What follows belongs to an exercise in optimizing a design on an open flow for small area, a short achievable clock period and few clock cycles per item; a production flow would make more cautious choices.
Where RTL was checked, it was by simulation tests only, not by an equivalence proof against the original.
The series may have gaps, and a smaller design here may also do less where the tests do not look.
Function not checked in runs 6 to 10: the RTL went through the layout flow alone.
No driver is modelled on the clock port, so clocking that relies on it looks cheaper here than on a real chip.
No activity file was given, so power comes from the tool's default toggle rates.

Run 1, routing congestion map:
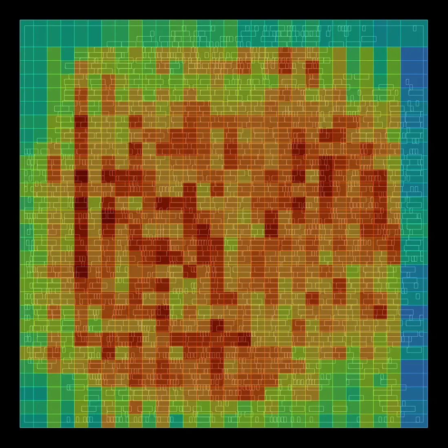
Run 1, gate-type map:
The bar under the picture is 50 µm long.
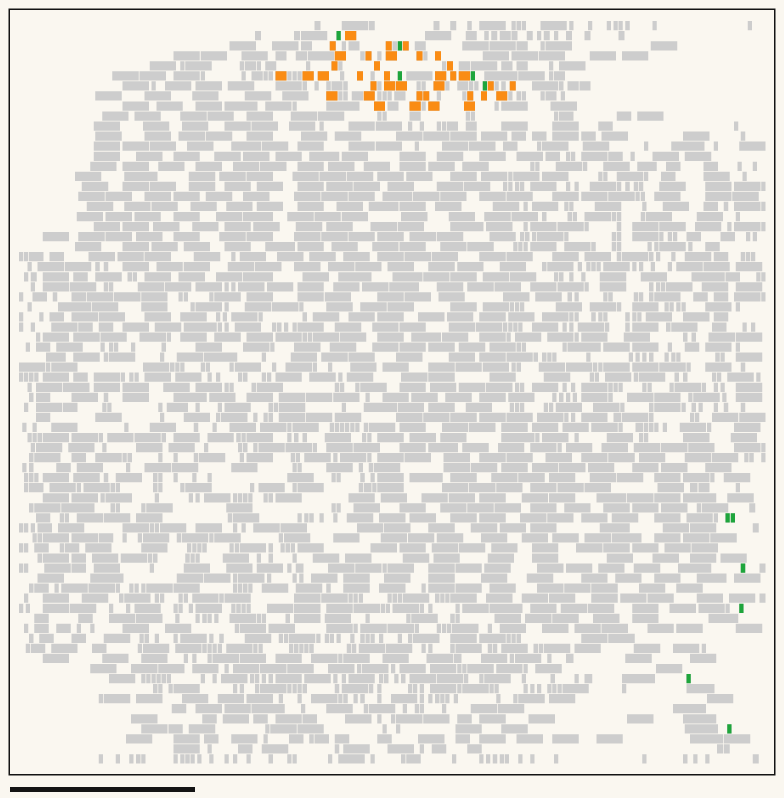
Run 1, close-up of the layout:
The bar under the picture is 10 µm long. Region (39, 143) to (64, 168) µm. Cells in grey, sequential cells in the stronger grey; small squares are vias.
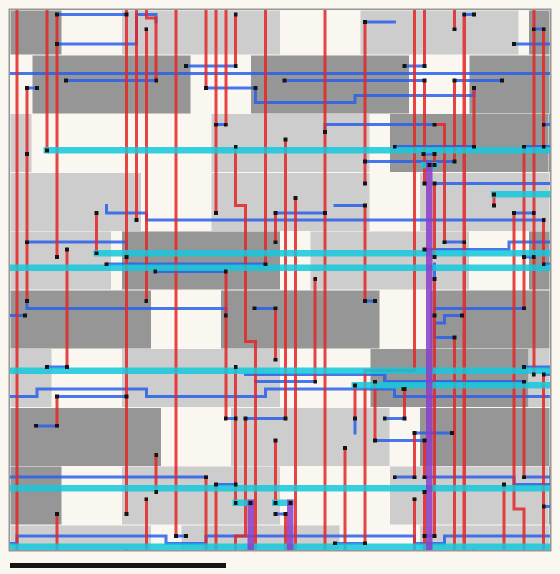
### flow/flow/run.sh
#!/bin/bash
# Own flow: the standard ORFS flow (standard synthesis, same steps and scripts), with
#  - port buffers of a plain small buffer cell (every input and output port still gets one),
#  - a tighter setup-slack target for the resizer's timing repair (flow/margin.txt),
#  - optionally (flow/post_cts.tcl) a step after clock-tree synthesis that sizes down cells
#    that are faster than needed, keeping the same setup-slack target.
# Each tool's full output goes to flow_orfs.log in this folder; ORFS's per-step logs stay
# under orfs/logs/.
set -euo pipefail
MARGIN=$(cat flow/margin.txt 2>/dev/null || echo 5.0)
export BUFFER_PORTS_ARGS="-buffer_cell sky130_fd_sc_hd__buf_1"
if [[ -f flow/post_cts.tcl ]]; then
  export POST_CTS_TCL=$PWD/flow/post_cts.tcl
fi
export OWN_MARGIN=$MARGIN
bash standard.sh SETUP_SLACK_MARGIN=$MARGIN finish > flow_orfs.log 2>&1
### flow/flow/margin.txt
5.35
### flow/flow/post_cts.tcl
# After clock-tree synthesis and its timing repair: size down cells on paths with more
# setup slack than the target, then legalise the placement again.
estimate_parasitics -placement
repair_timing -recover_power 100 -setup_margin $::env(OWN_MARGIN) -verbose
detailed_placement
check_placement -verbose
### flow/standard.sh
#!/bin/bash
# synth_recipe.tcl (not shown) runs the flow's synth.tcl, then flattens the netlist and writes it again
# the make line also repeats each setting of config.mk as NAME=value (left out here)
make -C /OpenROAD-flow-scripts/flow DESIGN_CONFIG=/design/flow/config.mk WORK_HOME=/design/flow/orfs CLKGATE_MAP_FILE= SYNTH_SCRIPT=/design/flow/synth_recipe.tcl "${@:-finish}"
### flow/config.mk
export PLATFORM = sky130hd
export DESIGN_NAME = Convolution
export DESIGN_NICKNAME = Convolution
export VERILOG_FILES = /design/flow/design.v
export SDC_FILE = /design/flow/constraint.sdc
export NUM_CORES = 8
export LEC_CHECK = 0
export ABC_CLOCK_PERIOD_IN_PS = 2000
export CAP_MARGIN = 20
export CORE_MARGIN = 2
export CORE_UTILIZATION = 60
export CTS_CLUSTER_DIAMETER = 100
export CTS_CLUSTER_SIZE = 20
export PLACE_DENSITY = 0.7
export SLEW_MARGIN = 20
export SYNTH_HIERARCHICAL = 1
### flow/constraint.sdc
create_clock -name core_clock -period 8.0 [get_ports {clk}]
set_input_delay 1.6000 -clock core_clock [delete_from_list [all_inputs] [get_ports {clk}]]
set_output_delay 1.6000 -clock core_clock [all_outputs]
set_load 0.01 [all_outputs]
### flow/design.v
module Convolution(clk, rst_n, in_valid, weight_valid,
  In_IFM_1, In_IFM_2, In_IFM_3, In_IFM_4, In_IFM_5, In_IFM_6, In_IFM_7, In_IFM_8, In_IFM_9,
  In_Weight_1, In_Weight_2, In_Weight_3, In_Weight_4, In_Weight_5, In_Weight_6, In_Weight_7, In_Weight_8, In_Weight_9,
  out_valid, Out_OFM);
input clk, rst_n, in_valid, weight_valid;
input [7:0] In_IFM_1;
input [7:0] In_IFM_2;
input [7:0] In_IFM_3;
input [7:0] In_IFM_4;
input [7:0] In_IFM_5;
input [7:0] In_IFM_6;
input [7:0] In_IFM_7;
input [7:0] In_IFM_8;
input [7:0] In_IFM_9;
input [7:0] In_Weight_1;
input [7:0] In_Weight_2;
input [7:0] In_Weight_3;
input [7:0] In_Weight_4;
input [7:0] In_Weight_5;
input [7:0] In_Weight_6;
input [7:0] In_Weight_7;
input [7:0] In_Weight_8;
input [7:0] In_Weight_9;
output out_valid;
output [20:0] Out_OFM;
reg [7:0] x1, w1;
reg [7:0] x2, w2;
reg [7:0] x3, w3;
reg [7:0] x4, w4;
reg [7:0] x5, w5;
reg [7:0] x6, w6;
reg [7:0] x7, w7;
reg [7:0] x8, w8;
reg [7:0] x9, w9;
wire [7:0] wn1;
wsel #(.N(8)) u_wsel1(.s(weight_valid), .a(In_Weight_1), .b(w1), .y(wn1));
wire [7:0] wn2;
wsel #(.N(8)) u_wsel2(.s(weight_valid), .a(In_Weight_2), .b(w2), .y(wn2));
wire [7:0] wn3;
wsel #(.N(8)) u_wsel3(.s(weight_valid), .a(In_Weight_3), .b(w3), .y(wn3));
wire [7:0] wn4;
wsel #(.N(8)) u_wsel4(.s(weight_valid), .a(In_Weight_4), .b(w4), .y(wn4));
wire [7:0] wn5;
wsel #(.N(8)) u_wsel5(.s(weight_valid), .a(In_Weight_5), .b(w5), .y(wn5));
wire [7:0] wn6;
wsel #(.N(8)) u_wsel6(.s(weight_valid), .a(In_Weight_6), .b(w6), .y(wn6));
wire [7:0] wn7;
wsel #(.N(8)) u_wsel7(.s(weight_valid), .a(In_Weight_7), .b(w7), .y(wn7));
wire [7:0] wn8;
wsel #(.N(8)) u_wsel8(.s(weight_valid), .a(In_Weight_8), .b(w8), .y(wn8));
wire [7:0] wn9;
wsel #(.N(8)) u_wsel9(.s(weight_valid), .a(In_Weight_9), .b(w9), .y(wn9));
always @(posedge clk) begin
  x1 <= In_IFM_1;
  x2 <= In_IFM_2;
  x3 <= In_IFM_3;
  x4 <= In_IFM_4;
  x5 <= In_IFM_5;
  x6 <= In_IFM_6;
  x7 <= In_IFM_7;
  x8 <= In_IFM_8;
  x9 <= In_IFM_9;
  w1 <= wn1;
  w2 <= wn2;
  w3 <= wn3;
  w4 <= wn4;
  w5 <= wn5;
  w6 <= wn6;
  w7 <= wn7;
  w8 <= wn8;
  w9 <= wn9;
end
reg [3:0] vld;
always @(posedge clk or negedge rst_n)
  if (!rst_n) vld <= 4'd0;
  else vld <= {vld[2:0], in_valid};
assign out_valid = vld[3];
reg k1_801;
reg k1_802;
reg k1_803;
reg k1_804;
reg k1_805;
reg k1_806;
reg k1_807;
reg k1_808;
reg k1_809;
reg k1_810;
reg k1_811;
reg k1_812;
reg k1_813;
reg k1_814;
reg k1_815;
reg k1_816;
reg k1_817;
reg k1_818;
reg k1_819;
reg k1_820;
reg k1_821;
reg k1_822;
reg k1_823;
reg k1_824;
reg k1_825;
reg k1_826;
reg k1_827;
reg k1_828;
reg k1_829;
reg k1_830;
reg k1_831;
reg k1_832;
reg k1_833;
reg k1_834;
reg k1_835;
reg k1_836;
reg k1_837;
reg k1_838;
reg k1_839;
reg k1_840;
reg k1_841;
reg k1_842;
reg k1_843;
reg k1_844;
reg k1_845;
reg k1_846;
reg k1_847;
reg k1_848;
reg k1_849;
reg k1_850;
reg k1_851;
reg k1_852;
reg k1_853;
reg k1_854;
reg k1_855;
reg k1_856;
reg k1_857;
reg k1_858;
reg k1_859;
reg k1_860;
reg k1_861;
reg k1_862;
reg k1_863;
reg k1_864;
reg k1_865;
reg k1_866;
reg k1_867;
reg k1_868;
reg k1_869;
reg k1_870;
reg k1_871;
reg k1_872;
reg k1_873;
reg k1_874;
reg k1_875;
reg k1_876;
reg k1_877;
reg k1_878;
reg k1_879;
reg k1_880;
reg k1_881;
reg k1_882;
reg k1_883;
reg k1_884;
reg k1_885;
reg k1_886;
reg k1_887;
reg k1_888;
reg k1_889;
reg k1_890;
reg k1_891;
reg k1_892;
reg k1_893;
reg k1_894;
reg k1_895;
reg k1_896;
reg k1_897;
reg k1_898;
reg k1_899;
reg k1_900;
reg k1_901;
reg k1_902;
reg k1_903;
reg k1_904;
reg k1_905;
reg k1_906;
reg k1_907;
reg k1_908;
reg k1_909;
reg k1_910;
reg k1_911;
reg k1_912;
reg k1_913;
reg k1_914;
reg k1_915;
reg k1_916;
reg k1_917;
reg k1_918;
reg k1_919;
reg k1_920;
reg k1_921;
reg k1_922;
reg k1_923;
reg k1_924;
reg k1_925;
reg k1_926;
reg k1_927;
reg k1_928;
reg k1_929;
reg k1_930;
reg k1_931;
reg k1_932;
reg k1_933;
reg k1_934;
reg k1_935;
reg k1_936;
reg k1_937;
reg k1_938;
reg k1_939;
reg k1_940;
reg k1_941;
reg k1_942;
reg k1_943;
reg k1_944;
reg k1_945;
reg k1_946;
reg k1_947;
reg k1_948;
reg k1_949;
reg k1_950;
reg k1_951;
reg k1_952;
reg k1_953;
reg k1_954;
reg k1_955;
reg k1_956;
reg k1_957;
reg k1_958;
reg k1_959;
reg k1_960;
reg k1_961;
reg k1_962;
reg k1_963;
reg k1_964;
reg k1_965;
reg k1_966;
reg k1_967;
reg k1_968;
reg k1_969;
reg k1_970;
reg k1_971;
reg k1_972;
reg k1_973;
reg k1_974;
reg k1_975;
reg k1_976;
reg k2_1247;
reg k2_1248;
reg k2_1249;
reg k2_1250;
reg k2_1251;
reg k2_1252;
reg k2_1253;
reg k2_1254;
reg k2_1255;
reg k2_1256;
reg k2_1257;
reg k2_1258;
reg k2_1259;
reg k2_1260;
reg k2_1261;
reg k2_1262;
reg k2_1263;
reg k2_1264;
reg k2_1265;
reg k2_1266;
reg k2_1267;
reg k2_1268;
reg k2_1269;
reg k2_1270;
reg k2_1271;
reg k2_1272;
reg k2_1273;
reg k2_1274;
reg k2_1275;
reg k2_1276;
reg k2_1277;
reg k2_1278;
reg k2_1279;
reg k2_1280;
reg k2_1281;
reg k2_1282;
reg k2_1283;
reg k2_1284;
reg k2_1285;
reg k2_1286;
reg k2_1287;
reg k2_1288;
reg k2_1289;
reg k2_1290;
wire pp1_0_0 = ~(x1[0] & w1[0]);
wire pp1_0_1 = ~(x1[0] & w1[1]);
wire pp1_0_2 = ~(x1[0] & w1[2]);
wire pp1_0_3 = ~(x1[0] & w1[3]);
wire pp1_0_4 = ~(x1[0] & w1[4]);
wire pp1_0_5 = ~(x1[0] & w1[5]);
wire pp1_0_6 = ~(x1[0] & w1[6]);
wire pp1_0_7 = ~(x1[0] & w1[7]);
wire pp1_1_0 = ~(x1[1] & w1[0]);
wire pp1_1_1 = ~(x1[1] & w1[1]);
wire pp1_1_2 = ~(x1[1] & w1[2]);
wire pp1_1_3 = ~(x1[1] & w1[3]);
wire pp1_1_4 = ~(x1[1] & w1[4]);
wire pp1_1_5 = ~(x1[1] & w1[5]);
wire pp1_1_6 = ~(x1[1] & w1[6]);
wire pp1_1_7 = ~(x1[1] & w1[7]);
wire pp1_2_0 = ~(x1[2] & w1[0]);
wire pp1_2_1 = ~(x1[2] & w1[1]);
wire pp1_2_2 = ~(x1[2] & w1[2]);
wire pp1_2_3 = ~(x1[2] & w1[3]);
wire pp1_2_4 = ~(x1[2] & w1[4]);
wire pp1_2_5 = ~(x1[2] & w1[5]);
wire pp1_2_6 = ~(x1[2] & w1[6]);
wire pp1_2_7 = ~(x1[2] & w1[7]);
wire pp1_3_0 = ~(x1[3] & w1[0]);
wire pp1_3_1 = ~(x1[3] & w1[1]);
wire pp1_3_2 = ~(x1[3] & w1[2]);
wire pp1_3_3 = ~(x1[3] & w1[3]);
wire pp1_3_4 = ~(x1[3] & w1[4]);
wire pp1_3_5 = ~(x1[3] & w1[5]);
wire pp1_3_6 = ~(x1[3] & w1[6]);
wire pp1_3_7 = ~(x1[3] & w1[7]);
wire pp1_4_0 = ~(x1[4] & w1[0]);
wire pp1_4_1 = ~(x1[4] & w1[1]);
wire pp1_4_2 = ~(x1[4] & w1[2]);
wire pp1_4_3 = ~(x1[4] & w1[3]);
wire pp1_4_4 = ~(x1[4] & w1[4]);
wire pp1_4_5 = ~(x1[4] & w1[5]);
wire pp1_4_6 = ~(x1[4] & w1[6]);
wire pp1_4_7 = ~(x1[4] & w1[7]);
wire pp1_5_0 = ~(x1[5] & w1[0]);
wire pp1_5_1 = ~(x1[5] & w1[1]);
wire pp1_5_2 = ~(x1[5] & w1[2]);
wire pp1_5_3 = ~(x1[5] & w1[3]);
wire pp1_5_4 = ~(x1[5] & w1[4]);
wire pp1_5_5 = ~(x1[5] & w1[5]);
wire pp1_5_6 = ~(x1[5] & w1[6]);
wire pp1_5_7 = ~(x1[5] & w1[7]);
wire pp1_6_0 = ~(x1[6] & w1[0]);
wire pp1_6_1 = ~(x1[6] & w1[1]);
wire pp1_6_2 = ~(x1[6] & w1[2]);
wire pp1_6_3 = ~(x1[6] & w1[3]);
wire pp1_6_4 = ~(x1[6] & w1[4]);
wire pp1_6_5 = ~(x1[6] & w1[5]);
wire pp1_6_6 = ~(x1[6] & w1[6]);
wire pp1_6_7 = ~(x1[6] & w1[7]);
wire pp1_7_0 = ~(x1[7] & w1[0]);
wire pp1_7_1 = ~(x1[7] & w1[1]);
wire pp1_7_2 = ~(x1[7] & w1[2]);
wire pp1_7_3 = ~(x1[7] & w1[3]);
wire pp1_7_4 = ~(x1[7] & w1[4]);
wire pp1_7_5 = ~(x1[7] & w1[5]);
wire pp1_7_6 = ~(x1[7] & w1[6]);
wire pp1_7_7 = ~(x1[7] & w1[7]);
wire pp2_0_0 = ~(x2[0] & w2[0]);
wire pp2_0_1 = ~(x2[0] & w2[1]);
wire pp2_0_2 = ~(x2[0] & w2[2]);
wire pp2_0_3 = ~(x2[0] & w2[3]);
wire pp2_0_4 = ~(x2[0] & w2[4]);
wire pp2_0_5 = ~(x2[0] & w2[5]);
wire pp2_0_6 = ~(x2[0] & w2[6]);
wire pp2_0_7 = ~(x2[0] & w2[7]);
wire pp2_1_0 = ~(x2[1] & w2[0]);
wire pp2_1_1 = ~(x2[1] & w2[1]);
wire pp2_1_2 = ~(x2[1] & w2[2]);
wire pp2_1_3 = ~(x2[1] & w2[3]);
wire pp2_1_4 = ~(x2[1] & w2[4]);
wire pp2_1_5 = ~(x2[1] & w2[5]);
wire pp2_1_6 = ~(x2[1] & w2[6]);
wire pp2_1_7 = ~(x2[1] & w2[7]);
wire pp2_2_0 = ~(x2[2] & w2[0]);
wire pp2_2_1 = ~(x2[2] & w2[1]);
wire pp2_2_2 = ~(x2[2] & w2[2]);
wire pp2_2_3 = ~(x2[2] & w2[3]);
wire pp2_2_4 = ~(x2[2] & w2[4]);
wire pp2_2_5 = ~(x2[2] & w2[5]);
wire pp2_2_6 = ~(x2[2] & w2[6]);
wire pp2_2_7 = ~(x2[2] & w2[7]);
wire pp2_3_0 = ~(x2[3] & w2[0]);
wire pp2_3_1 = ~(x2[3] & w2[1]);
wire pp2_3_2 = ~(x2[3] & w2[2]);
wire pp2_3_3 = ~(x2[3] & w2[3]);
wire pp2_3_4 = ~(x2[3] & w2[4]);
wire pp2_3_5 = ~(x2[3] & w2[5]);
wire pp2_3_6 = ~(x2[3] & w2[6]);
wire pp2_3_7 = ~(x2[3] & w2[7]);
wire pp2_4_0 = ~(x2[4] & w2[0]);
wire pp2_4_1 = ~(x2[4] & w2[1]);
wire pp2_4_2 = ~(x2[4] & w2[2]);
wire pp2_4_3 = ~(x2[4] & w2[3]);
wire pp2_4_4 = ~(x2[4] & w2[4]);
wire pp2_4_5 = ~(x2[4] & w2[5]);
wire pp2_4_6 = ~(x2[4] & w2[6]);
wire pp2_4_7 = ~(x2[4] & w2[7]);
wire pp2_5_0 = ~(x2[5] & w2[0]);
wire pp2_5_1 = ~(x2[5] & w2[1]);
wire pp2_5_2 = ~(x2[5] & w2[2]);
wire pp2_5_3 = ~(x2[5] & w2[3]);
wire pp2_5_4 = ~(x2[5] & w2[4]);
wire pp2_5_5 = ~(x2[5] & w2[5]);
wire pp2_5_6 = ~(x2[5] & w2[6]);
wire pp2_5_7 = ~(x2[5] & w2[7]);
wire pp2_6_0 = ~(x2[6] & w2[0]);
wire pp2_6_1 = ~(x2[6] & w2[1]);
wire pp2_6_2 = ~(x2[6] & w2[2]);
wire pp2_6_3 = ~(x2[6] & w2[3]);
wire pp2_6_4 = ~(x2[6] & w2[4]);
wire pp2_6_5 = ~(x2[6] & w2[5]);
wire pp2_6_6 = ~(x2[6] & w2[6]);
wire pp2_6_7 = ~(x2[6] & w2[7]);
wire pp2_7_0 = ~(x2[7] & w2[0]);
wire pp2_7_1 = ~(x2[7] & w2[1]);
wire pp2_7_2 = ~(x2[7] & w2[2]);
wire pp2_7_3 = ~(x2[7] & w2[3]);
wire pp2_7_4 = ~(x2[7] & w2[4]);
wire pp2_7_5 = ~(x2[7] & w2[5]);
wire pp2_7_6 = ~(x2[7] & w2[6]);
wire pp2_7_7 = ~(x2[7] & w2[7]);
wire pp3_0_0 = ~(x3[0] & w3[0]);
wire pp3_0_1 = ~(x3[0] & w3[1]);
wire pp3_0_2 = ~(x3[0] & w3[2]);
wire pp3_0_3 = ~(x3[0] & w3[3]);
wire pp3_0_4 = ~(x3[0] & w3[4]);
wire pp3_0_5 = ~(x3[0] & w3[5]);
wire pp3_0_6 = ~(x3[0] & w3[6]);
wire pp3_0_7 = ~(x3[0] & w3[7]);
wire pp3_1_0 = ~(x3[1] & w3[0]);
wire pp3_1_1 = ~(x3[1] & w3[1]);
wire pp3_1_2 = ~(x3[1] & w3[2]);
wire pp3_1_3 = ~(x3[1] & w3[3]);
wire pp3_1_4 = ~(x3[1] & w3[4]);
wire pp3_1_5 = ~(x3[1] & w3[5]);
wire pp3_1_6 = ~(x3[1] & w3[6]);
wire pp3_1_7 = ~(x3[1] & w3[7]);
wire pp3_2_0 = ~(x3[2] & w3[0]);
wire pp3_2_1 = ~(x3[2] & w3[1]);
wire pp3_2_2 = ~(x3[2] & w3[2]);
wire pp3_2_3 = ~(x3[2] & w3[3]);
wire pp3_2_4 = ~(x3[2] & w3[4]);
wire pp3_2_5 = ~(x3[2] & w3[5]);
wire pp3_2_6 = ~(x3[2] & w3[6]);
wire pp3_2_7 = ~(x3[2] & w3[7]);
wire pp3_3_0 = ~(x3[3] & w3[0]);
wire pp3_3_1 = ~(x3[3] & w3[1]);
wire pp3_3_2 = ~(x3[3] & w3[2]);
wire pp3_3_3 = ~(x3[3] & w3[3]);
wire pp3_3_4 = ~(x3[3] & w3[4]);
wire pp3_3_5 = ~(x3[3] & w3[5]);
wire pp3_3_6 = ~(x3[3] & w3[6]);
wire pp3_3_7 = ~(x3[3] & w3[7]);
wire pp3_4_0 = ~(x3[4] & w3[0]);
wire pp3_4_1 = ~(x3[4] & w3[1]);
wire pp3_4_2 = ~(x3[4] & w3[2]);
wire pp3_4_3 = ~(x3[4] & w3[3]);
wire pp3_4_4 = ~(x3[4] & w3[4]);
wire pp3_4_5 = ~(x3[4] & w3[5]);
wire pp3_4_6 = ~(x3[4] & w3[6]);
wire pp3_4_7 = ~(x3[4] & w3[7]);
wire pp3_5_0 = ~(x3[5] & w3[0]);
wire pp3_5_1 = ~(x3[5] & w3[1]);
wire pp3_5_2 = ~(x3[5] & w3[2]);
wire pp3_5_3 = ~(x3[5] & w3[3]);
wire pp3_5_4 = ~(x3[5] & w3[4]);
wire pp3_5_5 = ~(x3[5] & w3[5]);
wire pp3_5_6 = ~(x3[5] & w3[6]);
wire pp3_5_7 = ~(x3[5] & w3[7]);
wire pp3_6_0 = ~(x3[6] & w3[0]);
wire pp3_6_1 = ~(x3[6] & w3[1]);
wire pp3_6_2 = ~(x3[6] & w3[2]);
wire pp3_6_3 = ~(x3[6] & w3[3]);
wire pp3_6_4 = ~(x3[6] & w3[4]);
wire pp3_6_5 = ~(x3[6] & w3[5]);
wire pp3_6_6 = ~(x3[6] & w3[6]);
wire pp3_6_7 = ~(x3[6] & w3[7]);
wire pp3_7_0 = ~(x3[7] & w3[0]);
wire pp3_7_1 = ~(x3[7] & w3[1]);
wire pp3_7_2 = ~(x3[7] & w3[2]);
wire pp3_7_3 = ~(x3[7] & w3[3]);
wire pp3_7_4 = ~(x3[7] & w3[4]);
wire pp3_7_5 = ~(x3[7] & w3[5]);
wire pp3_7_6 = ~(x3[7] & w3[6]);
wire pp3_7_7 = ~(x3[7] & w3[7]);
wire pp4_0_0 = ~(x4[0] & w4[0]);
wire pp4_0_1 = ~(x4[0] & w4[1]);
wire pp4_0_2 = ~(x4[0] & w4[2]);
wire pp4_0_3 = ~(x4[0] & w4[3]);
wire pp4_0_4 = ~(x4[0] & w4[4]);
wire pp4_0_5 = ~(x4[0] & w4[5]);
wire pp4_0_6 = ~(x4[0] & w4[6]);
wire pp4_0_7 = ~(x4[0] & w4[7]);
wire pp4_1_0 = ~(x4[1] & w4[0]);
wire pp4_1_1 = ~(x4[1] & w4[1]);
wire pp4_1_2 = ~(x4[1] & w4[2]);
wire pp4_1_3 = ~(x4[1] & w4[3]);
wire pp4_1_4 = ~(x4[1] & w4[4]);
wire pp4_1_5 = ~(x4[1] & w4[5]);
wire pp4_1_6 = ~(x4[1] & w4[6]);
wire pp4_1_7 = ~(x4[1] & w4[7]);
wire pp4_2_0 = ~(x4[2] & w4[0]);
wire pp4_2_1 = ~(x4[2] & w4[1]);
wire pp4_2_2 = ~(x4[2] & w4[2]);
wire pp4_2_3 = ~(x4[2] & w4[3]);
wire pp4_2_4 = ~(x4[2] & w4[4]);
wire pp4_2_5 = ~(x4[2] & w4[5]);
wire pp4_2_6 = ~(x4[2] & w4[6]);
wire pp4_2_7 = ~(x4[2] & w4[7]);
wire pp4_3_0 = ~(x4[3] & w4[0]);
wire pp4_3_1 = ~(x4[3] & w4[1]);
wire pp4_3_2 = ~(x4[3] & w4[2]);
wire pp4_3_3 = ~(x4[3] & w4[3]);
wire pp4_3_4 = ~(x4[3] & w4[4]);
wire pp4_3_5 = ~(x4[3] & w4[5]);
wire pp4_3_6 = ~(x4[3] & w4[6]);
wire pp4_3_7 = ~(x4[3] & w4[7]);
wire pp4_4_0 = ~(x4[4] & w4[0]);
wire pp4_4_1 = ~(x4[4] & w4[1]);
wire pp4_4_2 = ~(x4[4] & w4[2]);
wire pp4_4_3 = ~(x4[4] & w4[3]);
wire pp4_4_4 = ~(x4[4] & w4[4]);
wire pp4_4_5 = ~(x4[4] & w4[5]);
wire pp4_4_6 = ~(x4[4] & w4[6]);
wire pp4_4_7 = ~(x4[4] & w4[7]);
wire pp4_5_0 = ~(x4[5] & w4[0]);
wire pp4_5_1 = ~(x4[5] & w4[1]);
wire pp4_5_2 = ~(x4[5] & w4[2]);
wire pp4_5_3 = ~(x4[5] & w4[3]);
wire pp4_5_4 = ~(x4[5] & w4[4]);
wire pp4_5_5 = ~(x4[5] & w4[5]);
wire pp4_5_6 = ~(x4[5] & w4[6]);
wire pp4_5_7 = ~(x4[5] & w4[7]);
wire pp4_6_0 = ~(x4[6] & w4[0]);
wire pp4_6_1 = ~(x4[6] & w4[1]);
wire pp4_6_2 = ~(x4[6] & w4[2]);
wire pp4_6_3 = ~(x4[6] & w4[3]);
wire pp4_6_4 = ~(x4[6] & w4[4]);
wire pp4_6_5 = ~(x4[6] & w4[5]);
wire pp4_6_6 = ~(x4[6] & w4[6]);
wire pp4_6_7 = ~(x4[6] & w4[7]);
wire pp4_7_0 = ~(x4[7] & w4[0]);
wire pp4_7_1 = ~(x4[7] & w4[1]);
wire pp4_7_2 = ~(x4[7] & w4[2]);
wire pp4_7_3 = ~(x4[7] & w4[3]);
wire pp4_7_4 = ~(x4[7] & w4[4]);
wire pp4_7_5 = ~(x4[7] & w4[5]);
wire pp4_7_6 = ~(x4[7] & w4[6]);
wire pp4_7_7 = ~(x4[7] & w4[7]);
wire pp5_0_0 = ~(x5[0] & w5[0]);
wire pp5_0_1 = ~(x5[0] & w5[1]);
wire pp5_0_2 = ~(x5[0] & w5[2]);
wire pp5_0_3 = ~(x5[0] & w5[3]);
wire pp5_0_4 = ~(x5[0] & w5[4]);
wire pp5_0_5 = ~(x5[0] & w5[5]);
wire pp5_0_6 = ~(x5[0] & w5[6]);
wire pp5_0_7 = ~(x5[0] & w5[7]);
wire pp5_1_0 = ~(x5[1] & w5[0]);
wire pp5_1_1 = ~(x5[1] & w5[1]);
wire pp5_1_2 = ~(x5[1] & w5[2]);
wire pp5_1_3 = ~(x5[1] & w5[3]);
wire pp5_1_4 = ~(x5[1] & w5[4]);
wire pp5_1_5 = ~(x5[1] & w5[5]);
wire pp5_1_6 = ~(x5[1] & w5[6]);
wire pp5_1_7 = ~(x5[1] & w5[7]);
wire pp5_2_0 = ~(x5[2] & w5[0]);
wire pp5_2_1 = ~(x5[2] & w5[1]);
wire pp5_2_2 = ~(x5[2] & w5[2]);
wire pp5_2_3 = ~(x5[2] & w5[3]);
wire pp5_2_4 = ~(x5[2] & w5[4]);
wire pp5_2_5 = ~(x5[2] & w5[5]);
wire pp5_2_6 = ~(x5[2] & w5[6]);
wire pp5_2_7 = ~(x5[2] & w5[7]);
wire pp5_3_0 = ~(x5[3] & w5[0]);
wire pp5_3_1 = ~(x5[3] & w5[1]);
wire pp5_3_2 = ~(x5[3] & w5[2]);
wire pp5_3_3 = ~(x5[3] & w5[3]);
wire pp5_3_4 = ~(x5[3] & w5[4]);
wire pp5_3_5 = ~(x5[3] & w5[5]);
wire pp5_3_6 = ~(x5[3] & w5[6]);
wire pp5_3_7 = ~(x5[3] & w5[7]);
wire pp5_4_0 = ~(x5[4] & w5[0]);
wire pp5_4_1 = ~(x5[4] & w5[1]);
wire pp5_4_2 = ~(x5[4] & w5[2]);
wire pp5_4_3 = ~(x5[4] & w5[3]);
wire pp5_4_4 = ~(x5[4] & w5[4]);
wire pp5_4_5 = ~(x5[4] & w5[5]);
wire pp5_4_6 = ~(x5[4] & w5[6]);
wire pp5_4_7 = ~(x5[4] & w5[7]);
wire pp5_5_0 = ~(x5[5] & w5[0]);
wire pp5_5_1 = ~(x5[5] & w5[1]);
wire pp5_5_2 = ~(x5[5] & w5[2]);
wire pp5_5_3 = ~(x5[5] & w5[3]);
wire pp5_5_4 = ~(x5[5] & w5[4]);
wire pp5_5_5 = ~(x5[5] & w5[5]);
wire pp5_5_6 = ~(x5[5] & w5[6]);
wire pp5_5_7 = ~(x5[5] & w5[7]);
wire pp5_6_0 = ~(x5[6] & w5[0]);
wire pp5_6_1 = ~(x5[6] & w5[1]);
wire pp5_6_2 = ~(x5[6] & w5[2]);
wire pp5_6_3 = ~(x5[6] & w5[3]);
wire pp5_6_4 = ~(x5[6] & w5[4]);
wire pp5_6_5 = ~(x5[6] & w5[5]);
wire pp5_6_6 = ~(x5[6] & w5[6]);
wire pp5_6_7 = ~(x5[6] & w5[7]);
wire pp5_7_0 = ~(x5[7] & w5[0]);
wire pp5_7_1 = ~(x5[7] & w5[1]);
wire pp5_7_2 = ~(x5[7] & w5[2]);
wire pp5_7_3 = ~(x5[7] & w5[3]);
wire pp5_7_4 = ~(x5[7] & w5[4]);
wire pp5_7_5 = ~(x5[7] & w5[5]);
wire pp5_7_6 = ~(x5[7] & w5[6]);
wire pp5_7_7 = ~(x5[7] & w5[7]);
wire pp6_0_0 = ~(x6[0] & w6[0]);
wire pp6_0_1 = ~(x6[0] & w6[1]);
wire pp6_0_2 = ~(x6[0] & w6[2]);
wire pp6_0_3 = ~(x6[0] & w6[3]);
wire pp6_0_4 = ~(x6[0] & w6[4]);
wire pp6_0_5 = ~(x6[0] & w6[5]);
wire pp6_0_6 = ~(x6[0] & w6[6]);
wire pp6_0_7 = ~(x6[0] & w6[7]);
wire pp6_1_0 = ~(x6[1] & w6[0]);
wire pp6_1_1 = ~(x6[1] & w6[1]);
wire pp6_1_2 = ~(x6[1] & w6[2]);
wire pp6_1_3 = ~(x6[1] & w6[3]);
wire pp6_1_4 = ~(x6[1] & w6[4]);
wire pp6_1_5 = ~(x6[1] & w6[5]);
wire pp6_1_6 = ~(x6[1] & w6[6]);
wire pp6_1_7 = ~(x6[1] & w6[7]);
wire pp6_2_0 = ~(x6[2] & w6[0]);
wire pp6_2_1 = ~(x6[2] & w6[1]);
wire pp6_2_2 = ~(x6[2] & w6[2]);
wire pp6_2_3 = ~(x6[2] & w6[3]);
wire pp6_2_4 = ~(x6[2] & w6[4]);
wire pp6_2_5 = ~(x6[2] & w6[5]);
wire pp6_2_6 = ~(x6[2] & w6[6]);
wire pp6_2_7 = ~(x6[2] & w6[7]);
wire pp6_3_0 = ~(x6[3] & w6[0]);
wire pp6_3_1 = ~(x6[3] & w6[1]);
wire pp6_3_2 = ~(x6[3] & w6[2]);
wire pp6_3_3 = ~(x6[3] & w6[3]);
wire pp6_3_4 = ~(x6[3] & w6[4]);
wire pp6_3_5 = ~(x6[3] & w6[5]);
wire pp6_3_6 = ~(x6[3] & w6[6]);
wire pp6_3_7 = ~(x6[3] & w6[7]);
wire pp6_4_0 = ~(x6[4] & w6[0]);
wire pp6_4_1 = ~(x6[4] & w6[1]);
wire pp6_4_2 = ~(x6[4] & w6[2]);
wire pp6_4_3 = ~(x6[4] & w6[3]);
wire pp6_4_4 = ~(x6[4] & w6[4]);
wire pp6_4_5 = ~(x6[4] & w6[5]);
wire pp6_4_6 = ~(x6[4] & w6[6]);
wire pp6_4_7 = ~(x6[4] & w6[7]);
wire pp6_5_0 = ~(x6[5] & w6[0]);
wire pp6_5_1 = ~(x6[5] & w6[1]);
wire pp6_5_2 = ~(x6[5] & w6[2]);
wire pp6_5_3 = ~(x6[5] & w6[3]);
wire pp6_5_4 = ~(x6[5] & w6[4]);
wire pp6_5_5 = ~(x6[5] & w6[5]);
wire pp6_5_6 = ~(x6[5] & w6[6]);
wire pp6_5_7 = ~(x6[5] & w6[7]);
wire pp6_6_0 = ~(x6[6] & w6[0]);
wire pp6_6_1 = ~(x6[6] & w6[1]);
wire pp6_6_2 = ~(x6[6] & w6[2]);
wire pp6_6_3 = ~(x6[6] & w6[3]);
wire pp6_6_4 = ~(x6[6] & w6[4]);
wire pp6_6_5 = ~(x6[6] & w6[5]);
wire pp6_6_6 = ~(x6[6] & w6[6]);
wire pp6_6_7 = ~(x6[6] & w6[7]);
wire pp6_7_0 = ~(x6[7] & w6[0]);
wire pp6_7_1 = ~(x6[7] & w6[1]);
wire pp6_7_2 = ~(x6[7] & w6[2]);
wire pp6_7_3 = ~(x6[7] & w6[3]);
wire pp6_7_4 = ~(x6[7] & w6[4]);
wire pp6_7_5 = ~(x6[7] & w6[5]);
wire pp6_7_6 = ~(x6[7] & w6[6]);
wire pp6_7_7 = ~(x6[7] & w6[7]);
wire pp7_0_0 = ~(x7[0] & w7[0]);
wire pp7_0_1 = ~(x7[0] & w7[1]);
wire pp7_0_2 = ~(x7[0] & w7[2]);
wire pp7_0_3 = ~(x7[0] & w7[3]);
wire pp7_0_4 = ~(x7[0] & w7[4]);
wire pp7_0_5 = ~(x7[0] & w7[5]);
wire pp7_0_6 = ~(x7[0] & w7[6]);
wire pp7_0_7 = ~(x7[0] & w7[7]);
wire pp7_1_0 = ~(x7[1] & w7[0]);
wire pp7_1_1 = ~(x7[1] & w7[1]);
wire pp7_1_2 = ~(x7[1] & w7[2]);
wire pp7_1_3 = ~(x7[1] & w7[3]);
wire pp7_1_4 = ~(x7[1] & w7[4]);
wire pp7_1_5 = ~(x7[1] & w7[5]);
wire pp7_1_6 = ~(x7[1] & w7[6]);
wire pp7_1_7 = ~(x7[1] & w7[7]);
wire pp7_2_0 = ~(x7[2] & w7[0]);
wire pp7_2_1 = ~(x7[2] & w7[1]);
wire pp7_2_2 = ~(x7[2] & w7[2]);
wire pp7_2_3 = ~(x7[2] & w7[3]);
wire pp7_2_4 = ~(x7[2] & w7[4]);
wire pp7_2_5 = ~(x7[2] & w7[5]);
wire pp7_2_6 = ~(x7[2] & w7[6]);
wire pp7_2_7 = ~(x7[2] & w7[7]);
wire pp7_3_0 = ~(x7[3] & w7[0]);
wire pp7_3_1 = ~(x7[3] & w7[1]);
wire pp7_3_2 = ~(x7[3] & w7[2]);
wire pp7_3_3 = ~(x7[3] & w7[3]);
wire pp7_3_4 = ~(x7[3] & w7[4]);
wire pp7_3_5 = ~(x7[3] & w7[5]);
wire pp7_3_6 = ~(x7[3] & w7[6]);
wire pp7_3_7 = ~(x7[3] & w7[7]);
wire pp7_4_0 = ~(x7[4] & w7[0]);
wire pp7_4_1 = ~(x7[4] & w7[1]);
wire pp7_4_2 = ~(x7[4] & w7[2]);
wire pp7_4_3 = ~(x7[4] & w7[3]);
wire pp7_4_4 = ~(x7[4] & w7[4]);
wire pp7_4_5 = ~(x7[4] & w7[5]);
wire pp7_4_6 = ~(x7[4] & w7[6]);
wire pp7_4_7 = ~(x7[4] & w7[7]);
wire pp7_5_0 = ~(x7[5] & w7[0]);
wire pp7_5_1 = ~(x7[5] & w7[1]);
wire pp7_5_2 = ~(x7[5] & w7[2]);
wire pp7_5_3 = ~(x7[5] & w7[3]);
wire pp7_5_4 = ~(x7[5] & w7[4]);
wire pp7_5_5 = ~(x7[5] & w7[5]);
wire pp7_5_6 = ~(x7[5] & w7[6]);
wire pp7_5_7 = ~(x7[5] & w7[7]);
wire pp7_6_0 = ~(x7[6] & w7[0]);
wire pp7_6_1 = ~(x7[6] & w7[1]);
wire pp7_6_2 = ~(x7[6] & w7[2]);
wire pp7_6_3 = ~(x7[6] & w7[3]);
wire pp7_6_4 = ~(x7[6] & w7[4]);
wire pp7_6_5 = ~(x7[6] & w7[5]);
wire pp7_6_6 = ~(x7[6] & w7[6]);
wire pp7_6_7 = ~(x7[6] & w7[7]);
wire pp7_7_0 = ~(x7[7] & w7[0]);
wire pp7_7_1 = ~(x7[7] & w7[1]);
wire pp7_7_2 = ~(x7[7] & w7[2]);
wire pp7_7_3 = ~(x7[7] & w7[3]);
wire pp7_7_4 = ~(x7[7] & w7[4]);
wire pp7_7_5 = ~(x7[7] & w7[5]);
wire pp7_7_6 = ~(x7[7] & w7[6]);
wire pp7_7_7 = ~(x7[7] & w7[7]);
wire pp8_0_0 = ~(x8[0] & w8[0]);
wire pp8_0_1 = ~(x8[0] & w8[1]);
wire pp8_0_2 = ~(x8[0] & w8[2]);
wire pp8_0_3 = ~(x8[0] & w8[3]);
wire pp8_0_4 = ~(x8[0] & w8[4]);
wire pp8_0_5 = ~(x8[0] & w8[5]);
wire pp8_0_6 = ~(x8[0] & w8[6]);
wire pp8_0_7 = ~(x8[0] & w8[7]);
wire pp8_1_0 = ~(x8[1] & w8[0]);
wire pp8_1_1 = ~(x8[1] & w8[1]);
wire pp8_1_2 = ~(x8[1] & w8[2]);
wire pp8_1_3 = ~(x8[1] & w8[3]);
wire pp8_1_4 = ~(x8[1] & w8[4]);
wire pp8_1_5 = ~(x8[1] & w8[5]);
wire pp8_1_6 = ~(x8[1] & w8[6]);
wire pp8_1_7 = ~(x8[1] & w8[7]);
wire pp8_2_0 = ~(x8[2] & w8[0]);
wire pp8_2_1 = ~(x8[2] & w8[1]);
wire pp8_2_2 = ~(x8[2] & w8[2]);
wire pp8_2_3 = ~(x8[2] & w8[3]);
wire pp8_2_4 = ~(x8[2] & w8[4]);
wire pp8_2_5 = ~(x8[2] & w8[5]);
wire pp8_2_6 = ~(x8[2] & w8[6]);
wire pp8_2_7 = ~(x8[2] & w8[7]);
wire pp8_3_0 = ~(x8[3] & w8[0]);
wire pp8_3_1 = ~(x8[3] & w8[1]);
wire pp8_3_2 = ~(x8[3] & w8[2]);
wire pp8_3_3 = ~(x8[3] & w8[3]);
wire pp8_3_4 = ~(x8[3] & w8[4]);
wire pp8_3_5 = ~(x8[3] & w8[5]);
wire pp8_3_6 = ~(x8[3] & w8[6]);
wire pp8_3_7 = ~(x8[3] & w8[7]);
wire pp8_4_0 = ~(x8[4] & w8[0]);
wire pp8_4_1 = ~(x8[4] & w8[1]);
wire pp8_4_2 = ~(x8[4] & w8[2]);
wire pp8_4_3 = ~(x8[4] & w8[3]);
wire pp8_4_4 = ~(x8[4] & w8[4]);
wire pp8_4_5 = ~(x8[4] & w8[5]);
wire pp8_4_6 = ~(x8[4] & w8[6]);
wire pp8_4_7 = ~(x8[4] & w8[7]);
wire pp8_5_0 = ~(x8[5] & w8[0]);
wire pp8_5_1 = ~(x8[5] & w8[1]);
wire pp8_5_2 = ~(x8[5] & w8[2]);
wire pp8_5_3 = ~(x8[5] & w8[3]);
wire pp8_5_4 = ~(x8[5] & w8[4]);
wire pp8_5_5 = ~(x8[5] & w8[5]);
wire pp8_5_6 = ~(x8[5] & w8[6]);
wire pp8_5_7 = ~(x8[5] & w8[7]);
wire pp8_6_0 = ~(x8[6] & w8[0]);
wire pp8_6_1 = ~(x8[6] & w8[1]);
wire pp8_6_2 = ~(x8[6] & w8[2]);
wire pp8_6_3 = ~(x8[6] & w8[3]);
wire pp8_6_4 = ~(x8[6] & w8[4]);
wire pp8_6_5 = ~(x8[6] & w8[5]);
wire pp8_6_6 = ~(x8[6] & w8[6]);
wire pp8_6_7 = ~(x8[6] & w8[7]);
wire pp8_7_0 = ~(x8[7] & w8[0]);
wire pp8_7_1 = ~(x8[7] & w8[1]);
wire pp8_7_2 = ~(x8[7] & w8[2]);
wire pp8_7_3 = ~(x8[7] & w8[3]);
wire pp8_7_4 = ~(x8[7] & w8[4]);
wire pp8_7_5 = ~(x8[7] & w8[5]);
wire pp8_7_6 = ~(x8[7] & w8[6]);
wire pp8_7_7 = ~(x8[7] & w8[7]);
wire pp9_0_0 = ~(x9[0] & w9[0]);
wire pp9_0_1 = ~(x9[0] & w9[1]);
wire pp9_0_2 = ~(x9[0] & w9[2]);
wire pp9_0_3 = ~(x9[0] & w9[3]);
wire pp9_0_4 = ~(x9[0] & w9[4]);
wire pp9_0_5 = ~(x9[0] & w9[5]);
wire pp9_0_6 = ~(x9[0] & w9[6]);
wire pp9_0_7 = ~(x9[0] & w9[7]);
wire pp9_1_0 = ~(x9[1] & w9[0]);
wire pp9_1_1 = ~(x9[1] & w9[1]);
wire pp9_1_2 = ~(x9[1] & w9[2]);
wire pp9_1_3 = ~(x9[1] & w9[3]);
wire pp9_1_4 = ~(x9[1] & w9[4]);
wire pp9_1_5 = ~(x9[1] & w9[5]);
wire pp9_1_6 = ~(x9[1] & w9[6]);
wire pp9_1_7 = ~(x9[1] & w9[7]);
wire pp9_2_0 = ~(x9[2] & w9[0]);
wire pp9_2_1 = ~(x9[2] & w9[1]);
wire pp9_2_2 = ~(x9[2] & w9[2]);
wire pp9_2_3 = ~(x9[2] & w9[3]);
wire pp9_2_4 = ~(x9[2] & w9[4]);
wire pp9_2_5 = ~(x9[2] & w9[5]);
wire pp9_2_6 = ~(x9[2] & w9[6]);
wire pp9_2_7 = ~(x9[2] & w9[7]);
wire pp9_3_0 = ~(x9[3] & w9[0]);
wire pp9_3_1 = ~(x9[3] & w9[1]);
wire pp9_3_2 = ~(x9[3] & w9[2]);
wire pp9_3_3 = ~(x9[3] & w9[3]);
wire pp9_3_4 = ~(x9[3] & w9[4]);
wire pp9_3_5 = ~(x9[3] & w9[5]);
wire pp9_3_6 = ~(x9[3] & w9[6]);
wire pp9_3_7 = ~(x9[3] & w9[7]);
wire pp9_4_0 = ~(x9[4] & w9[0]);
wire pp9_4_1 = ~(x9[4] & w9[1]);
wire pp9_4_2 = ~(x9[4] & w9[2]);
wire pp9_4_3 = ~(x9[4] & w9[3]);
wire pp9_4_4 = ~(x9[4] & w9[4]);
wire pp9_4_5 = ~(x9[4] & w9[5]);
wire pp9_4_6 = ~(x9[4] & w9[6]);
wire pp9_4_7 = ~(x9[4] & w9[7]);
wire pp9_5_0 = ~(x9[5] & w9[0]);
wire pp9_5_1 = ~(x9[5] & w9[1]);
wire pp9_5_2 = ~(x9[5] & w9[2]);
wire pp9_5_3 = ~(x9[5] & w9[3]);
wire pp9_5_4 = ~(x9[5] & w9[4]);
wire pp9_5_5 = ~(x9[5] & w9[5]);
wire pp9_5_6 = ~(x9[5] & w9[6]);
wire pp9_5_7 = ~(x9[5] & w9[7]);
wire pp9_6_0 = ~(x9[6] & w9[0]);
wire pp9_6_1 = ~(x9[6] & w9[1]);
wire pp9_6_2 = ~(x9[6] & w9[2]);
wire pp9_6_3 = ~(x9[6] & w9[3]);
wire pp9_6_4 = ~(x9[6] & w9[4]);
wire pp9_6_5 = ~(x9[6] & w9[5]);
wire pp9_6_6 = ~(x9[6] & w9[6]);
wire pp9_6_7 = ~(x9[6] & w9[7]);
wire pp9_7_0 = ~(x9[7] & w9[0]);
wire pp9_7_1 = ~(x9[7] & w9[1]);
wire pp9_7_2 = ~(x9[7] & w9[2]);
wire pp9_7_3 = ~(x9[7] & w9[3]);
wire pp9_7_4 = ~(x9[7] & w9[4]);
wire pp9_7_5 = ~(x9[7] & w9[5]);
wire pp9_7_6 = ~(x9[7] & w9[6]);
wire pp9_7_7 = ~(x9[7] & w9[7]);
wire s1, c2;
fa u_s1(.a(pp1_0_0), .b(pp2_0_0), .c(pp3_0_0), .s(s1), .co(c2));
wire s3, c4;
fa u_s3(.a(pp4_0_0), .b(pp5_0_0), .c(pp6_0_0), .s(s3), .co(c4));
wire s5, c6;
fa u_s5(.a(pp7_0_0), .b(pp8_0_0), .c(pp9_0_0), .s(s5), .co(c6));
wire s7, c8;
fa u_s7(.a(s1), .b(s3), .c(s5), .s(s7), .co(c8));
wire s9, c10;
fa u_s9(.a(pp1_0_1), .b(pp1_1_0), .c(pp2_0_1), .s(s9), .co(c10));
wire s11, c12;
fa u_s11(.a(pp2_1_0), .b(pp3_0_1), .c(pp3_1_0), .s(s11), .co(c12));
wire s13, c14;
fa u_s13(.a(pp4_0_1), .b(pp4_1_0), .c(pp5_0_1), .s(s13), .co(c14));
wire s15, c16;
fa u_s15(.a(pp5_1_0), .b(pp6_0_1), .c(pp6_1_0), .s(s15), .co(c16));
wire s17, c18;
fa u_s17(.a(pp7_0_1), .b(pp7_1_0), .c(pp8_0_1), .s(s17), .co(c18));
wire s19, c20;
fa u_s19(.a(pp8_1_0), .b(pp9_0_1), .c(pp9_1_0), .s(s19), .co(c20));
wire s21, c22;
fa u_s21(.a(c2), .b(c4), .c(c6), .s(s21), .co(c22));
wire s23, c24;
fa u_s23(.a(s11), .b(s13), .c(s15), .s(s23), .co(c24));
wire s25, c26;
fa u_s25(.a(s17), .b(s19), .c(s9), .s(s25), .co(c26));
wire s27, c28;
fa u_s27(.a(c8), .b(s21), .c(s23), .s(s27), .co(c28));
wire s29, c30;
fa u_s29(.a(pp1_0_2), .b(pp1_1_1), .c(pp1_2_0), .s(s29), .co(c30));
wire s31, c32;
fa u_s31(.a(pp2_0_2), .b(pp2_1_1), .c(pp2_2_0), .s(s31), .co(c32));
wire s33, c34;
fa u_s33(.a(pp3_0_2), .b(pp3_1_1), .c(pp3_2_0), .s(s33), .co(c34));
wire s35, c36;
fa u_s35(.a(pp4_0_2), .b(pp4_1_1), .c(pp4_2_0), .s(s35), .co(c36));
wire s37, c38;
fa u_s37(.a(pp5_0_2), .b(pp5_1_1), .c(pp5_2_0), .s(s37), .co(c38));
wire s39, c40;
fa u_s39(.a(pp6_0_2), .b(pp6_1_1), .c(pp6_2_0), .s(s39), .co(c40));
wire s41, c42;
fa u_s41(.a(pp7_0_2), .b(pp7_1_1), .c(pp7_2_0), .s(s41), .co(c42));
wire s43, c44;
fa u_s43(.a(pp8_0_2), .b(pp8_1_1), .c(pp8_2_0), .s(s43), .co(c44));
wire s45, c46;
fa u_s45(.a(pp9_0_2), .b(pp9_1_1), .c(pp9_2_0), .s(s45), .co(c46));
wire s47, c48;
fa u_s47(.a(c10), .b(c12), .c(c14), .s(s47), .co(c48));
wire s49, c50;
fa u_s49(.a(c16), .b(c18), .c(c20), .s(s49), .co(c50));
wire s51, c52;
fa u_s51(.a(s29), .b(s31), .c(s33), .s(s51), .co(c52));
wire s53, c54;
fa u_s53(.a(s35), .b(s37), .c(s39), .s(s53), .co(c54));
wire s55, c56;
fa u_s55(.a(s41), .b(s43), .c(s45), .s(s55), .co(c56));
wire s57, c58;
fa u_s57(.a(c22), .b(c24), .c(c26), .s(s57), .co(c58));
wire s59, c60;
fa u_s59(.a(s47), .b(s49), .c(s51), .s(s59), .co(c60));
wire s61, c62;
fa u_s61(.a(pp1_0_3), .b(pp1_1_2), .c(pp1_2_1), .s(s61), .co(c62));
wire s63, c64;
fa u_s63(.a(pp1_3_0), .b(pp2_0_3), .c(pp2_1_2), .s(s63), .co(c64));
wire s65, c66;
fa u_s65(.a(pp2_2_1), .b(pp2_3_0), .c(pp3_0_3), .s(s65), .co(c66));
wire s67, c68;
fa u_s67(.a(pp3_1_2), .b(pp3_2_1), .c(pp3_3_0), .s(s67), .co(c68));
wire s69, c70;
fa u_s69(.a(pp4_0_3), .b(pp4_1_2), .c(pp4_2_1), .s(s69), .co(c70));
wire s71, c72;
fa u_s71(.a(pp4_3_0), .b(pp5_0_3), .c(pp5_1_2), .s(s71), .co(c72));
wire s73, c74;
fa u_s73(.a(pp5_2_1), .b(pp5_3_0), .c(pp6_0_3), .s(s73), .co(c74));
wire s75, c76;
fa u_s75(.a(pp6_1_2), .b(pp6_2_1), .c(pp6_3_0), .s(s75), .co(c76));
wire s77, c78;
fa u_s77(.a(pp7_0_3), .b(pp7_1_2), .c(pp7_2_1), .s(s77), .co(c78));
wire s79, c80;
fa u_s79(.a(pp7_3_0), .b(pp8_0_3), .c(pp8_1_2), .s(s79), .co(c80));
wire s81, c82;
fa u_s81(.a(pp8_2_1), .b(pp8_3_0), .c(pp9_0_3), .s(s81), .co(c82));
wire s83, c84;
fa u_s83(.a(pp9_1_2), .b(pp9_2_1), .c(pp9_3_0), .s(s83), .co(c84));
wire s85, c86;
fa u_s85(.a(c30), .b(c32), .c(c34), .s(s85), .co(c86));
wire s87, c88;
fa u_s87(.a(c36), .b(c38), .c(c40), .s(s87), .co(c88));
wire s89, c90;
fa u_s89(.a(c42), .b(c44), .c(c46), .s(s89), .co(c90));
wire s91, c92;
fa u_s91(.a(s61), .b(s63), .c(s65), .s(s91), .co(c92));
wire s93, c94;
fa u_s93(.a(s67), .b(s69), .c(s71), .s(s93), .co(c94));
wire s95, c96;
fa u_s95(.a(s73), .b(s75), .c(s77), .s(s95), .co(c96));
wire s97, c98;
fa u_s97(.a(s79), .b(s81), .c(s83), .s(s97), .co(c98));
wire s99, c100;
fa u_s99(.a(c48), .b(c50), .c(c52), .s(s99), .co(c100));
wire s101, c102;
fa u_s101(.a(c54), .b(c56), .c(s85), .s(s101), .co(c102));
wire s103, c104;
fa u_s103(.a(s87), .b(s89), .c(s91), .s(s103), .co(c104));
wire s105, c106;
fa u_s105(.a(s93), .b(s95), .c(s97), .s(s105), .co(c106));
wire s107, c108;
fa u_s107(.a(pp1_0_4), .b(pp1_1_3), .c(pp1_2_2), .s(s107), .co(c108));
wire s109, c110;
fa u_s109(.a(pp1_3_1), .b(pp1_4_0), .c(pp2_0_4), .s(s109), .co(c110));
wire s111, c112;
fa u_s111(.a(pp2_1_3), .b(pp2_2_2), .c(pp2_3_1), .s(s111), .co(c112));
wire s113, c114;
fa u_s113(.a(pp2_4_0), .b(pp3_0_4), .c(pp3_1_3), .s(s113), .co(c114));
wire s115, c116;
fa u_s115(.a(pp3_2_2), .b(pp3_3_1), .c(pp3_4_0), .s(s115), .co(c116));
wire s117, c118;
fa u_s117(.a(pp4_0_4), .b(pp4_1_3), .c(pp4_2_2), .s(s117), .co(c118));
wire s119, c120;
fa u_s119(.a(pp4_3_1), .b(pp4_4_0), .c(pp5_0_4), .s(s119), .co(c120));
wire s121, c122;
fa u_s121(.a(pp5_1_3), .b(pp5_2_2), .c(pp5_3_1), .s(s121), .co(c122));
wire s123, c124;
fa u_s123(.a(pp5_4_0), .b(pp6_0_4), .c(pp6_1_3), .s(s123), .co(c124));
wire s125, c126;
fa u_s125(.a(pp6_2_2), .b(pp6_3_1), .c(pp6_4_0), .s(s125), .co(c126));
wire s127, c128;
fa u_s127(.a(pp7_0_4), .b(pp7_1_3), .c(pp7_2_2), .s(s127), .co(c128));
wire s129, c130;
fa u_s129(.a(pp7_3_1), .b(pp7_4_0), .c(pp8_0_4), .s(s129), .co(c130));
wire s131, c132;
fa u_s131(.a(pp8_1_3), .b(pp8_2_2), .c(pp8_3_1), .s(s131), .co(c132));
wire s133, c134;
fa u_s133(.a(pp8_4_0), .b(pp9_0_4), .c(pp9_1_3), .s(s133), .co(c134));
wire s135, c136;
fa u_s135(.a(pp9_2_2), .b(pp9_3_1), .c(pp9_4_0), .s(s135), .co(c136));
wire s137, c138;
fa u_s137(.a(c62), .b(c64), .c(c66), .s(s137), .co(c138));
wire s139, c140;
fa u_s139(.a(c68), .b(c70), .c(c72), .s(s139), .co(c140));
wire s141, c142;
fa u_s141(.a(c74), .b(c76), .c(c78), .s(s141), .co(c142));
wire s143, c144;
fa u_s143(.a(c80), .b(c82), .c(c84), .s(s143), .co(c144));
wire s145, c146;
fa u_s145(.a(s107), .b(s109), .c(s111), .s(s145), .co(c146));
wire s147, c148;
fa u_s147(.a(s113), .b(s115), .c(s117), .s(s147), .co(c148));
wire s149, c150;
fa u_s149(.a(s119), .b(s121), .c(s123), .s(s149), .co(c150));
wire s151, c152;
fa u_s151(.a(s125), .b(s127), .c(s129), .s(s151), .co(c152));
wire s153, c154;
fa u_s153(.a(s131), .b(s133), .c(s135), .s(s153), .co(c154));
wire s155, c156;
fa u_s155(.a(c86), .b(c88), .c(c90), .s(s155), .co(c156));
wire s157, c158;
fa u_s157(.a(c92), .b(c94), .c(c96), .s(s157), .co(c158));
wire s159, c160;
fa u_s159(.a(c98), .b(s137), .c(s139), .s(s159), .co(c160));
wire s161, c162;
fa u_s161(.a(s141), .b(s143), .c(s145), .s(s161), .co(c162));
wire s163, c164;
fa u_s163(.a(s147), .b(s149), .c(s151), .s(s163), .co(c164));
wire s165, c166;
fa u_s165(.a(pp1_0_5), .b(pp1_1_4), .c(pp1_2_3), .s(s165), .co(c166));
wire s167, c168;
fa u_s167(.a(pp1_3_2), .b(pp1_4_1), .c(pp1_5_0), .s(s167), .co(c168));
wire s169, c170;
fa u_s169(.a(pp2_0_5), .b(pp2_1_4), .c(pp2_2_3), .s(s169), .co(c170));
wire s171, c172;
fa u_s171(.a(pp2_3_2), .b(pp2_4_1), .c(pp2_5_0), .s(s171), .co(c172));
wire s173, c174;
fa u_s173(.a(pp3_0_5), .b(pp3_1_4), .c(pp3_2_3), .s(s173), .co(c174));
wire s175, c176;
fa u_s175(.a(pp3_3_2), .b(pp3_4_1), .c(pp3_5_0), .s(s175), .co(c176));
wire s177, c178;
fa u_s177(.a(pp4_0_5), .b(pp4_1_4), .c(pp4_2_3), .s(s177), .co(c178));
wire s179, c180;
fa u_s179(.a(pp4_3_2), .b(pp4_4_1), .c(pp4_5_0), .s(s179), .co(c180));
wire s181, c182;
fa u_s181(.a(pp5_0_5), .b(pp5_1_4), .c(pp5_2_3), .s(s181), .co(c182));
wire s183, c184;
fa u_s183(.a(pp5_3_2), .b(pp5_4_1), .c(pp5_5_0), .s(s183), .co(c184));
wire s185, c186;
fa u_s185(.a(pp6_0_5), .b(pp6_1_4), .c(pp6_2_3), .s(s185), .co(c186));
wire s187, c188;
fa u_s187(.a(pp6_3_2), .b(pp6_4_1), .c(pp6_5_0), .s(s187), .co(c188));
wire s189, c190;
fa u_s189(.a(pp7_0_5), .b(pp7_1_4), .c(pp7_2_3), .s(s189), .co(c190));
wire s191, c192;
fa u_s191(.a(pp7_3_2), .b(pp7_4_1), .c(pp7_5_0), .s(s191), .co(c192));
wire s193, c194;
fa u_s193(.a(pp8_0_5), .b(pp8_1_4), .c(pp8_2_3), .s(s193), .co(c194));
wire s195, c196;
fa u_s195(.a(pp8_3_2), .b(pp8_4_1), .c(pp8_5_0), .s(s195), .co(c196));
wire s197, c198;
fa u_s197(.a(pp9_0_5), .b(pp9_1_4), .c(pp9_2_3), .s(s197), .co(c198));
wire s199, c200;
fa u_s199(.a(pp9_3_2), .b(pp9_4_1), .c(pp9_5_0), .s(s199), .co(c200));
wire s201, c202;
fa u_s201(.a(c108), .b(c110), .c(c112), .s(s201), .co(c202));
wire s203, c204;
fa u_s203(.a(c114), .b(c116), .c(c118), .s(s203), .co(c204));
wire s205, c206;
fa u_s205(.a(c120), .b(c122), .c(c124), .s(s205), .co(c206));
wire s207, c208;
fa u_s207(.a(c126), .b(c128), .c(c130), .s(s207), .co(c208));
wire s209, c210;
fa u_s209(.a(c132), .b(c134), .c(c136), .s(s209), .co(c210));
wire s211, c212;
fa u_s211(.a(s165), .b(s167), .c(s169), .s(s211), .co(c212));
wire s213, c214;
fa u_s213(.a(s171), .b(s173), .c(s175), .s(s213), .co(c214));
wire s215, c216;
fa u_s215(.a(s177), .b(s179), .c(s181), .s(s215), .co(c216));
wire s217, c218;
fa u_s217(.a(s183), .b(s185), .c(s187), .s(s217), .co(c218));
wire s219, c220;
fa u_s219(.a(s189), .b(s191), .c(s193), .s(s219), .co(c220));
wire s221, c222;
fa u_s221(.a(s195), .b(s197), .c(s199), .s(s221), .co(c222));
wire s223, c224;
fa u_s223(.a(c138), .b(c140), .c(c142), .s(s223), .co(c224));
wire s225, c226;
fa u_s225(.a(c144), .b(c146), .c(c148), .s(s225), .co(c226));
wire s227, c228;
fa u_s227(.a(c150), .b(c152), .c(c154), .s(s227), .co(c228));
wire s229, c230;
fa u_s229(.a(s201), .b(s203), .c(s205), .s(s229), .co(c230));
wire s231, c232;
fa u_s231(.a(s207), .b(s209), .c(s211), .s(s231), .co(c232));
wire s233, c234;
fa u_s233(.a(s213), .b(s215), .c(s217), .s(s233), .co(c234));
wire s235, c236;
fa u_s235(.a(pp1_0_6), .b(pp1_1_5), .c(pp1_2_4), .s(s235), .co(c236));
wire s237, c238;
fa u_s237(.a(pp1_3_3), .b(pp1_4_2), .c(pp1_5_1), .s(s237), .co(c238));
wire s239, c240;
fa u_s239(.a(pp1_6_0), .b(pp2_0_6), .c(pp2_1_5), .s(s239), .co(c240));
wire s241, c242;
fa u_s241(.a(pp2_2_4), .b(pp2_3_3), .c(pp2_4_2), .s(s241), .co(c242));
wire s243, c244;
fa u_s243(.a(pp2_5_1), .b(pp2_6_0), .c(pp3_0_6), .s(s243), .co(c244));
wire s245, c246;
fa u_s245(.a(pp3_1_5), .b(pp3_2_4), .c(pp3_3_3), .s(s245), .co(c246));
wire s247, c248;
fa u_s247(.a(pp3_4_2), .b(pp3_5_1), .c(pp3_6_0), .s(s247), .co(c248));
wire s249, c250;
fa u_s249(.a(pp4_0_6), .b(pp4_1_5), .c(pp4_2_4), .s(s249), .co(c250));
wire s251, c252;
fa u_s251(.a(pp4_3_3), .b(pp4_4_2), .c(pp4_5_1), .s(s251), .co(c252));
wire s253, c254;
fa u_s253(.a(pp4_6_0), .b(pp5_0_6), .c(pp5_1_5), .s(s253), .co(c254));
wire s255, c256;
fa u_s255(.a(pp5_2_4), .b(pp5_3_3), .c(pp5_4_2), .s(s255), .co(c256));
wire s257, c258;
fa u_s257(.a(pp5_5_1), .b(pp5_6_0), .c(pp6_0_6), .s(s257), .co(c258));
wire s259, c260;
fa u_s259(.a(pp6_1_5), .b(pp6_2_4), .c(pp6_3_3), .s(s259), .co(c260));
wire s261, c262;
fa u_s261(.a(pp6_4_2), .b(pp6_5_1), .c(pp6_6_0), .s(s261), .co(c262));
wire s263, c264;
fa u_s263(.a(pp7_0_6), .b(pp7_1_5), .c(pp7_2_4), .s(s263), .co(c264));
wire s265, c266;
fa u_s265(.a(pp7_3_3), .b(pp7_4_2), .c(pp7_5_1), .s(s265), .co(c266));
wire s267, c268;
fa u_s267(.a(pp7_6_0), .b(pp8_0_6), .c(pp8_1_5), .s(s267), .co(c268));
wire s269, c270;
fa u_s269(.a(pp8_2_4), .b(pp8_3_3), .c(pp8_4_2), .s(s269), .co(c270));
wire s271, c272;
fa u_s271(.a(pp8_5_1), .b(pp8_6_0), .c(pp9_0_6), .s(s271), .co(c272));
wire s273, c274;
fa u_s273(.a(pp9_1_5), .b(pp9_2_4), .c(pp9_3_3), .s(s273), .co(c274));
wire s275, c276;
fa u_s275(.a(pp9_4_2), .b(pp9_5_1), .c(pp9_6_0), .s(s275), .co(c276));
wire s277, c278;
fa u_s277(.a(c166), .b(c168), .c(c170), .s(s277), .co(c278));
wire s279, c280;
fa u_s279(.a(c172), .b(c174), .c(c176), .s(s279), .co(c280));
wire s281, c282;
fa u_s281(.a(c178), .b(c180), .c(c182), .s(s281), .co(c282));
wire s283, c284;
fa u_s283(.a(c184), .b(c186), .c(c188), .s(s283), .co(c284));
wire s285, c286;
fa u_s285(.a(c190), .b(c192), .c(c194), .s(s285), .co(c286));
wire s287, c288;
fa u_s287(.a(c196), .b(c198), .c(c200), .s(s287), .co(c288));
wire s289, c290;
fa u_s289(.a(s235), .b(s237), .c(s239), .s(s289), .co(c290));
wire s291, c292;
fa u_s291(.a(s241), .b(s243), .c(s245), .s(s291), .co(c292));
wire s293, c294;
fa u_s293(.a(s247), .b(s249), .c(s251), .s(s293), .co(c294));
wire s295, c296;
fa u_s295(.a(s253), .b(s255), .c(s257), .s(s295), .co(c296));
wire s297, c298;
fa u_s297(.a(s259), .b(s261), .c(s263), .s(s297), .co(c298));
wire s299, c300;
fa u_s299(.a(s265), .b(s267), .c(s269), .s(s299), .co(c300));
wire s301, c302;
fa u_s301(.a(s271), .b(s273), .c(s275), .s(s301), .co(c302));
wire s303, c304;
fa u_s303(.a(c202), .b(c204), .c(c206), .s(s303), .co(c304));
wire s305, c306;
fa u_s305(.a(c208), .b(c210), .c(c212), .s(s305), .co(c306));
wire s307, c308;
fa u_s307(.a(c214), .b(c216), .c(c218), .s(s307), .co(c308));
wire s309, c310;
fa u_s309(.a(c220), .b(c222), .c(s277), .s(s309), .co(c310));
wire s311, c312;
fa u_s311(.a(s279), .b(s281), .c(s283), .s(s311), .co(c312));
wire s313, c314;
fa u_s313(.a(s285), .b(s287), .c(s289), .s(s313), .co(c314));
wire s315, c316;
fa u_s315(.a(s291), .b(s293), .c(s295), .s(s315), .co(c316));
wire s317, c318;
fa u_s317(.a(s297), .b(s299), .c(s301), .s(s317), .co(c318));
wire s319, c320;
fa u_s319(.a(pp1_0_7), .b(pp1_1_6), .c(pp1_2_5), .s(s319), .co(c320));
wire s321, c322;
fa u_s321(.a(pp1_3_4), .b(pp1_4_3), .c(pp1_5_2), .s(s321), .co(c322));
wire s323, c324;
fa u_s323(.a(pp1_6_1), .b(pp1_7_0), .c(pp2_0_7), .s(s323), .co(c324));
wire s325, c326;
fa u_s325(.a(pp2_1_6), .b(pp2_2_5), .c(pp2_3_4), .s(s325), .co(c326));
wire s327, c328;
fa u_s327(.a(pp2_4_3), .b(pp2_5_2), .c(pp2_6_1), .s(s327), .co(c328));
wire s329, c330;
fa u_s329(.a(pp2_7_0), .b(pp3_0_7), .c(pp3_1_6), .s(s329), .co(c330));
wire s331, c332;
fa u_s331(.a(pp3_2_5), .b(pp3_3_4), .c(pp3_4_3), .s(s331), .co(c332));
wire s333, c334;
fa u_s333(.a(pp3_5_2), .b(pp3_6_1), .c(pp3_7_0), .s(s333), .co(c334));
wire s335, c336;
fa u_s335(.a(pp4_0_7), .b(pp4_1_6), .c(pp4_2_5), .s(s335), .co(c336));
wire s337, c338;
fa u_s337(.a(pp4_3_4), .b(pp4_4_3), .c(pp4_5_2), .s(s337), .co(c338));
wire s339, c340;
fa u_s339(.a(pp4_6_1), .b(pp4_7_0), .c(pp5_0_7), .s(s339), .co(c340));
wire s341, c342;
fa u_s341(.a(pp5_1_6), .b(pp5_2_5), .c(pp5_3_4), .s(s341), .co(c342));
wire s343, c344;
fa u_s343(.a(pp5_4_3), .b(pp5_5_2), .c(pp5_6_1), .s(s343), .co(c344));
wire s345, c346;
fa u_s345(.a(pp5_7_0), .b(pp6_0_7), .c(pp6_1_6), .s(s345), .co(c346));
wire s347, c348;
fa u_s347(.a(pp6_2_5), .b(pp6_3_4), .c(pp6_4_3), .s(s347), .co(c348));
wire s349, c350;
fa u_s349(.a(pp6_5_2), .b(pp6_6_1), .c(pp6_7_0), .s(s349), .co(c350));
wire s351, c352;
fa u_s351(.a(pp7_0_7), .b(pp7_1_6), .c(pp7_2_5), .s(s351), .co(c352));
wire s353, c354;
fa u_s353(.a(pp7_3_4), .b(pp7_4_3), .c(pp7_5_2), .s(s353), .co(c354));
wire s355, c356;
fa u_s355(.a(pp7_6_1), .b(pp7_7_0), .c(pp8_0_7), .s(s355), .co(c356));
wire s357, c358;
fa u_s357(.a(pp8_1_6), .b(pp8_2_5), .c(pp8_3_4), .s(s357), .co(c358));
wire s359, c360;
fa u_s359(.a(pp8_4_3), .b(pp8_5_2), .c(pp8_6_1), .s(s359), .co(c360));
wire s361, c362;
fa u_s361(.a(pp8_7_0), .b(pp9_0_7), .c(pp9_1_6), .s(s361), .co(c362));
wire s363, c364;
fa u_s363(.a(pp9_2_5), .b(pp9_3_4), .c(pp9_4_3), .s(s363), .co(c364));
wire s365, c366;
fa u_s365(.a(pp9_5_2), .b(pp9_6_1), .c(pp9_7_0), .s(s365), .co(c366));
wire s367, c368;
fa u_s367(.a(c236), .b(c238), .c(c240), .s(s367), .co(c368));
wire s369, c370;
fa u_s369(.a(c242), .b(c244), .c(c246), .s(s369), .co(c370));
wire s371, c372;
fa u_s371(.a(c248), .b(c250), .c(c252), .s(s371), .co(c372));
wire s373, c374;
fa u_s373(.a(c254), .b(c256), .c(c258), .s(s373), .co(c374));
wire s375, c376;
fa u_s375(.a(c260), .b(c262), .c(c264), .s(s375), .co(c376));
wire s377, c378;
fa u_s377(.a(c266), .b(c268), .c(c270), .s(s377), .co(c378));
wire s379, c380;
fa u_s379(.a(c272), .b(c274), .c(c276), .s(s379), .co(c380));
wire s381, c382;
fa u_s381(.a(s319), .b(s321), .c(s323), .s(s381), .co(c382));
wire s383, c384;
fa u_s383(.a(s325), .b(s327), .c(s329), .s(s383), .co(c384));
wire s385, c386;
fa u_s385(.a(s331), .b(s333), .c(s335), .s(s385), .co(c386));
wire s387, c388;
fa u_s387(.a(s337), .b(s339), .c(s341), .s(s387), .co(c388));
wire s389, c390;
fa u_s389(.a(s343), .b(s345), .c(s347), .s(s389), .co(c390));
wire s391, c392;
fa u_s391(.a(s349), .b(s351), .c(s353), .s(s391), .co(c392));
wire s393, c394;
fa u_s393(.a(s355), .b(s357), .c(s359), .s(s393), .co(c394));
wire s395, c396;
fa u_s395(.a(s361), .b(s363), .c(s365), .s(s395), .co(c396));
wire s397, c398;
fa u_s397(.a(c278), .b(c280), .c(c282), .s(s397), .co(c398));
wire s399, c400;
fa u_s399(.a(c284), .b(c286), .c(c288), .s(s399), .co(c400));
wire s401, c402;
fa u_s401(.a(c290), .b(c292), .c(c294), .s(s401), .co(c402));
wire s403, c404;
fa u_s403(.a(c296), .b(c298), .c(c300), .s(s403), .co(c404));
wire s405, c406;
fa u_s405(.a(c302), .b(s367), .c(s369), .s(s405), .co(c406));
wire s407, c408;
fa u_s407(.a(s371), .b(s373), .c(s375), .s(s407), .co(c408));
wire s409, c410;
fa u_s409(.a(s377), .b(s379), .c(s381), .s(s409), .co(c410));
wire s411, c412;
fa u_s411(.a(s383), .b(s385), .c(s387), .s(s411), .co(c412));
wire s413, c414;
fa u_s413(.a(s389), .b(s391), .c(s393), .s(s413), .co(c414));
wire s415, c416;
fa u_s415(.a(pp1_1_7), .b(pp1_2_6), .c(pp1_3_5), .s(s415), .co(c416));
wire s417, c418;
fa u_s417(.a(pp1_4_4), .b(pp1_5_3), .c(pp1_6_2), .s(s417), .co(c418));
wire s419, c420;
fa u_s419(.a(pp1_7_1), .b(pp2_1_7), .c(pp2_2_6), .s(s419), .co(c420));
wire s421, c422;
fa u_s421(.a(pp2_3_5), .b(pp2_4_4), .c(pp2_5_3), .s(s421), .co(c422));
wire s423, c424;
fa u_s423(.a(pp2_6_2), .b(pp2_7_1), .c(pp3_1_7), .s(s423), .co(c424));
wire s425, c426;
fa u_s425(.a(pp3_2_6), .b(pp3_3_5), .c(pp3_4_4), .s(s425), .co(c426));
wire s427, c428;
fa u_s427(.a(pp3_5_3), .b(pp3_6_2), .c(pp3_7_1), .s(s427), .co(c428));
wire s429, c430;
fa u_s429(.a(pp4_1_7), .b(pp4_2_6), .c(pp4_3_5), .s(s429), .co(c430));
wire s431, c432;
fa u_s431(.a(pp4_4_4), .b(pp4_5_3), .c(pp4_6_2), .s(s431), .co(c432));
wire s433, c434;
fa u_s433(.a(pp4_7_1), .b(pp5_1_7), .c(pp5_2_6), .s(s433), .co(c434));
wire s435, c436;
fa u_s435(.a(pp5_3_5), .b(pp5_4_4), .c(pp5_5_3), .s(s435), .co(c436));
wire s437, c438;
fa u_s437(.a(pp5_6_2), .b(pp5_7_1), .c(pp6_1_7), .s(s437), .co(c438));
wire s439, c440;
fa u_s439(.a(pp6_2_6), .b(pp6_3_5), .c(pp6_4_4), .s(s439), .co(c440));
wire s441, c442;
fa u_s441(.a(pp6_5_3), .b(pp6_6_2), .c(pp6_7_1), .s(s441), .co(c442));
wire s443, c444;
fa u_s443(.a(pp7_1_7), .b(pp7_2_6), .c(pp7_3_5), .s(s443), .co(c444));
wire s445, c446;
fa u_s445(.a(pp7_4_4), .b(pp7_5_3), .c(pp7_6_2), .s(s445), .co(c446));
wire s447, c448;
fa u_s447(.a(pp7_7_1), .b(pp8_1_7), .c(pp8_2_6), .s(s447), .co(c448));
wire s449, c450;
fa u_s449(.a(pp8_3_5), .b(pp8_4_4), .c(pp8_5_3), .s(s449), .co(c450));
wire s451, c452;
fa u_s451(.a(pp8_6_2), .b(pp8_7_1), .c(pp9_1_7), .s(s451), .co(c452));
wire s453, c454;
fa u_s453(.a(pp9_2_6), .b(pp9_3_5), .c(pp9_4_4), .s(s453), .co(c454));
wire s455, c456;
fa u_s455(.a(pp9_5_3), .b(pp9_6_2), .c(pp9_7_1), .s(s455), .co(c456));
wire s457, c458;
fa u_s457(.a(c320), .b(c322), .c(c324), .s(s457), .co(c458));
wire s459, c460;
fa u_s459(.a(c326), .b(c328), .c(c330), .s(s459), .co(c460));
wire s461, c462;
fa u_s461(.a(c332), .b(c334), .c(c336), .s(s461), .co(c462));
wire s463, c464;
fa u_s463(.a(c338), .b(c340), .c(c342), .s(s463), .co(c464));
wire s465, c466;
fa u_s465(.a(c344), .b(c346), .c(c348), .s(s465), .co(c466));
wire s467, c468;
fa u_s467(.a(c350), .b(c352), .c(c354), .s(s467), .co(c468));
wire s469, c470;
fa u_s469(.a(c356), .b(c358), .c(c360), .s(s469), .co(c470));
wire s471, c472;
fa u_s471(.a(c362), .b(c364), .c(c366), .s(s471), .co(c472));
wire s473, c474;
fa u_s473(.a(s415), .b(s417), .c(s419), .s(s473), .co(c474));
wire s475, c476;
fa u_s475(.a(s421), .b(s423), .c(s425), .s(s475), .co(c476));
wire s477, c478;
fa u_s477(.a(s427), .b(s429), .c(s431), .s(s477), .co(c478));
wire s479, c480;
fa u_s479(.a(s433), .b(s435), .c(s437), .s(s479), .co(c480));
wire s481, c482;
fa u_s481(.a(s439), .b(s441), .c(s443), .s(s481), .co(c482));
wire s483, c484;
fa u_s483(.a(s445), .b(s447), .c(s449), .s(s483), .co(c484));
wire s485, c486;
fa u_s485(.a(s451), .b(s453), .c(s455), .s(s485), .co(c486));
wire s487, c488;
fa u_s487(.a(c368), .b(c370), .c(c372), .s(s487), .co(c488));
wire s489, c490;
fa u_s489(.a(c374), .b(c376), .c(c378), .s(s489), .co(c490));
wire s491, c492;
fa u_s491(.a(c380), .b(c382), .c(c384), .s(s491), .co(c492));
wire s493, c494;
fa u_s493(.a(c386), .b(c388), .c(c390), .s(s493), .co(c494));
wire s495, c496;
fa u_s495(.a(c392), .b(c394), .c(c396), .s(s495), .co(c496));
wire s497, c498;
fa u_s497(.a(s457), .b(s459), .c(s461), .s(s497), .co(c498));
wire s499, c500;
fa u_s499(.a(s463), .b(s465), .c(s467), .s(s499), .co(c500));
wire s501, c502;
fa u_s501(.a(s469), .b(s471), .c(s473), .s(s501), .co(c502));
wire s503, c504;
fa u_s503(.a(s475), .b(s477), .c(s479), .s(s503), .co(c504));
wire s505, c506;
fa u_s505(.a(s481), .b(s483), .c(s485), .s(s505), .co(c506));
wire s507, c508;
fa u_s507(.a(pp1_2_7), .b(pp1_3_6), .c(pp1_4_5), .s(s507), .co(c508));
wire s509, c510;
fa u_s509(.a(pp1_5_4), .b(pp1_6_3), .c(pp1_7_2), .s(s509), .co(c510));
wire s511, c512;
fa u_s511(.a(pp2_2_7), .b(pp2_3_6), .c(pp2_4_5), .s(s511), .co(c512));
wire s513, c514;
fa u_s513(.a(pp2_5_4), .b(pp2_6_3), .c(pp2_7_2), .s(s513), .co(c514));
wire s515, c516;
fa u_s515(.a(pp3_2_7), .b(pp3_3_6), .c(pp3_4_5), .s(s515), .co(c516));
wire s517, c518;
fa u_s517(.a(pp3_5_4), .b(pp3_6_3), .c(pp3_7_2), .s(s517), .co(c518));
wire s519, c520;
fa u_s519(.a(pp4_2_7), .b(pp4_3_6), .c(pp4_4_5), .s(s519), .co(c520));
wire s521, c522;
fa u_s521(.a(pp4_5_4), .b(pp4_6_3), .c(pp4_7_2), .s(s521), .co(c522));
wire s523, c524;
fa u_s523(.a(pp5_2_7), .b(pp5_3_6), .c(pp5_4_5), .s(s523), .co(c524));
wire s525, c526;
fa u_s525(.a(pp5_5_4), .b(pp5_6_3), .c(pp5_7_2), .s(s525), .co(c526));
wire s527, c528;
fa u_s527(.a(pp6_2_7), .b(pp6_3_6), .c(pp6_4_5), .s(s527), .co(c528));
wire s529, c530;
fa u_s529(.a(pp6_5_4), .b(pp6_6_3), .c(pp6_7_2), .s(s529), .co(c530));
wire s531, c532;
fa u_s531(.a(pp7_2_7), .b(pp7_3_6), .c(pp7_4_5), .s(s531), .co(c532));
wire s533, c534;
fa u_s533(.a(pp7_5_4), .b(pp7_6_3), .c(pp7_7_2), .s(s533), .co(c534));
wire s535, c536;
fa u_s535(.a(pp8_2_7), .b(pp8_3_6), .c(pp8_4_5), .s(s535), .co(c536));
wire s537, c538;
fa u_s537(.a(pp8_5_4), .b(pp8_6_3), .c(pp8_7_2), .s(s537), .co(c538));
wire s539, c540;
fa u_s539(.a(pp9_2_7), .b(pp9_3_6), .c(pp9_4_5), .s(s539), .co(c540));
wire s541, c542;
fa u_s541(.a(pp9_5_4), .b(pp9_6_3), .c(pp9_7_2), .s(s541), .co(c542));
wire s543, c544;
fa u_s543(.a(c416), .b(c418), .c(c420), .s(s543), .co(c544));
wire s545, c546;
fa u_s545(.a(c422), .b(c424), .c(c426), .s(s545), .co(c546));
wire s547, c548;
fa u_s547(.a(c428), .b(c430), .c(c432), .s(s547), .co(c548));
wire s549, c550;
fa u_s549(.a(c434), .b(c436), .c(c438), .s(s549), .co(c550));
wire s551, c552;
fa u_s551(.a(c440), .b(c442), .c(c444), .s(s551), .co(c552));
wire s553, c554;
fa u_s553(.a(c446), .b(c448), .c(c450), .s(s553), .co(c554));
wire s555, c556;
fa u_s555(.a(c452), .b(c454), .c(c456), .s(s555), .co(c556));
wire s557, c558;
fa u_s557(.a(s507), .b(s509), .c(s511), .s(s557), .co(c558));
wire s559, c560;
fa u_s559(.a(s513), .b(s515), .c(s517), .s(s559), .co(c560));
wire s561, c562;
fa u_s561(.a(s519), .b(s521), .c(s523), .s(s561), .co(c562));
wire s563, c564;
fa u_s563(.a(s525), .b(s527), .c(s529), .s(s563), .co(c564));
wire s565, c566;
fa u_s565(.a(s531), .b(s533), .c(s535), .s(s565), .co(c566));
wire s567, c568;
fa u_s567(.a(s537), .b(s539), .c(s541), .s(s567), .co(c568));
wire s569, c570;
fa u_s569(.a(c458), .b(c460), .c(c462), .s(s569), .co(c570));
wire s571, c572;
fa u_s571(.a(c464), .b(c466), .c(c468), .s(s571), .co(c572));
wire s573, c574;
fa u_s573(.a(c470), .b(c472), .c(c474), .s(s573), .co(c574));
wire s575, c576;
fa u_s575(.a(c476), .b(c478), .c(c480), .s(s575), .co(c576));
wire s577, c578;
fa u_s577(.a(c482), .b(c484), .c(c486), .s(s577), .co(c578));
wire s579, c580;
fa u_s579(.a(s543), .b(s545), .c(s547), .s(s579), .co(c580));
wire s581, c582;
fa u_s581(.a(s549), .b(s551), .c(s553), .s(s581), .co(c582));
wire s583, c584;
fa u_s583(.a(s555), .b(s557), .c(s559), .s(s583), .co(c584));
wire s585, c586;
fa u_s585(.a(s561), .b(s563), .c(s565), .s(s585), .co(c586));
wire s587, c588;
fa u_s587(.a(pp1_3_7), .b(pp1_4_6), .c(pp1_5_5), .s(s587), .co(c588));
wire s589, c590;
fa u_s589(.a(pp1_6_4), .b(pp1_7_3), .c(pp2_3_7), .s(s589), .co(c590));
wire s591, c592;
fa u_s591(.a(pp2_4_6), .b(pp2_5_5), .c(pp2_6_4), .s(s591), .co(c592));
wire s593, c594;
fa u_s593(.a(pp2_7_3), .b(pp3_3_7), .c(pp3_4_6), .s(s593), .co(c594));
wire s595, c596;
fa u_s595(.a(pp3_5_5), .b(pp3_6_4), .c(pp3_7_3), .s(s595), .co(c596));
wire s597, c598;
fa u_s597(.a(pp4_3_7), .b(pp4_4_6), .c(pp4_5_5), .s(s597), .co(c598));
wire s599, c600;
fa u_s599(.a(pp4_6_4), .b(pp4_7_3), .c(pp5_3_7), .s(s599), .co(c600));
wire s601, c602;
fa u_s601(.a(pp5_4_6), .b(pp5_5_5), .c(pp5_6_4), .s(s601), .co(c602));
wire s603, c604;
fa u_s603(.a(pp5_7_3), .b(pp6_3_7), .c(pp6_4_6), .s(s603), .co(c604));
wire s605, c606;
fa u_s605(.a(pp6_5_5), .b(pp6_6_4), .c(pp6_7_3), .s(s605), .co(c606));
wire s607, c608;
fa u_s607(.a(pp7_3_7), .b(pp7_4_6), .c(pp7_5_5), .s(s607), .co(c608));
wire s609, c610;
fa u_s609(.a(pp7_6_4), .b(pp7_7_3), .c(pp8_3_7), .s(s609), .co(c610));
wire s611, c612;
fa u_s611(.a(pp8_4_6), .b(pp8_5_5), .c(pp8_6_4), .s(s611), .co(c612));
wire s613, c614;
fa u_s613(.a(pp8_7_3), .b(pp9_3_7), .c(pp9_4_6), .s(s613), .co(c614));
wire s615, c616;
fa u_s615(.a(pp9_5_5), .b(pp9_6_4), .c(pp9_7_3), .s(s615), .co(c616));
wire s617, c618;
fa u_s617(.a(c508), .b(c510), .c(c512), .s(s617), .co(c618));
wire s619, c620;
fa u_s619(.a(c514), .b(c516), .c(c518), .s(s619), .co(c620));
wire s621, c622;
fa u_s621(.a(c520), .b(c522), .c(c524), .s(s621), .co(c622));
wire s623, c624;
fa u_s623(.a(c526), .b(c528), .c(c530), .s(s623), .co(c624));
wire s625, c626;
fa u_s625(.a(c532), .b(c534), .c(c536), .s(s625), .co(c626));
wire s627, c628;
fa u_s627(.a(c538), .b(c540), .c(c542), .s(s627), .co(c628));
wire s629, c630;
fa u_s629(.a(s587), .b(s589), .c(s591), .s(s629), .co(c630));
wire s631, c632;
fa u_s631(.a(s593), .b(s595), .c(s597), .s(s631), .co(c632));
wire s633, c634;
fa u_s633(.a(s599), .b(s601), .c(s603), .s(s633), .co(c634));
wire s635, c636;
fa u_s635(.a(s605), .b(s607), .c(s609), .s(s635), .co(c636));
wire s637, c638;
fa u_s637(.a(s611), .b(s613), .c(s615), .s(s637), .co(c638));
wire s639, c640;
fa u_s639(.a(c544), .b(c546), .c(c548), .s(s639), .co(c640));
wire s641, c642;
fa u_s641(.a(c550), .b(c552), .c(c554), .s(s641), .co(c642));
wire s643, c644;
fa u_s643(.a(c556), .b(c558), .c(c560), .s(s643), .co(c644));
wire s645, c646;
fa u_s645(.a(c562), .b(c564), .c(c566), .s(s645), .co(c646));
wire s647, c648;
fa u_s647(.a(c568), .b(s617), .c(s619), .s(s647), .co(c648));
wire s649, c650;
fa u_s649(.a(s621), .b(s623), .c(s625), .s(s649), .co(c650));
wire s651, c652;
fa u_s651(.a(s627), .b(s629), .c(s631), .s(s651), .co(c652));
wire s653, c654;
fa u_s653(.a(s633), .b(s635), .c(s637), .s(s653), .co(c654));
wire s655, c656;
fa u_s655(.a(pp1_4_7), .b(pp1_5_6), .c(pp1_6_5), .s(s655), .co(c656));
wire s657, c658;
fa u_s657(.a(pp1_7_4), .b(pp2_4_7), .c(pp2_5_6), .s(s657), .co(c658));
wire s659, c660;
fa u_s659(.a(pp2_6_5), .b(pp2_7_4), .c(pp3_4_7), .s(s659), .co(c660));
wire s661, c662;
fa u_s661(.a(pp3_5_6), .b(pp3_6_5), .c(pp3_7_4), .s(s661), .co(c662));
wire s663, c664;
fa u_s663(.a(pp4_4_7), .b(pp4_5_6), .c(pp4_6_5), .s(s663), .co(c664));
wire s665, c666;
fa u_s665(.a(pp4_7_4), .b(pp5_4_7), .c(pp5_5_6), .s(s665), .co(c666));
wire s667, c668;
fa u_s667(.a(pp5_6_5), .b(pp5_7_4), .c(pp6_4_7), .s(s667), .co(c668));
wire s669, c670;
fa u_s669(.a(pp6_5_6), .b(pp6_6_5), .c(pp6_7_4), .s(s669), .co(c670));
wire s671, c672;
fa u_s671(.a(pp7_4_7), .b(pp7_5_6), .c(pp7_6_5), .s(s671), .co(c672));
wire s673, c674;
fa u_s673(.a(pp7_7_4), .b(pp8_4_7), .c(pp8_5_6), .s(s673), .co(c674));
wire s675, c676;
fa u_s675(.a(pp8_6_5), .b(pp8_7_4), .c(pp9_4_7), .s(s675), .co(c676));
wire s677, c678;
fa u_s677(.a(pp9_5_6), .b(pp9_6_5), .c(pp9_7_4), .s(s677), .co(c678));
wire s679, c680;
fa u_s679(.a(c588), .b(c590), .c(c592), .s(s679), .co(c680));
wire s681, c682;
fa u_s681(.a(c594), .b(c596), .c(c598), .s(s681), .co(c682));
wire s683, c684;
fa u_s683(.a(c600), .b(c602), .c(c604), .s(s683), .co(c684));
wire s685, c686;
fa u_s685(.a(c606), .b(c608), .c(c610), .s(s685), .co(c686));
wire s687, c688;
fa u_s687(.a(c612), .b(c614), .c(c616), .s(s687), .co(c688));
wire s689, c690;
fa u_s689(.a(s655), .b(s657), .c(s659), .s(s689), .co(c690));
wire s691, c692;
fa u_s691(.a(s661), .b(s663), .c(s665), .s(s691), .co(c692));
wire s693, c694;
fa u_s693(.a(s667), .b(s669), .c(s671), .s(s693), .co(c694));
wire s695, c696;
fa u_s695(.a(s673), .b(s675), .c(s677), .s(s695), .co(c696));
wire s697, c698;
fa u_s697(.a(c618), .b(c620), .c(c622), .s(s697), .co(c698));
wire s699, c700;
fa u_s699(.a(c624), .b(c626), .c(c628), .s(s699), .co(c700));
wire s701, c702;
fa u_s701(.a(c630), .b(c632), .c(c634), .s(s701), .co(c702));
wire s703, c704;
fa u_s703(.a(c636), .b(c638), .c(s679), .s(s703), .co(c704));
wire s705, c706;
fa u_s705(.a(s681), .b(s683), .c(s685), .s(s705), .co(c706));
wire s707, c708;
fa u_s707(.a(s687), .b(s689), .c(s691), .s(s707), .co(c708));
wire s709, c710;
fa u_s709(.a(pp1_5_7), .b(pp1_6_6), .c(pp1_7_5), .s(s709), .co(c710));
wire s711, c712;
fa u_s711(.a(pp2_5_7), .b(pp2_6_6), .c(pp2_7_5), .s(s711), .co(c712));
wire s713, c714;
fa u_s713(.a(pp3_5_7), .b(pp3_6_6), .c(pp3_7_5), .s(s713), .co(c714));
wire s715, c716;
fa u_s715(.a(pp4_5_7), .b(pp4_6_6), .c(pp4_7_5), .s(s715), .co(c716));
wire s717, c718;
fa u_s717(.a(pp5_5_7), .b(pp5_6_6), .c(pp5_7_5), .s(s717), .co(c718));
wire s719, c720;
fa u_s719(.a(pp6_5_7), .b(pp6_6_6), .c(pp6_7_5), .s(s719), .co(c720));
wire s721, c722;
fa u_s721(.a(pp7_5_7), .b(pp7_6_6), .c(pp7_7_5), .s(s721), .co(c722));
wire s723, c724;
fa u_s723(.a(pp8_5_7), .b(pp8_6_6), .c(pp8_7_5), .s(s723), .co(c724));
wire s725, c726;
fa u_s725(.a(pp9_5_7), .b(pp9_6_6), .c(pp9_7_5), .s(s725), .co(c726));
wire s727, c728;
fa u_s727(.a(c656), .b(c658), .c(c660), .s(s727), .co(c728));
wire s729, c730;
fa u_s729(.a(c662), .b(c664), .c(c666), .s(s729), .co(c730));
wire s731, c732;
fa u_s731(.a(c668), .b(c670), .c(c672), .s(s731), .co(c732));
wire s733, c734;
fa u_s733(.a(c674), .b(c676), .c(c678), .s(s733), .co(c734));
wire s735, c736;
fa u_s735(.a(s709), .b(s711), .c(s713), .s(s735), .co(c736));
wire s737, c738;
fa u_s737(.a(s715), .b(s717), .c(s719), .s(s737), .co(c738));
wire s739, c740;
fa u_s739(.a(s721), .b(s723), .c(s725), .s(s739), .co(c740));
wire s741, c742;
fa u_s741(.a(c680), .b(c682), .c(c684), .s(s741), .co(c742));
wire s743, c744;
fa u_s743(.a(c686), .b(c688), .c(c690), .s(s743), .co(c744));
wire s745, c746;
fa u_s745(.a(c692), .b(c694), .c(c696), .s(s745), .co(c746));
wire s747, c748;
fa u_s747(.a(s727), .b(s729), .c(s731), .s(s747), .co(c748));
wire s749, c750;
fa u_s749(.a(s733), .b(s735), .c(s737), .s(s749), .co(c750));
wire s751, c752;
fa u_s751(.a(pp1_6_7), .b(pp1_7_6), .c(pp2_6_7), .s(s751), .co(c752));
wire s753, c754;
fa u_s753(.a(pp2_7_6), .b(pp3_6_7), .c(pp3_7_6), .s(s753), .co(c754));
wire s755, c756;
fa u_s755(.a(pp4_6_7), .b(pp4_7_6), .c(pp5_6_7), .s(s755), .co(c756));
wire s757, c758;
fa u_s757(.a(pp5_7_6), .b(pp6_6_7), .c(pp6_7_6), .s(s757), .co(c758));
wire s759, c760;
fa u_s759(.a(pp7_6_7), .b(pp7_7_6), .c(pp8_6_7), .s(s759), .co(c760));
wire s761, c762;
fa u_s761(.a(pp8_7_6), .b(pp9_6_7), .c(pp9_7_6), .s(s761), .co(c762));
wire s763, c764;
fa u_s763(.a(c710), .b(c712), .c(c714), .s(s763), .co(c764));
wire s765, c766;
fa u_s765(.a(c716), .b(c718), .c(c720), .s(s765), .co(c766));
wire s767, c768;
fa u_s767(.a(c722), .b(c724), .c(c726), .s(s767), .co(c768));
wire s769, c770;
fa u_s769(.a(s751), .b(s753), .c(s755), .s(s769), .co(c770));
wire s771, c772;
fa u_s771(.a(s757), .b(s759), .c(s761), .s(s771), .co(c772));
wire s773, c774;
fa u_s773(.a(c728), .b(c730), .c(c732), .s(s773), .co(c774));
wire s775, c776;
fa u_s775(.a(c734), .b(c736), .c(c738), .s(s775), .co(c776));
wire s777, c778;
fa u_s777(.a(c740), .b(s763), .c(s765), .s(s777), .co(c778));
wire s779, c780;
fa u_s779(.a(s767), .b(s769), .c(s771), .s(s779), .co(c780));
wire s781, c782;
fa u_s781(.a(pp1_7_7), .b(pp2_7_7), .c(pp3_7_7), .s(s781), .co(c782));
wire s783, c784;
fa u_s783(.a(pp4_7_7), .b(pp5_7_7), .c(pp6_7_7), .s(s783), .co(c784));
wire s785, c786;
fa u_s785(.a(pp7_7_7), .b(pp8_7_7), .c(pp9_7_7), .s(s785), .co(c786));
wire s787, c788;
fa u_s787(.a(c752), .b(c754), .c(c756), .s(s787), .co(c788));
wire s789, c790;
fa u_s789(.a(c758), .b(c760), .c(c762), .s(s789), .co(c790));
wire s791, c792;
fa u_s791(.a(s781), .b(s783), .c(s785), .s(s791), .co(c792));
wire s793, c794;
fa u_s793(.a(c764), .b(c766), .c(c768), .s(s793), .co(c794));
wire s795, c796;
fa u_s795(.a(c770), .b(c772), .c(s787), .s(s795), .co(c796));
wire s797, c798;
fa u_s797(.a(c782), .b(c784), .c(c786), .s(s797), .co(c798));
wire s799, c800;
fa u_s799(.a(c788), .b(c790), .c(c792), .s(s799), .co(c800));
wire s977, c978;
fa u_s977(.a(k1_804), .b(k1_805), .c(k1_806), .s(s977), .co(c978));
wire s979, c980;
fa u_s979(.a(k1_807), .b(k1_808), .c(s977), .s(s979), .co(c980));
wire s981, c982;
fa u_s981(.a(k1_809), .b(k1_810), .c(k1_811), .s(s981), .co(c982));
wire s983, c984;
fa u_s983(.a(k1_812), .b(k1_813), .c(k1_814), .s(s983), .co(c984));
wire s985, c986;
fa u_s985(.a(c978), .b(s981), .c(s983), .s(s985), .co(c986));
wire s987, c988;
fa u_s987(.a(k1_815), .b(k1_816), .c(k1_817), .s(s987), .co(c988));
wire s989, c990;
fa u_s989(.a(k1_818), .b(k1_819), .c(k1_820), .s(s989), .co(c990));
wire s991, c992;
fa u_s991(.a(k1_821), .b(k1_822), .c(k1_823), .s(s991), .co(c992));
wire s993, c994;
fa u_s993(.a(k1_824), .b(c982), .c(c984), .s(s993), .co(c994));
wire s995, c996;
fa u_s995(.a(s987), .b(s989), .c(s991), .s(s995), .co(c996));
wire s997, c998;
fa u_s997(.a(c986), .b(s993), .c(s995), .s(s997), .co(c998));
wire s999, c1000;
fa u_s999(.a(k1_825), .b(k1_826), .c(k1_827), .s(s999), .co(c1000));
wire s1001, c1002;
fa u_s1001(.a(k1_828), .b(k1_829), .c(k1_830), .s(s1001), .co(c1002));
wire s1003, c1004;
fa u_s1003(.a(k1_831), .b(k1_832), .c(k1_833), .s(s1003), .co(c1004));
wire s1005, c1006;
fa u_s1005(.a(k1_834), .b(k1_835), .c(k1_836), .s(s1005), .co(c1006));
wire s1007, c1008;
fa u_s1007(.a(k1_837), .b(c988), .c(c990), .s(s1007), .co(c1008));
wire s1009, c1010;
fa u_s1009(.a(c992), .b(s1001), .c(s1003), .s(s1009), .co(c1010));
wire s1011, c1012;
fa u_s1011(.a(s1005), .b(s999), .c(c994), .s(s1011), .co(c1012));
wire s1013, c1014;
fa u_s1013(.a(s1007), .b(c996), .c(s1009), .s(s1013), .co(c1014));
wire s1015, c1016;
fa u_s1015(.a(s1011), .b(c998), .c(s1013), .s(s1015), .co(c1016));
wire s1017, c1018;
fa u_s1017(.a(k1_838), .b(k1_839), .c(k1_840), .s(s1017), .co(c1018));
wire s1019, c1020;
fa u_s1019(.a(k1_841), .b(k1_842), .c(k1_843), .s(s1019), .co(c1020));
wire s1021, c1022;
fa u_s1021(.a(k1_844), .b(k1_845), .c(k1_846), .s(s1021), .co(c1022));
wire s1023, c1024;
fa u_s1023(.a(k1_847), .b(k1_848), .c(k1_849), .s(s1023), .co(c1024));
wire s1025, c1026;
fa u_s1025(.a(k1_850), .b(k1_851), .c(c1000), .s(s1025), .co(c1026));
wire s1027, c1028;
fa u_s1027(.a(c1002), .b(c1004), .c(c1006), .s(s1027), .co(c1028));
wire s1029, c1030;
fa u_s1029(.a(s1017), .b(s1019), .c(s1021), .s(s1029), .co(c1030));
wire s1031, c1032;
fa u_s1031(.a(s1023), .b(c1008), .c(s1025), .s(s1031), .co(c1032));
wire s1033, c1034;
fa u_s1033(.a(c1010), .b(s1027), .c(s1029), .s(s1033), .co(c1034));
wire s1035, c1036;
fa u_s1035(.a(c1012), .b(s1031), .c(c1014), .s(s1035), .co(c1036));
wire s1037, c1038;
fa u_s1037(.a(k1_852), .b(k1_853), .c(k1_854), .s(s1037), .co(c1038));
wire s1039, c1040;
fa u_s1039(.a(k1_855), .b(k1_856), .c(k1_857), .s(s1039), .co(c1040));
wire s1041, c1042;
fa u_s1041(.a(k1_858), .b(k1_859), .c(k1_860), .s(s1041), .co(c1042));
wire s1043, c1044;
fa u_s1043(.a(k1_861), .b(k1_862), .c(k1_863), .s(s1043), .co(c1044));
wire s1045, c1046;
fa u_s1045(.a(k1_864), .b(k1_865), .c(k1_866), .s(s1045), .co(c1046));
wire s1047, c1048;
fa u_s1047(.a(k1_867), .b(k1_868), .c(k1_869), .s(s1047), .co(c1048));
wire s1049, c1050;
fa u_s1049(.a(c1018), .b(c1020), .c(c1022), .s(s1049), .co(c1050));
wire s1051, c1052;
fa u_s1051(.a(c1024), .b(s1037), .c(s1039), .s(s1051), .co(c1052));
wire s1053, c1054;
fa u_s1053(.a(s1041), .b(s1043), .c(s1045), .s(s1053), .co(c1054));
wire s1055, c1056;
fa u_s1055(.a(s1047), .b(c1026), .c(c1028), .s(s1055), .co(c1056));
wire s1057, c1058;
fa u_s1057(.a(c1030), .b(s1049), .c(s1051), .s(s1057), .co(c1058));
wire s1059, c1060;
fa u_s1059(.a(s1053), .b(c1032), .c(s1055), .s(s1059), .co(c1060));
wire s1061, c1062;
fa u_s1061(.a(c1034), .b(s1057), .c(c1036), .s(s1061), .co(c1062));
wire s1063, c1064;
fa u_s1063(.a(k1_870), .b(k1_871), .c(k1_872), .s(s1063), .co(c1064));
wire s1065, c1066;
fa u_s1065(.a(k1_873), .b(k1_874), .c(k1_875), .s(s1065), .co(c1066));
wire s1067, c1068;
fa u_s1067(.a(k1_876), .b(k1_877), .c(k1_878), .s(s1067), .co(c1068));
wire s1069, c1070;
fa u_s1069(.a(k1_879), .b(k1_880), .c(k1_881), .s(s1069), .co(c1070));
wire s1071, c1072;
fa u_s1071(.a(k1_882), .b(k1_883), .c(k1_884), .s(s1071), .co(c1072));
wire s1073, c1074;
fa u_s1073(.a(k1_885), .b(k1_886), .c(k1_887), .s(s1073), .co(c1074));
wire s1075, c1076;
fa u_s1075(.a(k1_888), .b(c1038), .c(c1040), .s(s1075), .co(c1076));
wire s1077, c1078;
fa u_s1077(.a(c1042), .b(c1044), .c(c1046), .s(s1077), .co(c1078));
wire s1079, c1080;
fa u_s1079(.a(c1048), .b(s1063), .c(s1065), .s(s1079), .co(c1080));
wire s1081, c1082;
fa u_s1081(.a(s1067), .b(s1069), .c(s1071), .s(s1081), .co(c1082));
wire s1083, c1084;
fa u_s1083(.a(s1073), .b(c1050), .c(c1052), .s(s1083), .co(c1084));
wire s1085, c1086;
fa u_s1085(.a(s1075), .b(c1054), .c(s1077), .s(s1085), .co(c1086));
wire s1087, c1088;
fa u_s1087(.a(s1079), .b(s1081), .c(c1056), .s(s1087), .co(c1088));
wire s1089, c1090;
fa u_s1089(.a(s1083), .b(c1058), .c(s1085), .s(s1089), .co(c1090));
wire s1091, c1092;
fa u_s1091(.a(k1_889), .b(k1_890), .c(k1_891), .s(s1091), .co(c1092));
wire s1093, c1094;
fa u_s1093(.a(k1_892), .b(k1_893), .c(k1_894), .s(s1093), .co(c1094));
wire s1095, c1096;
fa u_s1095(.a(k1_895), .b(k1_896), .c(k1_897), .s(s1095), .co(c1096));
wire s1097, c1098;
fa u_s1097(.a(k1_898), .b(k1_899), .c(k1_900), .s(s1097), .co(c1098));
wire s1099, c1100;
fa u_s1099(.a(k1_901), .b(k1_902), .c(k1_903), .s(s1099), .co(c1100));
wire s1101, c1102;
fa u_s1101(.a(k1_904), .b(k1_905), .c(k1_906), .s(s1101), .co(c1102));
wire s1103, c1104;
fa u_s1103(.a(k1_907), .b(k1_908), .c(c1064), .s(s1103), .co(c1104));
wire s1105, c1106;
fa u_s1105(.a(c1066), .b(c1068), .c(c1070), .s(s1105), .co(c1106));
wire s1107, c1108;
fa u_s1107(.a(c1072), .b(c1074), .c(s1091), .s(s1107), .co(c1108));
wire s1109, c1110;
fa u_s1109(.a(s1093), .b(s1095), .c(s1097), .s(s1109), .co(c1110));
wire s1111, c1112;
fa u_s1111(.a(s1099), .b(s1101), .c(c1076), .s(s1111), .co(c1112));
wire s1113, c1114;
fa u_s1113(.a(s1103), .b(c1078), .c(c1080), .s(s1113), .co(c1114));
wire s1115, c1116;
fa u_s1115(.a(c1082), .b(s1105), .c(s1107), .s(s1115), .co(c1116));
wire s1117, c1118;
fa u_s1117(.a(s1109), .b(s1111), .c(c1084), .s(s1117), .co(c1118));
wire s1119, c1120;
fa u_s1119(.a(c1086), .b(s1113), .c(s1115), .s(s1119), .co(c1120));
wire s1121, c1122;
fa u_s1121(.a(k1_909), .b(k1_910), .c(k1_911), .s(s1121), .co(c1122));
wire s1123, c1124;
fa u_s1123(.a(k1_912), .b(k1_913), .c(k1_914), .s(s1123), .co(c1124));
wire s1125, c1126;
fa u_s1125(.a(k1_915), .b(k1_916), .c(k1_917), .s(s1125), .co(c1126));
wire s1127, c1128;
fa u_s1127(.a(k1_918), .b(k1_919), .c(k1_920), .s(s1127), .co(c1128));
wire s1129, c1130;
fa u_s1129(.a(k1_921), .b(k1_922), .c(k1_923), .s(s1129), .co(c1130));
wire s1131, c1132;
fa u_s1131(.a(k1_924), .b(k1_925), .c(c1092), .s(s1131), .co(c1132));
wire s1133, c1134;
fa u_s1133(.a(c1094), .b(c1096), .c(c1098), .s(s1133), .co(c1134));
wire s1135, c1136;
fa u_s1135(.a(c1100), .b(c1102), .c(s1121), .s(s1135), .co(c1136));
wire s1137, c1138;
fa u_s1137(.a(s1123), .b(s1125), .c(s1127), .s(s1137), .co(c1138));
wire s1139, c1140;
fa u_s1139(.a(s1129), .b(c1104), .c(s1131), .s(s1139), .co(c1140));
wire s1141, c1142;
fa u_s1141(.a(c1106), .b(c1108), .c(c1110), .s(s1141), .co(c1142));
wire s1143, c1144;
fa u_s1143(.a(s1133), .b(s1135), .c(s1137), .s(s1143), .co(c1144));
wire s1145, c1146;
fa u_s1145(.a(c1112), .b(s1139), .c(c1114), .s(s1145), .co(c1146));
wire s1147, c1148;
fa u_s1147(.a(c1116), .b(s1141), .c(s1143), .s(s1147), .co(c1148));
wire s1149, c1150;
fa u_s1149(.a(k1_926), .b(k1_927), .c(k1_928), .s(s1149), .co(c1150));
wire s1151, c1152;
fa u_s1151(.a(k1_929), .b(k1_930), .c(k1_931), .s(s1151), .co(c1152));
wire s1153, c1154;
fa u_s1153(.a(k1_932), .b(k1_933), .c(k1_934), .s(s1153), .co(c1154));
wire s1155, c1156;
fa u_s1155(.a(k1_935), .b(k1_936), .c(k1_937), .s(s1155), .co(c1156));
wire s1157, c1158;
fa u_s1157(.a(k1_938), .b(k1_939), .c(k1_940), .s(s1157), .co(c1158));
wire s1159, c1160;
fa u_s1159(.a(k1_941), .b(c1122), .c(c1124), .s(s1159), .co(c1160));
wire s1161, c1162;
fa u_s1161(.a(c1126), .b(c1128), .c(c1130), .s(s1161), .co(c1162));
wire s1163, c1164;
fa u_s1163(.a(s1149), .b(s1151), .c(s1153), .s(s1163), .co(c1164));
wire s1165, c1166;
fa u_s1165(.a(s1155), .b(s1157), .c(c1132), .s(s1165), .co(c1166));
wire s1167, c1168;
fa u_s1167(.a(c1134), .b(c1136), .c(s1159), .s(s1167), .co(c1168));
wire s1169, c1170;
fa u_s1169(.a(c1138), .b(s1161), .c(s1163), .s(s1169), .co(c1170));
wire s1171, c1172;
fa u_s1171(.a(c1140), .b(s1165), .c(c1142), .s(s1171), .co(c1172));
wire s1173, c1174;
fa u_s1173(.a(c1144), .b(s1167), .c(s1169), .s(s1173), .co(c1174));
wire s1175, c1176;
fa u_s1175(.a(k1_942), .b(k1_943), .c(k1_944), .s(s1175), .co(c1176));
wire s1177, c1178;
fa u_s1177(.a(k1_945), .b(k1_946), .c(k1_947), .s(s1177), .co(c1178));
wire s1179, c1180;
fa u_s1179(.a(k1_948), .b(k1_949), .c(k1_950), .s(s1179), .co(c1180));
wire s1181, c1182;
fa u_s1181(.a(k1_951), .b(k1_952), .c(k1_953), .s(s1181), .co(c1182));
wire s1183, c1184;
fa u_s1183(.a(c1150), .b(c1152), .c(c1154), .s(s1183), .co(c1184));
wire s1185, c1186;
fa u_s1185(.a(c1156), .b(c1158), .c(s1175), .s(s1185), .co(c1186));
wire s1187, c1188;
fa u_s1187(.a(s1177), .b(s1179), .c(s1181), .s(s1187), .co(c1188));
wire s1189, c1190;
fa u_s1189(.a(c1160), .b(c1162), .c(c1164), .s(s1189), .co(c1190));
wire s1191, c1192;
fa u_s1191(.a(s1183), .b(s1185), .c(s1187), .s(s1191), .co(c1192));
wire s1193, c1194;
fa u_s1193(.a(c1166), .b(c1168), .c(s1189), .s(s1193), .co(c1194));
wire s1195, c1196;
fa u_s1195(.a(c1170), .b(s1191), .c(c1172), .s(s1195), .co(c1196));
wire s1197, c1198;
fa u_s1197(.a(k1_954), .b(k1_955), .c(k1_956), .s(s1197), .co(c1198));
wire s1199, c1200;
fa u_s1199(.a(k1_957), .b(k1_958), .c(k1_959), .s(s1199), .co(c1200));
wire s1201, c1202;
fa u_s1201(.a(k1_960), .b(k1_961), .c(k1_962), .s(s1201), .co(c1202));
wire s1203, c1204;
fa u_s1203(.a(c1176), .b(c1178), .c(c1180), .s(s1203), .co(c1204));
wire s1205, c1206;
fa u_s1205(.a(c1182), .b(s1197), .c(s1199), .s(s1205), .co(c1206));
wire s1207, c1208;
fa u_s1207(.a(s1201), .b(c1184), .c(c1186), .s(s1207), .co(c1208));
wire s1209, c1210;
fa u_s1209(.a(c1188), .b(s1203), .c(s1205), .s(s1209), .co(c1210));
wire s1211, c1212;
fa u_s1211(.a(c1190), .b(s1207), .c(c1192), .s(s1211), .co(c1212));
wire s1213, c1214;
fa u_s1213(.a(k1_963), .b(k1_964), .c(k1_965), .s(s1213), .co(c1214));
wire s1215, c1216;
fa u_s1215(.a(k1_966), .b(k1_967), .c(k1_968), .s(s1215), .co(c1216));
wire s1217, c1218;
fa u_s1217(.a(k1_969), .b(k1_970), .c(c1198), .s(s1217), .co(c1218));
wire s1219, c1220;
fa u_s1219(.a(c1200), .b(c1202), .c(s1213), .s(s1219), .co(c1220));
wire s1221, c1222;
fa u_s1221(.a(s1215), .b(s1217), .c(c1204), .s(s1221), .co(c1222));
wire s1223, c1224;
fa u_s1223(.a(c1206), .b(s1219), .c(c1208), .s(s1223), .co(c1224));
wire s1225, c1226;
fa u_s1225(.a(s1221), .b(c1210), .c(s1223), .s(s1225), .co(c1226));
wire s1227, c1228;
fa u_s1227(.a(k1_971), .b(k1_972), .c(k1_973), .s(s1227), .co(c1228));
wire s1229, c1230;
fa u_s1229(.a(k1_974), .b(c1214), .c(c1216), .s(s1229), .co(c1230));
wire s1231, c1232;
fa u_s1231(.a(s1227), .b(c1218), .c(c1220), .s(s1231), .co(c1232));
wire s1233, c1234;
fa u_s1233(.a(s1229), .b(c1222), .c(s1231), .s(s1233), .co(c1234));
wire s1235, c1236;
fa u_s1235(.a(k1_975), .b(k1_976), .c(c1228), .s(s1235), .co(c1236));
wire s1237, c1238;
fa u_s1237(.a(c1230), .b(s1235), .c(c1232), .s(s1237), .co(c1238));
wire s1239, c1240;
fa u_s1239(.a(1'b1), .b(k1_802), .c(k1_803), .s(s1239), .co(c1240));
wire s1241, c1242;
fa u_s1241(.a(1'b1), .b(c1240), .c(s979), .s(s1241), .co(c1242));
wire s1243, c1244;
fa u_s1243(.a(c980), .b(s985), .c(c1242), .s(s1243), .co(c1244));
wire s1245, c1246;
fa u_s1245(.a(1'b1), .b(s997), .c(c1244), .s(s1245), .co(c1246));
wire s1291, c1292;
fa u_s1291(.a(1'b1), .b(k2_1252), .c(k2_1290), .s(s1291), .co(c1292));
wire s1293, c1294;
fa u_s1293(.a(k2_1253), .b(k2_1254), .c(k2_1255), .s(s1293), .co(c1294));
wire s1295, c1296;
fa u_s1295(.a(1'b1), .b(k2_1256), .c(k2_1257), .s(s1295), .co(c1296));
wire s1297, c1298;
fa u_s1297(.a(k2_1258), .b(k2_1259), .c(k2_1260), .s(s1297), .co(c1298));
wire s1299, c1300;
fa u_s1299(.a(k2_1262), .b(k2_1263), .c(k2_1264), .s(s1299), .co(c1300));
wire s1301, c1302;
fa u_s1301(.a(k2_1266), .b(k2_1267), .c(k2_1268), .s(s1301), .co(c1302));
wire s1303, c1304;
fa u_s1303(.a(k2_1270), .b(k2_1271), .c(k2_1272), .s(s1303), .co(c1304));
wire s1305, c1306;
fa u_s1305(.a(k2_1274), .b(k2_1275), .c(k2_1276), .s(s1305), .co(c1306));
wire s1307, c1308;
fa u_s1307(.a(k2_1277), .b(k2_1278), .c(k2_1279), .s(s1307), .co(c1308));
wire s1309, c1310;
fa u_s1309(.a(1'b1), .b(k2_1281), .c(k2_1282), .s(s1309), .co(c1310));
wire s1311, c1312;
fa u_s1311(.a(k2_1283), .b(k2_1284), .c(k2_1285), .s(s1311), .co(c1312));
wire s1313, c1314;
fa u_s1313(.a(1'b1), .b(k2_1286), .c(k2_1287), .s(s1313), .co(c1314));
wire s1315, c1316;
fa u_s1315(.a(1'b1), .b(k2_1288), .c(k2_1289), .s(s1315), .co(c1316));
wire s1317, c1318;
fa u_s1317(.a(1'b1), .b(k2_1261), .c(c1296), .s(s1317), .co(c1318));
wire s1319, c1320;
fa u_s1319(.a(k2_1265), .b(c1298), .c(s1299), .s(s1319), .co(c1320));
wire s1321, c1322;
fa u_s1321(.a(k2_1269), .b(c1300), .c(s1301), .s(s1321), .co(c1322));
wire s1323, c1324;
fa u_s1323(.a(k2_1273), .b(c1302), .c(s1303), .s(s1323), .co(c1324));
wire s1325, c1326;
fa u_s1325(.a(1'b1), .b(c1304), .c(s1305), .s(s1325), .co(c1326));
wire s1327, c1328;
fa u_s1327(.a(k2_1280), .b(c1306), .c(s1307), .s(s1327), .co(c1328));
wire s1329, c1330;
fa u_s1329(.a(1'b1), .b(c1308), .c(s1309), .s(s1329), .co(c1330));
wire s1331, c1332;
fa u_s1331(.a(1'b1), .b(c1310), .c(s1311), .s(s1331), .co(c1332));
wire s1333, c1334;
fa u_s1333(.a(1'b1), .b(c1312), .c(s1313), .s(s1333), .co(c1334));
wire s1335, c1336;
fa u_s1335(.a(1'b1), .b(c1314), .c(s1315), .s(s1335), .co(c1336));
always @(posedge clk) begin
  k1_801 <= s7;
  k1_802 <= s25;
  k1_803 <= s27;
  k1_804 <= s53;
  k1_805 <= s55;
  k1_806 <= c28;
  k1_807 <= s57;
  k1_808 <= s59;
  k1_809 <= c58;
  k1_810 <= c60;
  k1_811 <= s99;
  k1_812 <= s101;
  k1_813 <= s103;
  k1_814 <= s105;
  k1_815 <= s153;
  k1_816 <= c100;
  k1_817 <= c102;
  k1_818 <= c104;
  k1_819 <= s155;
  k1_820 <= c106;
  k1_821 <= s157;
  k1_822 <= s159;
  k1_823 <= s161;
  k1_824 <= s163;
  k1_825 <= s219;
  k1_826 <= s221;
  k1_827 <= c156;
  k1_828 <= c158;
  k1_829 <= c160;
  k1_830 <= c162;
  k1_831 <= s223;
  k1_832 <= s225;
  k1_833 <= c164;
  k1_834 <= s227;
  k1_835 <= s229;
  k1_836 <= s231;
  k1_837 <= s233;
  k1_838 <= c224;
  k1_839 <= c226;
  k1_840 <= c228;
  k1_841 <= c230;
  k1_842 <= c232;
  k1_843 <= s303;
  k1_844 <= s305;
  k1_845 <= c234;
  k1_846 <= s307;
  k1_847 <= s309;
  k1_848 <= s311;
  k1_849 <= s313;
  k1_850 <= s315;
  k1_851 <= s317;
  k1_852 <= s395;
  k1_853 <= c304;
  k1_854 <= c306;
  k1_855 <= c308;
  k1_856 <= c310;
  k1_857 <= c312;
  k1_858 <= c314;
  k1_859 <= s397;
  k1_860 <= s399;
  k1_861 <= c316;
  k1_862 <= c318;
  k1_863 <= s401;
  k1_864 <= s403;
  k1_865 <= s405;
  k1_866 <= s407;
  k1_867 <= s409;
  k1_868 <= s411;
  k1_869 <= s413;
  k1_870 <= c398;
  k1_871 <= c400;
  k1_872 <= c402;
  k1_873 <= c404;
  k1_874 <= c406;
  k1_875 <= c408;
  k1_876 <= c410;
  k1_877 <= s487;
  k1_878 <= s489;
  k1_879 <= s491;
  k1_880 <= c412;
  k1_881 <= c414;
  k1_882 <= s493;
  k1_883 <= s495;
  k1_884 <= s497;
  k1_885 <= s499;
  k1_886 <= s501;
  k1_887 <= s503;
  k1_888 <= s505;
  k1_889 <= s567;
  k1_890 <= c488;
  k1_891 <= c490;
  k1_892 <= c492;
  k1_893 <= c494;
  k1_894 <= c496;
  k1_895 <= c498;
  k1_896 <= c500;
  k1_897 <= c502;
  k1_898 <= s569;
  k1_899 <= s571;
  k1_900 <= s573;
  k1_901 <= c504;
  k1_902 <= c506;
  k1_903 <= s575;
  k1_904 <= s577;
  k1_905 <= s579;
  k1_906 <= s581;
  k1_907 <= s583;
  k1_908 <= s585;
  k1_909 <= c570;
  k1_910 <= c572;
  k1_911 <= c574;
  k1_912 <= c576;
  k1_913 <= c578;
  k1_914 <= c580;
  k1_915 <= c582;
  k1_916 <= s639;
  k1_917 <= s641;
  k1_918 <= c584;
  k1_919 <= s643;
  k1_920 <= c586;
  k1_921 <= s645;
  k1_922 <= s647;
  k1_923 <= s649;
  k1_924 <= s651;
  k1_925 <= s653;
  k1_926 <= s693;
  k1_927 <= s695;
  k1_928 <= c640;
  k1_929 <= c642;
  k1_930 <= c644;
  k1_931 <= c646;
  k1_932 <= c648;
  k1_933 <= c650;
  k1_934 <= s697;
  k1_935 <= s699;
  k1_936 <= c652;
  k1_937 <= c654;
  k1_938 <= s701;
  k1_939 <= s703;
  k1_940 <= s705;
  k1_941 <= s707;
  k1_942 <= s739;
  k1_943 <= c698;
  k1_944 <= c700;
  k1_945 <= c702;
  k1_946 <= c704;
  k1_947 <= c706;
  k1_948 <= s741;
  k1_949 <= s743;
  k1_950 <= c708;
  k1_951 <= s745;
  k1_952 <= s747;
  k1_953 <= s749;
  k1_954 <= c742;
  k1_955 <= c744;
  k1_956 <= c746;
  k1_957 <= c748;
  k1_958 <= s773;
  k1_959 <= c750;
  k1_960 <= s775;
  k1_961 <= s777;
  k1_962 <= s779;
  k1_963 <= s789;
  k1_964 <= s791;
  k1_965 <= c774;
  k1_966 <= c776;
  k1_967 <= c778;
  k1_968 <= s793;
  k1_969 <= c780;
  k1_970 <= s795;
  k1_971 <= s797;
  k1_972 <= c794;
  k1_973 <= c796;
  k1_974 <= s799;
  k1_975 <= c798;
  k1_976 <= c800;
  k2_1247 <= k1_801;
  k2_1248 <= s1239;
  k2_1249 <= s1241;
  k2_1250 <= s1243;
  k2_1251 <= s1245;
  k2_1252 <= s1015;
  k2_1253 <= s1033;
  k2_1254 <= c1016;
  k2_1255 <= s1035;
  k2_1256 <= s1059;
  k2_1257 <= s1061;
  k2_1258 <= c1060;
  k2_1259 <= s1087;
  k2_1260 <= s1089;
  k2_1261 <= c1062;
  k2_1262 <= c1088;
  k2_1263 <= s1117;
  k2_1264 <= c1090;
  k2_1265 <= s1119;
  k2_1266 <= c1118;
  k2_1267 <= s1145;
  k2_1268 <= c1120;
  k2_1269 <= s1147;
  k2_1270 <= c1146;
  k2_1271 <= s1171;
  k2_1272 <= c1148;
  k2_1273 <= s1173;
  k2_1274 <= s1193;
  k2_1275 <= c1174;
  k2_1276 <= s1195;
  k2_1277 <= s1209;
  k2_1278 <= c1194;
  k2_1279 <= s1211;
  k2_1280 <= c1196;
  k2_1281 <= c1212;
  k2_1282 <= s1225;
  k2_1283 <= c1224;
  k2_1284 <= s1233;
  k2_1285 <= c1226;
  k2_1286 <= c1234;
  k2_1287 <= s1237;
  k2_1288 <= c1236;
  k2_1289 <= c1238;
  k2_1290 <= c1246;
end
wire [13:0] fa_a = {1'b1,c1316,s1335,s1333,s1331,s1329,s1327,s1325,s1323,s1321,s1319,s1297,c1294,c1292};
wire [13:0] fa_b = {1'b1,c1336,c1334,c1332,c1330,c1328,c1326,c1324,c1322,c1320,c1318,s1317,s1295,s1293};
wire [13:0] hi;
wire cg0, cp0;
skm_g u_cg0(.a(fa_a[0]), .b(fa_b[0]), .y(cg0));
skm_x u_cp0(.a(fa_a[0]), .b(fa_b[0]), .y(cp0));
wire ct0;
skm_t u_ct0(.a(fa_a[0]), .b(fa_b[0]), .y(ct0));
wire cg1, cp1;
skm_g u_cg1(.a(fa_a[1]), .b(fa_b[1]), .y(cg1));
skm_x u_cp1(.a(fa_a[1]), .b(fa_b[1]), .y(cp1));
wire ct1;
skm_t u_ct1(.a(fa_a[1]), .b(fa_b[1]), .y(ct1));
wire cg2, cp2;
skm_g u_cg2(.a(fa_a[2]), .b(fa_b[2]), .y(cg2));
skm_x u_cp2(.a(fa_a[2]), .b(fa_b[2]), .y(cp2));
wire ct2;
skm_t u_ct2(.a(fa_a[2]), .b(fa_b[2]), .y(ct2));
wire cg3, cp3;
skm_g u_cg3(.a(fa_a[3]), .b(fa_b[3]), .y(cg3));
skm_x u_cp3(.a(fa_a[3]), .b(fa_b[3]), .y(cp3));
wire ct3;
skm_t u_ct3(.a(fa_a[3]), .b(fa_b[3]), .y(ct3));
wire cg4, cp4;
skm_g u_cg4(.a(fa_a[4]), .b(fa_b[4]), .y(cg4));
skm_x u_cp4(.a(fa_a[4]), .b(fa_b[4]), .y(cp4));
wire ct4;
skm_t u_ct4(.a(fa_a[4]), .b(fa_b[4]), .y(ct4));
wire cg5, cp5;
skm_g u_cg5(.a(fa_a[5]), .b(fa_b[5]), .y(cg5));
skm_x u_cp5(.a(fa_a[5]), .b(fa_b[5]), .y(cp5));
wire ct5;
skm_t u_ct5(.a(fa_a[5]), .b(fa_b[5]), .y(ct5));
wire cg6, cp6;
skm_g u_cg6(.a(fa_a[6]), .b(fa_b[6]), .y(cg6));
skm_x u_cp6(.a(fa_a[6]), .b(fa_b[6]), .y(cp6));
wire ct6;
skm_t u_ct6(.a(fa_a[6]), .b(fa_b[6]), .y(ct6));
wire cg7, cp7;
skm_g u_cg7(.a(fa_a[7]), .b(fa_b[7]), .y(cg7));
skm_x u_cp7(.a(fa_a[7]), .b(fa_b[7]), .y(cp7));
wire ct7;
skm_t u_ct7(.a(fa_a[7]), .b(fa_b[7]), .y(ct7));
wire cg8, cp8;
skm_g u_cg8(.a(fa_a[8]), .b(fa_b[8]), .y(cg8));
skm_x u_cp8(.a(fa_a[8]), .b(fa_b[8]), .y(cp8));
wire ct8;
skm_t u_ct8(.a(fa_a[8]), .b(fa_b[8]), .y(ct8));
wire cg9, cp9;
skm_g u_cg9(.a(fa_a[9]), .b(fa_b[9]), .y(cg9));
skm_x u_cp9(.a(fa_a[9]), .b(fa_b[9]), .y(cp9));
wire ct9;
skm_t u_ct9(.a(fa_a[9]), .b(fa_b[9]), .y(ct9));
wire cg10, cp10;
skm_g u_cg10(.a(fa_a[10]), .b(fa_b[10]), .y(cg10));
skm_x u_cp10(.a(fa_a[10]), .b(fa_b[10]), .y(cp10));
wire ct10;
skm_t u_ct10(.a(fa_a[10]), .b(fa_b[10]), .y(ct10));
wire cg11, cp11;
skm_g u_cg11(.a(fa_a[11]), .b(fa_b[11]), .y(cg11));
skm_x u_cp11(.a(fa_a[11]), .b(fa_b[11]), .y(cp11));
wire ct11;
skm_t u_ct11(.a(fa_a[11]), .b(fa_b[11]), .y(ct11));
wire cg12, cp12;
skm_g u_cg12(.a(fa_a[12]), .b(fa_b[12]), .y(cg12));
skm_x u_cp12(.a(fa_a[12]), .b(fa_b[12]), .y(cp12));
wire ct12;
skm_t u_ct12(.a(fa_a[12]), .b(fa_b[12]), .y(ct12));
wire cg13, cp13;
skm_g u_cg13(.a(fa_a[13]), .b(fa_b[13]), .y(cg13));
skm_x u_cp13(.a(fa_a[13]), .b(fa_b[13]), .y(cp13));
wire ct13;
skm_t u_ct13(.a(fa_a[13]), .b(fa_b[13]), .y(ct13));
wire pg0_13, pp0_13;
skm_o11110 u_pg0_13(.gi(cg13), .pi(ct13), .gj(cg12), .pj(ct12), .go(pg0_13), .po(pp0_13));
wire pg0_12, pp0_12;
skm_o11110 u_pg0_12(.gi(cg12), .pi(ct12), .gj(cg11), .pj(ct11), .go(pg0_12), .po(pp0_12));
wire pg0_11, pp0_11;
skm_o11110 u_pg0_11(.gi(cg11), .pi(ct11), .gj(cg10), .pj(ct10), .go(pg0_11), .po(pp0_11));
wire pg0_10, pp0_10;
skm_o11110 u_pg0_10(.gi(cg10), .pi(ct10), .gj(cg9), .pj(ct9), .go(pg0_10), .po(pp0_10));
wire pg0_9, pp0_9;
skm_o11110 u_pg0_9(.gi(cg9), .pi(ct9), .gj(cg8), .pj(ct8), .go(pg0_9), .po(pp0_9));
wire pg0_8, pp0_8;
skm_o11110 u_pg0_8(.gi(cg8), .pi(ct8), .gj(cg7), .pj(ct7), .go(pg0_8), .po(pp0_8));
wire pg0_7, pp0_7;
skm_o11110 u_pg0_7(.gi(cg7), .pi(ct7), .gj(cg6), .pj(ct6), .go(pg0_7), .po(pp0_7));
wire pg0_6, pp0_6;
skm_o11110 u_pg0_6(.gi(cg6), .pi(ct6), .gj(cg5), .pj(ct5), .go(pg0_6), .po(pp0_6));
wire pg0_5, pp0_5;
skm_o11110 u_pg0_5(.gi(cg5), .pi(ct5), .gj(cg4), .pj(ct4), .go(pg0_5), .po(pp0_5));
wire pg0_4, pp0_4;
skm_o11110 u_pg0_4(.gi(cg4), .pi(ct4), .gj(cg3), .pj(ct3), .go(pg0_4), .po(pp0_4));
wire pg0_3, pp0_3;
skm_o11110 u_pg0_3(.gi(cg3), .pi(ct3), .gj(cg2), .pj(ct2), .go(pg0_3), .po(pp0_3));
wire pg0_2, pp0_2;
skm_o11110 u_pg0_2(.gi(cg2), .pi(ct2), .gj(cg1), .pj(ct1), .go(pg0_2), .po(pp0_2));
wire pg0_1, pp0_1;
skm_o11110 u_pg0_1(.gi(cg1), .pi(ct1), .gj(cg0), .pj(ct0), .go(pg0_1), .po(pp0_1));
wire pg1_13, pp1_13;
skm_o00001 u_pg1_13(.gi(pg0_13), .pi(pp0_13), .gj(pg0_11), .pj(pp0_11), .go(pg1_13), .po(pp1_13));
wire pg1_12, pp1_12;
skm_o00001 u_pg1_12(.gi(pg0_12), .pi(pp0_12), .gj(pg0_10), .pj(pp0_10), .go(pg1_12), .po(pp1_12));
wire pg1_11, pp1_11;
skm_o00001 u_pg1_11(.gi(pg0_11), .pi(pp0_11), .gj(pg0_9), .pj(pp0_9), .go(pg1_11), .po(pp1_11));
wire pg1_10, pp1_10;
skm_o00001 u_pg1_10(.gi(pg0_10), .pi(pp0_10), .gj(pg0_8), .pj(pp0_8), .go(pg1_10), .po(pp1_10));
wire pg1_9, pp1_9;
skm_o00001 u_pg1_9(.gi(pg0_9), .pi(pp0_9), .gj(pg0_7), .pj(pp0_7), .go(pg1_9), .po(pp1_9));
wire pg1_8, pp1_8;
skm_o00001 u_pg1_8(.gi(pg0_8), .pi(pp0_8), .gj(pg0_6), .pj(pp0_6), .go(pg1_8), .po(pp1_8));
wire pg1_7, pp1_7;
skm_o00001 u_pg1_7(.gi(pg0_7), .pi(pp0_7), .gj(pg0_5), .pj(pp0_5), .go(pg1_7), .po(pp1_7));
wire pg1_6, pp1_6;
skm_o00001 u_pg1_6(.gi(pg0_6), .pi(pp0_6), .gj(pg0_4), .pj(pp0_4), .go(pg1_6), .po(pp1_6));
wire pg1_5, pp1_5;
skm_o00001 u_pg1_5(.gi(pg0_5), .pi(pp0_5), .gj(pg0_3), .pj(pp0_3), .go(pg1_5), .po(pp1_5));
wire pg1_4, pp1_4;
skm_o00001 u_pg1_4(.gi(pg0_4), .pi(pp0_4), .gj(pg0_2), .pj(pp0_2), .go(pg1_4), .po(pp1_4));
wire pg1_3, pp1_3;
skm_o00001 u_pg1_3(.gi(pg0_3), .pi(pp0_3), .gj(pg0_1), .pj(pp0_1), .go(pg1_3), .po(pp1_3));
wire pg1_2, pp1_2;
skm_o00111 u_pg1_2(.gi(pg0_2), .pi(pp0_2), .gj(cg0), .pj(ct0), .go(pg1_2), .po(pp1_2));
wire pg2_13, pp2_13;
skm_o11110 u_pg2_13(.gi(pg1_13), .pi(pp1_13), .gj(pg1_9), .pj(pp1_9), .go(pg2_13), .po(pp2_13));
wire pg2_12, pp2_12;
skm_o11110 u_pg2_12(.gi(pg1_12), .pi(pp1_12), .gj(pg1_8), .pj(pp1_8), .go(pg2_12), .po(pp2_12));
wire pg2_11, pp2_11;
skm_o11110 u_pg2_11(.gi(pg1_11), .pi(pp1_11), .gj(pg1_7), .pj(pp1_7), .go(pg2_11), .po(pp2_11));
wire pg2_10, pp2_10;
skm_o11110 u_pg2_10(.gi(pg1_10), .pi(pp1_10), .gj(pg1_6), .pj(pp1_6), .go(pg2_10), .po(pp2_10));
wire pg2_9, pp2_9;
skm_o11110 u_pg2_9(.gi(pg1_9), .pi(pp1_9), .gj(pg1_5), .pj(pp1_5), .go(pg2_9), .po(pp2_9));
wire pg2_8, pp2_8;
skm_o11110 u_pg2_8(.gi(pg1_8), .pi(pp1_8), .gj(pg1_4), .pj(pp1_4), .go(pg2_8), .po(pp2_8));
wire pg2_7, pp2_7;
skm_o11190 u_pg2_7(.gi(pg1_7), .pi(pp1_7), .gj(pg1_3), .pj(pg1_3), .go(pg2_7), .po(pp2_7));
wire pg2_6, pp2_6;
skm_o11190 u_pg2_6(.gi(pg1_6), .pi(pp1_6), .gj(pg1_2), .pj(pg1_2), .go(pg2_6), .po(pp2_6));
wire pg2_5, pp2_5;
skm_o11000 u_pg2_5(.gi(pg1_5), .pi(pp1_5), .gj(pg0_1), .pj(pp0_1), .go(pg2_5), .po(pp2_5));
wire pg2_4, pp2_4;
skm_o11110 u_pg2_4(.gi(pg1_4), .pi(pp1_4), .gj(cg0), .pj(ct0), .go(pg2_4), .po(pp2_4));
wire pg3_13, pp3_13;
skm_o00091 u_pg3_13(.gi(pg2_13), .pi(pp2_13), .gj(pg2_5), .pj(pg2_5), .go(pg3_13), .po(pp3_13));
wire pg3_12, pp3_12;
skm_o00091 u_pg3_12(.gi(pg2_12), .pi(pp2_12), .gj(pg2_4), .pj(pg2_4), .go(pg3_12), .po(pp3_12));
wire pg3_11, pp3_11;
skm_o00191 u_pg3_11(.gi(pg2_11), .pi(pp2_11), .gj(pg1_3), .pj(pg1_3), .go(pg3_11), .po(pp3_11));
wire pg3_10, pp3_10;
skm_o00191 u_pg3_10(.gi(pg2_10), .pi(pp2_10), .gj(pg1_2), .pj(pg1_2), .go(pg3_10), .po(pp3_10));
wire pg3_9, pp3_9;
skm_o00091 u_pg3_9(.gi(pg2_9), .pi(pp2_9), .gj(pg0_1), .pj(pg0_1), .go(pg3_9), .po(pp3_9));
wire pg3_8, pp3_8;
skm_o00191 u_pg3_8(.gi(pg2_8), .pi(pp2_8), .gj(cg0), .pj(cg0), .go(pg3_8), .po(pp3_8));
assign hi[0] = cp0;
skm_s1 u_sum1(.p(cp1), .c(cg0), .s(hi[1]));
skm_s0 u_sum2(.p(cp2), .c(pg0_1), .s(hi[2]));
skm_s1 u_sum3(.p(cp3), .c(pg1_2), .s(hi[3]));
skm_s1 u_sum4(.p(cp4), .c(pg1_3), .s(hi[4]));
skm_s0 u_sum5(.p(cp5), .c(pg2_4), .s(hi[5]));
skm_s0 u_sum6(.p(cp6), .c(pg2_5), .s(hi[6]));
skm_s0 u_sum7(.p(cp7), .c(pg2_6), .s(hi[7]));
skm_s0 u_sum8(.p(cp8), .c(pg2_7), .s(hi[8]));
skm_s1 u_sum9(.p(cp9), .c(pg3_8), .s(hi[9]));
skm_s1 u_sum10(.p(cp10), .c(pg3_9), .s(hi[10]));
skm_s1 u_sum11(.p(cp11), .c(pg3_10), .s(hi[11]));
skm_s1 u_sum12(.p(cp12), .c(pg3_11), .s(hi[12]));
skm_s1 u_sum13(.p(cp13), .c(pg3_12), .s(hi[13]));
reg [19:0] ofm;
always @(posedge clk) ofm <= {hi, ~{s1291,k2_1251,k2_1250,k2_1249,k2_1248,k2_1247}};
assign Out_OFM = {1'd0, ofm};
endmodule
module fa(a, b, c, s, co);
input a, b, c;
output s, co;
assign s = a ^ b ^ c;
assign co = (a & b) | (a & c) | (b & c);
endmodule
module skm_g(a, b, y);
input a, b;
output y;
assign y = ~(a | b);
endmodule
module skm_t(a, b, y);
input a, b;
output y;
assign y = ~(a & b);
endmodule
module skm_x(a, b, y);
input a, b;
output y;
assign y = a ^ b;
endmodule
module skm_o00001(gi, pi, gj, pj, go, po);
input gi, pi, gj, pj;
output go, po;
assign go = (~gi | (~pi & ~gj));
assign po = (~pi & ~pj);
endmodule
module skm_o00091(gi, pi, gj, pj, go, po);
input gi, pi, gj, pj;
output go, po;
assign go = (~gi | (~pi & ~gj));
assign po = 1'b0;
endmodule
module skm_o00111(gi, pi, gj, pj, go, po);
input gi, pi, gj, pj;
output go, po;
assign go = (~gi | (~pi & gj));
assign po = (~pi & pj);
endmodule
module skm_o00191(gi, pi, gj, pj, go, po);
input gi, pi, gj, pj;
output go, po;
assign go = (~gi | (~pi & gj));
assign po = 1'b0;
endmodule
module skm_o11000(gi, pi, gj, pj, go, po);
input gi, pi, gj, pj;
output go, po;
assign go = ~(gi | (pi & ~gj));
assign po = ~(pi & ~pj);
endmodule
module skm_o11110(gi, pi, gj, pj, go, po);
input gi, pi, gj, pj;
output go, po;
assign go = ~(gi | (pi & gj));
assign po = ~(pi & pj);
endmodule
module skm_o11190(gi, pi, gj, pj, go, po);
input gi, pi, gj, pj;
output go, po;
assign go = ~(gi | (pi & gj));
assign po = 1'b0;
endmodule
module skm_s0(p, c, s);
input p, c;
output s;
assign s = ~(p ^ c);
endmodule
module skm_s1(p, c, s);
input p, c;
output s;
assign s = p ^ c;
endmodule
module wsel(s, a, b, y);
parameter N = 8;
input s;
input [N-1:0] a, b;
output [N-1:0] y;
assign y = s ? a : b;
endmodule
==> run notes, run 1 <==
Non-Filler Instances 2464; Fmax achieved 379.5 MHz; Core Area 40740 µm²; initial antenna violation count 1; period utilisation layout 0.3294; YS warnings 7; worst-skew pair later-pin latency 0.57 ns; Worst path slowest cell dfrtp_1; CP Launch Type register; share of post-route cells with drive strength above 1 0.04917; total number of vias 13849; DRC viols 0; Port Buf Inserts 168; final antenna-violating net count 0; final WL 61.34 mm; GRT Overall Usage 0.3097; Post-Synthesis Cells 1875; Max-slew headroom 0.6590; I/O pin total 170; Mapped Area 24700 µm²; Critical Path AT 1.04 ns; WP data required 6.40 ns; Least-Margin Pin Slew 0.5110 ns; final slew viol count 0; CTS tree built; initial cell density of the core 0.6062; Final min period 2.635 ns; setup_tns 0 ns; Worst-path clk slew 0.08 ns; Mapped Avg Cell Area 13.17 µm²; P&R area growth vs syn 0.1521%; routed len/inst 24.89 µm; Inserted Diodes 0; worst-case register-to-register setup slack 5.37 ns; Worst Setup End Kind primary output; most common cell after layout, fill and taps aside nand2_1; critical-path cell list clkbuf_2; die area 42800 µm²; Leakage 0.008826 µW; CTS Sinks 388; Inst Count DP 2437; DP HPWL 51.78 mm; Layout fillers 3290; status timing/DRC/antenna clean; drt first pass iters 6; vias in the first global route 15196; die width 206.9 µm; CP top delay family flip-flops; placer congestion estimate 0.9617; critical path class register to primary output; Hold Fails Final Rpt 0; Final Skew 0.02022 ns; pin count of the biggest net entering global routing 49; crit path buf inv count 1; DR vias/cell 5.621; Rows 74; max cap viols 0; final setup vio count 0; Iteration-0 DRC Markers 1421; Die H 206.9 µm
Testbench counts for the RTL of run 1, summed over its fixed seeds: cycles 824, items 800.
## Picture notes: 'routing congestion map'
most used routing layer: met2
Final Core Density: 0.6072

## Picture notes: 'gate-type map'
- orange: aoi and oai cells (cells 37; where top middle)
- green: inv cells (cells 11)

## Picture notes: 'close-up of the layout'
- red: M2
- blue: M1
- purple: M4
- cyan: M3
- sequential cells in the window: 11
- most frequent: fa_1 (12), dfxtp_1 (11)
- cells with their middle in the window: 23

## run 1: flip-flops by register name, summed over array words and instances (netlist names), 4 cells and up
signal and count:
w3 8, w8 8, w7 8, ofm 20
w6 8, x6 8, x4 8, w2 8
w1 8, vld 4, x8 8, w9 8
w5 8, x5 8, x9 8, x2 8
x3 8, x7 8, x1 8, w4 8
## run 1: worst paths after layout
path                             end   start  depth (start not counted)
min                          k2_1247  k1_801                          0
min in group asynchronous     vld[3]   rst_n                          1
max reg2reg                  k2_1257  k1_825                          5
min reg2reg                  k2_1247  k1_801                          0
max in group asynchronous     vld[0]   rst_n                          1
max                        out_valid  vld[3]                          1
## run 1: stage by stage
step | hold WS (ns) | power [µW] | utilization | area (µm²) | setup WS [ns]
after floorplan | 0.3096 | 7962 | - | 24750 | 5.389
after global placement | 0.3153 | 9955 | 0.5972 | 24330 | 4.671
after detailed placement | 0.3184 | 10200 | 0.5972 | 24330 | 4.627
after global routing | 0.3411 | 12370 | 0.6072 | 24740 | 5.298
final | 0.3345 | 11220 | 0.6072 | 24740 | 5.365
## run 1: cell type report
class / instances / area (µm²) / share of cell area
inverter: 11 / 41.29 / 0.001669
clock inverter: 1 / 16.27 / 0.0006576
tap: 532 / 665.6 / 0.02691
sequential: 388 / 7789 / 0.3149
timing repair buffer: 170 / 688.2 / 0.02782
multi-input combinational: 1337 / 14950 / 0.6045
clock buffer: 25 / 583.1 / 0.02357
## run 1: layer usage
| layer | wire [µm] | vias up | GRT usage |
|---|---|---|---|
| met3 | 6979 | 137 | 0.07567 |
| met4 | 3425 | 0 | 0.1302 |
| li1 | - | 5689 | - |
| met2 | 27400 | 856 | 0.4714 |
| met1 | 23530 | 7167 | 0.4317 |
| met5 | 0 | - | 0 |
## run 1: power by group
| part | leakage (µW) | switching, µW | internal, µW |
|---|---|---|---|
| registers | 0.00327 | 486 | 2740 |
| clock network | 0.000293 | 640 | 519 |
| logic | 0.00526 | 3770 | 3060 |
Run 1, signal wires on met1:
The bar under the picture is 50 µm long. Supply wires on this layer in grey.
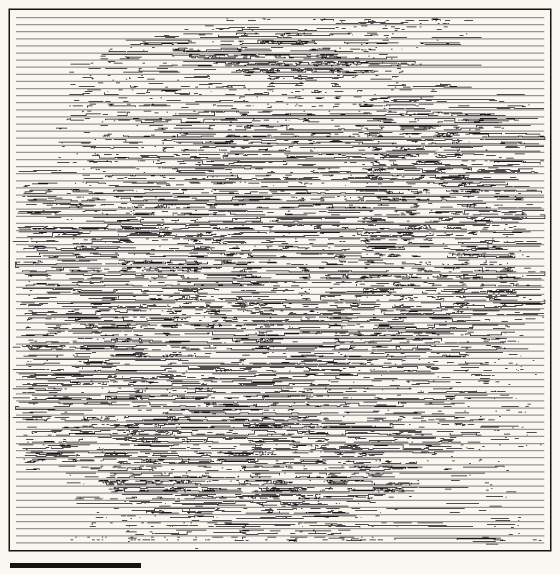

--- run 2 (diff from run 1) ---
--- a/flow/config.mk
+++ b/flow/config.mk
@@ -10,6 +10,6 @@
 export CORE_MARGIN = 2
-export CORE_UTILIZATION = 60
+export CORE_UTILIZATION = 70
 export CTS_CLUSTER_DIAMETER = 100
 export CTS_CLUSTER_SIZE = 20
-export PLACE_DENSITY = 0.7
+export PLACE_DENSITY = 0.8
 export SLEW_MARGIN = 20
Run 2, signal wires on met1:
The bar under the picture is 50 µm long. Supply wires on this layer in grey.
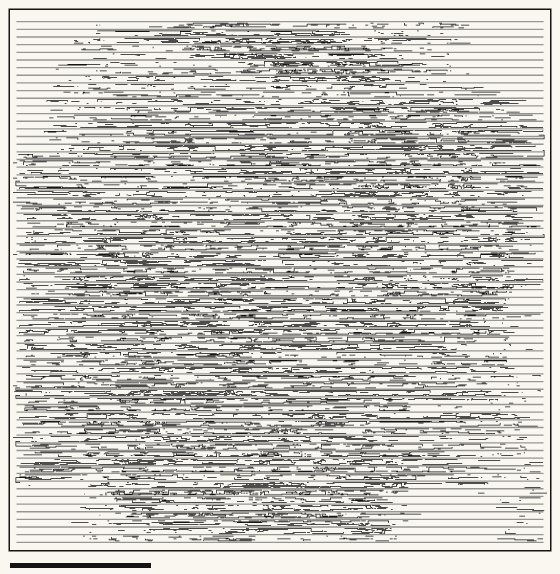
- main direction: horizontal
- longest straight run: 89.7 µm

Run 2, ports around the boundary:
Pins as bars across the die edge, other pins in grey.
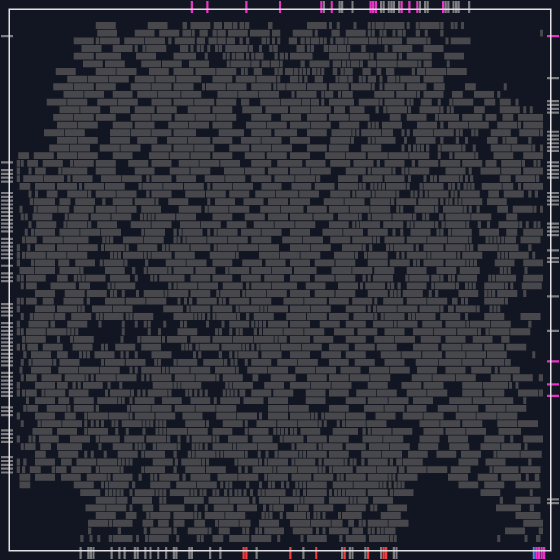
- blue: in_valid (pins 1; direction input; edge bottom)
- magenta: Out_OFM (pins 21; direction output; edge 13 top, 4 bottom, 4 right)
- red: In_Weight_1 (pins 8; direction input; edge bottom)
- all pins by edge: 62 left, 41 bottom, 35 right, 32 top

==> run 2 against run 1 <==
Combinational power up 3%. Largest power group unchanged. Maximum frequency shrank 0.44%. Cell area shrank 0.37%.
==> run notes, run 2 <==
status timing/DRC/antenna clean; routed len/inst 25.82 µm; CTS tree built; setup_tns 0 ns; Post-Synthesis Cells 1875; Non-Filler Instances 2389; Least-Margin Pin Slew 0.6201 ns; final slew viol count 0; Inst Count DP 2360; Critical Path Fanout Max 1; Hold Fails Final Rpt 0; Mapped Avg Cell Area 13.17 µm²; DP HPWL 51.16 mm; met2 usage 0.5507; CP Launch Type register; pin count of the biggest net entering global routing 49; final antenna-violating net count 0; critical path class register to primary output; max FFs per register 20; Worst Setup End Kind primary output; Cell Pwr Density 464.7 nW/µm²; Mapped Area 24700 µm²; met1 Use GR 0.5006; critical-path cell list clkbuf_2; GRT Overall Usage 0.3636; YS warnings 7; DRC viols 0; Final Skew 0.03717 ns; CTS Sinks 388; crit path buf inv count 1; Worst-path clk slew 0.08 ns; Worst path max stage delay 0.37 ns; max cap viols 0; Iteration-0 DRC Markers 1607; WP data required 6.40 ns; Rows 68; total number of vias 14251; period utilisation layout 0.3309; Leakage 0.008800 µW; initial cell density of the core 0.7132; placer congestion estimate 0.9646; initial antenna violation count 0; final setup vio count 0; vias in the first global route 15586; Worst path slowest cell dfrtp_1; die area 36800 µm²; Worst Reg-to-Reg Cells 4; IR drop worst, VDD 0.4111 mV; first-pass GRT wire length 94.63 mm; Port Buf Inserts 168; drt first pass iters 6; Hold Crit Depth 0; HP Class register to register; Largest Register ofm; worst-skew pair later-pin latency 0.58 ns; most common cell after layout, fill and taps aside nand2_1; Critical Path AT 1.05 ns; most frequent cells in the layout 597 x nand2_1, 536 x fa_1, 381 x dfxtp_1, 155 x buf_1, 68 x mux2_1; CP top delay family flip-flops; CP Depth 1; Fmax achieved 377.8 MHz; Max-slew headroom 0.5866; met3 Track Usage GR 0.06834; grt ovf 0; Layout Nets 2636; most used routing layer met2; DR vias/cell 5.965; Final Core Density 0.7117; I/O pin total 170; RSZ-0062 raised after global routing yes; Core Area 34630 µm²; worst-case register-to-register setup slack 5.37 ns; P&R area growth vs syn -0.2180%; share of post-route cells with drive strength above 1 0.05018; final WL 61.68 mm; Final min period 2.647 ns
Run 2, top view of the die:
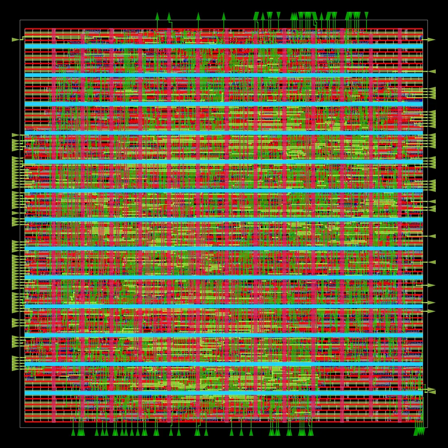
die width: 191.8 µm
Final Instance Area: 24640 µm²

[run 2: routing by layer]
| layer | vias up | routed length (µm) |
|---|---|---|
| li1 | 5688 | - |
| met1 | 7338 | 22560 |
| met2 | 1022 | 27870 |
| met3 | 203 | 6627 |
| met4 | 0 | 4630 |
| met5 | - | 0 |
[run 2: layout make-up]
cell class | count | area [µm²]
antenna | 1 | 2.502
clock buffer | 24 | 579.3
clock inverter | 4 | 27.53
fill | 2369 | 9985
inverter | 11 | 41.29
multi-input combinational | 1337 | 14970
sequential | 388 | 7791
tap | 455 | 569.3
timing repair buffer | 169 | 661.9
[run 2: final timing paths]
path                       startpoint        end
max                            vld[3]  out_valid
min                            k1_801    k2_1247
max reg2reg                     x6[1]     k1_851
min reg2reg                    k1_801    k2_1247
max in group asynchronous       rst_n     vld[2]
min in group asynchronous       rst_n     vld[3]
[run 2: per-stage QoR]
stage | worst slack (ns) | total power [µW] | area [µm²] | hold WS [ns]
2_1_floorplan | 5.389 | 7962 | 24750 | 0.3096
5_1_grt | 5.306 | 12360 | 24640 | 0.3510
3_3_place_gp | 4.644 | 9765 | 24230 | 0.3190
6_report | 5.353 | 11450 | 24640 | 0.3324
3_5_place_dp | 4.598 | 10200 | 24230 | 0.3175
[run 2: power breakdown]
group	internal, µW	switching, µW	total [µW]	leakage (µW)
Combinational	3110	3930	7030	0.00522
Clock	520	649	1170	0.000301
Sequential	2740	503	3250	0.00327
Total	6370	5080	11500	0.00880
Run 2, close-up of the layout:
The bar under the picture is 10 µm long. Region (35, 131) to (60, 156) µm. Cells in grey, sequential cells in the stronger grey; small squares are vias.
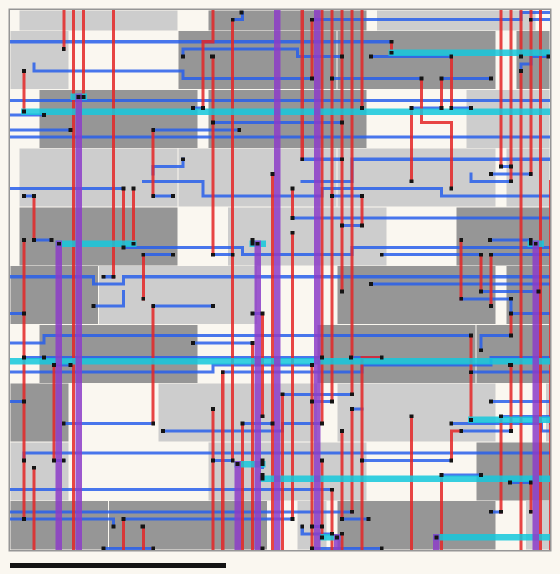

--- run 3 (diff from run 2) ---
--- a/flow/config.mk
+++ b/flow/config.mk
@@ -10,6 +10,6 @@
 export CORE_MARGIN = 2
-export CORE_UTILIZATION = 70
+export CORE_UTILIZATION = 55
 export CTS_CLUSTER_DIAMETER = 100
 export CTS_CLUSTER_SIZE = 20
-export PLACE_DENSITY = 0.8
+export PLACE_DENSITY = 0.6
 export SLEW_MARGIN = 20
Run 3, close-up of the layout:
The bar under the picture is 10 µm long. Region (41, 149) to (66, 174) µm. Cells in grey, sequential cells in the stronger grey; small squares are vias.
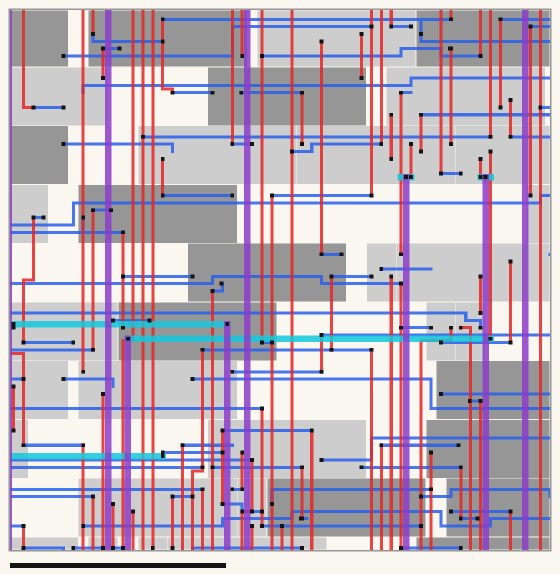
- cyan: M3
- red: M2
- blue: M1
- purple: M4
- sequential cells in the window: 10
- cells with their middle in the window: 26
- most frequent: fa_1 (11), dfxtp_1 (10), nand2_1 (5)

Run 3, signal wires on met1:
The bar under the picture is 50 µm long. Supply wires on this layer in grey.
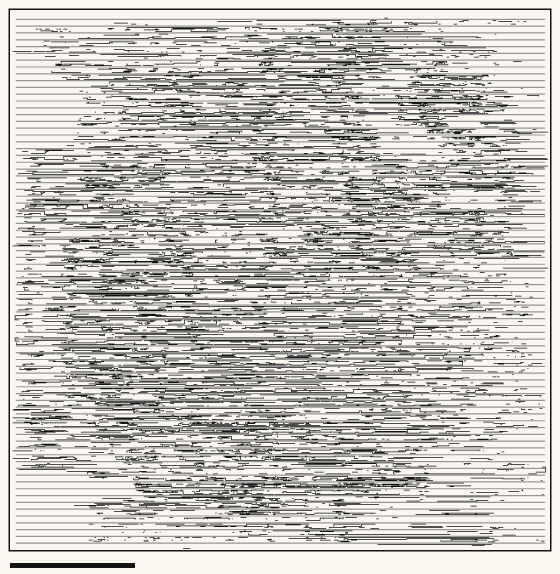
- wire length on this layer: 26.9 mm
- nets with wire on the layer: 2230
- main direction: horizontal
- longest straight run: 88.3 µm

Run 3, routing congestion map:
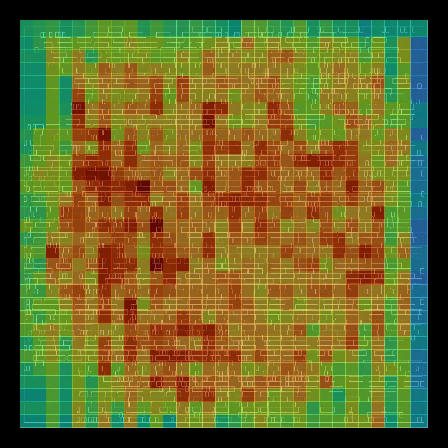
GRT Overall Usage: 0.2903
met1 Use GR: 0.4159
Final Core Density: 0.5602
met3 Track Usage GR: 0.03848
routed len/inst: 25.27 µm

==> run 3 against run 2 <==
Still clean on timing, DRC and antenna. Utilization down 15 points. Combinational power up 0.7%. Cell area up 0.74%. Sequential share of layout area down 0.23 points. Maximum frequency up 0.14%. Wire length up 3.4%. First-iteration DRC count down 24%. Clock skew down 0.023 ns. Die area up 27%. Non-clock buffer count up 1. Critical path type unchanged. Largest power group unchanged.
==> run notes, run 3 <==
status timing/DRC/antenna clean; met1 wire length 26.93 mm; Hold Fails Final Rpt 0; Inst Count DP 2497; final setup vio count 0; metal3 WL 4.471 mm; Non-Filler Instances 2524; pin count of the biggest net entering global routing 46; vias in the first global route 15402; Critical Path AT 1.04 ns; YS warnings 7; most common cell after layout, fill and taps aside nand2_1; DRC viols 0; Iteration-0 DRC Markers 1216; CTS Sinks 388; Rows 77; Post-Synthesis Cells 1875; Final min period 2.643 ns; RSZ-0062 raised after global routing yes; uppermost layer routed met4; worst-case register-to-register setup slack 5.38 ns; P&R area growth vs syn 0.5218%; initial antenna violation count 1; Cell Pwr Density 461.8 nW/µm²; critical path class register to primary output; die width 215.9 µm; Inserted Diodes 0; Critical Path Fanout Max 1; share of post-route cells with drive strength above 1 0.05590; Mapped Avg Cell Area 13.17 µm²; CTS tree built; DP HPWL 54.28 mm; HP Class register to register; final WL 63.77 mm; final slew viol count 0; crit path buf inv count 1; Die H 215.9 µm; WP data required 6.40 ns; crit path to out_valid; CP top delay family flip-flops; final antenna-violating net count 0; Layout Nets 2637; Port Buf Inserts 168; worst-skew pair later-pin latency 0.57 ns; Worst-path clk slew 0.08 ns; met2 wire len 29.09 mm; max cap viols 0; Least-Margin Pin Slew 0.5773 ns; first-pass GRT wire length 97.85 mm; Reg-to-Reg End k2_1257; period utilisation layout 0.3304; CP Launch Type register; Core Area 44320 µm²; Worst Setup End Kind primary output; worst r2r src k1_825; placer congestion estimate 0.9472; I/O pin total 170; die area 46620 µm²; drt first pass iters 5; Mapped Area 24700 µm²; IR drop worst, VDD 0.3171 mV; Worst path slowest cell dfrtp_1; Worst Reg-to-Reg Cells 5; Max-slew headroom 0.6146; initial cell density of the core 0.5573; grt ovf 0; Fmax achieved 378.3 MHz; Worst path max stage delay 0.36 ns; critical-path cell list clkbuf_2; Final Skew 0.01442 ns; setup_tns 0 ns; Leakage 0.008826 µW; DR vias/cell 5.398; max FFs per register 20; most frequent cells in the layout 597 x nand2_1, 540 x fa_1, 381 x dfxtp_1, 146 x buf_1, 61 x mux2_1; total number of vias 13624; CP Launch Point vld[3]; CP Depth 1; Largest Register ofm
[run 3: cell types whose count changed in the layout (fill, tap and decap cells not counted), sizes merged]
cell | previous run | this run
buf | 158 | 151
clkbuf | 35 | 43
clkinv | 3 | 0
clkinvlp | 0 | 1
diode | 1 | 0
[run 3: how the worst min path moves through the flow]
stage	cells after the start	slack, ns	end	startpoint
6_report	0	0.33	k2_1247	k1_801
5_1_grt	0	0.35	k2_1247	k1_801
3_5_place_dp	0	0.32	k2_1247	k1_801
3_3_place_gp	0	0.31	k2_1247	k1_801
2_1_floorplan	0	0.31	k2_1247	k1_801
[run 3: layout make-up]
type | count | area, µm²
repair buffers | 170 | 695.7
fillers | 3826 | 19490
clock buffers | 24 | 579.3
clock inverters | 2 | 16.27
well taps | 592 | 740.7
inverters | 11 | 41.29
flip-flops and latches | 388 | 7791
multi-input cells | 1337 | 14960
[run 3: where the power goes]
group	total [µW]	switching, µW	internal (µW)
registers	3230	486	2740
logic	7080	3940	3140
clock network	1150	638	517
total	11500	5060	6410
[run 3: layer usage]
layer,vias up,track usage
met5,-,0
met4,0,0.1192
met3,109,0.03848
met2,638,0.4533
met1,7186,0.4159
li1,5691,-
[run 3: stage by stage]
stage | total power, µW | cell area (µm²) | worst slack [ns] | util | hold WS (ns)
3_5_place_dp | 10460 | 24410 | 4.567 | 0.5507 | 0.3179
5_1_grt | 12600 | 24830 | 5.311 | 0.5602 | 0.3479
6_report | 11470 | 24830 | 5.357 | 0.5602 | 0.3333
2_1_floorplan | 7962 | 24750 | 5.389 | - | 0.3096
3_3_place_gp | 10350 | 24410 | 4.628 | 0.5507 | 0.3145
Run 3, gate-type map:
The bar under the picture is 50 µm long.
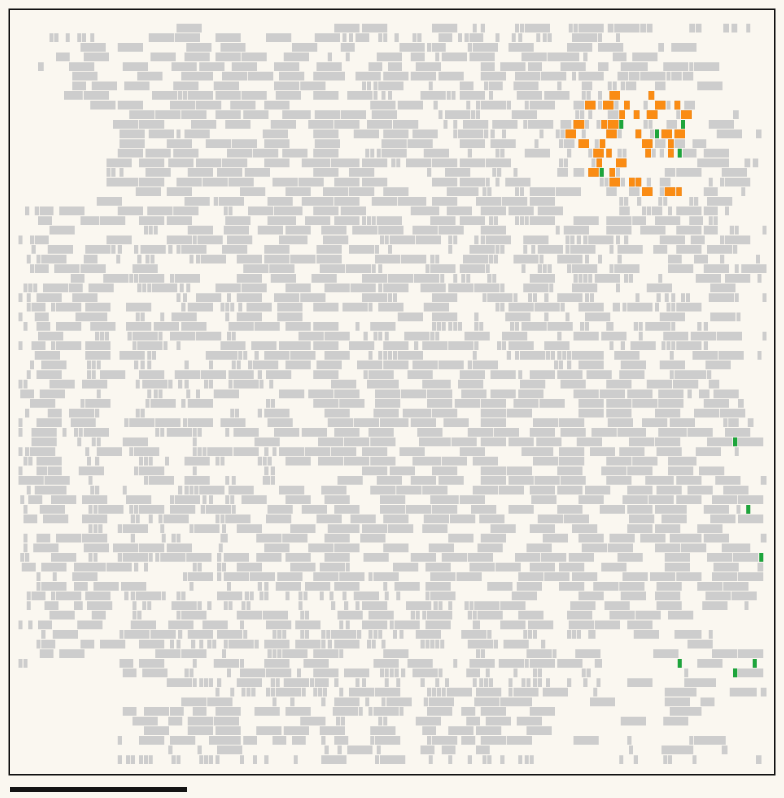

--- run 4 (diff from run 3) ---
--- a/flow/config.mk
+++ b/flow/config.mk
@@ -10,6 +10,6 @@
 export CORE_MARGIN = 2
-export CORE_UTILIZATION = 55
-export CTS_CLUSTER_DIAMETER = 100
-export CTS_CLUSTER_SIZE = 20
-export PLACE_DENSITY = 0.6
+export CORE_UTILIZATION = 60
+export CTS_CLUSTER_DIAMETER = 75
+export CTS_CLUSTER_SIZE = 30
+export PLACE_DENSITY = 0.7
 export SLEW_MARGIN = 20
Run 4, gate-type map:
The bar under the picture is 50 µm long.
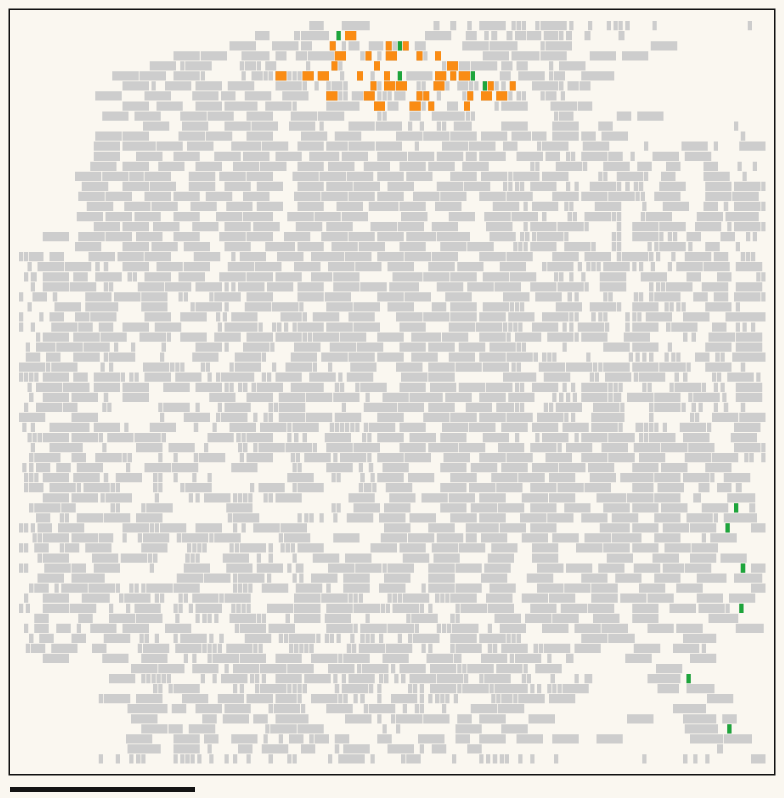
- green: inv cells (cells 11)
- orange: aoi and oai cells (cells 37; where top middle)

Run 4, top view of the die:
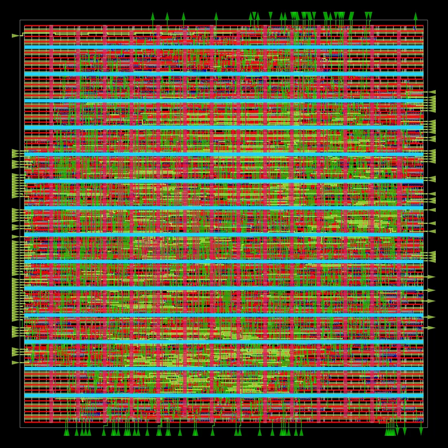
Die H: 206.9 µm
Final Core Density: 0.6190
die width: 206.9 µm

Run 4, close-up of the layout:
The bar under the picture is 10 µm long. Region (39, 143) to (64, 168) µm. Cells in grey, sequential cells in the stronger grey; small squares are vias.
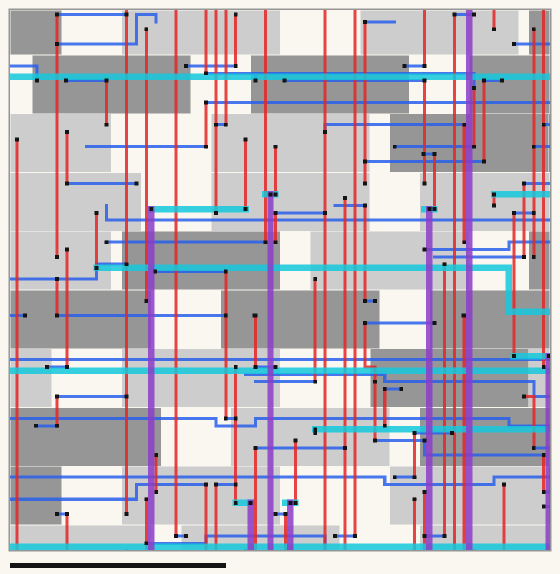
- cyan: M3
- blue: M1
- purple: M4
- red: M2
- most frequent: fa_1 (13), dfxtp_1 (11)
- cells with their middle in the window: 24
- sequential cells in the window: 11

==> run 4 against run 3 <==
Still clean on timing, DRC and antenna. Count of clock-buffer cells in the layout is 5 higher. Cell area up 1.6%. Final cell count fell by 1.5%. Clock power up 33%. Clock skew up 0.015 ns. Non-clock buffer count did not move. Critical endpoint unchanged. Largest cell class unchanged. Highest routed layer unchanged.
==> run notes, run 4 <==
Worst Setup End Kind primary output; Leakage 0.009033 µW; CTS Sinks 388; max FFs per register 20; HP Class register to register; clock share of power 0.131; Hold Crit Depth 0; drt first pass iters 5; initial antenna violation count 1; Layout Nets 2640; most common cell after layout, fill and taps aside nand2_1; setup_tns 0 ns; max cap viols 0; final setup vio count 0; Max-slew headroom 0.6538; Cell Pwr Density 462.1 nW/µm²; period utilisation layout 0.3322; I/O pin total 170; Non-Filler Instances 2486; IR drop worst, VDD 0.3709 mV; GRT Overall Usage 0.3123; final antenna-violating net count 0; YS warnings 7; Worst Reg-to-Reg Cells 5; share of post-route cells with drive strength above 1 0.06656; CP top delay family flip-flops; CP Depth 1; Largest Register ofm; die area 42800 µm²; Final min period 2.657 ns; critical path class register to primary output; DRC viols 0; DP HPWL 51.78 mm; Port Buf Inserts 168; logic gate share of total power 0.591; Least-Margin Pin Slew 0.5187 ns; Worst path max stage delay 0.36 ns; Layout fillers 3226; final WL 61.57 mm; Worst path slowest cell dfrtp_1; pin count of the biggest net entering global routing 49; Post-Synthesis Cells 1875; Reg power frac 0.278; RSZ-0062 raised after global routing yes; switching part of the total 0.4381; Place WS 4.627 ns; Hold Fails Final Rpt 0; Worst-path clk slew 0.08 ns; Final WS setup 5.343 ns; Core Area 40740 µm²; WP data required 6.40 ns; worst-skew pair later-pin latency 0.59 ns; status timing/DRC/antenna clean; CTS tree built; sw power 5105 µW; Critical Path Fanout Max 1; worst hold slack 0.3341 ns; Rows 74; routed len/inst 24.77 µm; vias in the first global route 15245; most frequent cells in the layout 597 x nand2_1, 542 x fa_1, 373 x dfxtp_1, 146 x buf_1, 66 x mux2_1; Iteration-0 DRC Markers 1346; Mapped Avg Cell Area 13.17 µm²; Mapped Area 24700 µm²; P_int 6547 µW; Final Skew 0.02934 ns; Critical Path AT 1.06 ns; CP Launch Type register; DR vias/cell 5.582; first-pass GRT wire length 95.41 mm; total number of vias 13878; initial cell density of the core 0.6062; final slew viol count 0; crit path buf inv count 1; placer congestion estimate 0.9617; P&R area growth vs syn 2.097%; Fmax achieved 376.3 MHz; Inst Count DP 2437; grt ovf 0; critical-path cell list clkbuf_2
## run 4: final timing paths
check                            start   endpoint  slack (ns)
worst max-delay path            vld[3]  out_valid        5.34
worst min-delay path            k1_801    k2_1247        0.33
worst max register to register  k1_942    k2_1282        5.38
worst min register to register  k1_801    k2_1247        0.33
max in group asynchronous        rst_n     vld[0]        7.01
min in group asynchronous        rst_n     vld[3]        0.82
## run 4: layer usage
layer / routed length (µm) / vias to the layer above / share of wire / global-route usage
li1: - / 5716 / - / -
met2: 27610 / 824 / 0.45 / 0.4715
met5: 0 / - / 0 / 0
met1: 24120 / 7200 / 0.39 / 0.4415
met4: 3433 / 0 / 0.056 / 0.1345
met3: 6406 / 138 / 0.10 / 0.07017
## run 4: final cells by class
| cell class | count | area (µm²) | area share |
|---|---|---|---|
| diodes | 1 | 2.502 | 0.00009924 |
| multi-input cells | 1337 | 14950 | 0.5930 |
| flip-flops and latches | 388 | 7801 | 0.3094 |
| clock inverters | 18 | 297.8 | 0.01181 |
| well taps | 532 | 665.6 | 0.02640 |
| inverters | 11 | 41.29 | 0.001637 |
| repair buffers | 170 | 752.0 | 0.02982 |
| clock buffers | 29 | 703.2 | 0.02789 |
## run 4: power by group through the flow
| stage | clock network, µW | logic (µW) | registers (µW) |
|---|---|---|---|
| global placement | 0 | 6710 | 3250 |
| detailed placement | 0 | 6930 | 3270 |
| floorplan | 0 | 4890 | 3070 |
| global route | 1630 | 7880 | 3310 |
| finish | 1530 | 6890 | 3240 |
## run 4: stage by stage
| step | utilization | cell area [µm²] | total power [µW] |
|---|---|---|---|
| 5_1_grt | 0.6189 | 25210 | 12820 |
| 6_report | 0.6190 | 25220 | 11650 |
| 3_3_place_gp | 0.5972 | 24330 | 9955 |
| 2_1_floorplan | - | 24750 | 7962 |
| 3_5_place_dp | 0.5972 | 24330 | 10200 |
Run 4, signal wires on met1:
The bar under the picture is 50 µm long. Supply wires on this layer in grey.
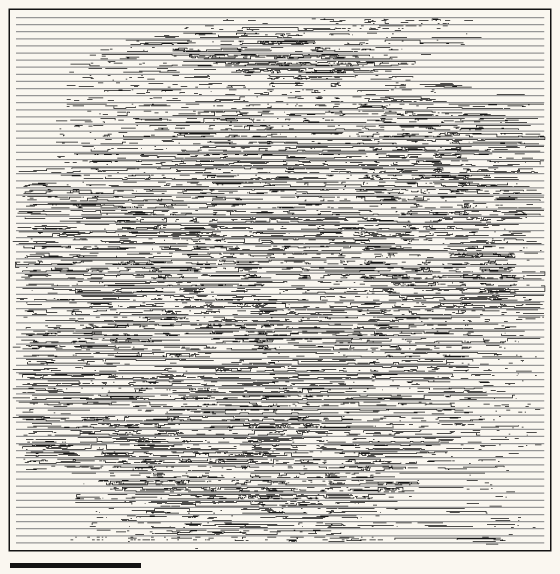

--- run 5 (diff from run 4) ---
--- a/flow/config.mk
+++ b/flow/config.mk
@@ -11,4 +11,5 @@
 export CORE_UTILIZATION = 60
-export CTS_CLUSTER_DIAMETER = 75
-export CTS_CLUSTER_SIZE = 30
+export CTS_BUF_LIST = sky130_fd_sc_hd__clkbuf_4 sky130_fd_sc_hd__clkbuf_8
+export CTS_CLUSTER_DIAMETER = 100
+export CTS_CLUSTER_SIZE = 15
 export PLACE_DENSITY = 0.7
Run 5, signal wires on met1:
The bar under the picture is 50 µm long. Supply wires on this layer in grey.
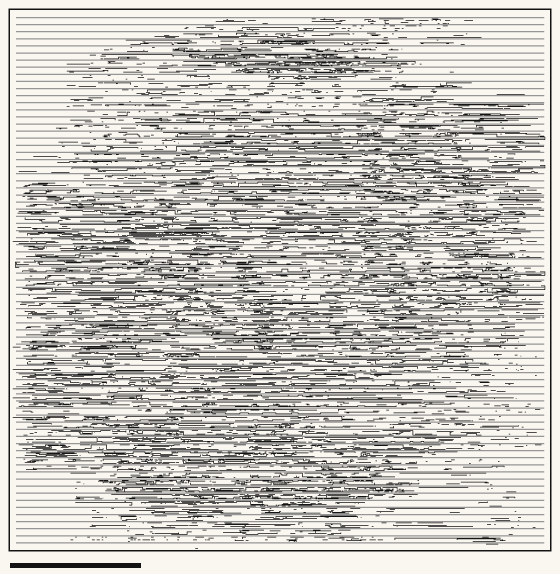
- nets with wire on the layer: 2222
- share of all routed wire: 40%
- main direction: horizontal
- longest straight run: 80.0 µm

Run 5, ports around the boundary:
Pins as bars across the die edge, other pins in grey.
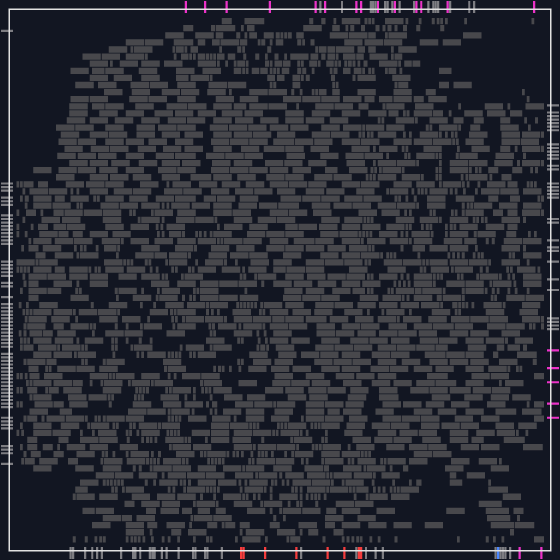
- red: In_Weight_1 (pins 8; direction input; edge bottom)
- blue: in_valid (pins 1; direction input; edge bottom)
- magenta: Out_OFM (pins 21; direction output; edge 14 top, 5 right, 2 bottom)

Run 5, top view of the die:
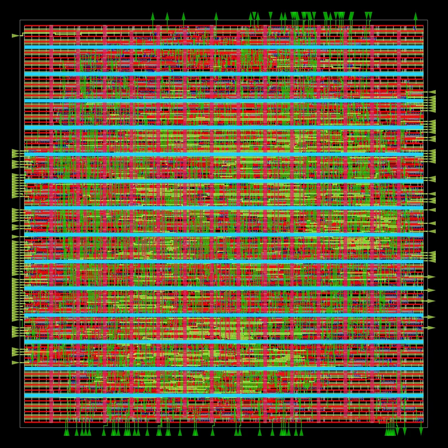
final WL: 61.16 mm
Final Instance Area: 24630 µm²
Rows: 74
I/O pin total: 170

==> run 5 against run 4 <==
Clock power is 37% lower. Cell area shrank 2.3%. Sequential power about the same. Non-clock buffer count unchanged. Clock skew grew 0.0028 ns. Wire length is 0.67% lower. First-iteration DRC count rose by 2.8%.
==> run notes, run 5 <==
status timing/DRC/antenna clean; Final min period 2.735 ns; final slew viol count 0; final antenna-violating net count 0; WP data required 6.40 ns; max FFs per register 20; vias in the first global route 15229; Mapped Area 24700 µm²; CTS tree built; Hold Fails Final Rpt 0; Cell Pwr Density 448.1 nW/µm²; critical path class register to primary output; first-pass GRT wire length 94.39 mm; Worst Reg-to-Reg Cells 5; total number of vias 13833; Leakage 0.008769 µW; most frequent cells in the layout 597 x nand2_1, 540 x fa_1, 374 x dfxtp_1, 146 x buf_1, 67 x mux2_1; CP Depth 1; Inserted Diodes 0; CP Launch Type register; max cap viols 0; Worst path max stage delay 0.37 ns; P&R area growth vs syn -0.2686%; IR drop worst, VDD 0.3738 mV; setup_tns 0 ns; Fmax achieved 365.6 MHz; Iteration-0 DRC Markers 1384; Least-Margin Pin Slew 0.5332 ns; crit path buf inv count 1; Worst path slowest cell dfrtp_1; initial cell density of the core 0.6062; Inst Count DP 2437; RSZ-0062 raised after global routing yes; Final Skew 0.03209 ns; Layout Nets 2643; critical-path cell list clkbuf_2; CP top delay family flip-flops; period utilisation layout 0.3419; CTS Sinks 388; worst hold slack 0.3383 ns; DR vias/cell 5.600; Worst Setup End Kind primary output; grt ovf 0; initial antenna violation count 1; pin count of the biggest net entering global routing 49; GRT Overall Usage 0.3088; DRC viols 0; worst-skew pair later-pin latency 0.66 ns; Port Buf Inserts 168; routed len/inst 24.76 µm; Post-Synthesis Cells 1875; die width 206.9 µm; HP Class register to register; Max-slew headroom 0.6440; Critical Path Fanout Max 1; YS warnings 7; Critical Path AT 1.14 ns; share of post-route cells with drive strength above 1 0.05934; Die H 206.9 µm; Core Area 40740 µm²; drt first pass iters 8; final setup vio count 0; Largest Register ofm; die area 42800 µm²; Mapped Avg Cell Area 13.17 µm²; most common cell after layout, fill and taps aside nand2_1; Hold Crit Depth 0; placer congestion estimate 0.9617; Layout fillers 3289; Non-Filler Instances 2470; DP HPWL 51.78 mm; Worst-path clk slew 0.10 ns
run 5: changes by cell type in the layout (fill, tap and decap cells not counted), sizes merged:
cell      before  now
clkbuf        31   33
clkinvlp       0    1
diode          1    0
inv           21   11
clkinv         8    0
run 5: per-stage QoR:
| step | utilization | setup slack (ns) | power [µW] | cell area, µm² |
|---|---|---|---|---|
| after floorplan | - | 5.389 | 7962 | 24750 |
| after global placement | 0.5972 | 4.671 | 9955 | 24330 |
| after detailed placement | 0.5972 | 4.627 | 10200 | 24330 |
| after global routing | 0.6046 | 5.205 | 12200 | 24630 |
| final | 0.6046 | 5.265 | 11040 | 24630 |
run 5: path summary, 6_finish.rpt:
check / end / slack, ns / start
worst max-delay path: out_valid / 5.26 / vld[3]
worst min-delay path: k2_1247 / 0.34 / k1_801
worst max register to register: k2_1257 / 5.37 / k1_830
worst min register to register: k2_1247 / 0.34 / k1_801
max in group asynchronous: vld[0] / 7.09 / rst_n
min in group asynchronous: vld[3] / 0.75 / rst_n
run 5: cell type report:
| class | instances | area, µm² | share of cell area |
|---|---|---|---|
| clock buffer | 31 | 420.4 | 0.01707 |
| clock inverter | 1 | 7.507 | 0.0003048 |
| sequential | 388 | 7800 | 0.3167 |
| multi-input combinational | 1337 | 14960 | 0.6072 |
| tap | 532 | 665.6 | 0.02702 |
| inverter | 11 | 41.29 | 0.001676 |
| timing repair buffer | 170 | 739.5 | 0.03002 |
run 5: layer usage:
layer | up-vias | wire length (µm) | GRT usage
met1 | 7221 | 24160 | 0.4400
met5 | - | 0 | 0
li1 | 5689 | - | -
met4 | 0 | 3611 | 0.1363
met3 | 131 | 6356 | 0.06797
met2 | 792 | 27030 | 0.4620
run 5: power breakdown:
group | leakage [µW] | switching, µW | internal [µW]
clock network | 0.000220 | 621 | 340
registers | 0.00327 | 488 | 2750
logic | 0.00527 | 3770 | 3070
total | 0.00877 | 4880 | 6160
Run 5, routing congestion map:
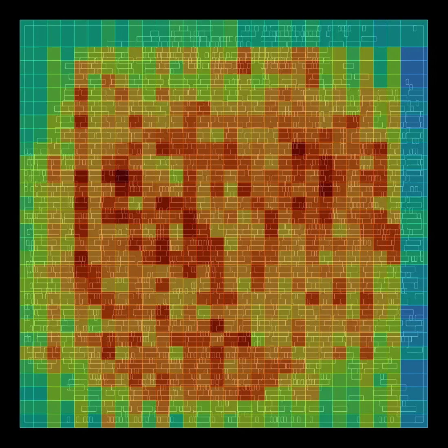

--- run 6 (diff from run 5) ---
--- a/flow/design.v
+++ b/flow/design.v
@@ -1936,5 +1936,7 @@
 wire s1239, c1240;
-fa u_s1239(.a(1'b1), .b(k1_802), .c(k1_803), .s(s1239), .co(c1240));
+has u_s1239(.a(k1_802), .b(k1_803), .y(s1239));
+hac u_c1240(.a(k1_802), .b(k1_803), .y(c1240));
 wire s1241, c1242;
-fa u_s1241(.a(1'b1), .b(c1240), .c(s979), .s(s1241), .co(c1242));
+has u_s1241(.a(c1240), .b(s979), .y(s1241));
+hac u_c1242(.a(c1240), .b(s979), .y(c1242));
 wire s1243, c1244;
@@ -1942,5 +1944,7 @@
 wire s1245, c1246;
-fa u_s1245(.a(1'b1), .b(s997), .c(c1244), .s(s1245), .co(c1246));
+has u_s1245(.a(s997), .b(c1244), .y(s1245));
+hac u_c1246(.a(s997), .b(c1244), .y(c1246));
 wire s1291, c1292;
-fa u_s1291(.a(1'b1), .b(k2_1252), .c(k2_1290), .s(s1291), .co(c1292));
+has u_s1291(.a(k2_1252), .b(k2_1290), .y(s1291));
+hac u_c1292(.a(k2_1252), .b(k2_1290), .y(c1292));
 wire s1293, c1294;
@@ -1948,3 +1952,4 @@
 wire s1295, c1296;
-fa u_s1295(.a(1'b1), .b(k2_1256), .c(k2_1257), .s(s1295), .co(c1296));
+has u_s1295(.a(k2_1256), .b(k2_1257), .y(s1295));
+hac u_c1296(.a(k2_1256), .b(k2_1257), .y(c1296));
 wire s1297, c1298;
@@ -1962,3 +1967,4 @@
 wire s1309, c1310;
-fa u_s1309(.a(1'b1), .b(k2_1281), .c(k2_1282), .s(s1309), .co(c1310));
+has u_s1309(.a(k2_1281), .b(k2_1282), .y(s1309));
+hac u_c1310(.a(k2_1281), .b(k2_1282), .y(c1310));
 wire s1311, c1312;
@@ -1966,7 +1972,10 @@
 wire s1313, c1314;
-fa u_s1313(.a(1'b1), .b(k2_1286), .c(k2_1287), .s(s1313), .co(c1314));
+has u_s1313(.a(k2_1286), .b(k2_1287), .y(s1313));
+hac u_c1314(.a(k2_1286), .b(k2_1287), .y(c1314));
 wire s1315, c1316;
-fa u_s1315(.a(1'b1), .b(k2_1288), .c(k2_1289), .s(s1315), .co(c1316));
+has u_s1315(.a(k2_1288), .b(k2_1289), .y(s1315));
+hac u_c1316(.a(k2_1288), .b(k2_1289), .y(c1316));
 wire s1317, c1318;
-fa u_s1317(.a(1'b1), .b(k2_1261), .c(c1296), .s(s1317), .co(c1318));
+has u_s1317(.a(k2_1261), .b(c1296), .y(s1317));
+hac u_c1318(.a(k2_1261), .b(c1296), .y(c1318));
 wire s1319, c1320;
@@ -1978,3 +1987,4 @@
 wire s1325, c1326;
-fa u_s1325(.a(1'b1), .b(c1304), .c(s1305), .s(s1325), .co(c1326));
+has u_s1325(.a(c1304), .b(s1305), .y(s1325));
+hac u_c1326(.a(c1304), .b(s1305), .y(c1326));
 wire s1327, c1328;
@@ -1982,9 +1992,13 @@
 wire s1329, c1330;
-fa u_s1329(.a(1'b1), .b(c1308), .c(s1309), .s(s1329), .co(c1330));
+has u_s1329(.a(s1309), .b(c1308), .y(s1329));
+hac u_c1330(.a(s1309), .b(c1308), .y(c1330));
 wire s1331, c1332;
-fa u_s1331(.a(1'b1), .b(c1310), .c(s1311), .s(s1331), .co(c1332));
+has u_s1331(.a(c1310), .b(s1311), .y(s1331));
+hac u_c1332(.a(c1310), .b(s1311), .y(c1332));
 wire s1333, c1334;
-fa u_s1333(.a(1'b1), .b(c1312), .c(s1313), .s(s1333), .co(c1334));
+has u_s1333(.a(s1313), .b(c1312), .y(s1333));
+hac u_c1334(.a(s1313), .b(c1312), .y(c1334));
 wire s1335, c1336;
-fa u_s1335(.a(1'b1), .b(c1314), .c(s1315), .s(s1335), .co(c1336));
+has u_s1335(.a(c1314), .b(s1315), .y(s1335));
+hac u_c1336(.a(c1314), .b(s1315), .y(c1336));
 always @(posedge clk) begin
@@ -2211,4 +2225,4 @@
 end
-wire [13:0] fa_a = {1'b1,c1316,s1335,s1333,s1331,s1329,s1327,s1325,s1323,s1321,s1319,s1297,c1294,c1292};
-wire [13:0] fa_b = {1'b1,c1336,c1334,c1332,c1330,c1328,c1326,c1324,c1322,c1320,c1318,s1317,s1295,s1293};
+wire [13:0] fa_a = {1'b1,c1316,s1335,s1333,s1331,s1329,s1327,s1325,s1323,s1321,s1319,s1297,s1295,c1292};
+wire [13:0] fa_b = {1'b1,c1336,c1334,c1332,c1330,c1328,c1326,c1324,c1322,c1320,c1318,s1317,c1294,s1293};
 wire [13:0] hi;
@@ -2390,2 +2404,12 @@
 endmodule
+module has(a, b, y);
+input a, b;
+output y;
+assign y = ~(a ^ b);
+endmodule
+module hac(a, b, y);
+input a, b;
+output y;
+assign y = a | b;
+endmodule
 module skm_g(a, b, y);
--- a/flow/config.mk
+++ b/flow/config.mk
@@ -11,5 +11,4 @@
 export CORE_UTILIZATION = 60
-export CTS_BUF_LIST = sky130_fd_sc_hd__clkbuf_4 sky130_fd_sc_hd__clkbuf_8
 export CTS_CLUSTER_DIAMETER = 100
-export CTS_CLUSTER_SIZE = 15
+export CTS_CLUSTER_SIZE = 20
 export PLACE_DENSITY = 0.7
Run 6, routing congestion map:
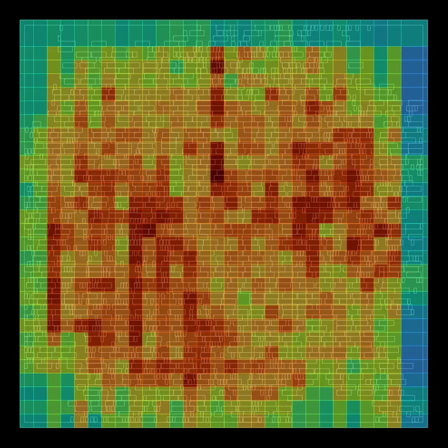
GRT Overall Usage: 0.3156
Final Core Density: 0.6067
met3 Track Usage GR: 0.07221

Run 6, gate-type map:
The bar under the picture is 50 µm long.
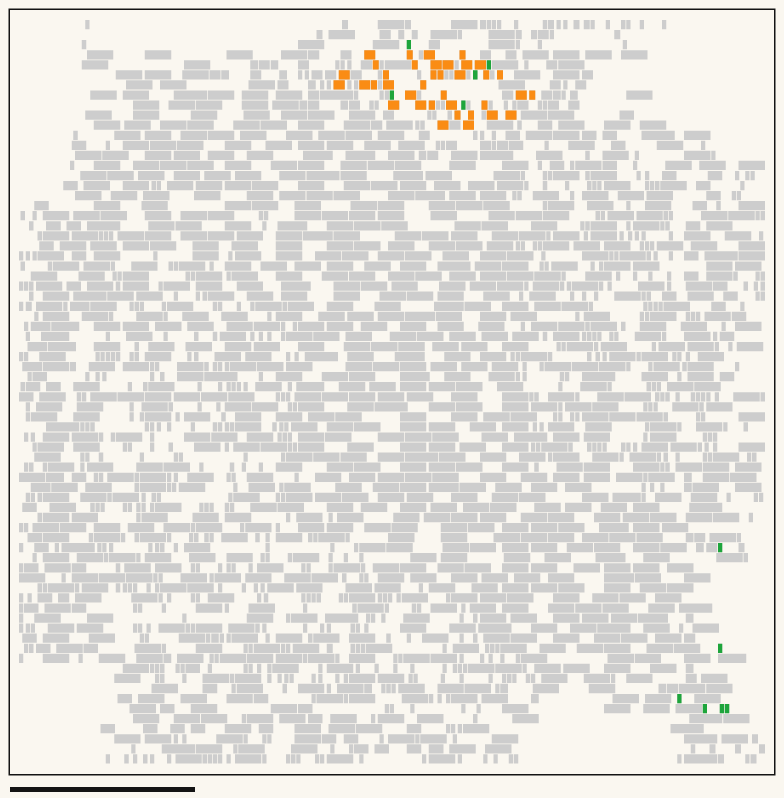
- orange: aoi and oai cells (cells 37; where top middle)
- green: inv cells (cells 11)

==> run 6 against run 5 <==
Combinational power decreased by 3.4%. Global-route usage increased by 0.68 points. Critical endpoint unchanged. Via count increased by 0.96%. Final cell count decreased by 0.12%. Wire length increased by 2.1%. Clock skew decreased by 0.019 ns. Non-clock buffer count increased by 1. Utilization increased by 0.21 points. Clock power increased by 22%. Cell area increased by 0.12%. Area after synthesis decreased by 0.28%. Still clean on timing, DRC and antenna. Highest routed layer unchanged. Setup slack improved by 0.098 ns.
==> run notes, run 6 <==
final setup vio count 0; Cell Pwr Density 446.2 nW/µm²; worst r2r src k1_831; Worst Reg-to-Reg Cells 5; Hold Crit Depth 0; Multi-input gate area 14850 µm²; CTS tree built; pin count of the biggest net entering global routing 40; DRC viols 0; Final WS setup 5.362 ns; Mapped Avg Cell Area 13.04 µm²; Least-Margin Pin Slew 0.5500 ns; status timing/DRC/antenna clean; Critical Path AT 1.04 ns; Iteration-0 DRC Markers 1188; Core Area 40650 µm²; Placed Area 24210 µm²; period utilisation layout 0.3297; worst-case register-to-register setup slack 5.37 ns; CP Launch Type register; IR drop worst, VDD 0.3319 mV; Max-slew headroom 0.6295; Critical Path Fanout Max 1; Hold Startpoint k1_801; RSZ-0062 raised after global routing yes; final slew viol count 0; initial cell density of the core 0.6059; Reg-to-Reg End k2_1257; most common cell after layout, fill and taps aside nand2_1; Final min period 2.638 ns; vias in the first global route 15480; initial antenna violation count 1; Largest Register ofm; Rows 74; drt first pass iters 5; worst-skew pair later-pin latency 0.56 ns; Hold EP k2_1247; Hold Fails Final Rpt 0; Reg area 7795 µm²; placer congestion estimate 0.9486; most frequent cells in the layout 597 x nand2_1, 528 x fa_1, 378 x dfxtp_1, 148 x buf_1, 47 x mux2_1; Worst Setup End Kind primary output; max cap viols 0; critical-path cell list clkbuf_2; final WL 62.41 mm; Inserted Diodes 0; I/O pin total 170; HP Class register to register; Final Instance Area 24660 µm²; Final Skew 0.01350 ns; Fmax achieved 379.1 MHz; Place WS 4.594 ns; grt ovf 0; setup_tns 0 ns; Leakage 0.008750 µW; die area 42680 µm²; WP data required 6.40 ns; total number of vias 13966; Mapped Area 24630 µm²; routed len/inst 25.30 µm; Layout fillers 3236; Layout Nets 2624; crit path buf inv count 1; share of post-route cells with drive strength above 1 0.06408; final antenna-violating net count 0; Post-Synthesis Cells 1889; Worst path slowest cell dfrtp_1; first-pass GRT wire length 96.28 mm; Worst path max stage delay 0.36 ns; max FFs per register 20; critical path class register to primary output; CP top delay family flip-flops; Worst-path clk slew 0.08 ns; DR vias/cell 5.661; YS warnings 7; DP HPWL 52.21 mm; CTS Sinks 388; P&R area growth vs syn 0.1374%
Run 6, ports around the boundary:
Pins as bars across the die edge, other pins in grey.
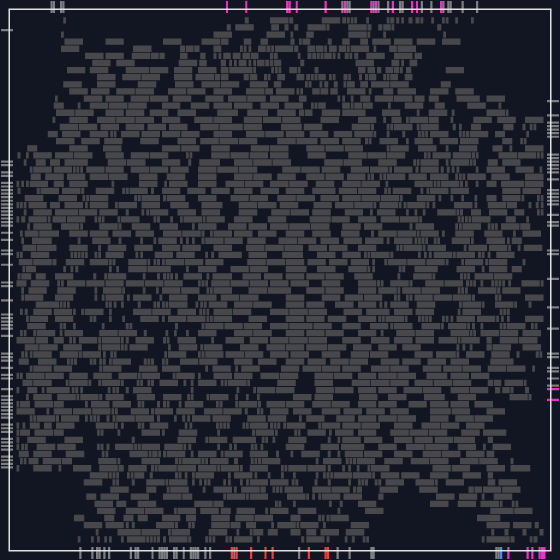
die width: 206.6 µm
Port Buf Inserts: 168

==> run 6: metal layers <==
metal | global-route usage | share of wire | vias up
li1 | - | - | 5718
met1 | 0.4450 | 0.40 | 7295
met2 | 0.4741 | 0.44 | 813
met3 | 0.07221 | 0.10 | 140
met4 | 0.1411 | 0.059 | 0
met5 | 0 | 0 | -
==> run 6: how the worst max path moves through the flow <==
stage,endpoint,start,depth (start not counted)
final,out_valid,vld[3],1
after global routing,k2_1257,k1_831,5
after detailed placement,w1[7],weight_valid,3
after global placement,w1[0],weight_valid,3
after floorplan,k2_1282,k1_926,5
==> run 6: stage by stage <==
step	total power [µW]	hold WS (ns)	std cells	utilization
2_1_floorplan	7756	0.3096	1890	-
3_3_place_gp	9669	0.3163	2437	0.5956
3_5_place_dp	9962	0.3143	2437	0.5956
5_1_grt	12070	0.3544	2467	0.6067
6_report	11000	0.3338	2467	0.6067
==> run 6: worst reg2reg max path: stages (launching register included) <==
cell and delay (ns):
dfxtp_1 0.33, fa_1 0.56, fa_1 0.45, fa_2 0.37, fa_2 0.37, fa_1 0.44
==> run 6: power by group <==
part / internal [µW] / leakage (µW) / switching [µW]
clock: 529 / 0.000301 / 638
sequential: 2730 / 0.00327 / 497
combinational: 2970 / 0.00517 / 3640
==> run 6: layout make-up <==
cell class | instances | area share
clock buffers | 26 | 0.02420
flip-flops and latches | 388 | 0.3161
well taps | 532 | 0.02699
inverters | 11 | 0.001674
multi-input cells | 1337 | 0.6021
repair buffers | 171 | 0.02841
clock inverters | 2 | 0.0005581
Run 6, close-up of the layout:
The bar under the picture is 10 µm long. Region (39, 142) to (64, 167) µm. Cells in grey, sequential cells in the stronger grey; small squares are vias.
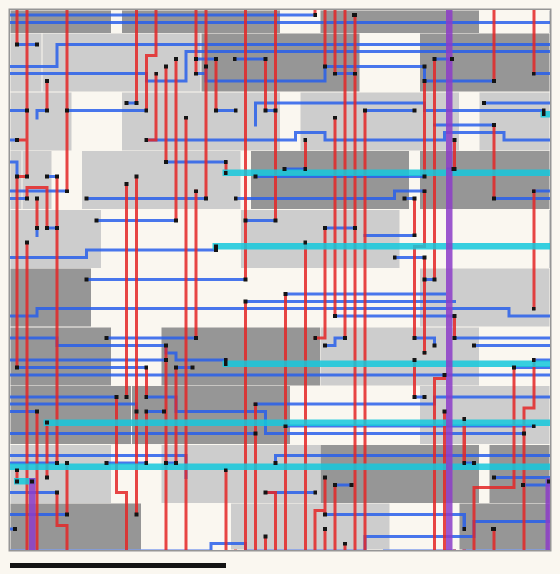

--- run 7 (diff from run 6) ---
--- a/flow/design.v
+++ b/flow/design.v
@@ -1936,7 +1936,5 @@
 wire s1239, c1240;
-has u_s1239(.a(k1_802), .b(k1_803), .y(s1239));
-hac u_c1240(.a(k1_802), .b(k1_803), .y(c1240));
+fa u_s1239(.a(1'b1), .b(k1_802), .c(k1_803), .s(s1239), .co(c1240));
 wire s1241, c1242;
-has u_s1241(.a(c1240), .b(s979), .y(s1241));
-hac u_c1242(.a(c1240), .b(s979), .y(c1242));
+fa u_s1241(.a(1'b1), .b(c1240), .c(s979), .s(s1241), .co(c1242));
 wire s1243, c1244;
@@ -1944,7 +1942,5 @@
 wire s1245, c1246;
-has u_s1245(.a(s997), .b(c1244), .y(s1245));
-hac u_c1246(.a(s997), .b(c1244), .y(c1246));
+fa u_s1245(.a(1'b1), .b(s997), .c(c1244), .s(s1245), .co(c1246));
 wire s1291, c1292;
-has u_s1291(.a(k2_1252), .b(k2_1290), .y(s1291));
-hac u_c1292(.a(k2_1252), .b(k2_1290), .y(c1292));
+fa u_s1291(.a(1'b1), .b(k2_1252), .c(k2_1290), .s(s1291), .co(c1292));
 wire s1293, c1294;
@@ -1952,4 +1948,3 @@
 wire s1295, c1296;
-has u_s1295(.a(k2_1256), .b(k2_1257), .y(s1295));
-hac u_c1296(.a(k2_1256), .b(k2_1257), .y(c1296));
+fa u_s1295(.a(1'b1), .b(k2_1256), .c(k2_1257), .s(s1295), .co(c1296));
 wire s1297, c1298;
@@ -1967,4 +1962,3 @@
 wire s1309, c1310;
-has u_s1309(.a(k2_1281), .b(k2_1282), .y(s1309));
-hac u_c1310(.a(k2_1281), .b(k2_1282), .y(c1310));
+fa u_s1309(.a(1'b1), .b(k2_1281), .c(k2_1282), .s(s1309), .co(c1310));
 wire s1311, c1312;
@@ -1972,10 +1966,7 @@
 wire s1313, c1314;
-has u_s1313(.a(k2_1286), .b(k2_1287), .y(s1313));
-hac u_c1314(.a(k2_1286), .b(k2_1287), .y(c1314));
+fa u_s1313(.a(1'b1), .b(k2_1286), .c(k2_1287), .s(s1313), .co(c1314));
 wire s1315, c1316;
-has u_s1315(.a(k2_1288), .b(k2_1289), .y(s1315));
-hac u_c1316(.a(k2_1288), .b(k2_1289), .y(c1316));
+fa u_s1315(.a(1'b1), .b(k2_1288), .c(k2_1289), .s(s1315), .co(c1316));
 wire s1317, c1318;
-has u_s1317(.a(k2_1261), .b(c1296), .y(s1317));
-hac u_c1318(.a(k2_1261), .b(c1296), .y(c1318));
+fa u_s1317(.a(1'b1), .b(k2_1261), .c(c1296), .s(s1317), .co(c1318));
 wire s1319, c1320;
@@ -1987,4 +1978,3 @@
 wire s1325, c1326;
-has u_s1325(.a(c1304), .b(s1305), .y(s1325));
-hac u_c1326(.a(c1304), .b(s1305), .y(c1326));
+fa u_s1325(.a(1'b1), .b(c1304), .c(s1305), .s(s1325), .co(c1326));
 wire s1327, c1328;
@@ -1992,13 +1982,9 @@
 wire s1329, c1330;
-has u_s1329(.a(s1309), .b(c1308), .y(s1329));
-hac u_c1330(.a(s1309), .b(c1308), .y(c1330));
+fa u_s1329(.a(1'b1), .b(c1308), .c(s1309), .s(s1329), .co(c1330));
 wire s1331, c1332;
-has u_s1331(.a(c1310), .b(s1311), .y(s1331));
-hac u_c1332(.a(c1310), .b(s1311), .y(c1332));
+fa u_s1331(.a(1'b1), .b(c1310), .c(s1311), .s(s1331), .co(c1332));
 wire s1333, c1334;
-has u_s1333(.a(s1313), .b(c1312), .y(s1333));
-hac u_c1334(.a(s1313), .b(c1312), .y(c1334));
+fa u_s1333(.a(1'b1), .b(c1312), .c(s1313), .s(s1333), .co(c1334));
 wire s1335, c1336;
-has u_s1335(.a(c1314), .b(s1315), .y(s1335));
-hac u_c1336(.a(c1314), .b(s1315), .y(c1336));
+fa u_s1335(.a(1'b1), .b(c1314), .c(s1315), .s(s1335), .co(c1336));
 always @(posedge clk) begin
@@ -2225,4 +2211,4 @@
 end
-wire [13:0] fa_a = {1'b1,c1316,s1335,s1333,s1331,s1329,s1327,s1325,s1323,s1321,s1319,s1297,s1295,c1292};
-wire [13:0] fa_b = {1'b1,c1336,c1334,c1332,c1330,c1328,c1326,c1324,c1322,c1320,c1318,s1317,c1294,s1293};
+wire [13:0] fa_a = {1'b1,c1316,s1335,s1333,s1331,s1329,s1327,s1325,s1323,s1321,s1319,s1297,c1294,c1292};
+wire [13:0] fa_b = {1'b1,c1336,c1334,c1332,c1330,c1328,c1326,c1324,c1322,c1320,c1318,s1317,s1295,s1293};
 wire [13:0] hi;
@@ -2298,84 +2284,84 @@
 skm_t u_ct13(.a(fa_a[13]), .b(fa_b[13]), .y(ct13));
-wire pg0_13, pp0_13;
-skm_o11110 u_pg0_13(.gi(cg13), .pi(ct13), .gj(cg12), .pj(ct12), .go(pg0_13), .po(pp0_13));
-wire pg0_12, pp0_12;
-skm_o11110 u_pg0_12(.gi(cg12), .pi(ct12), .gj(cg11), .pj(ct11), .go(pg0_12), .po(pp0_12));
-wire pg0_11, pp0_11;
-skm_o11110 u_pg0_11(.gi(cg11), .pi(ct11), .gj(cg10), .pj(ct10), .go(pg0_11), .po(pp0_11));
-wire pg0_10, pp0_10;
-skm_o11110 u_pg0_10(.gi(cg10), .pi(ct10), .gj(cg9), .pj(ct9), .go(pg0_10), .po(pp0_10));
-wire pg0_9, pp0_9;
-skm_o11110 u_pg0_9(.gi(cg9), .pi(ct9), .gj(cg8), .pj(ct8), .go(pg0_9), .po(pp0_9));
-wire pg0_8, pp0_8;
-skm_o11110 u_pg0_8(.gi(cg8), .pi(ct8), .gj(cg7), .pj(ct7), .go(pg0_8), .po(pp0_8));
-wire pg0_7, pp0_7;
-skm_o11110 u_pg0_7(.gi(cg7), .pi(ct7), .gj(cg6), .pj(ct6), .go(pg0_7), .po(pp0_7));
-wire pg0_6, pp0_6;
-skm_o11110 u_pg0_6(.gi(cg6), .pi(ct6), .gj(cg5), .pj(ct5), .go(pg0_6), .po(pp0_6));
-wire pg0_5, pp0_5;
-skm_o11110 u_pg0_5(.gi(cg5), .pi(ct5), .gj(cg4), .pj(ct4), .go(pg0_5), .po(pp0_5));
-wire pg0_4, pp0_4;
-skm_o11110 u_pg0_4(.gi(cg4), .pi(ct4), .gj(cg3), .pj(ct3), .go(pg0_4), .po(pp0_4));
-wire pg0_3, pp0_3;
-skm_o11110 u_pg0_3(.gi(cg3), .pi(ct3), .gj(cg2), .pj(ct2), .go(pg0_3), .po(pp0_3));
-wire pg0_2, pp0_2;
-skm_o11110 u_pg0_2(.gi(cg2), .pi(ct2), .gj(cg1), .pj(ct1), .go(pg0_2), .po(pp0_2));
 wire pg0_1, pp0_1;
 skm_o11110 u_pg0_1(.gi(cg1), .pi(ct1), .gj(cg0), .pj(ct0), .go(pg0_1), .po(pp0_1));
-wire pg1_13, pp1_13;
-skm_o00001 u_pg1_13(.gi(pg0_13), .pi(pp0_13), .gj(pg0_11), .pj(pp0_11), .go(pg1_13), .po(pp1_13));
-wire pg1_12, pp1_12;
-skm_o00001 u_pg1_12(.gi(pg0_12), .pi(pp0_12), .gj(pg0_10), .pj(pp0_10), .go(pg1_12), .po(pp1_12));
-wire pg1_11, pp1_11;
-skm_o00001 u_pg1_11(.gi(pg0_11), .pi(pp0_11), .gj(pg0_9), .pj(pp0_9), .go(pg1_11), .po(pp1_11));
-wire pg1_10, pp1_10;
-skm_o00001 u_pg1_10(.gi(pg0_10), .pi(pp0_10), .gj(pg0_8), .pj(pp0_8), .go(pg1_10), .po(pp1_10));
-wire pg1_9, pp1_9;
-skm_o00001 u_pg1_9(.gi(pg0_9), .pi(pp0_9), .gj(pg0_7), .pj(pp0_7), .go(pg1_9), .po(pp1_9));
-wire pg1_8, pp1_8;
-skm_o00001 u_pg1_8(.gi(pg0_8), .pi(pp0_8), .gj(pg0_6), .pj(pp0_6), .go(pg1_8), .po(pp1_8));
-wire pg1_7, pp1_7;
-skm_o00001 u_pg1_7(.gi(pg0_7), .pi(pp0_7), .gj(pg0_5), .pj(pp0_5), .go(pg1_7), .po(pp1_7));
-wire pg1_6, pp1_6;
-skm_o00001 u_pg1_6(.gi(pg0_6), .pi(pp0_6), .gj(pg0_4), .pj(pp0_4), .go(pg1_6), .po(pp1_6));
-wire pg1_5, pp1_5;
-skm_o00001 u_pg1_5(.gi(pg0_5), .pi(pp0_5), .gj(pg0_3), .pj(pp0_3), .go(pg1_5), .po(pp1_5));
-wire pg1_4, pp1_4;
-skm_o00001 u_pg1_4(.gi(pg0_4), .pi(pp0_4), .gj(pg0_2), .pj(pp0_2), .go(pg1_4), .po(pp1_4));
-wire pg1_3, pp1_3;
-skm_o00001 u_pg1_3(.gi(pg0_3), .pi(pp0_3), .gj(pg0_1), .pj(pp0_1), .go(pg1_3), .po(pp1_3));
+wire pg0_2, pp0_2;
+skm_o11000 u_pg0_2(.gi(cg2), .pi(ct2), .gj(pg0_1), .pj(pp0_1), .go(pg0_2), .po(pp0_2));
+wire pg0_3, pp0_3;
+skm_o11000 u_pg0_3(.gi(cg3), .pi(ct3), .gj(pg0_2), .pj(pp0_2), .go(pg0_3), .po(pp0_3));
+wire pg0_4, pp0_4;
+skm_o11000 u_pg0_4(.gi(cg4), .pi(ct4), .gj(pg0_3), .pj(pp0_3), .go(pg0_4), .po(pp0_4));
+wire pg0_5, pp0_5;
+skm_o11000 u_pg0_5(.gi(cg5), .pi(ct5), .gj(pg0_4), .pj(pp0_4), .go(pg0_5), .po(pp0_5));
+wire pg0_6, pp0_6;
+skm_o11000 u_pg0_6(.gi(cg6), .pi(ct6), .gj(pg0_5), .pj(pp0_5), .go(pg0_6), .po(pp0_6));
+wire pg0_7, pp0_7;
+skm_o11000 u_pg0_7(.gi(cg7), .pi(ct7), .gj(pg0_6), .pj(pp0_6), .go(pg0_7), .po(pp0_7));
+wire pg0_8, pp0_8;
+skm_o11000 u_pg0_8(.gi(cg8), .pi(ct8), .gj(pg0_7), .pj(pp0_7), .go(pg0_8), .po(pp0_8));
+wire pg0_9, pp0_9;
+skm_o11000 u_pg0_9(.gi(cg9), .pi(ct9), .gj(pg0_8), .pj(pp0_8), .go(pg0_9), .po(pp0_9));
+wire pg0_10, pp0_10;
+skm_o11000 u_pg0_10(.gi(cg10), .pi(ct10), .gj(pg0_9), .pj(pp0_9), .go(pg0_10), .po(pp0_10));
+wire pg0_11, pp0_11;
+skm_o11000 u_pg0_11(.gi(cg11), .pi(ct11), .gj(pg0_10), .pj(pp0_10), .go(pg0_11), .po(pp0_11));
+wire pg0_12, pp0_12;
+skm_o11000 u_pg0_12(.gi(cg12), .pi(ct12), .gj(pg0_11), .pj(pp0_11), .go(pg0_12), .po(pp0_12));
+wire pg0_13, pp0_13;
+skm_o11000 u_pg0_13(.gi(cg13), .pi(ct13), .gj(pg0_12), .pj(pp0_12), .go(pg0_13), .po(pp0_13));
 wire pg1_2, pp1_2;
 skm_o00111 u_pg1_2(.gi(pg0_2), .pi(pp0_2), .gj(cg0), .pj(ct0), .go(pg1_2), .po(pp1_2));
-wire pg2_13, pp2_13;
-skm_o11110 u_pg2_13(.gi(pg1_13), .pi(pp1_13), .gj(pg1_9), .pj(pp1_9), .go(pg2_13), .po(pp2_13));
-wire pg2_12, pp2_12;
-skm_o11110 u_pg2_12(.gi(pg1_12), .pi(pp1_12), .gj(pg1_8), .pj(pp1_8), .go(pg2_12), .po(pp2_12));
-wire pg2_11, pp2_11;
-skm_o11110 u_pg2_11(.gi(pg1_11), .pi(pp1_11), .gj(pg1_7), .pj(pp1_7), .go(pg2_11), .po(pp2_11));
-wire pg2_10, pp2_10;
-skm_o11110 u_pg2_10(.gi(pg1_10), .pi(pp1_10), .gj(pg1_6), .pj(pp1_6), .go(pg2_10), .po(pp2_10));
-wire pg2_9, pp2_9;
-skm_o11110 u_pg2_9(.gi(pg1_9), .pi(pp1_9), .gj(pg1_5), .pj(pp1_5), .go(pg2_9), .po(pp2_9));
-wire pg2_8, pp2_8;
-skm_o11110 u_pg2_8(.gi(pg1_8), .pi(pp1_8), .gj(pg1_4), .pj(pp1_4), .go(pg2_8), .po(pp2_8));
-wire pg2_7, pp2_7;
-skm_o11190 u_pg2_7(.gi(pg1_7), .pi(pp1_7), .gj(pg1_3), .pj(pg1_3), .go(pg2_7), .po(pp2_7));
-wire pg2_6, pp2_6;
-skm_o11190 u_pg2_6(.gi(pg1_6), .pi(pp1_6), .gj(pg1_2), .pj(pg1_2), .go(pg2_6), .po(pp2_6));
-wire pg2_5, pp2_5;
-skm_o11000 u_pg2_5(.gi(pg1_5), .pi(pp1_5), .gj(pg0_1), .pj(pp0_1), .go(pg2_5), .po(pp2_5));
+wire pg1_3, pp1_3;
+skm_o00001 u_pg1_3(.gi(pg0_3), .pi(pp0_3), .gj(pg0_1), .pj(pp0_1), .go(pg1_3), .po(pp1_3));
+wire pg1_4, pp1_4;
+skm_o00111 u_pg1_4(.gi(pg0_4), .pi(pp0_4), .gj(pg1_2), .pj(pp1_2), .go(pg1_4), .po(pp1_4));
+wire pg1_5, pp1_5;
+skm_o00111 u_pg1_5(.gi(pg0_5), .pi(pp0_5), .gj(pg1_3), .pj(pp1_3), .go(pg1_5), .po(pp1_5));
+wire pg1_6, pp1_6;
+skm_o00111 u_pg1_6(.gi(pg0_6), .pi(pp0_6), .gj(pg1_4), .pj(pp1_4), .go(pg1_6), .po(pp1_6));
+wire pg1_7, pp1_7;
+skm_o00111 u_pg1_7(.gi(pg0_7), .pi(pp0_7), .gj(pg1_5), .pj(pp1_5), .go(pg1_7), .po(pp1_7));
+wire pg1_8, pp1_8;
+skm_o00111 u_pg1_8(.gi(pg0_8), .pi(pp0_8), .gj(pg1_6), .pj(pp1_6), .go(pg1_8), .po(pp1_8));
+wire pg1_9, pp1_9;
+skm_o00111 u_pg1_9(.gi(pg0_9), .pi(pp0_9), .gj(pg1_7), .pj(pp1_7), .go(pg1_9), .po(pp1_9));
+wire pg1_10, pp1_10;
+skm_o00111 u_pg1_10(.gi(pg0_10), .pi(pp0_10), .gj(pg1_8), .pj(pp1_8), .go(pg1_10), .po(pp1_10));
+wire pg1_11, pp1_11;
+skm_o00111 u_pg1_11(.gi(pg0_11), .pi(pp0_11), .gj(pg1_9), .pj(pp1_9), .go(pg1_11), .po(pp1_11));
+wire pg1_12, pp1_12;
+skm_o00111 u_pg1_12(.gi(pg0_12), .pi(pp0_12), .gj(pg1_10), .pj(pp1_10), .go(pg1_12), .po(pp1_12));
+wire pg1_13, pp1_13;
+skm_o00111 u_pg1_13(.gi(pg0_13), .pi(pp0_13), .gj(pg1_11), .pj(pp1_11), .go(pg1_13), .po(pp1_13));
 wire pg2_4, pp2_4;
 skm_o11110 u_pg2_4(.gi(pg1_4), .pi(pp1_4), .gj(cg0), .pj(ct0), .go(pg2_4), .po(pp2_4));
-wire pg3_13, pp3_13;
-skm_o00091 u_pg3_13(.gi(pg2_13), .pi(pp2_13), .gj(pg2_5), .pj(pg2_5), .go(pg3_13), .po(pp3_13));
-wire pg3_12, pp3_12;
-skm_o00091 u_pg3_12(.gi(pg2_12), .pi(pp2_12), .gj(pg2_4), .pj(pg2_4), .go(pg3_12), .po(pp3_12));
-wire pg3_11, pp3_11;
-skm_o00191 u_pg3_11(.gi(pg2_11), .pi(pp2_11), .gj(pg1_3), .pj(pg1_3), .go(pg3_11), .po(pp3_11));
-wire pg3_10, pp3_10;
-skm_o00191 u_pg3_10(.gi(pg2_10), .pi(pp2_10), .gj(pg1_2), .pj(pg1_2), .go(pg3_10), .po(pp3_10));
-wire pg3_9, pp3_9;
-skm_o00091 u_pg3_9(.gi(pg2_9), .pi(pp2_9), .gj(pg0_1), .pj(pg0_1), .go(pg3_9), .po(pp3_9));
+wire pg2_5, pp2_5;
+skm_o11000 u_pg2_5(.gi(pg1_5), .pi(pp1_5), .gj(pg0_1), .pj(pp0_1), .go(pg2_5), .po(pp2_5));
+wire pg2_6, pp2_6;
+skm_o11190 u_pg2_6(.gi(pg1_6), .pi(pp1_6), .gj(pg1_2), .pj(pg1_2), .go(pg2_6), .po(pp2_6));
+wire pg2_7, pp2_7;
+skm_o11190 u_pg2_7(.gi(pg1_7), .pi(pp1_7), .gj(pg1_3), .pj(pg1_3), .go(pg2_7), .po(pp2_7));
+wire pg2_8, pp2_8;
+skm_o11000 u_pg2_8(.gi(pg1_8), .pi(pp1_8), .gj(pg2_4), .pj(pp2_4), .go(pg2_8), .po(pp2_8));
+wire pg2_9, pp2_9;
+skm_o11000 u_pg2_9(.gi(pg1_9), .pi(pp1_9), .gj(pg2_5), .pj(pp2_5), .go(pg2_9), .po(pp2_9));
+wire pg2_10, pp2_10;
+skm_o11000 u_pg2_10(.gi(pg1_10), .pi(pp1_10), .gj(pg2_6), .pj(None), .go(pg2_10), .po(pp2_10));
+wire pg2_11, pp2_11;
+skm_o11000 u_pg2_11(.gi(pg1_11), .pi(pp1_11), .gj(pg2_7), .pj(None), .go(pg2_11), .po(pp2_11));
+wire pg2_12, pp2_12;
+skm_o11000 u_pg2_12(.gi(pg1_12), .pi(pp1_12), .gj(pg2_8), .pj(pp2_8), .go(pg2_12), .po(pp2_12));
+wire pg2_13, pp2_13;
+skm_o11000 u_pg2_13(.gi(pg1_13), .pi(pp1_13), .gj(pg2_9), .pj(pp2_9), .go(pg2_13), .po(pp2_13));
 wire pg3_8, pp3_8;
 skm_o00191 u_pg3_8(.gi(pg2_8), .pi(pp2_8), .gj(cg0), .pj(cg0), .go(pg3_8), .po(pp3_8));
+wire pg3_9, pp3_9;
+skm_o00091 u_pg3_9(.gi(pg2_9), .pi(pp2_9), .gj(pg0_1), .pj(pg0_1), .go(pg3_9), .po(pp3_9));
+wire pg3_10, pp3_10;
+skm_o00191 u_pg3_10(.gi(pg2_10), .pi(pp2_10), .gj(pg1_2), .pj(pg1_2), .go(pg3_10), .po(pp3_10));
+wire pg3_11, pp3_11;
+skm_o00191 u_pg3_11(.gi(pg2_11), .pi(pp2_11), .gj(pg1_3), .pj(pg1_3), .go(pg3_11), .po(pp3_11));
+wire pg3_12, pp3_12;
+skm_o00091 u_pg3_12(.gi(pg2_12), .pi(pp2_12), .gj(pg2_4), .pj(pg2_4), .go(pg3_12), .po(pp3_12));
+wire pg3_13, pp3_13;
+skm_o00091 u_pg3_13(.gi(pg2_13), .pi(pp2_13), .gj(pg2_5), .pj(pg2_5), .go(pg3_13), .po(pp3_13));
 assign hi[0] = cp0;
@@ -2404,12 +2390,2 @@
 endmodule
-module has(a, b, y);
-input a, b;
-output y;
-assign y = ~(a ^ b);
-endmodule
-module hac(a, b, y);
-input a, b;
-output y;
-assign y = a | b;
-endmodule
 module skm_g(a, b, y);
Run 7, close-up of the layout:
The bar under the picture is 10 µm long. Region (39, 143) to (64, 168) µm. Cells in grey, sequential cells in the stronger grey; small squares are vias.
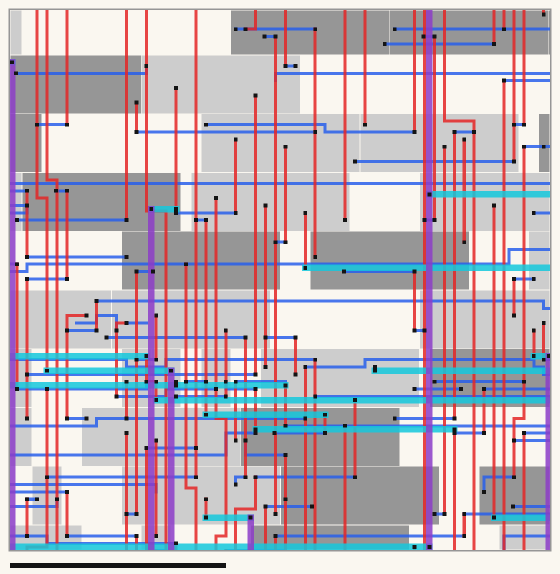
- cyan: M3
- purple: M4
- blue: M1
- red: M2
- cells with their middle in the window: 24
- sequential cells in the window: 9
- most frequent: fa_1 (11), dfxtp_1 (9), nand2_1 (4)

Run 7, signal wires on met1:
The bar under the picture is 50 µm long. Supply wires on this layer in grey.
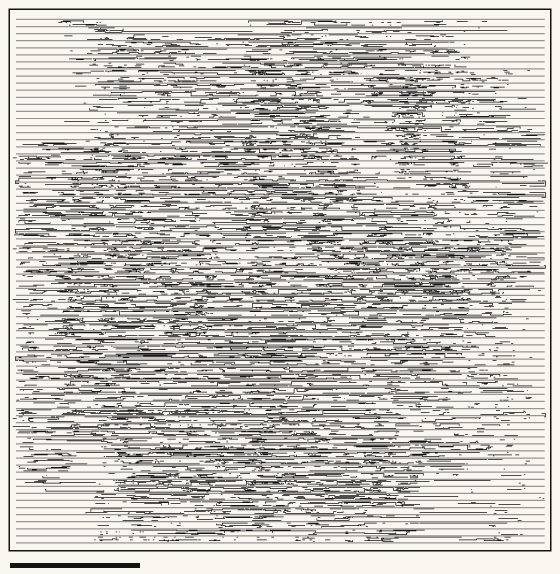
total number of vias: 14206
met1 Use GR: 0.4406

==> run 7 against run 6 <==
Still clean. Maximum frequency shrank 34%. Setup slack worse by 1.3 ns. Combinational power grew 29%. First-iteration DRC count is 14% higher. Die area is 1.0% higher. Total power increased by 18%. Sequential share of layout area shrank 0.76 points. Critical endpoint is now ofm[19]. Largest power group unchanged.
==> run notes, run 7 <==
status timing/DRC/antenna clean; final WL 64.32 mm; Rows 74; Port Buf Inserts 168; YS warnings 10; sw power 5668 µW; setup_tns 0 ns; HP Class register to register; metal3 WL 6.555 mm; Mapped Area 24880 µm²; worst-skew pair later-pin latency 0.58 ns; first-pass GRT wire length 99.77 mm; Final min period 3.972 ns; Least-Margin Pin Slew 0.6537 ns; grt ovf 0; met1 wire length 25.09 mm; final slew viol count 0; CTS Sinks 388; Post-Synthesis Cells 1906; Fmax achieved 251.8 MHz; Worst-path clk slew 0.09 ns; Cell Pwr Density 515.3 nW/µm²; pin count of the biggest net entering global routing 43; uppermost layer routed met4; Leakage 0.009100 µW; max FFs per register 20; Worst path max stage delay 0.56 ns; switching part of the total 0.4352; initial cell density of the core 0.6080; critical path class register to register; routed len/inst 25.50 µm; Final Skew 0.02378 ns; share of post-route cells with drive strength above 1 0.08291; vias in the first global route 15987; DR vias/cell 5.633; Core Area 40920 µm²; Die H 207.6 µm; Worst Setup End Kind register; IR drop worst, VDD 0.4626 mV; Mapped Avg Cell Area 13.05 µm²; Reg power frac 0.250; Worst Reg-to-Reg Cells 28; Iteration-0 DRC Markers 1355; placer congestion estimate 0.9708; Hold Fails Final Rpt 0; CP Launch Type register; Layout Nets 2693; die width 207.6 µm; most frequent cells in the layout 583 x nand2_1, 532 x fa_1, 376 x dfxtp_1, 146 x buf_1, 50 x mux2_1; Hold Crit Depth 0; Inserted Diodes 0; DRC viols 0; total power draw 13020 µW; Critical Path AT 4.42 ns; GRT Overall Usage 0.3152; period utilisation layout 0.4965; RSZ-0062 raised after global routing yes; clock share of power 0.098; Max-slew headroom 0.5596; Worst path slowest cell fa_1; CTS tree built
Run 7, ports around the boundary:
Pins as bars across the die edge, other pins in grey.
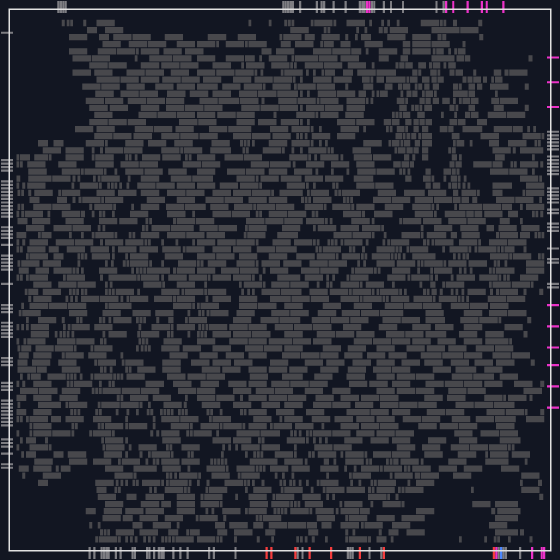
- blue: in_valid (pins 1; direction input; edge bottom)
- red: In_Weight_1 (pins 8; direction input; edge bottom)
- magenta: Out_OFM (pins 21; direction output; edge 9 right, 8 top, 4 bottom)
- all pins by edge: 55 left, 46 bottom, 36 right, 33 top

run 7: power groups by stage:
| stage | sequential (µW) | combinational, µW | clock (µW) |
|---|---|---|---|
| after floorplan | 3070 | 5060 | 0 |
| after global placement | 3270 | 7600 | 0 |
| after detailed placement | 3290 | 7730 | 0 |
| after global routing | 3320 | 9440 | 1360 |
| final | 3250 | 8500 | 1270 |
run 7: layer usage:
layer  GRT usage  vias up
met3     0.06959      156
met4      0.1440        0
li1            -     5808
met5           0        -
met2      0.4786      845
met1      0.4406     7397
run 7: critical path, delay by kind of cell (launching register included):
kind	cells	cell delay (ns)
compound gates	14	1.74
xor+xnor	1	0.16
fa+ha+maj	2	0.91
buf+inv	10	0.62
flops	1	0.33
simple gates	1	0.09
run 7: layout make-up:
cell class,instances,area (µm²)
Clock inverter,3,90.09
Tap cell,532,665.6
Multi-Input combinational cell,1345,15130
Inverter,36,135.1
Timing Repair Buffer,193,872.1
Sequential cell,388,7797
Clock buffer,25,583.1
Fill cell,3274,15650
run 7: worst paths after layout:
check / from / to / slack [ns]
max: k2_1256 / ofm[19] / 4.03
min: k1_801 / k2_1247 / 0.33
max reg2reg: k2_1256 / ofm[19] / 4.03
min in group asynchronous: rst_n / vld[2] / 0.84
min reg2reg: k1_801 / k2_1247 / 0.33
max in group asynchronous: rst_n / vld[1] / 6.99
run 7: stage by stage:
step           area, µm²  utilization  hold WS (ns)  setup slack (ns)  cells
3_3_place_gp       24540       0.5996        0.3154             3.948   2470
3_5_place_dp       24540       0.5996        0.3132             3.919   2470
5_1_grt            25270       0.6176        0.3454             3.655   2522
2_1_floorplan      24960            -        0.3096             4.442   1923
6_report           25270       0.6176        0.3327             4.028   2522
Run 7, top view of the die:
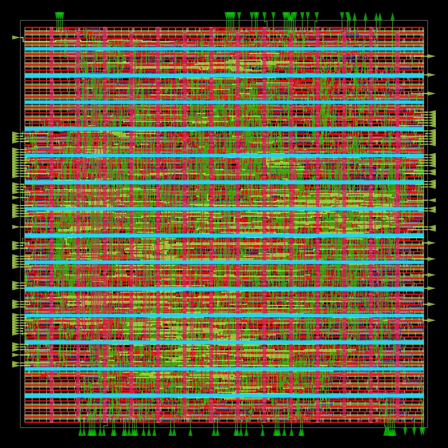

--- run 8 (diff from run 7) ---
--- a/flow/design.v
+++ b/flow/design.v
@@ -2284,84 +2284,52 @@
 skm_t u_ct13(.a(fa_a[13]), .b(fa_b[13]), .y(ct13));
+wire pg0_13, pp0_13;
+skm_o11110 u_pg0_13(.gi(cg13), .pi(ct13), .gj(cg12), .pj(ct12), .go(pg0_13), .po(pp0_13));
+wire pg0_11, pp0_11;
+skm_o11110 u_pg0_11(.gi(cg11), .pi(ct11), .gj(cg10), .pj(ct10), .go(pg0_11), .po(pp0_11));
+wire pg0_9, pp0_9;
+skm_o11110 u_pg0_9(.gi(cg9), .pi(ct9), .gj(cg8), .pj(ct8), .go(pg0_9), .po(pp0_9));
+wire pg0_7, pp0_7;
+skm_o11110 u_pg0_7(.gi(cg7), .pi(ct7), .gj(cg6), .pj(ct6), .go(pg0_7), .po(pp0_7));
+wire pg0_5, pp0_5;
+skm_o11110 u_pg0_5(.gi(cg5), .pi(ct5), .gj(cg4), .pj(ct4), .go(pg0_5), .po(pp0_5));
+wire pg0_3, pp0_3;
+skm_o11110 u_pg0_3(.gi(cg3), .pi(ct3), .gj(cg2), .pj(ct2), .go(pg0_3), .po(pp0_3));
 wire pg0_1, pp0_1;
 skm_o11110 u_pg0_1(.gi(cg1), .pi(ct1), .gj(cg0), .pj(ct0), .go(pg0_1), .po(pp0_1));
-wire pg0_2, pp0_2;
-skm_o11000 u_pg0_2(.gi(cg2), .pi(ct2), .gj(pg0_1), .pj(pp0_1), .go(pg0_2), .po(pp0_2));
-wire pg0_3, pp0_3;
-skm_o11000 u_pg0_3(.gi(cg3), .pi(ct3), .gj(pg0_2), .pj(pp0_2), .go(pg0_3), .po(pp0_3));
-wire pg0_4, pp0_4;
-skm_o11000 u_pg0_4(.gi(cg4), .pi(ct4), .gj(pg0_3), .pj(pp0_3), .go(pg0_4), .po(pp0_4));
-wire pg0_5, pp0_5;
-skm_o11000 u_pg0_5(.gi(cg5), .pi(ct5), .gj(pg0_4), .pj(pp0_4), .go(pg0_5), .po(pp0_5));
-wire pg0_6, pp0_6;
-skm_o11000 u_pg0_6(.gi(cg6), .pi(ct6), .gj(pg0_5), .pj(pp0_5), .go(pg0_6), .po(pp0_6));
-wire pg0_7, pp0_7;
-skm_o11000 u_pg0_7(.gi(cg7), .pi(ct7), .gj(pg0_6), .pj(pp0_6), .go(pg0_7), .po(pp0_7));
-wire pg0_8, pp0_8;
-skm_o11000 u_pg0_8(.gi(cg8), .pi(ct8), .gj(pg0_7), .pj(pp0_7), .go(pg0_8), .po(pp0_8));
-wire pg0_9, pp0_9;
-skm_o11000 u_pg0_9(.gi(cg9), .pi(ct9), .gj(pg0_8), .pj(pp0_8), .go(pg0_9), .po(pp0_9));
-wire pg0_10, pp0_10;
-skm_o11000 u_pg0_10(.gi(cg10), .pi(ct10), .gj(pg0_9), .pj(pp0_9), .go(pg0_10), .po(pp0_10));
-wire pg0_11, pp0_11;
-skm_o11000 u_pg0_11(.gi(cg11), .pi(ct11), .gj(pg0_10), .pj(pp0_10), .go(pg0_11), .po(pp0_11));
-wire pg0_12, pp0_12;
-skm_o11000 u_pg0_12(.gi(cg12), .pi(ct12), .gj(pg0_11), .pj(pp0_11), .go(pg0_12), .po(pp0_12));
-wire pg0_13, pp0_13;
-skm_o11000 u_pg0_13(.gi(cg13), .pi(ct13), .gj(pg0_12), .pj(pp0_12), .go(pg0_13), .po(pp0_13));
-wire pg1_2, pp1_2;
-skm_o00111 u_pg1_2(.gi(pg0_2), .pi(pp0_2), .gj(cg0), .pj(ct0), .go(pg1_2), .po(pp1_2));
+wire pg1_11, pp1_11;
+skm_o00001 u_pg1_11(.gi(pg0_11), .pi(pp0_11), .gj(pg0_9), .pj(pp0_9), .go(pg1_11), .po(pp1_11));
+wire pg1_10, pp1_10;
+skm_o11000 u_pg1_10(.gi(cg10), .pi(ct10), .gj(pg0_9), .pj(pp0_9), .go(pg1_10), .po(pp1_10));
+wire pg1_7, pp1_7;
+skm_o00001 u_pg1_7(.gi(pg0_7), .pi(pp0_7), .gj(pg0_5), .pj(pp0_5), .go(pg1_7), .po(pp1_7));
+wire pg1_6, pp1_6;
+skm_o11000 u_pg1_6(.gi(cg6), .pi(ct6), .gj(pg0_5), .pj(pp0_5), .go(pg1_6), .po(pp1_6));
 wire pg1_3, pp1_3;
 skm_o00001 u_pg1_3(.gi(pg0_3), .pi(pp0_3), .gj(pg0_1), .pj(pp0_1), .go(pg1_3), .po(pp1_3));
-wire pg1_4, pp1_4;
-skm_o00111 u_pg1_4(.gi(pg0_4), .pi(pp0_4), .gj(pg1_2), .pj(pp1_2), .go(pg1_4), .po(pp1_4));
-wire pg1_5, pp1_5;
-skm_o00111 u_pg1_5(.gi(pg0_5), .pi(pp0_5), .gj(pg1_3), .pj(pp1_3), .go(pg1_5), .po(pp1_5));
-wire pg1_6, pp1_6;
-skm_o00111 u_pg1_6(.gi(pg0_6), .pi(pp0_6), .gj(pg1_4), .pj(pp1_4), .go(pg1_6), .po(pp1_6));
-wire pg1_7, pp1_7;
-skm_o00111 u_pg1_7(.gi(pg0_7), .pi(pp0_7), .gj(pg1_5), .pj(pp1_5), .go(pg1_7), .po(pp1_7));
-wire pg1_8, pp1_8;
-skm_o00111 u_pg1_8(.gi(pg0_8), .pi(pp0_8), .gj(pg1_6), .pj(pp1_6), .go(pg1_8), .po(pp1_8));
-wire pg1_9, pp1_9;
-skm_o00111 u_pg1_9(.gi(pg0_9), .pi(pp0_9), .gj(pg1_7), .pj(pp1_7), .go(pg1_9), .po(pp1_9));
-wire pg1_10, pp1_10;
-skm_o00111 u_pg1_10(.gi(pg0_10), .pi(pp0_10), .gj(pg1_8), .pj(pp1_8), .go(pg1_10), .po(pp1_10));
-wire pg1_11, pp1_11;
-skm_o00111 u_pg1_11(.gi(pg0_11), .pi(pp0_11), .gj(pg1_9), .pj(pp1_9), .go(pg1_11), .po(pp1_11));
-wire pg1_12, pp1_12;
-skm_o00111 u_pg1_12(.gi(pg0_12), .pi(pp0_12), .gj(pg1_10), .pj(pp1_10), .go(pg1_12), .po(pp1_12));
-wire pg1_13, pp1_13;
-skm_o00111 u_pg1_13(.gi(pg0_13), .pi(pp0_13), .gj(pg1_11), .pj(pp1_11), .go(pg1_13), .po(pp1_13));
-wire pg2_4, pp2_4;
-skm_o11110 u_pg2_4(.gi(pg1_4), .pi(pp1_4), .gj(cg0), .pj(ct0), .go(pg2_4), .po(pp2_4));
-wire pg2_5, pp2_5;
-skm_o11000 u_pg2_5(.gi(pg1_5), .pi(pp1_5), .gj(pg0_1), .pj(pp0_1), .go(pg2_5), .po(pp2_5));
-wire pg2_6, pp2_6;
-skm_o11190 u_pg2_6(.gi(pg1_6), .pi(pp1_6), .gj(pg1_2), .pj(pg1_2), .go(pg2_6), .po(pp2_6));
-wire pg2_7, pp2_7;
-skm_o11190 u_pg2_7(.gi(pg1_7), .pi(pp1_7), .gj(pg1_3), .pj(pg1_3), .go(pg2_7), .po(pp2_7));
-wire pg2_8, pp2_8;
-skm_o11000 u_pg2_8(.gi(pg1_8), .pi(pp1_8), .gj(pg2_4), .pj(pp2_4), .go(pg2_8), .po(pp2_8));
-wire pg2_9, pp2_9;
-skm_o11000 u_pg2_9(.gi(pg1_9), .pi(pp1_9), .gj(pg2_5), .pj(pp2_5), .go(pg2_9), .po(pp2_9));
-wire pg2_10, pp2_10;
-skm_o11000 u_pg2_10(.gi(pg1_10), .pi(pp1_10), .gj(pg2_6), .pj(None), .go(pg2_10), .po(pp2_10));
-wire pg2_11, pp2_11;
-skm_o11000 u_pg2_11(.gi(pg1_11), .pi(pp1_11), .gj(pg2_7), .pj(None), .go(pg2_11), .po(pp2_11));
-wire pg2_12, pp2_12;
-skm_o11000 u_pg2_12(.gi(pg1_12), .pi(pp1_12), .gj(pg2_8), .pj(pp2_8), .go(pg2_12), .po(pp2_12));
+wire pg1_2, pp1_2;
+skm_o11090 u_pg1_2(.gi(cg2), .pi(ct2), .gj(pg0_1), .pj(pg0_1), .go(pg1_2), .po(pp1_2));
 wire pg2_13, pp2_13;
-skm_o11000 u_pg2_13(.gi(pg1_13), .pi(pp1_13), .gj(pg2_9), .pj(pp2_9), .go(pg2_13), .po(pp2_13));
-wire pg3_8, pp3_8;
-skm_o00191 u_pg3_8(.gi(pg2_8), .pi(pp2_8), .gj(cg0), .pj(cg0), .go(pg3_8), .po(pp3_8));
-wire pg3_9, pp3_9;
-skm_o00091 u_pg3_9(.gi(pg2_9), .pi(pp2_9), .gj(pg0_1), .pj(pg0_1), .go(pg3_9), .po(pp3_9));
-wire pg3_10, pp3_10;
-skm_o00191 u_pg3_10(.gi(pg2_10), .pi(pp2_10), .gj(pg1_2), .pj(pg1_2), .go(pg3_10), .po(pp3_10));
-wire pg3_11, pp3_11;
-skm_o00191 u_pg3_11(.gi(pg2_11), .pi(pp2_11), .gj(pg1_3), .pj(pg1_3), .go(pg3_11), .po(pp3_11));
-wire pg3_12, pp3_12;
-skm_o00091 u_pg3_12(.gi(pg2_12), .pi(pp2_12), .gj(pg2_4), .pj(pg2_4), .go(pg3_12), .po(pp3_12));
+skm_o00111 u_pg2_13(.gi(pg0_13), .pi(pp0_13), .gj(pg1_11), .pj(pp1_11), .go(pg2_13), .po(pp2_13));
+wire pg2_12, pp2_12;
+skm_o11110 u_pg2_12(.gi(cg12), .pi(ct12), .gj(pg1_11), .pj(pp1_11), .go(pg2_12), .po(pp2_12));
+wire pg2_7, pp2_7;
+skm_o11110 u_pg2_7(.gi(pg1_7), .pi(pp1_7), .gj(pg1_3), .pj(pp1_3), .go(pg2_7), .po(pp2_7));
+wire pg2_6, pp2_6;
+skm_o00191 u_pg2_6(.gi(pg1_6), .pi(pp1_6), .gj(pg1_3), .pj(pg1_3), .go(pg2_6), .po(pp2_6));
+wire pg2_5, pp2_5;
+skm_o00191 u_pg2_5(.gi(pg0_5), .pi(pp0_5), .gj(pg1_3), .pj(pg1_3), .go(pg2_5), .po(pp2_5));
+wire pg2_4, pp2_4;
+skm_o11190 u_pg2_4(.gi(cg4), .pi(ct4), .gj(pg1_3), .pj(pg1_3), .go(pg2_4), .po(pp2_4));
 wire pg3_13, pp3_13;
-skm_o00091 u_pg3_13(.gi(pg2_13), .pi(pp2_13), .gj(pg2_5), .pj(pg2_5), .go(pg3_13), .po(pp3_13));
+skm_o11090 u_pg3_13(.gi(pg2_13), .pi(pp2_13), .gj(pg2_7), .pj(pg2_7), .go(pg3_13), .po(pp3_13));
+wire pg3_12, pp3_12;
+skm_o00091 u_pg3_12(.gi(pg2_12), .pi(pp2_12), .gj(pg2_7), .pj(pg2_7), .go(pg3_12), .po(pp3_12));
+wire pg3_11, pp3_11;
+skm_o11090 u_pg3_11(.gi(pg1_11), .pi(pp1_11), .gj(pg2_7), .pj(pg2_7), .go(pg3_11), .po(pp3_11));
+wire pg3_10, pp3_10;
+skm_o00091 u_pg3_10(.gi(pg1_10), .pi(pp1_10), .gj(pg2_7), .pj(pg2_7), .go(pg3_10), .po(pp3_10));
+wire pg3_9, pp3_9;
+skm_o00091 u_pg3_9(.gi(pg0_9), .pi(pp0_9), .gj(pg2_7), .pj(pg2_7), .go(pg3_9), .po(pp3_9));
+wire pg3_8, pp3_8;
+skm_o11090 u_pg3_8(.gi(cg8), .pi(ct8), .gj(pg2_7), .pj(pg2_7), .go(pg3_8), .po(pp3_8));
 assign hi[0] = cp0;
@@ -2369,12 +2337,12 @@
 skm_s0 u_sum2(.p(cp2), .c(pg0_1), .s(hi[2]));
-skm_s1 u_sum3(.p(cp3), .c(pg1_2), .s(hi[3]));
+skm_s0 u_sum3(.p(cp3), .c(pg1_2), .s(hi[3]));
 skm_s1 u_sum4(.p(cp4), .c(pg1_3), .s(hi[4]));
 skm_s0 u_sum5(.p(cp5), .c(pg2_4), .s(hi[5]));
-skm_s0 u_sum6(.p(cp6), .c(pg2_5), .s(hi[6]));
-skm_s0 u_sum7(.p(cp7), .c(pg2_6), .s(hi[7]));
+skm_s1 u_sum6(.p(cp6), .c(pg2_5), .s(hi[6]));
+skm_s1 u_sum7(.p(cp7), .c(pg2_6), .s(hi[7]));
 skm_s0 u_sum8(.p(cp8), .c(pg2_7), .s(hi[8]));
-skm_s1 u_sum9(.p(cp9), .c(pg3_8), .s(hi[9]));
+skm_s0 u_sum9(.p(cp9), .c(pg3_8), .s(hi[9]));
 skm_s1 u_sum10(.p(cp10), .c(pg3_9), .s(hi[10]));
 skm_s1 u_sum11(.p(cp11), .c(pg3_10), .s(hi[11]));
-skm_s1 u_sum12(.p(cp12), .c(pg3_11), .s(hi[12]));
+skm_s0 u_sum12(.p(cp12), .c(pg3_11), .s(hi[12]));
 skm_s1 u_sum13(.p(cp13), .c(pg3_12), .s(hi[13]));
@@ -2435,2 +2403,8 @@
 endmodule
+module skm_o11090(gi, pi, gj, pj, go, po);
+input gi, pi, gj, pj;
+output go, po;
+assign go = ~(gi | (pi & ~gj));
+assign po = 1'b0;
+endmodule
 module skm_o11110(gi, pi, gj, pj, go, po);
Run 8, top view of the die:
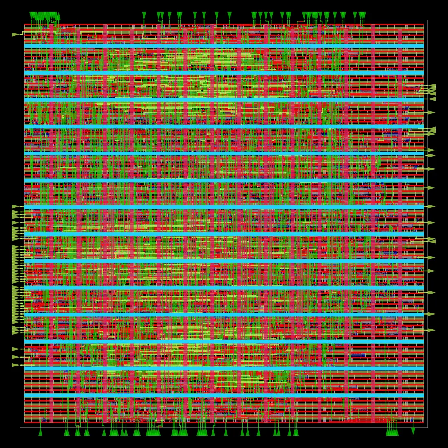
final WL: 58.51 mm
Die H: 206.3 µm
Final Core Density: 0.6079

Run 8, routing congestion map:
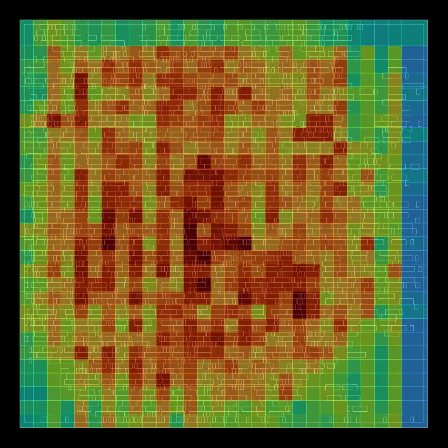
met2 usage: 0.4917
met3 Track Usage GR: 0.03910
GRT Overall Usage: 0.3006
met1 Use GR: 0.3826

==> run 8 against run 7 <==
Sequential power about the same. Maximum frequency up 50%. Cell area down 2.2%. Clock power down 9%. Register-to-register slack better by 1.4 ns.
==> run notes, run 8 <==
status timing/DRC/antenna clean; grt ovf 0; Worst path max stage delay 0.36 ns; die area 42550 µm²; vias in the first global route 15492; HP Class register to register; Iteration-0 DRC Markers 1155; placer congestion estimate 0.9446; Fmax achieved 376.9 MHz; CTS tree built; die width 206.3 µm; Final Skew 0.01842 ns; IR drop worst, VDD 0.5338 mV; clock share of power 0.105; P_int 6385 µW; drt first pass iters 5; critical-path cell list clkbuf_2; DR vias/cell 5.539; most frequent cells in the layout 587 x nand2_1, 537 x fa_1, 375 x dfxtp_1, 147 x buf_1, 61 x mux2_1; Least-Margin Pin Slew 0.5668 ns; Inserted Diodes 0; DRC viols 0; Post-Synthesis Cells 1847; Largest Register ofm; Cell Pwr Density 450.1 nW/µm²; final slew viol count 0; RSZ-0062 raised after global routing yes; Reg power frac 0.293; worst-case register-to-register setup slack 5.40 ns; final setup vio count 0; DP HPWL 49.36 mm; worst-skew pair later-pin latency 0.57 ns; most common cell after layout, fill and taps aside nand2_1; sw power 4737 µW; Rows 74; first-pass GRT wire length 91.91 mm; CP Launch Type register; max FFs per register 20; final antenna-violating net count 0; Critical Path Fanout Max 1; Core Area 40650 µm²; Hold EP k2_1247; Hold Fails Final Rpt 0; period utilisation layout 0.3316; setup_tns 0 ns; Worst Reg-to-Reg Cells 5; WP data required 6.40 ns; total power draw 11120 µW; Critical Path AT 1.05 ns; most used routing layer met2; crit path buf inv count 1; share of post-route cells with drive strength above 1 0.05929; Worst Setup End Kind primary output; Final min period 2.653 ns; I/O pin total 170; Worst path slowest cell dfrtp_1; routed len/inst 24.00 µm; total number of vias 13504; worst r2r src k1_806; Mapped Area 24550 µm²; Leakage 0.008806 µW; Hold Crit Depth 0; initial antenna violation count 0; critical path class register to primary output; max cap viols 0; Layout Nets 2609; pin count of the biggest net entering global routing 48; Hold Startpoint k1_801; Worst-path clk slew 0.09 ns; Reg-to-Reg End k2_1251; initial cell density of the core 0.6040
Run 8, signal wires on met1:
The bar under the picture is 50 µm long. Supply wires on this layer in grey.
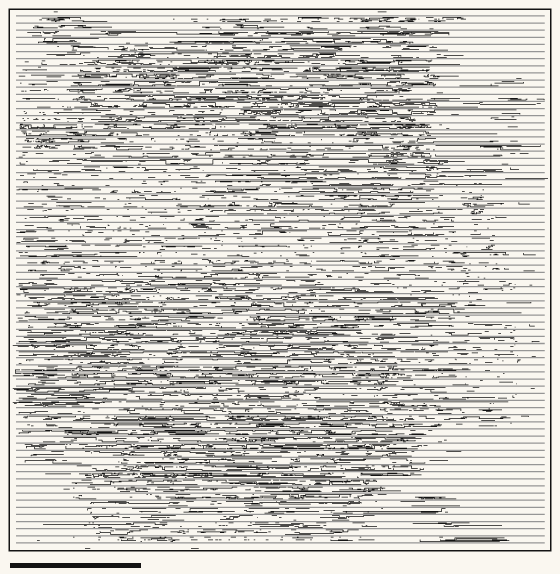
- share of all routed wire: 35%
- nets with wire on the layer: 2196
- longest straight run: 62.6 µm

## run 8: area by class of cell
class | count | area, µm² | area share
Clock buffer | 25 | 583.1 | 0.02360
Clock inverter | 3 | 25.02 | 0.001013
Inverter | 13 | 48.80 | 0.001975
Multi-Input combinational cell | 1307 | 14840 | 0.6006
Sequential cell | 388 | 7799 | 0.3156
Tap cell | 532 | 665.6 | 0.02694
Timing Repair Buffer | 170 | 747.0 | 0.03023
## run 8: through the flow
step	hold slack [ns]	worst slack, ns	cell area, µm²	util	cells
final	0.3407	5.347	24710	0.6079	2438
after global routing	0.3526	5.285	24710	0.6079	2438
after detailed placement	0.3232	4.604	24180	0.5949	2409
after global placement	0.3129	4.659	24180	0.5949	2409
after floorplan	0.3096	5.389	24600	-	1862
## run 8: worst max-delay path by stage
stage          cells past startpoint         to  slack [ns]          from
2_1_floorplan                      5    k2_1282        5.39        k1_926
3_5_place_dp                       3      w8[3]        4.60  weight_valid
5_1_grt                            1  out_valid        5.28        vld[3]
6_report                           1  out_valid        5.35        vld[3]
3_3_place_gp                       3      w9[2]        4.66  weight_valid
## run 8: worst register-to-register path, cell delays in order, from the launching register on
cell     delay (ns)
dfxtp_1        0.32
fa_1           0.57
fa_1           0.45
fa_2           0.35
fa_2           0.35
fa_1           0.43
## run 8: per-layer routing
layer | up-vias | wire, µm
met4 | 0 | 4533
met1 | 6995 | 20540
met2 | 760 | 28530
li1 | 5586 | -
met3 | 163 | 4915
met5 | - | 0
## run 8: power by group through the flow
stage                     clock [µW]  combinational (µW)  sequential, µW
final                           1160                6700            3260
after detailed placement           0                6530            3290
after global routing            1270                7620            3320
after floorplan                    0                4590            3070
after global placement             0                6250            3270
Run 8, gate-type map:
The bar under the picture is 50 µm long.
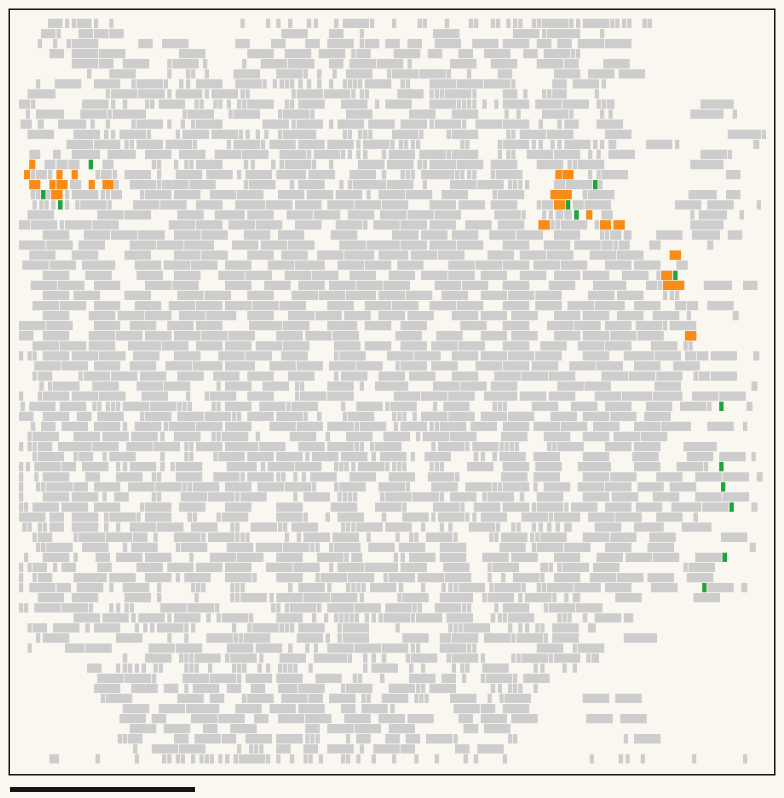

--- run 9 (diff from run 8) ---
--- a/flow/design.v
+++ b/flow/design.v
@@ -2214,136 +2214,3 @@
 wire [13:0] hi;
-wire cg0, cp0;
-skm_g u_cg0(.a(fa_a[0]), .b(fa_b[0]), .y(cg0));
-skm_x u_cp0(.a(fa_a[0]), .b(fa_b[0]), .y(cp0));
-wire ct0;
-skm_t u_ct0(.a(fa_a[0]), .b(fa_b[0]), .y(ct0));
-wire cg1, cp1;
-skm_g u_cg1(.a(fa_a[1]), .b(fa_b[1]), .y(cg1));
-skm_x u_cp1(.a(fa_a[1]), .b(fa_b[1]), .y(cp1));
-wire ct1;
-skm_t u_ct1(.a(fa_a[1]), .b(fa_b[1]), .y(ct1));
-wire cg2, cp2;
-skm_g u_cg2(.a(fa_a[2]), .b(fa_b[2]), .y(cg2));
-skm_x u_cp2(.a(fa_a[2]), .b(fa_b[2]), .y(cp2));
-wire ct2;
-skm_t u_ct2(.a(fa_a[2]), .b(fa_b[2]), .y(ct2));
-wire cg3, cp3;
-skm_g u_cg3(.a(fa_a[3]), .b(fa_b[3]), .y(cg3));
-skm_x u_cp3(.a(fa_a[3]), .b(fa_b[3]), .y(cp3));
-wire ct3;
-skm_t u_ct3(.a(fa_a[3]), .b(fa_b[3]), .y(ct3));
-wire cg4, cp4;
-skm_g u_cg4(.a(fa_a[4]), .b(fa_b[4]), .y(cg4));
-skm_x u_cp4(.a(fa_a[4]), .b(fa_b[4]), .y(cp4));
-wire ct4;
-skm_t u_ct4(.a(fa_a[4]), .b(fa_b[4]), .y(ct4));
-wire cg5, cp5;
-skm_g u_cg5(.a(fa_a[5]), .b(fa_b[5]), .y(cg5));
-skm_x u_cp5(.a(fa_a[5]), .b(fa_b[5]), .y(cp5));
-wire ct5;
-skm_t u_ct5(.a(fa_a[5]), .b(fa_b[5]), .y(ct5));
-wire cg6, cp6;
-skm_g u_cg6(.a(fa_a[6]), .b(fa_b[6]), .y(cg6));
-skm_x u_cp6(.a(fa_a[6]), .b(fa_b[6]), .y(cp6));
-wire ct6;
-skm_t u_ct6(.a(fa_a[6]), .b(fa_b[6]), .y(ct6));
-wire cg7, cp7;
-skm_g u_cg7(.a(fa_a[7]), .b(fa_b[7]), .y(cg7));
-skm_x u_cp7(.a(fa_a[7]), .b(fa_b[7]), .y(cp7));
-wire ct7;
-skm_t u_ct7(.a(fa_a[7]), .b(fa_b[7]), .y(ct7));
-wire cg8, cp8;
-skm_g u_cg8(.a(fa_a[8]), .b(fa_b[8]), .y(cg8));
-skm_x u_cp8(.a(fa_a[8]), .b(fa_b[8]), .y(cp8));
-wire ct8;
-skm_t u_ct8(.a(fa_a[8]), .b(fa_b[8]), .y(ct8));
-wire cg9, cp9;
-skm_g u_cg9(.a(fa_a[9]), .b(fa_b[9]), .y(cg9));
-skm_x u_cp9(.a(fa_a[9]), .b(fa_b[9]), .y(cp9));
-wire ct9;
-skm_t u_ct9(.a(fa_a[9]), .b(fa_b[9]), .y(ct9));
-wire cg10, cp10;
-skm_g u_cg10(.a(fa_a[10]), .b(fa_b[10]), .y(cg10));
-skm_x u_cp10(.a(fa_a[10]), .b(fa_b[10]), .y(cp10));
-wire ct10;
-skm_t u_ct10(.a(fa_a[10]), .b(fa_b[10]), .y(ct10));
-wire cg11, cp11;
-skm_g u_cg11(.a(fa_a[11]), .b(fa_b[11]), .y(cg11));
-skm_x u_cp11(.a(fa_a[11]), .b(fa_b[11]), .y(cp11));
-wire ct11;
-skm_t u_ct11(.a(fa_a[11]), .b(fa_b[11]), .y(ct11));
-wire cg12, cp12;
-skm_g u_cg12(.a(fa_a[12]), .b(fa_b[12]), .y(cg12));
-skm_x u_cp12(.a(fa_a[12]), .b(fa_b[12]), .y(cp12));
-wire ct12;
-skm_t u_ct12(.a(fa_a[12]), .b(fa_b[12]), .y(ct12));
-wire cg13, cp13;
-skm_g u_cg13(.a(fa_a[13]), .b(fa_b[13]), .y(cg13));
-skm_x u_cp13(.a(fa_a[13]), .b(fa_b[13]), .y(cp13));
-wire ct13;
-skm_t u_ct13(.a(fa_a[13]), .b(fa_b[13]), .y(ct13));
-wire pg0_13, pp0_13;
-skm_o11110 u_pg0_13(.gi(cg13), .pi(ct13), .gj(cg12), .pj(ct12), .go(pg0_13), .po(pp0_13));
-wire pg0_11, pp0_11;
-skm_o11110 u_pg0_11(.gi(cg11), .pi(ct11), .gj(cg10), .pj(ct10), .go(pg0_11), .po(pp0_11));
-wire pg0_9, pp0_9;
-skm_o11110 u_pg0_9(.gi(cg9), .pi(ct9), .gj(cg8), .pj(ct8), .go(pg0_9), .po(pp0_9));
-wire pg0_7, pp0_7;
-skm_o11110 u_pg0_7(.gi(cg7), .pi(ct7), .gj(cg6), .pj(ct6), .go(pg0_7), .po(pp0_7));
-wire pg0_5, pp0_5;
-skm_o11110 u_pg0_5(.gi(cg5), .pi(ct5), .gj(cg4), .pj(ct4), .go(pg0_5), .po(pp0_5));
-wire pg0_3, pp0_3;
-skm_o11110 u_pg0_3(.gi(cg3), .pi(ct3), .gj(cg2), .pj(ct2), .go(pg0_3), .po(pp0_3));
-wire pg0_1, pp0_1;
-skm_o11110 u_pg0_1(.gi(cg1), .pi(ct1), .gj(cg0), .pj(ct0), .go(pg0_1), .po(pp0_1));
-wire pg1_11, pp1_11;
-skm_o00001 u_pg1_11(.gi(pg0_11), .pi(pp0_11), .gj(pg0_9), .pj(pp0_9), .go(pg1_11), .po(pp1_11));
-wire pg1_10, pp1_10;
-skm_o11000 u_pg1_10(.gi(cg10), .pi(ct10), .gj(pg0_9), .pj(pp0_9), .go(pg1_10), .po(pp1_10));
-wire pg1_7, pp1_7;
-skm_o00001 u_pg1_7(.gi(pg0_7), .pi(pp0_7), .gj(pg0_5), .pj(pp0_5), .go(pg1_7), .po(pp1_7));
-wire pg1_6, pp1_6;
-skm_o11000 u_pg1_6(.gi(cg6), .pi(ct6), .gj(pg0_5), .pj(pp0_5), .go(pg1_6), .po(pp1_6));
-wire pg1_3, pp1_3;
-skm_o00001 u_pg1_3(.gi(pg0_3), .pi(pp0_3), .gj(pg0_1), .pj(pp0_1), .go(pg1_3), .po(pp1_3));
-wire pg1_2, pp1_2;
-skm_o11090 u_pg1_2(.gi(cg2), .pi(ct2), .gj(pg0_1), .pj(pg0_1), .go(pg1_2), .po(pp1_2));
-wire pg2_13, pp2_13;
-skm_o00111 u_pg2_13(.gi(pg0_13), .pi(pp0_13), .gj(pg1_11), .pj(pp1_11), .go(pg2_13), .po(pp2_13));
-wire pg2_12, pp2_12;
-skm_o11110 u_pg2_12(.gi(cg12), .pi(ct12), .gj(pg1_11), .pj(pp1_11), .go(pg2_12), .po(pp2_12));
-wire pg2_7, pp2_7;
-skm_o11110 u_pg2_7(.gi(pg1_7), .pi(pp1_7), .gj(pg1_3), .pj(pp1_3), .go(pg2_7), .po(pp2_7));
-wire pg2_6, pp2_6;
-skm_o00191 u_pg2_6(.gi(pg1_6), .pi(pp1_6), .gj(pg1_3), .pj(pg1_3), .go(pg2_6), .po(pp2_6));
-wire pg2_5, pp2_5;
-skm_o00191 u_pg2_5(.gi(pg0_5), .pi(pp0_5), .gj(pg1_3), .pj(pg1_3), .go(pg2_5), .po(pp2_5));
-wire pg2_4, pp2_4;
-skm_o11190 u_pg2_4(.gi(cg4), .pi(ct4), .gj(pg1_3), .pj(pg1_3), .go(pg2_4), .po(pp2_4));
-wire pg3_13, pp3_13;
-skm_o11090 u_pg3_13(.gi(pg2_13), .pi(pp2_13), .gj(pg2_7), .pj(pg2_7), .go(pg3_13), .po(pp3_13));
-wire pg3_12, pp3_12;
-skm_o00091 u_pg3_12(.gi(pg2_12), .pi(pp2_12), .gj(pg2_7), .pj(pg2_7), .go(pg3_12), .po(pp3_12));
-wire pg3_11, pp3_11;
-skm_o11090 u_pg3_11(.gi(pg1_11), .pi(pp1_11), .gj(pg2_7), .pj(pg2_7), .go(pg3_11), .po(pp3_11));
-wire pg3_10, pp3_10;
-skm_o00091 u_pg3_10(.gi(pg1_10), .pi(pp1_10), .gj(pg2_7), .pj(pg2_7), .go(pg3_10), .po(pp3_10));
-wire pg3_9, pp3_9;
-skm_o00091 u_pg3_9(.gi(pg0_9), .pi(pp0_9), .gj(pg2_7), .pj(pg2_7), .go(pg3_9), .po(pp3_9));
-wire pg3_8, pp3_8;
-skm_o11090 u_pg3_8(.gi(cg8), .pi(ct8), .gj(pg2_7), .pj(pg2_7), .go(pg3_8), .po(pp3_8));
-assign hi[0] = cp0;
-skm_s1 u_sum1(.p(cp1), .c(cg0), .s(hi[1]));
-skm_s0 u_sum2(.p(cp2), .c(pg0_1), .s(hi[2]));
-skm_s0 u_sum3(.p(cp3), .c(pg1_2), .s(hi[3]));
-skm_s1 u_sum4(.p(cp4), .c(pg1_3), .s(hi[4]));
-skm_s0 u_sum5(.p(cp5), .c(pg2_4), .s(hi[5]));
-skm_s1 u_sum6(.p(cp6), .c(pg2_5), .s(hi[6]));
-skm_s1 u_sum7(.p(cp7), .c(pg2_6), .s(hi[7]));
-skm_s0 u_sum8(.p(cp8), .c(pg2_7), .s(hi[8]));
-skm_s0 u_sum9(.p(cp9), .c(pg3_8), .s(hi[9]));
-skm_s1 u_sum10(.p(cp10), .c(pg3_9), .s(hi[10]));
-skm_s1 u_sum11(.p(cp11), .c(pg3_10), .s(hi[11]));
-skm_s0 u_sum12(.p(cp12), .c(pg3_11), .s(hi[12]));
-skm_s1 u_sum13(.p(cp13), .c(pg3_12), .s(hi[13]));
+cpa #(.N(14), .LV(4)) u_cpa(.a(fa_a), .b(fa_b), .s(hi));
 reg [19:0] ofm;
@@ -2358,75 +2225,2 @@
 endmodule
-module skm_g(a, b, y);
-input a, b;
-output y;
-assign y = ~(a | b);
-endmodule
-module skm_t(a, b, y);
-input a, b;
-output y;
-assign y = ~(a & b);
-endmodule
-module skm_x(a, b, y);
-input a, b;
-output y;
-assign y = a ^ b;
-endmodule
-module skm_o00001(gi, pi, gj, pj, go, po);
-input gi, pi, gj, pj;
-output go, po;
-assign go = (~gi | (~pi & ~gj));
-assign po = (~pi & ~pj);
-endmodule
-module skm_o00091(gi, pi, gj, pj, go, po);
-input gi, pi, gj, pj;
-output go, po;
-assign go = (~gi | (~pi & ~gj));
-assign po = 1'b0;
-endmodule
-module skm_o00111(gi, pi, gj, pj, go, po);
-input gi, pi, gj, pj;
-output go, po;
-assign go = (~gi | (~pi & gj));
-assign po = (~pi & pj);
-endmodule
-module skm_o00191(gi, pi, gj, pj, go, po);
-input gi, pi, gj, pj;
-output go, po;
-assign go = (~gi | (~pi & gj));
-assign po = 1'b0;
-endmodule
-module skm_o11000(gi, pi, gj, pj, go, po);
-input gi, pi, gj, pj;
-output go, po;
-assign go = ~(gi | (pi & ~gj));
-assign po = ~(pi & ~pj);
-endmodule
-module skm_o11090(gi, pi, gj, pj, go, po);
-input gi, pi, gj, pj;
-output go, po;
-assign go = ~(gi | (pi & ~gj));
-assign po = 1'b0;
-endmodule
-module skm_o11110(gi, pi, gj, pj, go, po);
-input gi, pi, gj, pj;
-output go, po;
-assign go = ~(gi | (pi & gj));
-assign po = ~(pi & pj);
-endmodule
-module skm_o11190(gi, pi, gj, pj, go, po);
-input gi, pi, gj, pj;
-output go, po;
-assign go = ~(gi | (pi & gj));
-assign po = 1'b0;
-endmodule
-module skm_s0(p, c, s);
-input p, c;
-output s;
-assign s = ~(p ^ c);
-endmodule
-module skm_s1(p, c, s);
-input p, c;
-output s;
-assign s = p ^ c;
-endmodule
 module wsel(s, a, b, y);
@@ -2438 +2232,25 @@
 endmodule
+module cpa(a, b, s);
+parameter N = 16;
+parameter LV = 4;   
+input [N-1:0] a, b;
+output [N-1:0] s;
+wire [(LV+1)*N-1:0] g, p;
+assign g[N-1:0] = {a[N-1:1] & b[N-1:1], a[0] | b[0]};   
+assign p[N-1:0] = a ^ b;
+genvar l, i;
+generate
+  for (l = 0; l < LV; l = l + 1) begin : lvl
+    for (i = 0; i < N; i = i + 1) begin : bt
+      if ((i >> l) % 2 == 1) begin : op
+        assign g[(l+1)*N+i] = g[l*N+i] | (p[l*N+i] & g[l*N+((i>>l)<<l)-1]);
+        assign p[(l+1)*N+i] = p[l*N+i] & p[l*N+((i>>l)<<l)-1];
+      end else begin : pass
+        assign g[(l+1)*N+i] = g[l*N+i];
+        assign p[(l+1)*N+i] = p[l*N+i];
+      end
+    end
+  end
+endgenerate
+assign s = ~(p[N-1:0] ^ {g[LV*N+N-2:LV*N], 1'b1});
+endmodule
==> flow/flow/margin.txt (replaced) <==
5.3
Run 9, gate-type map:
The bar under the picture is 50 µm long.
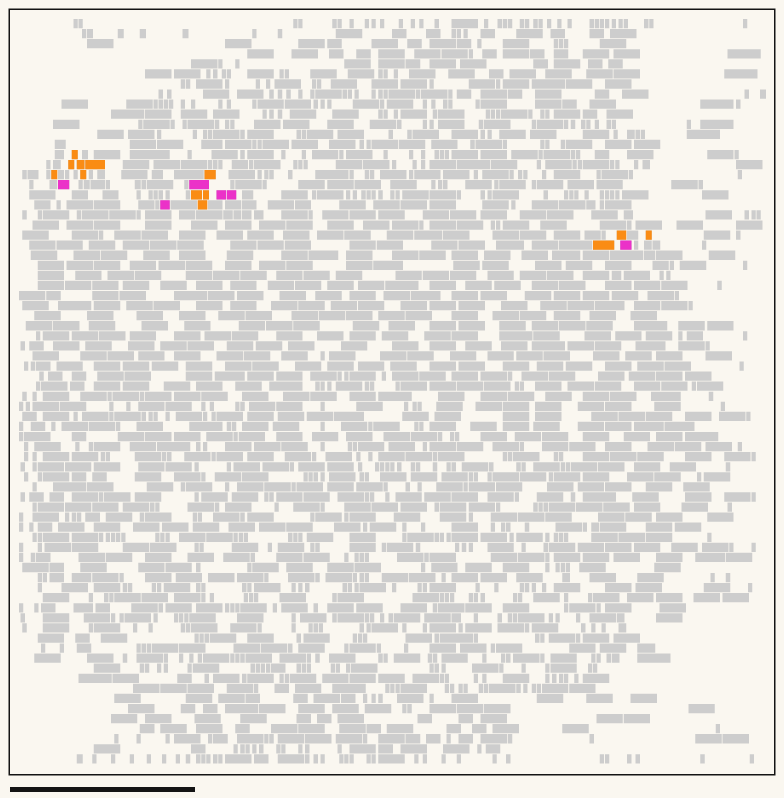
- magenta: non-inverting ao/oa cells (cells 6)
- orange: aoi and oai cells (cells 13)

Run 9, signal wires on met1:
The bar under the picture is 50 µm long. Supply wires on this layer in grey.
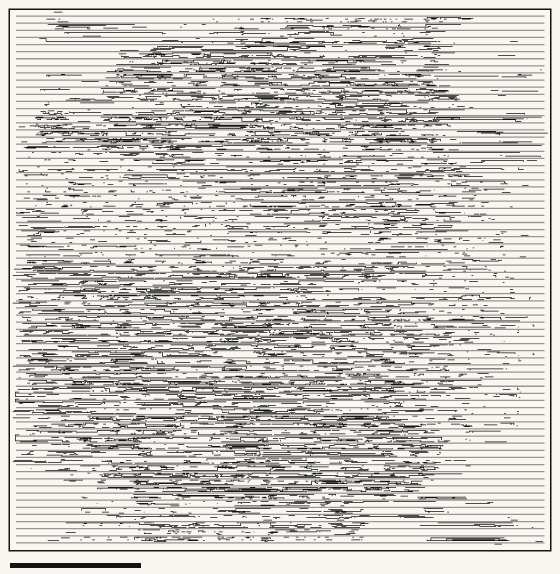
total number of vias: 13559
met1 Use GR: 0.3891

==> run 9 against run 8 <==
Die area about the same. Global-route usage is essentially flat. Largest power group unchanged. Critical path depth grew 9. Register-to-register slack lost 0.30 ns. Worst hold slack improved by 0.012 ns. Sequential power barely moved. Utilization grew 0.099 points. Clock power is 3% higher. Largest cell class unchanged. Sequential cell count stayed put. Cell area rose by 0.16%. Non-clock buffer count up 8.
==> run notes, run 9 <==
status timing/DRC/antenna clean; most used cell, CP fa_1; FFs w/ async S/R, synth 0.01031; EDFF count, synth 0; YS warnings 7; Placed Area 24200 µm²; sequential area share after synthesis 0.3171; Synth top area share 0.4582; crit path buf inv count 0; die width 206.3 µm; area leader, netlist fa_1; final slew viol count 0; WP data required 8.46 ns; CTS Sinks 388; DR vias/cell 5.584; simple-gate share of the synthesized area 0.09299; Worst path max stage delay 0.56 ns; post-synthesis mux area share 0.04402; pin count of the biggest net entering global routing 45; top post-synthesis cells by count 573 x nand2_1, 562 x fa_1, 384 x dfxtp_1, 153 x buf_6, 72 x mux2_4; Critical Path Fanout Max 3; CP top delay family adder cells; Layout Nets 2615; period utilisation layout 0.3621; Critical Path AT 3.36 ns; critical-path cell list fa_1 -> fa_1 -> ha_4 -> o211ai_1 -> a21o_2 -> nand2_2 -> a21o_1 -> a21oi_2 -> fa_2 -> xor2_1; final antenna-violating net count 0; drt first pass iters 5; worst hold slack 0.3529 ns; CP Depth 10; HP Class register to register; P&R area growth vs syn 0.7845%; setup_tns 0 ns; most frequent cells in the layout 572 x nand2_1, 550 x fa_1, 381 x dfxtp_1, 162 x buf_1, 61 x mux2_1; CTS tree built; Core Area 40650 µm²; DRC viols 0; most instantiated library cell after synthesis nand2_1; IR drop worst, VDD 0.3726 mV; Largest Register ofm; Max-slew headroom 0.6037; Worst Setup End Kind register; Non-Filler Instances 2428; vias in the first global route 15097; initial antenna violation count 0; predominant post-synthesis flop cell dfxtp_1; Inserted Diodes 0; Inst Count DP 2391; xor-xnor portion of the synthesized cell area 0.002497; Layout fillers 3215; Fmax achieved 345.2 MHz; Synth Register Bits 388; Final Instance Area 24750 µm²; Worst-path clk slew 0.08 ns; Die H 206.3 µm; largest family of logic cells by synthesized area adder cells; worst-skew pair later-pin latency 0.57 ns; Adder-Cell Fraction of Synth Area 0.4643; Worst path slowest cell fa_1; grt ovf 0; Port Buf Inserts 168; Least-Margin Pin Slew 0.5936 ns; Cell Pwr Density 445.8 nW/µm²; Rows 74; initial cell density of the core 0.6041; die area 42560 µm²; Leakage 0.008840 µW; Final min period 2.897 ns; Mapped Area 24560 µm²; Unique masters post-synth 32; Synth Area in Compound Gates 0.005401; CP Launch Type register; critical path class register to register; Iteration-0 DRC Markers 1178; Hold Crit Depth 0; max FFs per register 20; final setup vio count 0; final WL 58.58 mm; DP HPWL 49.08 mm; Reg area 7791 µm²; Final Skew 0.02012 ns; Mapped Avg Cell Area 13.42 µm²; max cap viols 0; first-pass GRT wire length 91.51 mm; Hold Fails Final Rpt 0; I/O pin total 170; most common cell after layout, fill and taps aside nand2_1; share of post-route cells with drive strength above 1 0.04641; Post-Synthesis Cells 1830; placer congestion estimate 0.8937; Multi-input gate area 14850 µm²; RSZ-0062 raised after global routing yes; Synth area leaders fa_1 46%, dfxtp_1 31%, nand2_1 8.8%, buf_6 7.0%, mux2_4 4.4%; Worst Reg-to-Reg Cells 10
Run 9, routing congestion map:
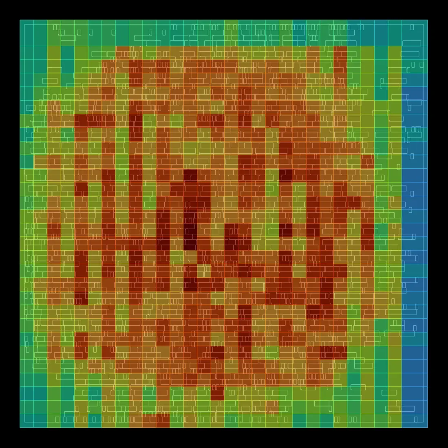
met2 usage: 0.4898
Final Core Density: 0.6089
GRT Overall Usage: 0.3006
routed len/inst: 24.13 µm

[run 9: power breakdown]
part / internal, µW / switching, µW
clock: 560 / 643
combinational: 3170 / 3400
sequential: 2740 / 514
total: 6470 / 4560
[run 9: layer usage]
| metal | share of wire | track usage | up-vias |
|---|---|---|---|
| met5 | 0 | 0 | - |
| met4 | 0.078 | 0.1781 | 0 |
| met3 | 0.085 | 0.04037 | 168 |
| met2 | 0.48 | 0.4898 | 793 |
| met1 | 0.36 | 0.3891 | 7029 |
| li1 | - | - | 5569 |
[run 9: Yosys stat by module (local to each module, per instance), a selection]
module | flops+latches | times used | cells
Convolution | 388 | 1 | 1117
fa | 0 | 558 | 1
[run 9: per-stage QoR]
step,setup slack [ns],total power (µW)
2_1_floorplan,5.234,7447
3_3_place_gp,4.635,9333
3_5_place_dp,4.574,9498
5_1_grt,5.021,12140
6_report,5.103,11030
[run 9: area by class of cell]
cell class / instances / share of cell area
clock inverters: 2 / 0.001517
flip-flops and latches: 388 / 0.3148
multi-input cells: 1284 / 0.6002
clock buffers: 26 / 0.02412
inverters: 18 / 0.002730
well taps: 532 / 0.02690
repair buffers: 178 / 0.02978
[run 9: final timing paths]
path	startpoint	to	slack, ns
setup reg to reg	k2_1272	ofm[15]	5.10
setup / recovery	k2_1272	ofm[15]	5.10
min in group asynchronous	rst_n	vld[1]	0.85
hold / removal	k1_801	k2_1247	0.35
hold reg to reg	k1_801	k2_1247	0.35
max in group asynchronous	rst_n	vld[2]	6.97
[run 9: logic make-up after synthesis]
family	after synthesis
and+or+nand+nor	595
adders and majority gates	574
DFF	388
buffers and inverters	173
muxes	72
AOI/OAI and AO/OA	19
xor gates and xnor gates	7
other	2
Run 9, top view of the die:
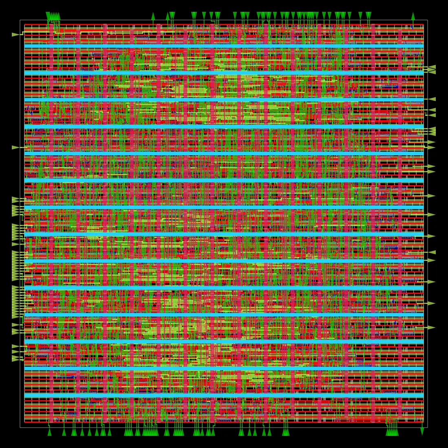

## Run 10: large edit since run 9, in outline
flow/design.v: 2256 -> 2450 lines; modules unchanged: 2
  Convolution: edited, 2219 -> 2370 lines
  skm_g: new, 5 lines
  skm_t: new, 5 lines
  skm_x: new, 5 lines
  skm_o00001: new, 6 lines
  skm_o00091: new, 6 lines
  skm_o00111: new, 6 lines
  skm_o00191: new, 6 lines
  skm_o11090: new, 6 lines
  skm_o11110: new, 6 lines
  skm_o11190: new, 6 lines
  skm_s0: new, 5 lines
  skm_s1: new, 5 lines
  removed: cpa
==> module skm_o11090 as of run 10 <==
module skm_o11090(gi, pi, gj, pj, go, po);
input gi, pi, gj, pj;
output go, po;
assign go = ~(gi | (pi & ~gj));
assign po = 1'b0;
endmodule
==> module skm_t as of run 10 <==
module skm_t(a, b, y);
input a, b;
output y;
assign y = ~(a & b);
endmodule
==> module skm_o11110 as of run 10 <==
module skm_o11110(gi, pi, gj, pj, go, po);
input gi, pi, gj, pj;
output go, po;
assign go = ~(gi | (pi & gj));
assign po = ~(pi & pj);
endmodule
==> module skm_o00091 as of run 10 <==
module skm_o00091(gi, pi, gj, pj, go, po);
input gi, pi, gj, pj;
output go, po;
assign go = (~gi | (~pi & ~gj));
assign po = 1'b0;
endmodule
==> module skm_o00191 as of run 10 <==
module skm_o00191(gi, pi, gj, pj, go, po);
input gi, pi, gj, pj;
output go, po;
assign go = (~gi | (~pi & gj));
assign po = 1'b0;
endmodule
==> module skm_s1 as of run 10 <==
module skm_s1(p, c, s);
input p, c;
output s;
assign s = p ^ c;
endmodule
==> module skm_g as of run 10 <==
module skm_g(a, b, y);
input a, b;
output y;
assign y = ~(a | b);
endmodule
==> module skm_o11190 as of run 10 <==
module skm_o11190(gi, pi, gj, pj, go, po);
input gi, pi, gj, pj;
output go, po;
assign go = ~(gi | (pi & gj));
assign po = 1'b0;
endmodule
==> module skm_o00001 as of run 10 <==
module skm_o00001(gi, pi, gj, pj, go, po);
input gi, pi, gj, pj;
output go, po;
assign go = (~gi | (~pi & ~gj));
assign po = (~pi & ~pj);
endmodule
==> module skm_x as of run 10 <==
module skm_x(a, b, y);
input a, b;
output y;
assign y = a ^ b;
endmodule
==> module skm_s0 as of run 10 <==
module skm_s0(p, c, s);
input p, c;
output s;
assign s = ~(p ^ c);
endmodule
==> module skm_o00111 as of run 10 <==
module skm_o00111(gi, pi, gj, pj, go, po);
input gi, pi, gj, pj;
output go, po;
assign go = (~gi | (~pi & gj));
assign po = (~pi & pj);
endmodule
==> flow/flow/margin.txt (replaced) <==
5.35
Run 10, top view of the die:
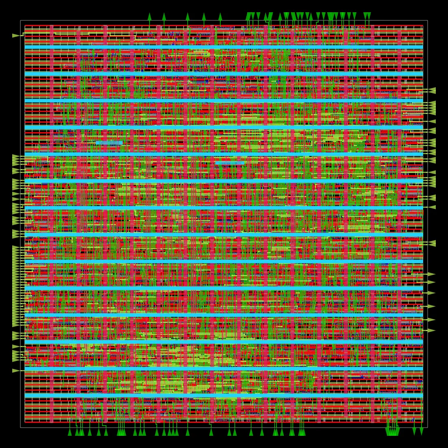
final WL: 61.15 mm
Final Core Density: 0.6105
Final Instance Area: 24820 µm²

Run 10, ports around the boundary:
Pins as bars across the die edge, other pins in grey.
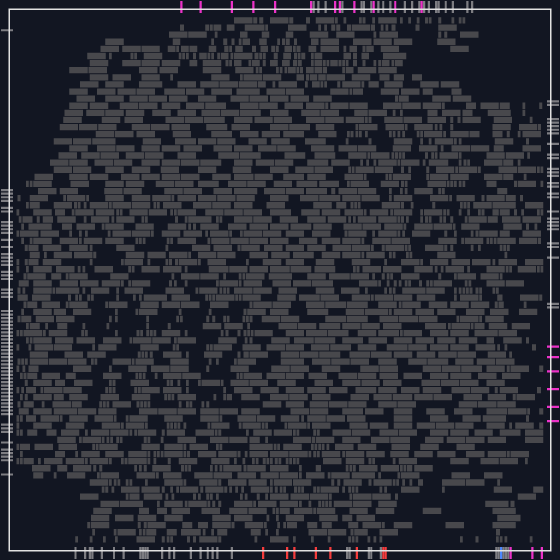
- red: In_Weight_1 (pins 8; direction input; edge bottom)
- magenta: Out_OFM (pins 21; direction output; edge 12 top, 6 right, 3 bottom)
- blue: in_valid (pins 1; direction input; edge bottom)

Run 10, gate-type map:
The bar under the picture is 50 µm long.
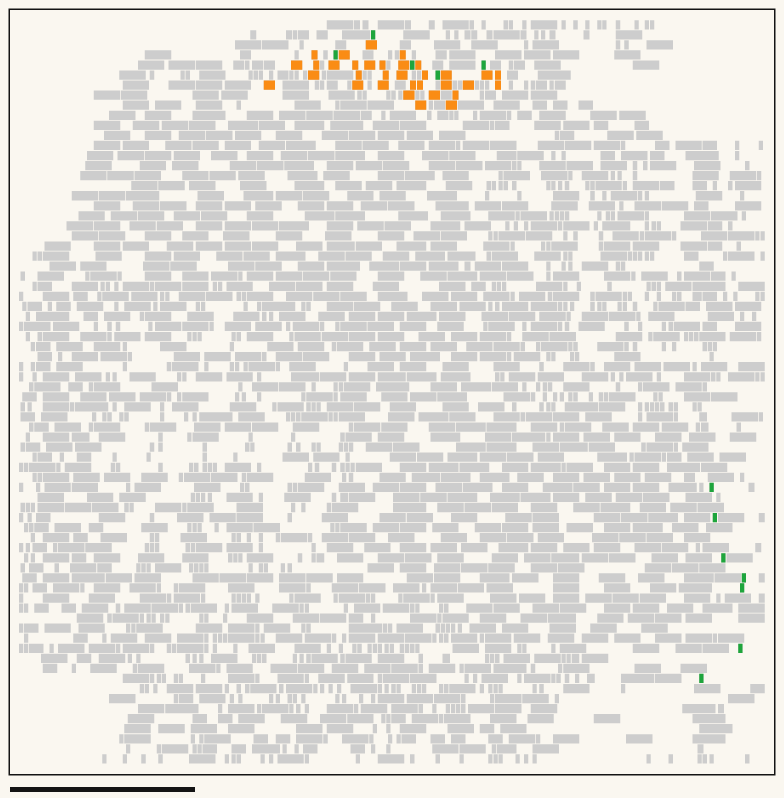
- orange: aoi and oai cells (cells 33; where top middle)
- green: inv cells (cells 12)

==> run 10 against run 9 <==
Combinational power is 12% higher. Sequential share of layout area is 0.44 points lower. Count of clock-buffer cells in the layout is 1 lower. Clock power is 3% lower. Utilization is 0.17 points higher. Setup slack better by 0.11 ns. Wire length is 4.4% higher. Clock skew is 0.0065 ns lower. Largest power group unchanged.
==> run notes, run 10 <==
WP data required 8.51 ns; Hold Crit Depth 0; Fmax achieved 358.8 MHz; Inserted Diodes 0; Hold EP k2_1257; Core Area 40650 µm²; routed len/inst 24.88 µm; CP Launch Point k1_909; initial cell density of the core 0.6061; Worst Setup End Kind register; Cell Pwr Density 474.1 nW/µm²; Reg area 7702 µm²; Reg-to-Reg End k2_1278; Layout Nets 2635; Non-Filler Instances 2458; vias in the first global route 14851; YS warnings 7; max cap viols 0; critical path class register to register; Die H 206.6 µm; DR vias/cell 5.610; CTS Sinks 383; status timing/DRC/antenna clean; Largest Register ofm; P&R area growth vs syn 0.7262%; RSZ-0062 raised after global routing yes; Critical Path Fanout Max 1; grt ovf 0; Mapped Area 24640 µm²; I/O pin total 170; Hold Startpoint k1_801; Multi-input gate area 15120 µm²; die area 42700 µm²; Final min period 2.787 ns; Least-Margin Pin Slew 0.6005 ns; period utilisation layout 0.3484; final slew viol count 0; IR drop worst, VDD 0.3942 mV; Layout fillers 3282; Leakage 0.008793 µW; GRT Overall Usage 0.3068; placer congestion estimate 0.9763; Max-slew headroom 0.5997; share of post-route cells with drive strength above 1 0.07632; Worst-path clk slew 0.08 ns; worst-skew pair later-pin latency 0.57 ns; Final Skew 0.01358 ns; most common cell after layout, fill and taps aside nand2_1; Inst Count DP 2431; worst r2r src k1_909; most frequent cells in the layout 594 x nand2_1, 508 x fa_1, 367 x dfxtp_1, 147 x buf_1, 67 x mux2_1; DRC viols 0; Critical Path AT 3.30 ns; setup_tns 0 ns; max FFs per register 20; Hold Fails Final Rpt 0; Port Buf Inserts 168; total power draw 11760 µW; initial antenna violation count 2; pin count of the biggest net entering global routing 49; worst-case register-to-register setup slack 5.21 ns; first-pass GRT wire length 93.03 mm; DP HPWL 51.48 mm; CTS tree built; Mapped Avg Cell Area 13.21 µm²; CP Launch Type register; HP Class register to register; final setup vio count 0; Iteration-0 DRC Markers 1317; Post-Synthesis Cells 1865; total number of vias 13790; drt first pass iters 5; Rows 74; final antenna-violating net count 0; die width 206.6 µm; Worst Reg-to-Reg Cells 5
run 10: worst max path at each step:
| stage | to | slack [ns] | cells after the start |
|---|---|---|---|
| final | k2_1278 | 5.21 | 5 |
| after global routing | k2_1263 | 5.17 | 5 |
| after detailed placement | w2[2] | 4.58 | 3 |
| after global placement | w1[5] | 4.64 | 3 |
| after floorplan | k2_1284 | 5.32 | 5 |
run 10: critical path, cell delays in order (launching register included):
cell     delay (ns)
dfxtp_1        0.33
fa_1           0.58
fa_2           0.45
fa_1           0.49
fa_2           0.37
fa_2           0.52
run 10: per-stage QoR:
step	instance area, µm²	util	setup slack [ns]	hold WS, ns
5_1_grt	24820	0.6105	5.171	0.3579
6_report	24820	0.6105	5.213	0.3304
3_5_place_dp	24330	0.5986	4.581	0.3161
2_1_floorplan	24750	-	5.322	0.3096
3_3_place_gp	24330	0.5986	4.635	0.3154
run 10: layout make-up:
type / count / share of cell area
clock inverter: 2 / 0.0007563
tap: 532 / 0.02682
inverter: 12 / 0.001815
sequential: 383 / 0.3104
clock buffer: 25 / 0.02390
timing repair buffer: 169 / 0.02718
multi-input combinational: 1335 / 0.6092
run 10: metal layers:
layer | GRT usage | vias to the layer above | wire [µm]
met5 | 0 | - | 24
met4 | 0.1367 | 4 | 3540
met3 | 0.05432 | 122 | 5691
met2 | 0.4666 | 815 | 27490
met1 | 0.4384 | 7186 | 24410
li1 | - | 5663 | -
run 10: report_power, final:
part,switching [µW],internal (µW)
Clock,637,528
Sequential,493,2730
Combinational,3980,3400

-- what the ideal ports hide --
No port has a modelled driver above. Below, the same layouts with a new extraction and two added sets of constraints. Step 1 assumes that a clkbuf_16 drives the clock port and a buf_2 every other input. Step 2 moves the port delays by t, midway between the first and last clock arrival at a register: inputs arrive t later, outputs are due t later. That takes back most of the time a late clock gives input paths. Slacks: ideal / step 1 / step 2; pairs: ideal / step 1.
| run | t (ns) | slack for setup (ns) | worst setup path at the end | latest minus earliest clock arrival (ns) | worst data-port slew with drivers (ns) |
|---|---|---|---|---|---|
| run 1 | 0.609 | 5.365 / 5.314 / 5.310 | input to register | 0.021 / 0.021 | 0.05 |
| run 2 | 0.617 | 5.353 / 5.298 / 4.776 | input to register | 0.037 / 0.037 | 0.14 |
| run 3 | 0.621 | 5.357 / 5.299 / 5.261 | input to register | 0.015 / 0.016 | 0.08 |
| run 4 | 0.633 | 5.343 / 5.290 / 5.315 | input to register | 0.032 / 0.032 | 0.05 |
| run 5 | 0.696 | 5.265 / 5.213 / 5.308 | input to register | 0.032 / 0.033 | 0.05 |
| run 6 | 0.607 | 5.362 / 5.307 / 4.987 | input to register | 0.013 / 0.013 | 0.04 |
| run 7 | 0.619 | 4.028 / 4.028 / 4.028 | register to register | 0.024 / 0.024 | 0.04 |
| run 8 | 0.618 | 5.347 / 5.291 / 5.003 | input to register | 0.020 / 0.020 | 0.06 |
| run 9 | 0.609 | 5.103 / 5.103 / 5.100 | input to register | 0.020 / 0.021 | 0.05 |
| run 10 | 0.615 | 5.213 / 5.213 / 4.752 | input to register | 0.014 / 0.014 | 0.12 |
After both steps setup and hold are still met in every run listed. For run 2, which loses most, drivers alone change the setup slack by -0.055 ns; drivers and shift together by -0.577 ns.
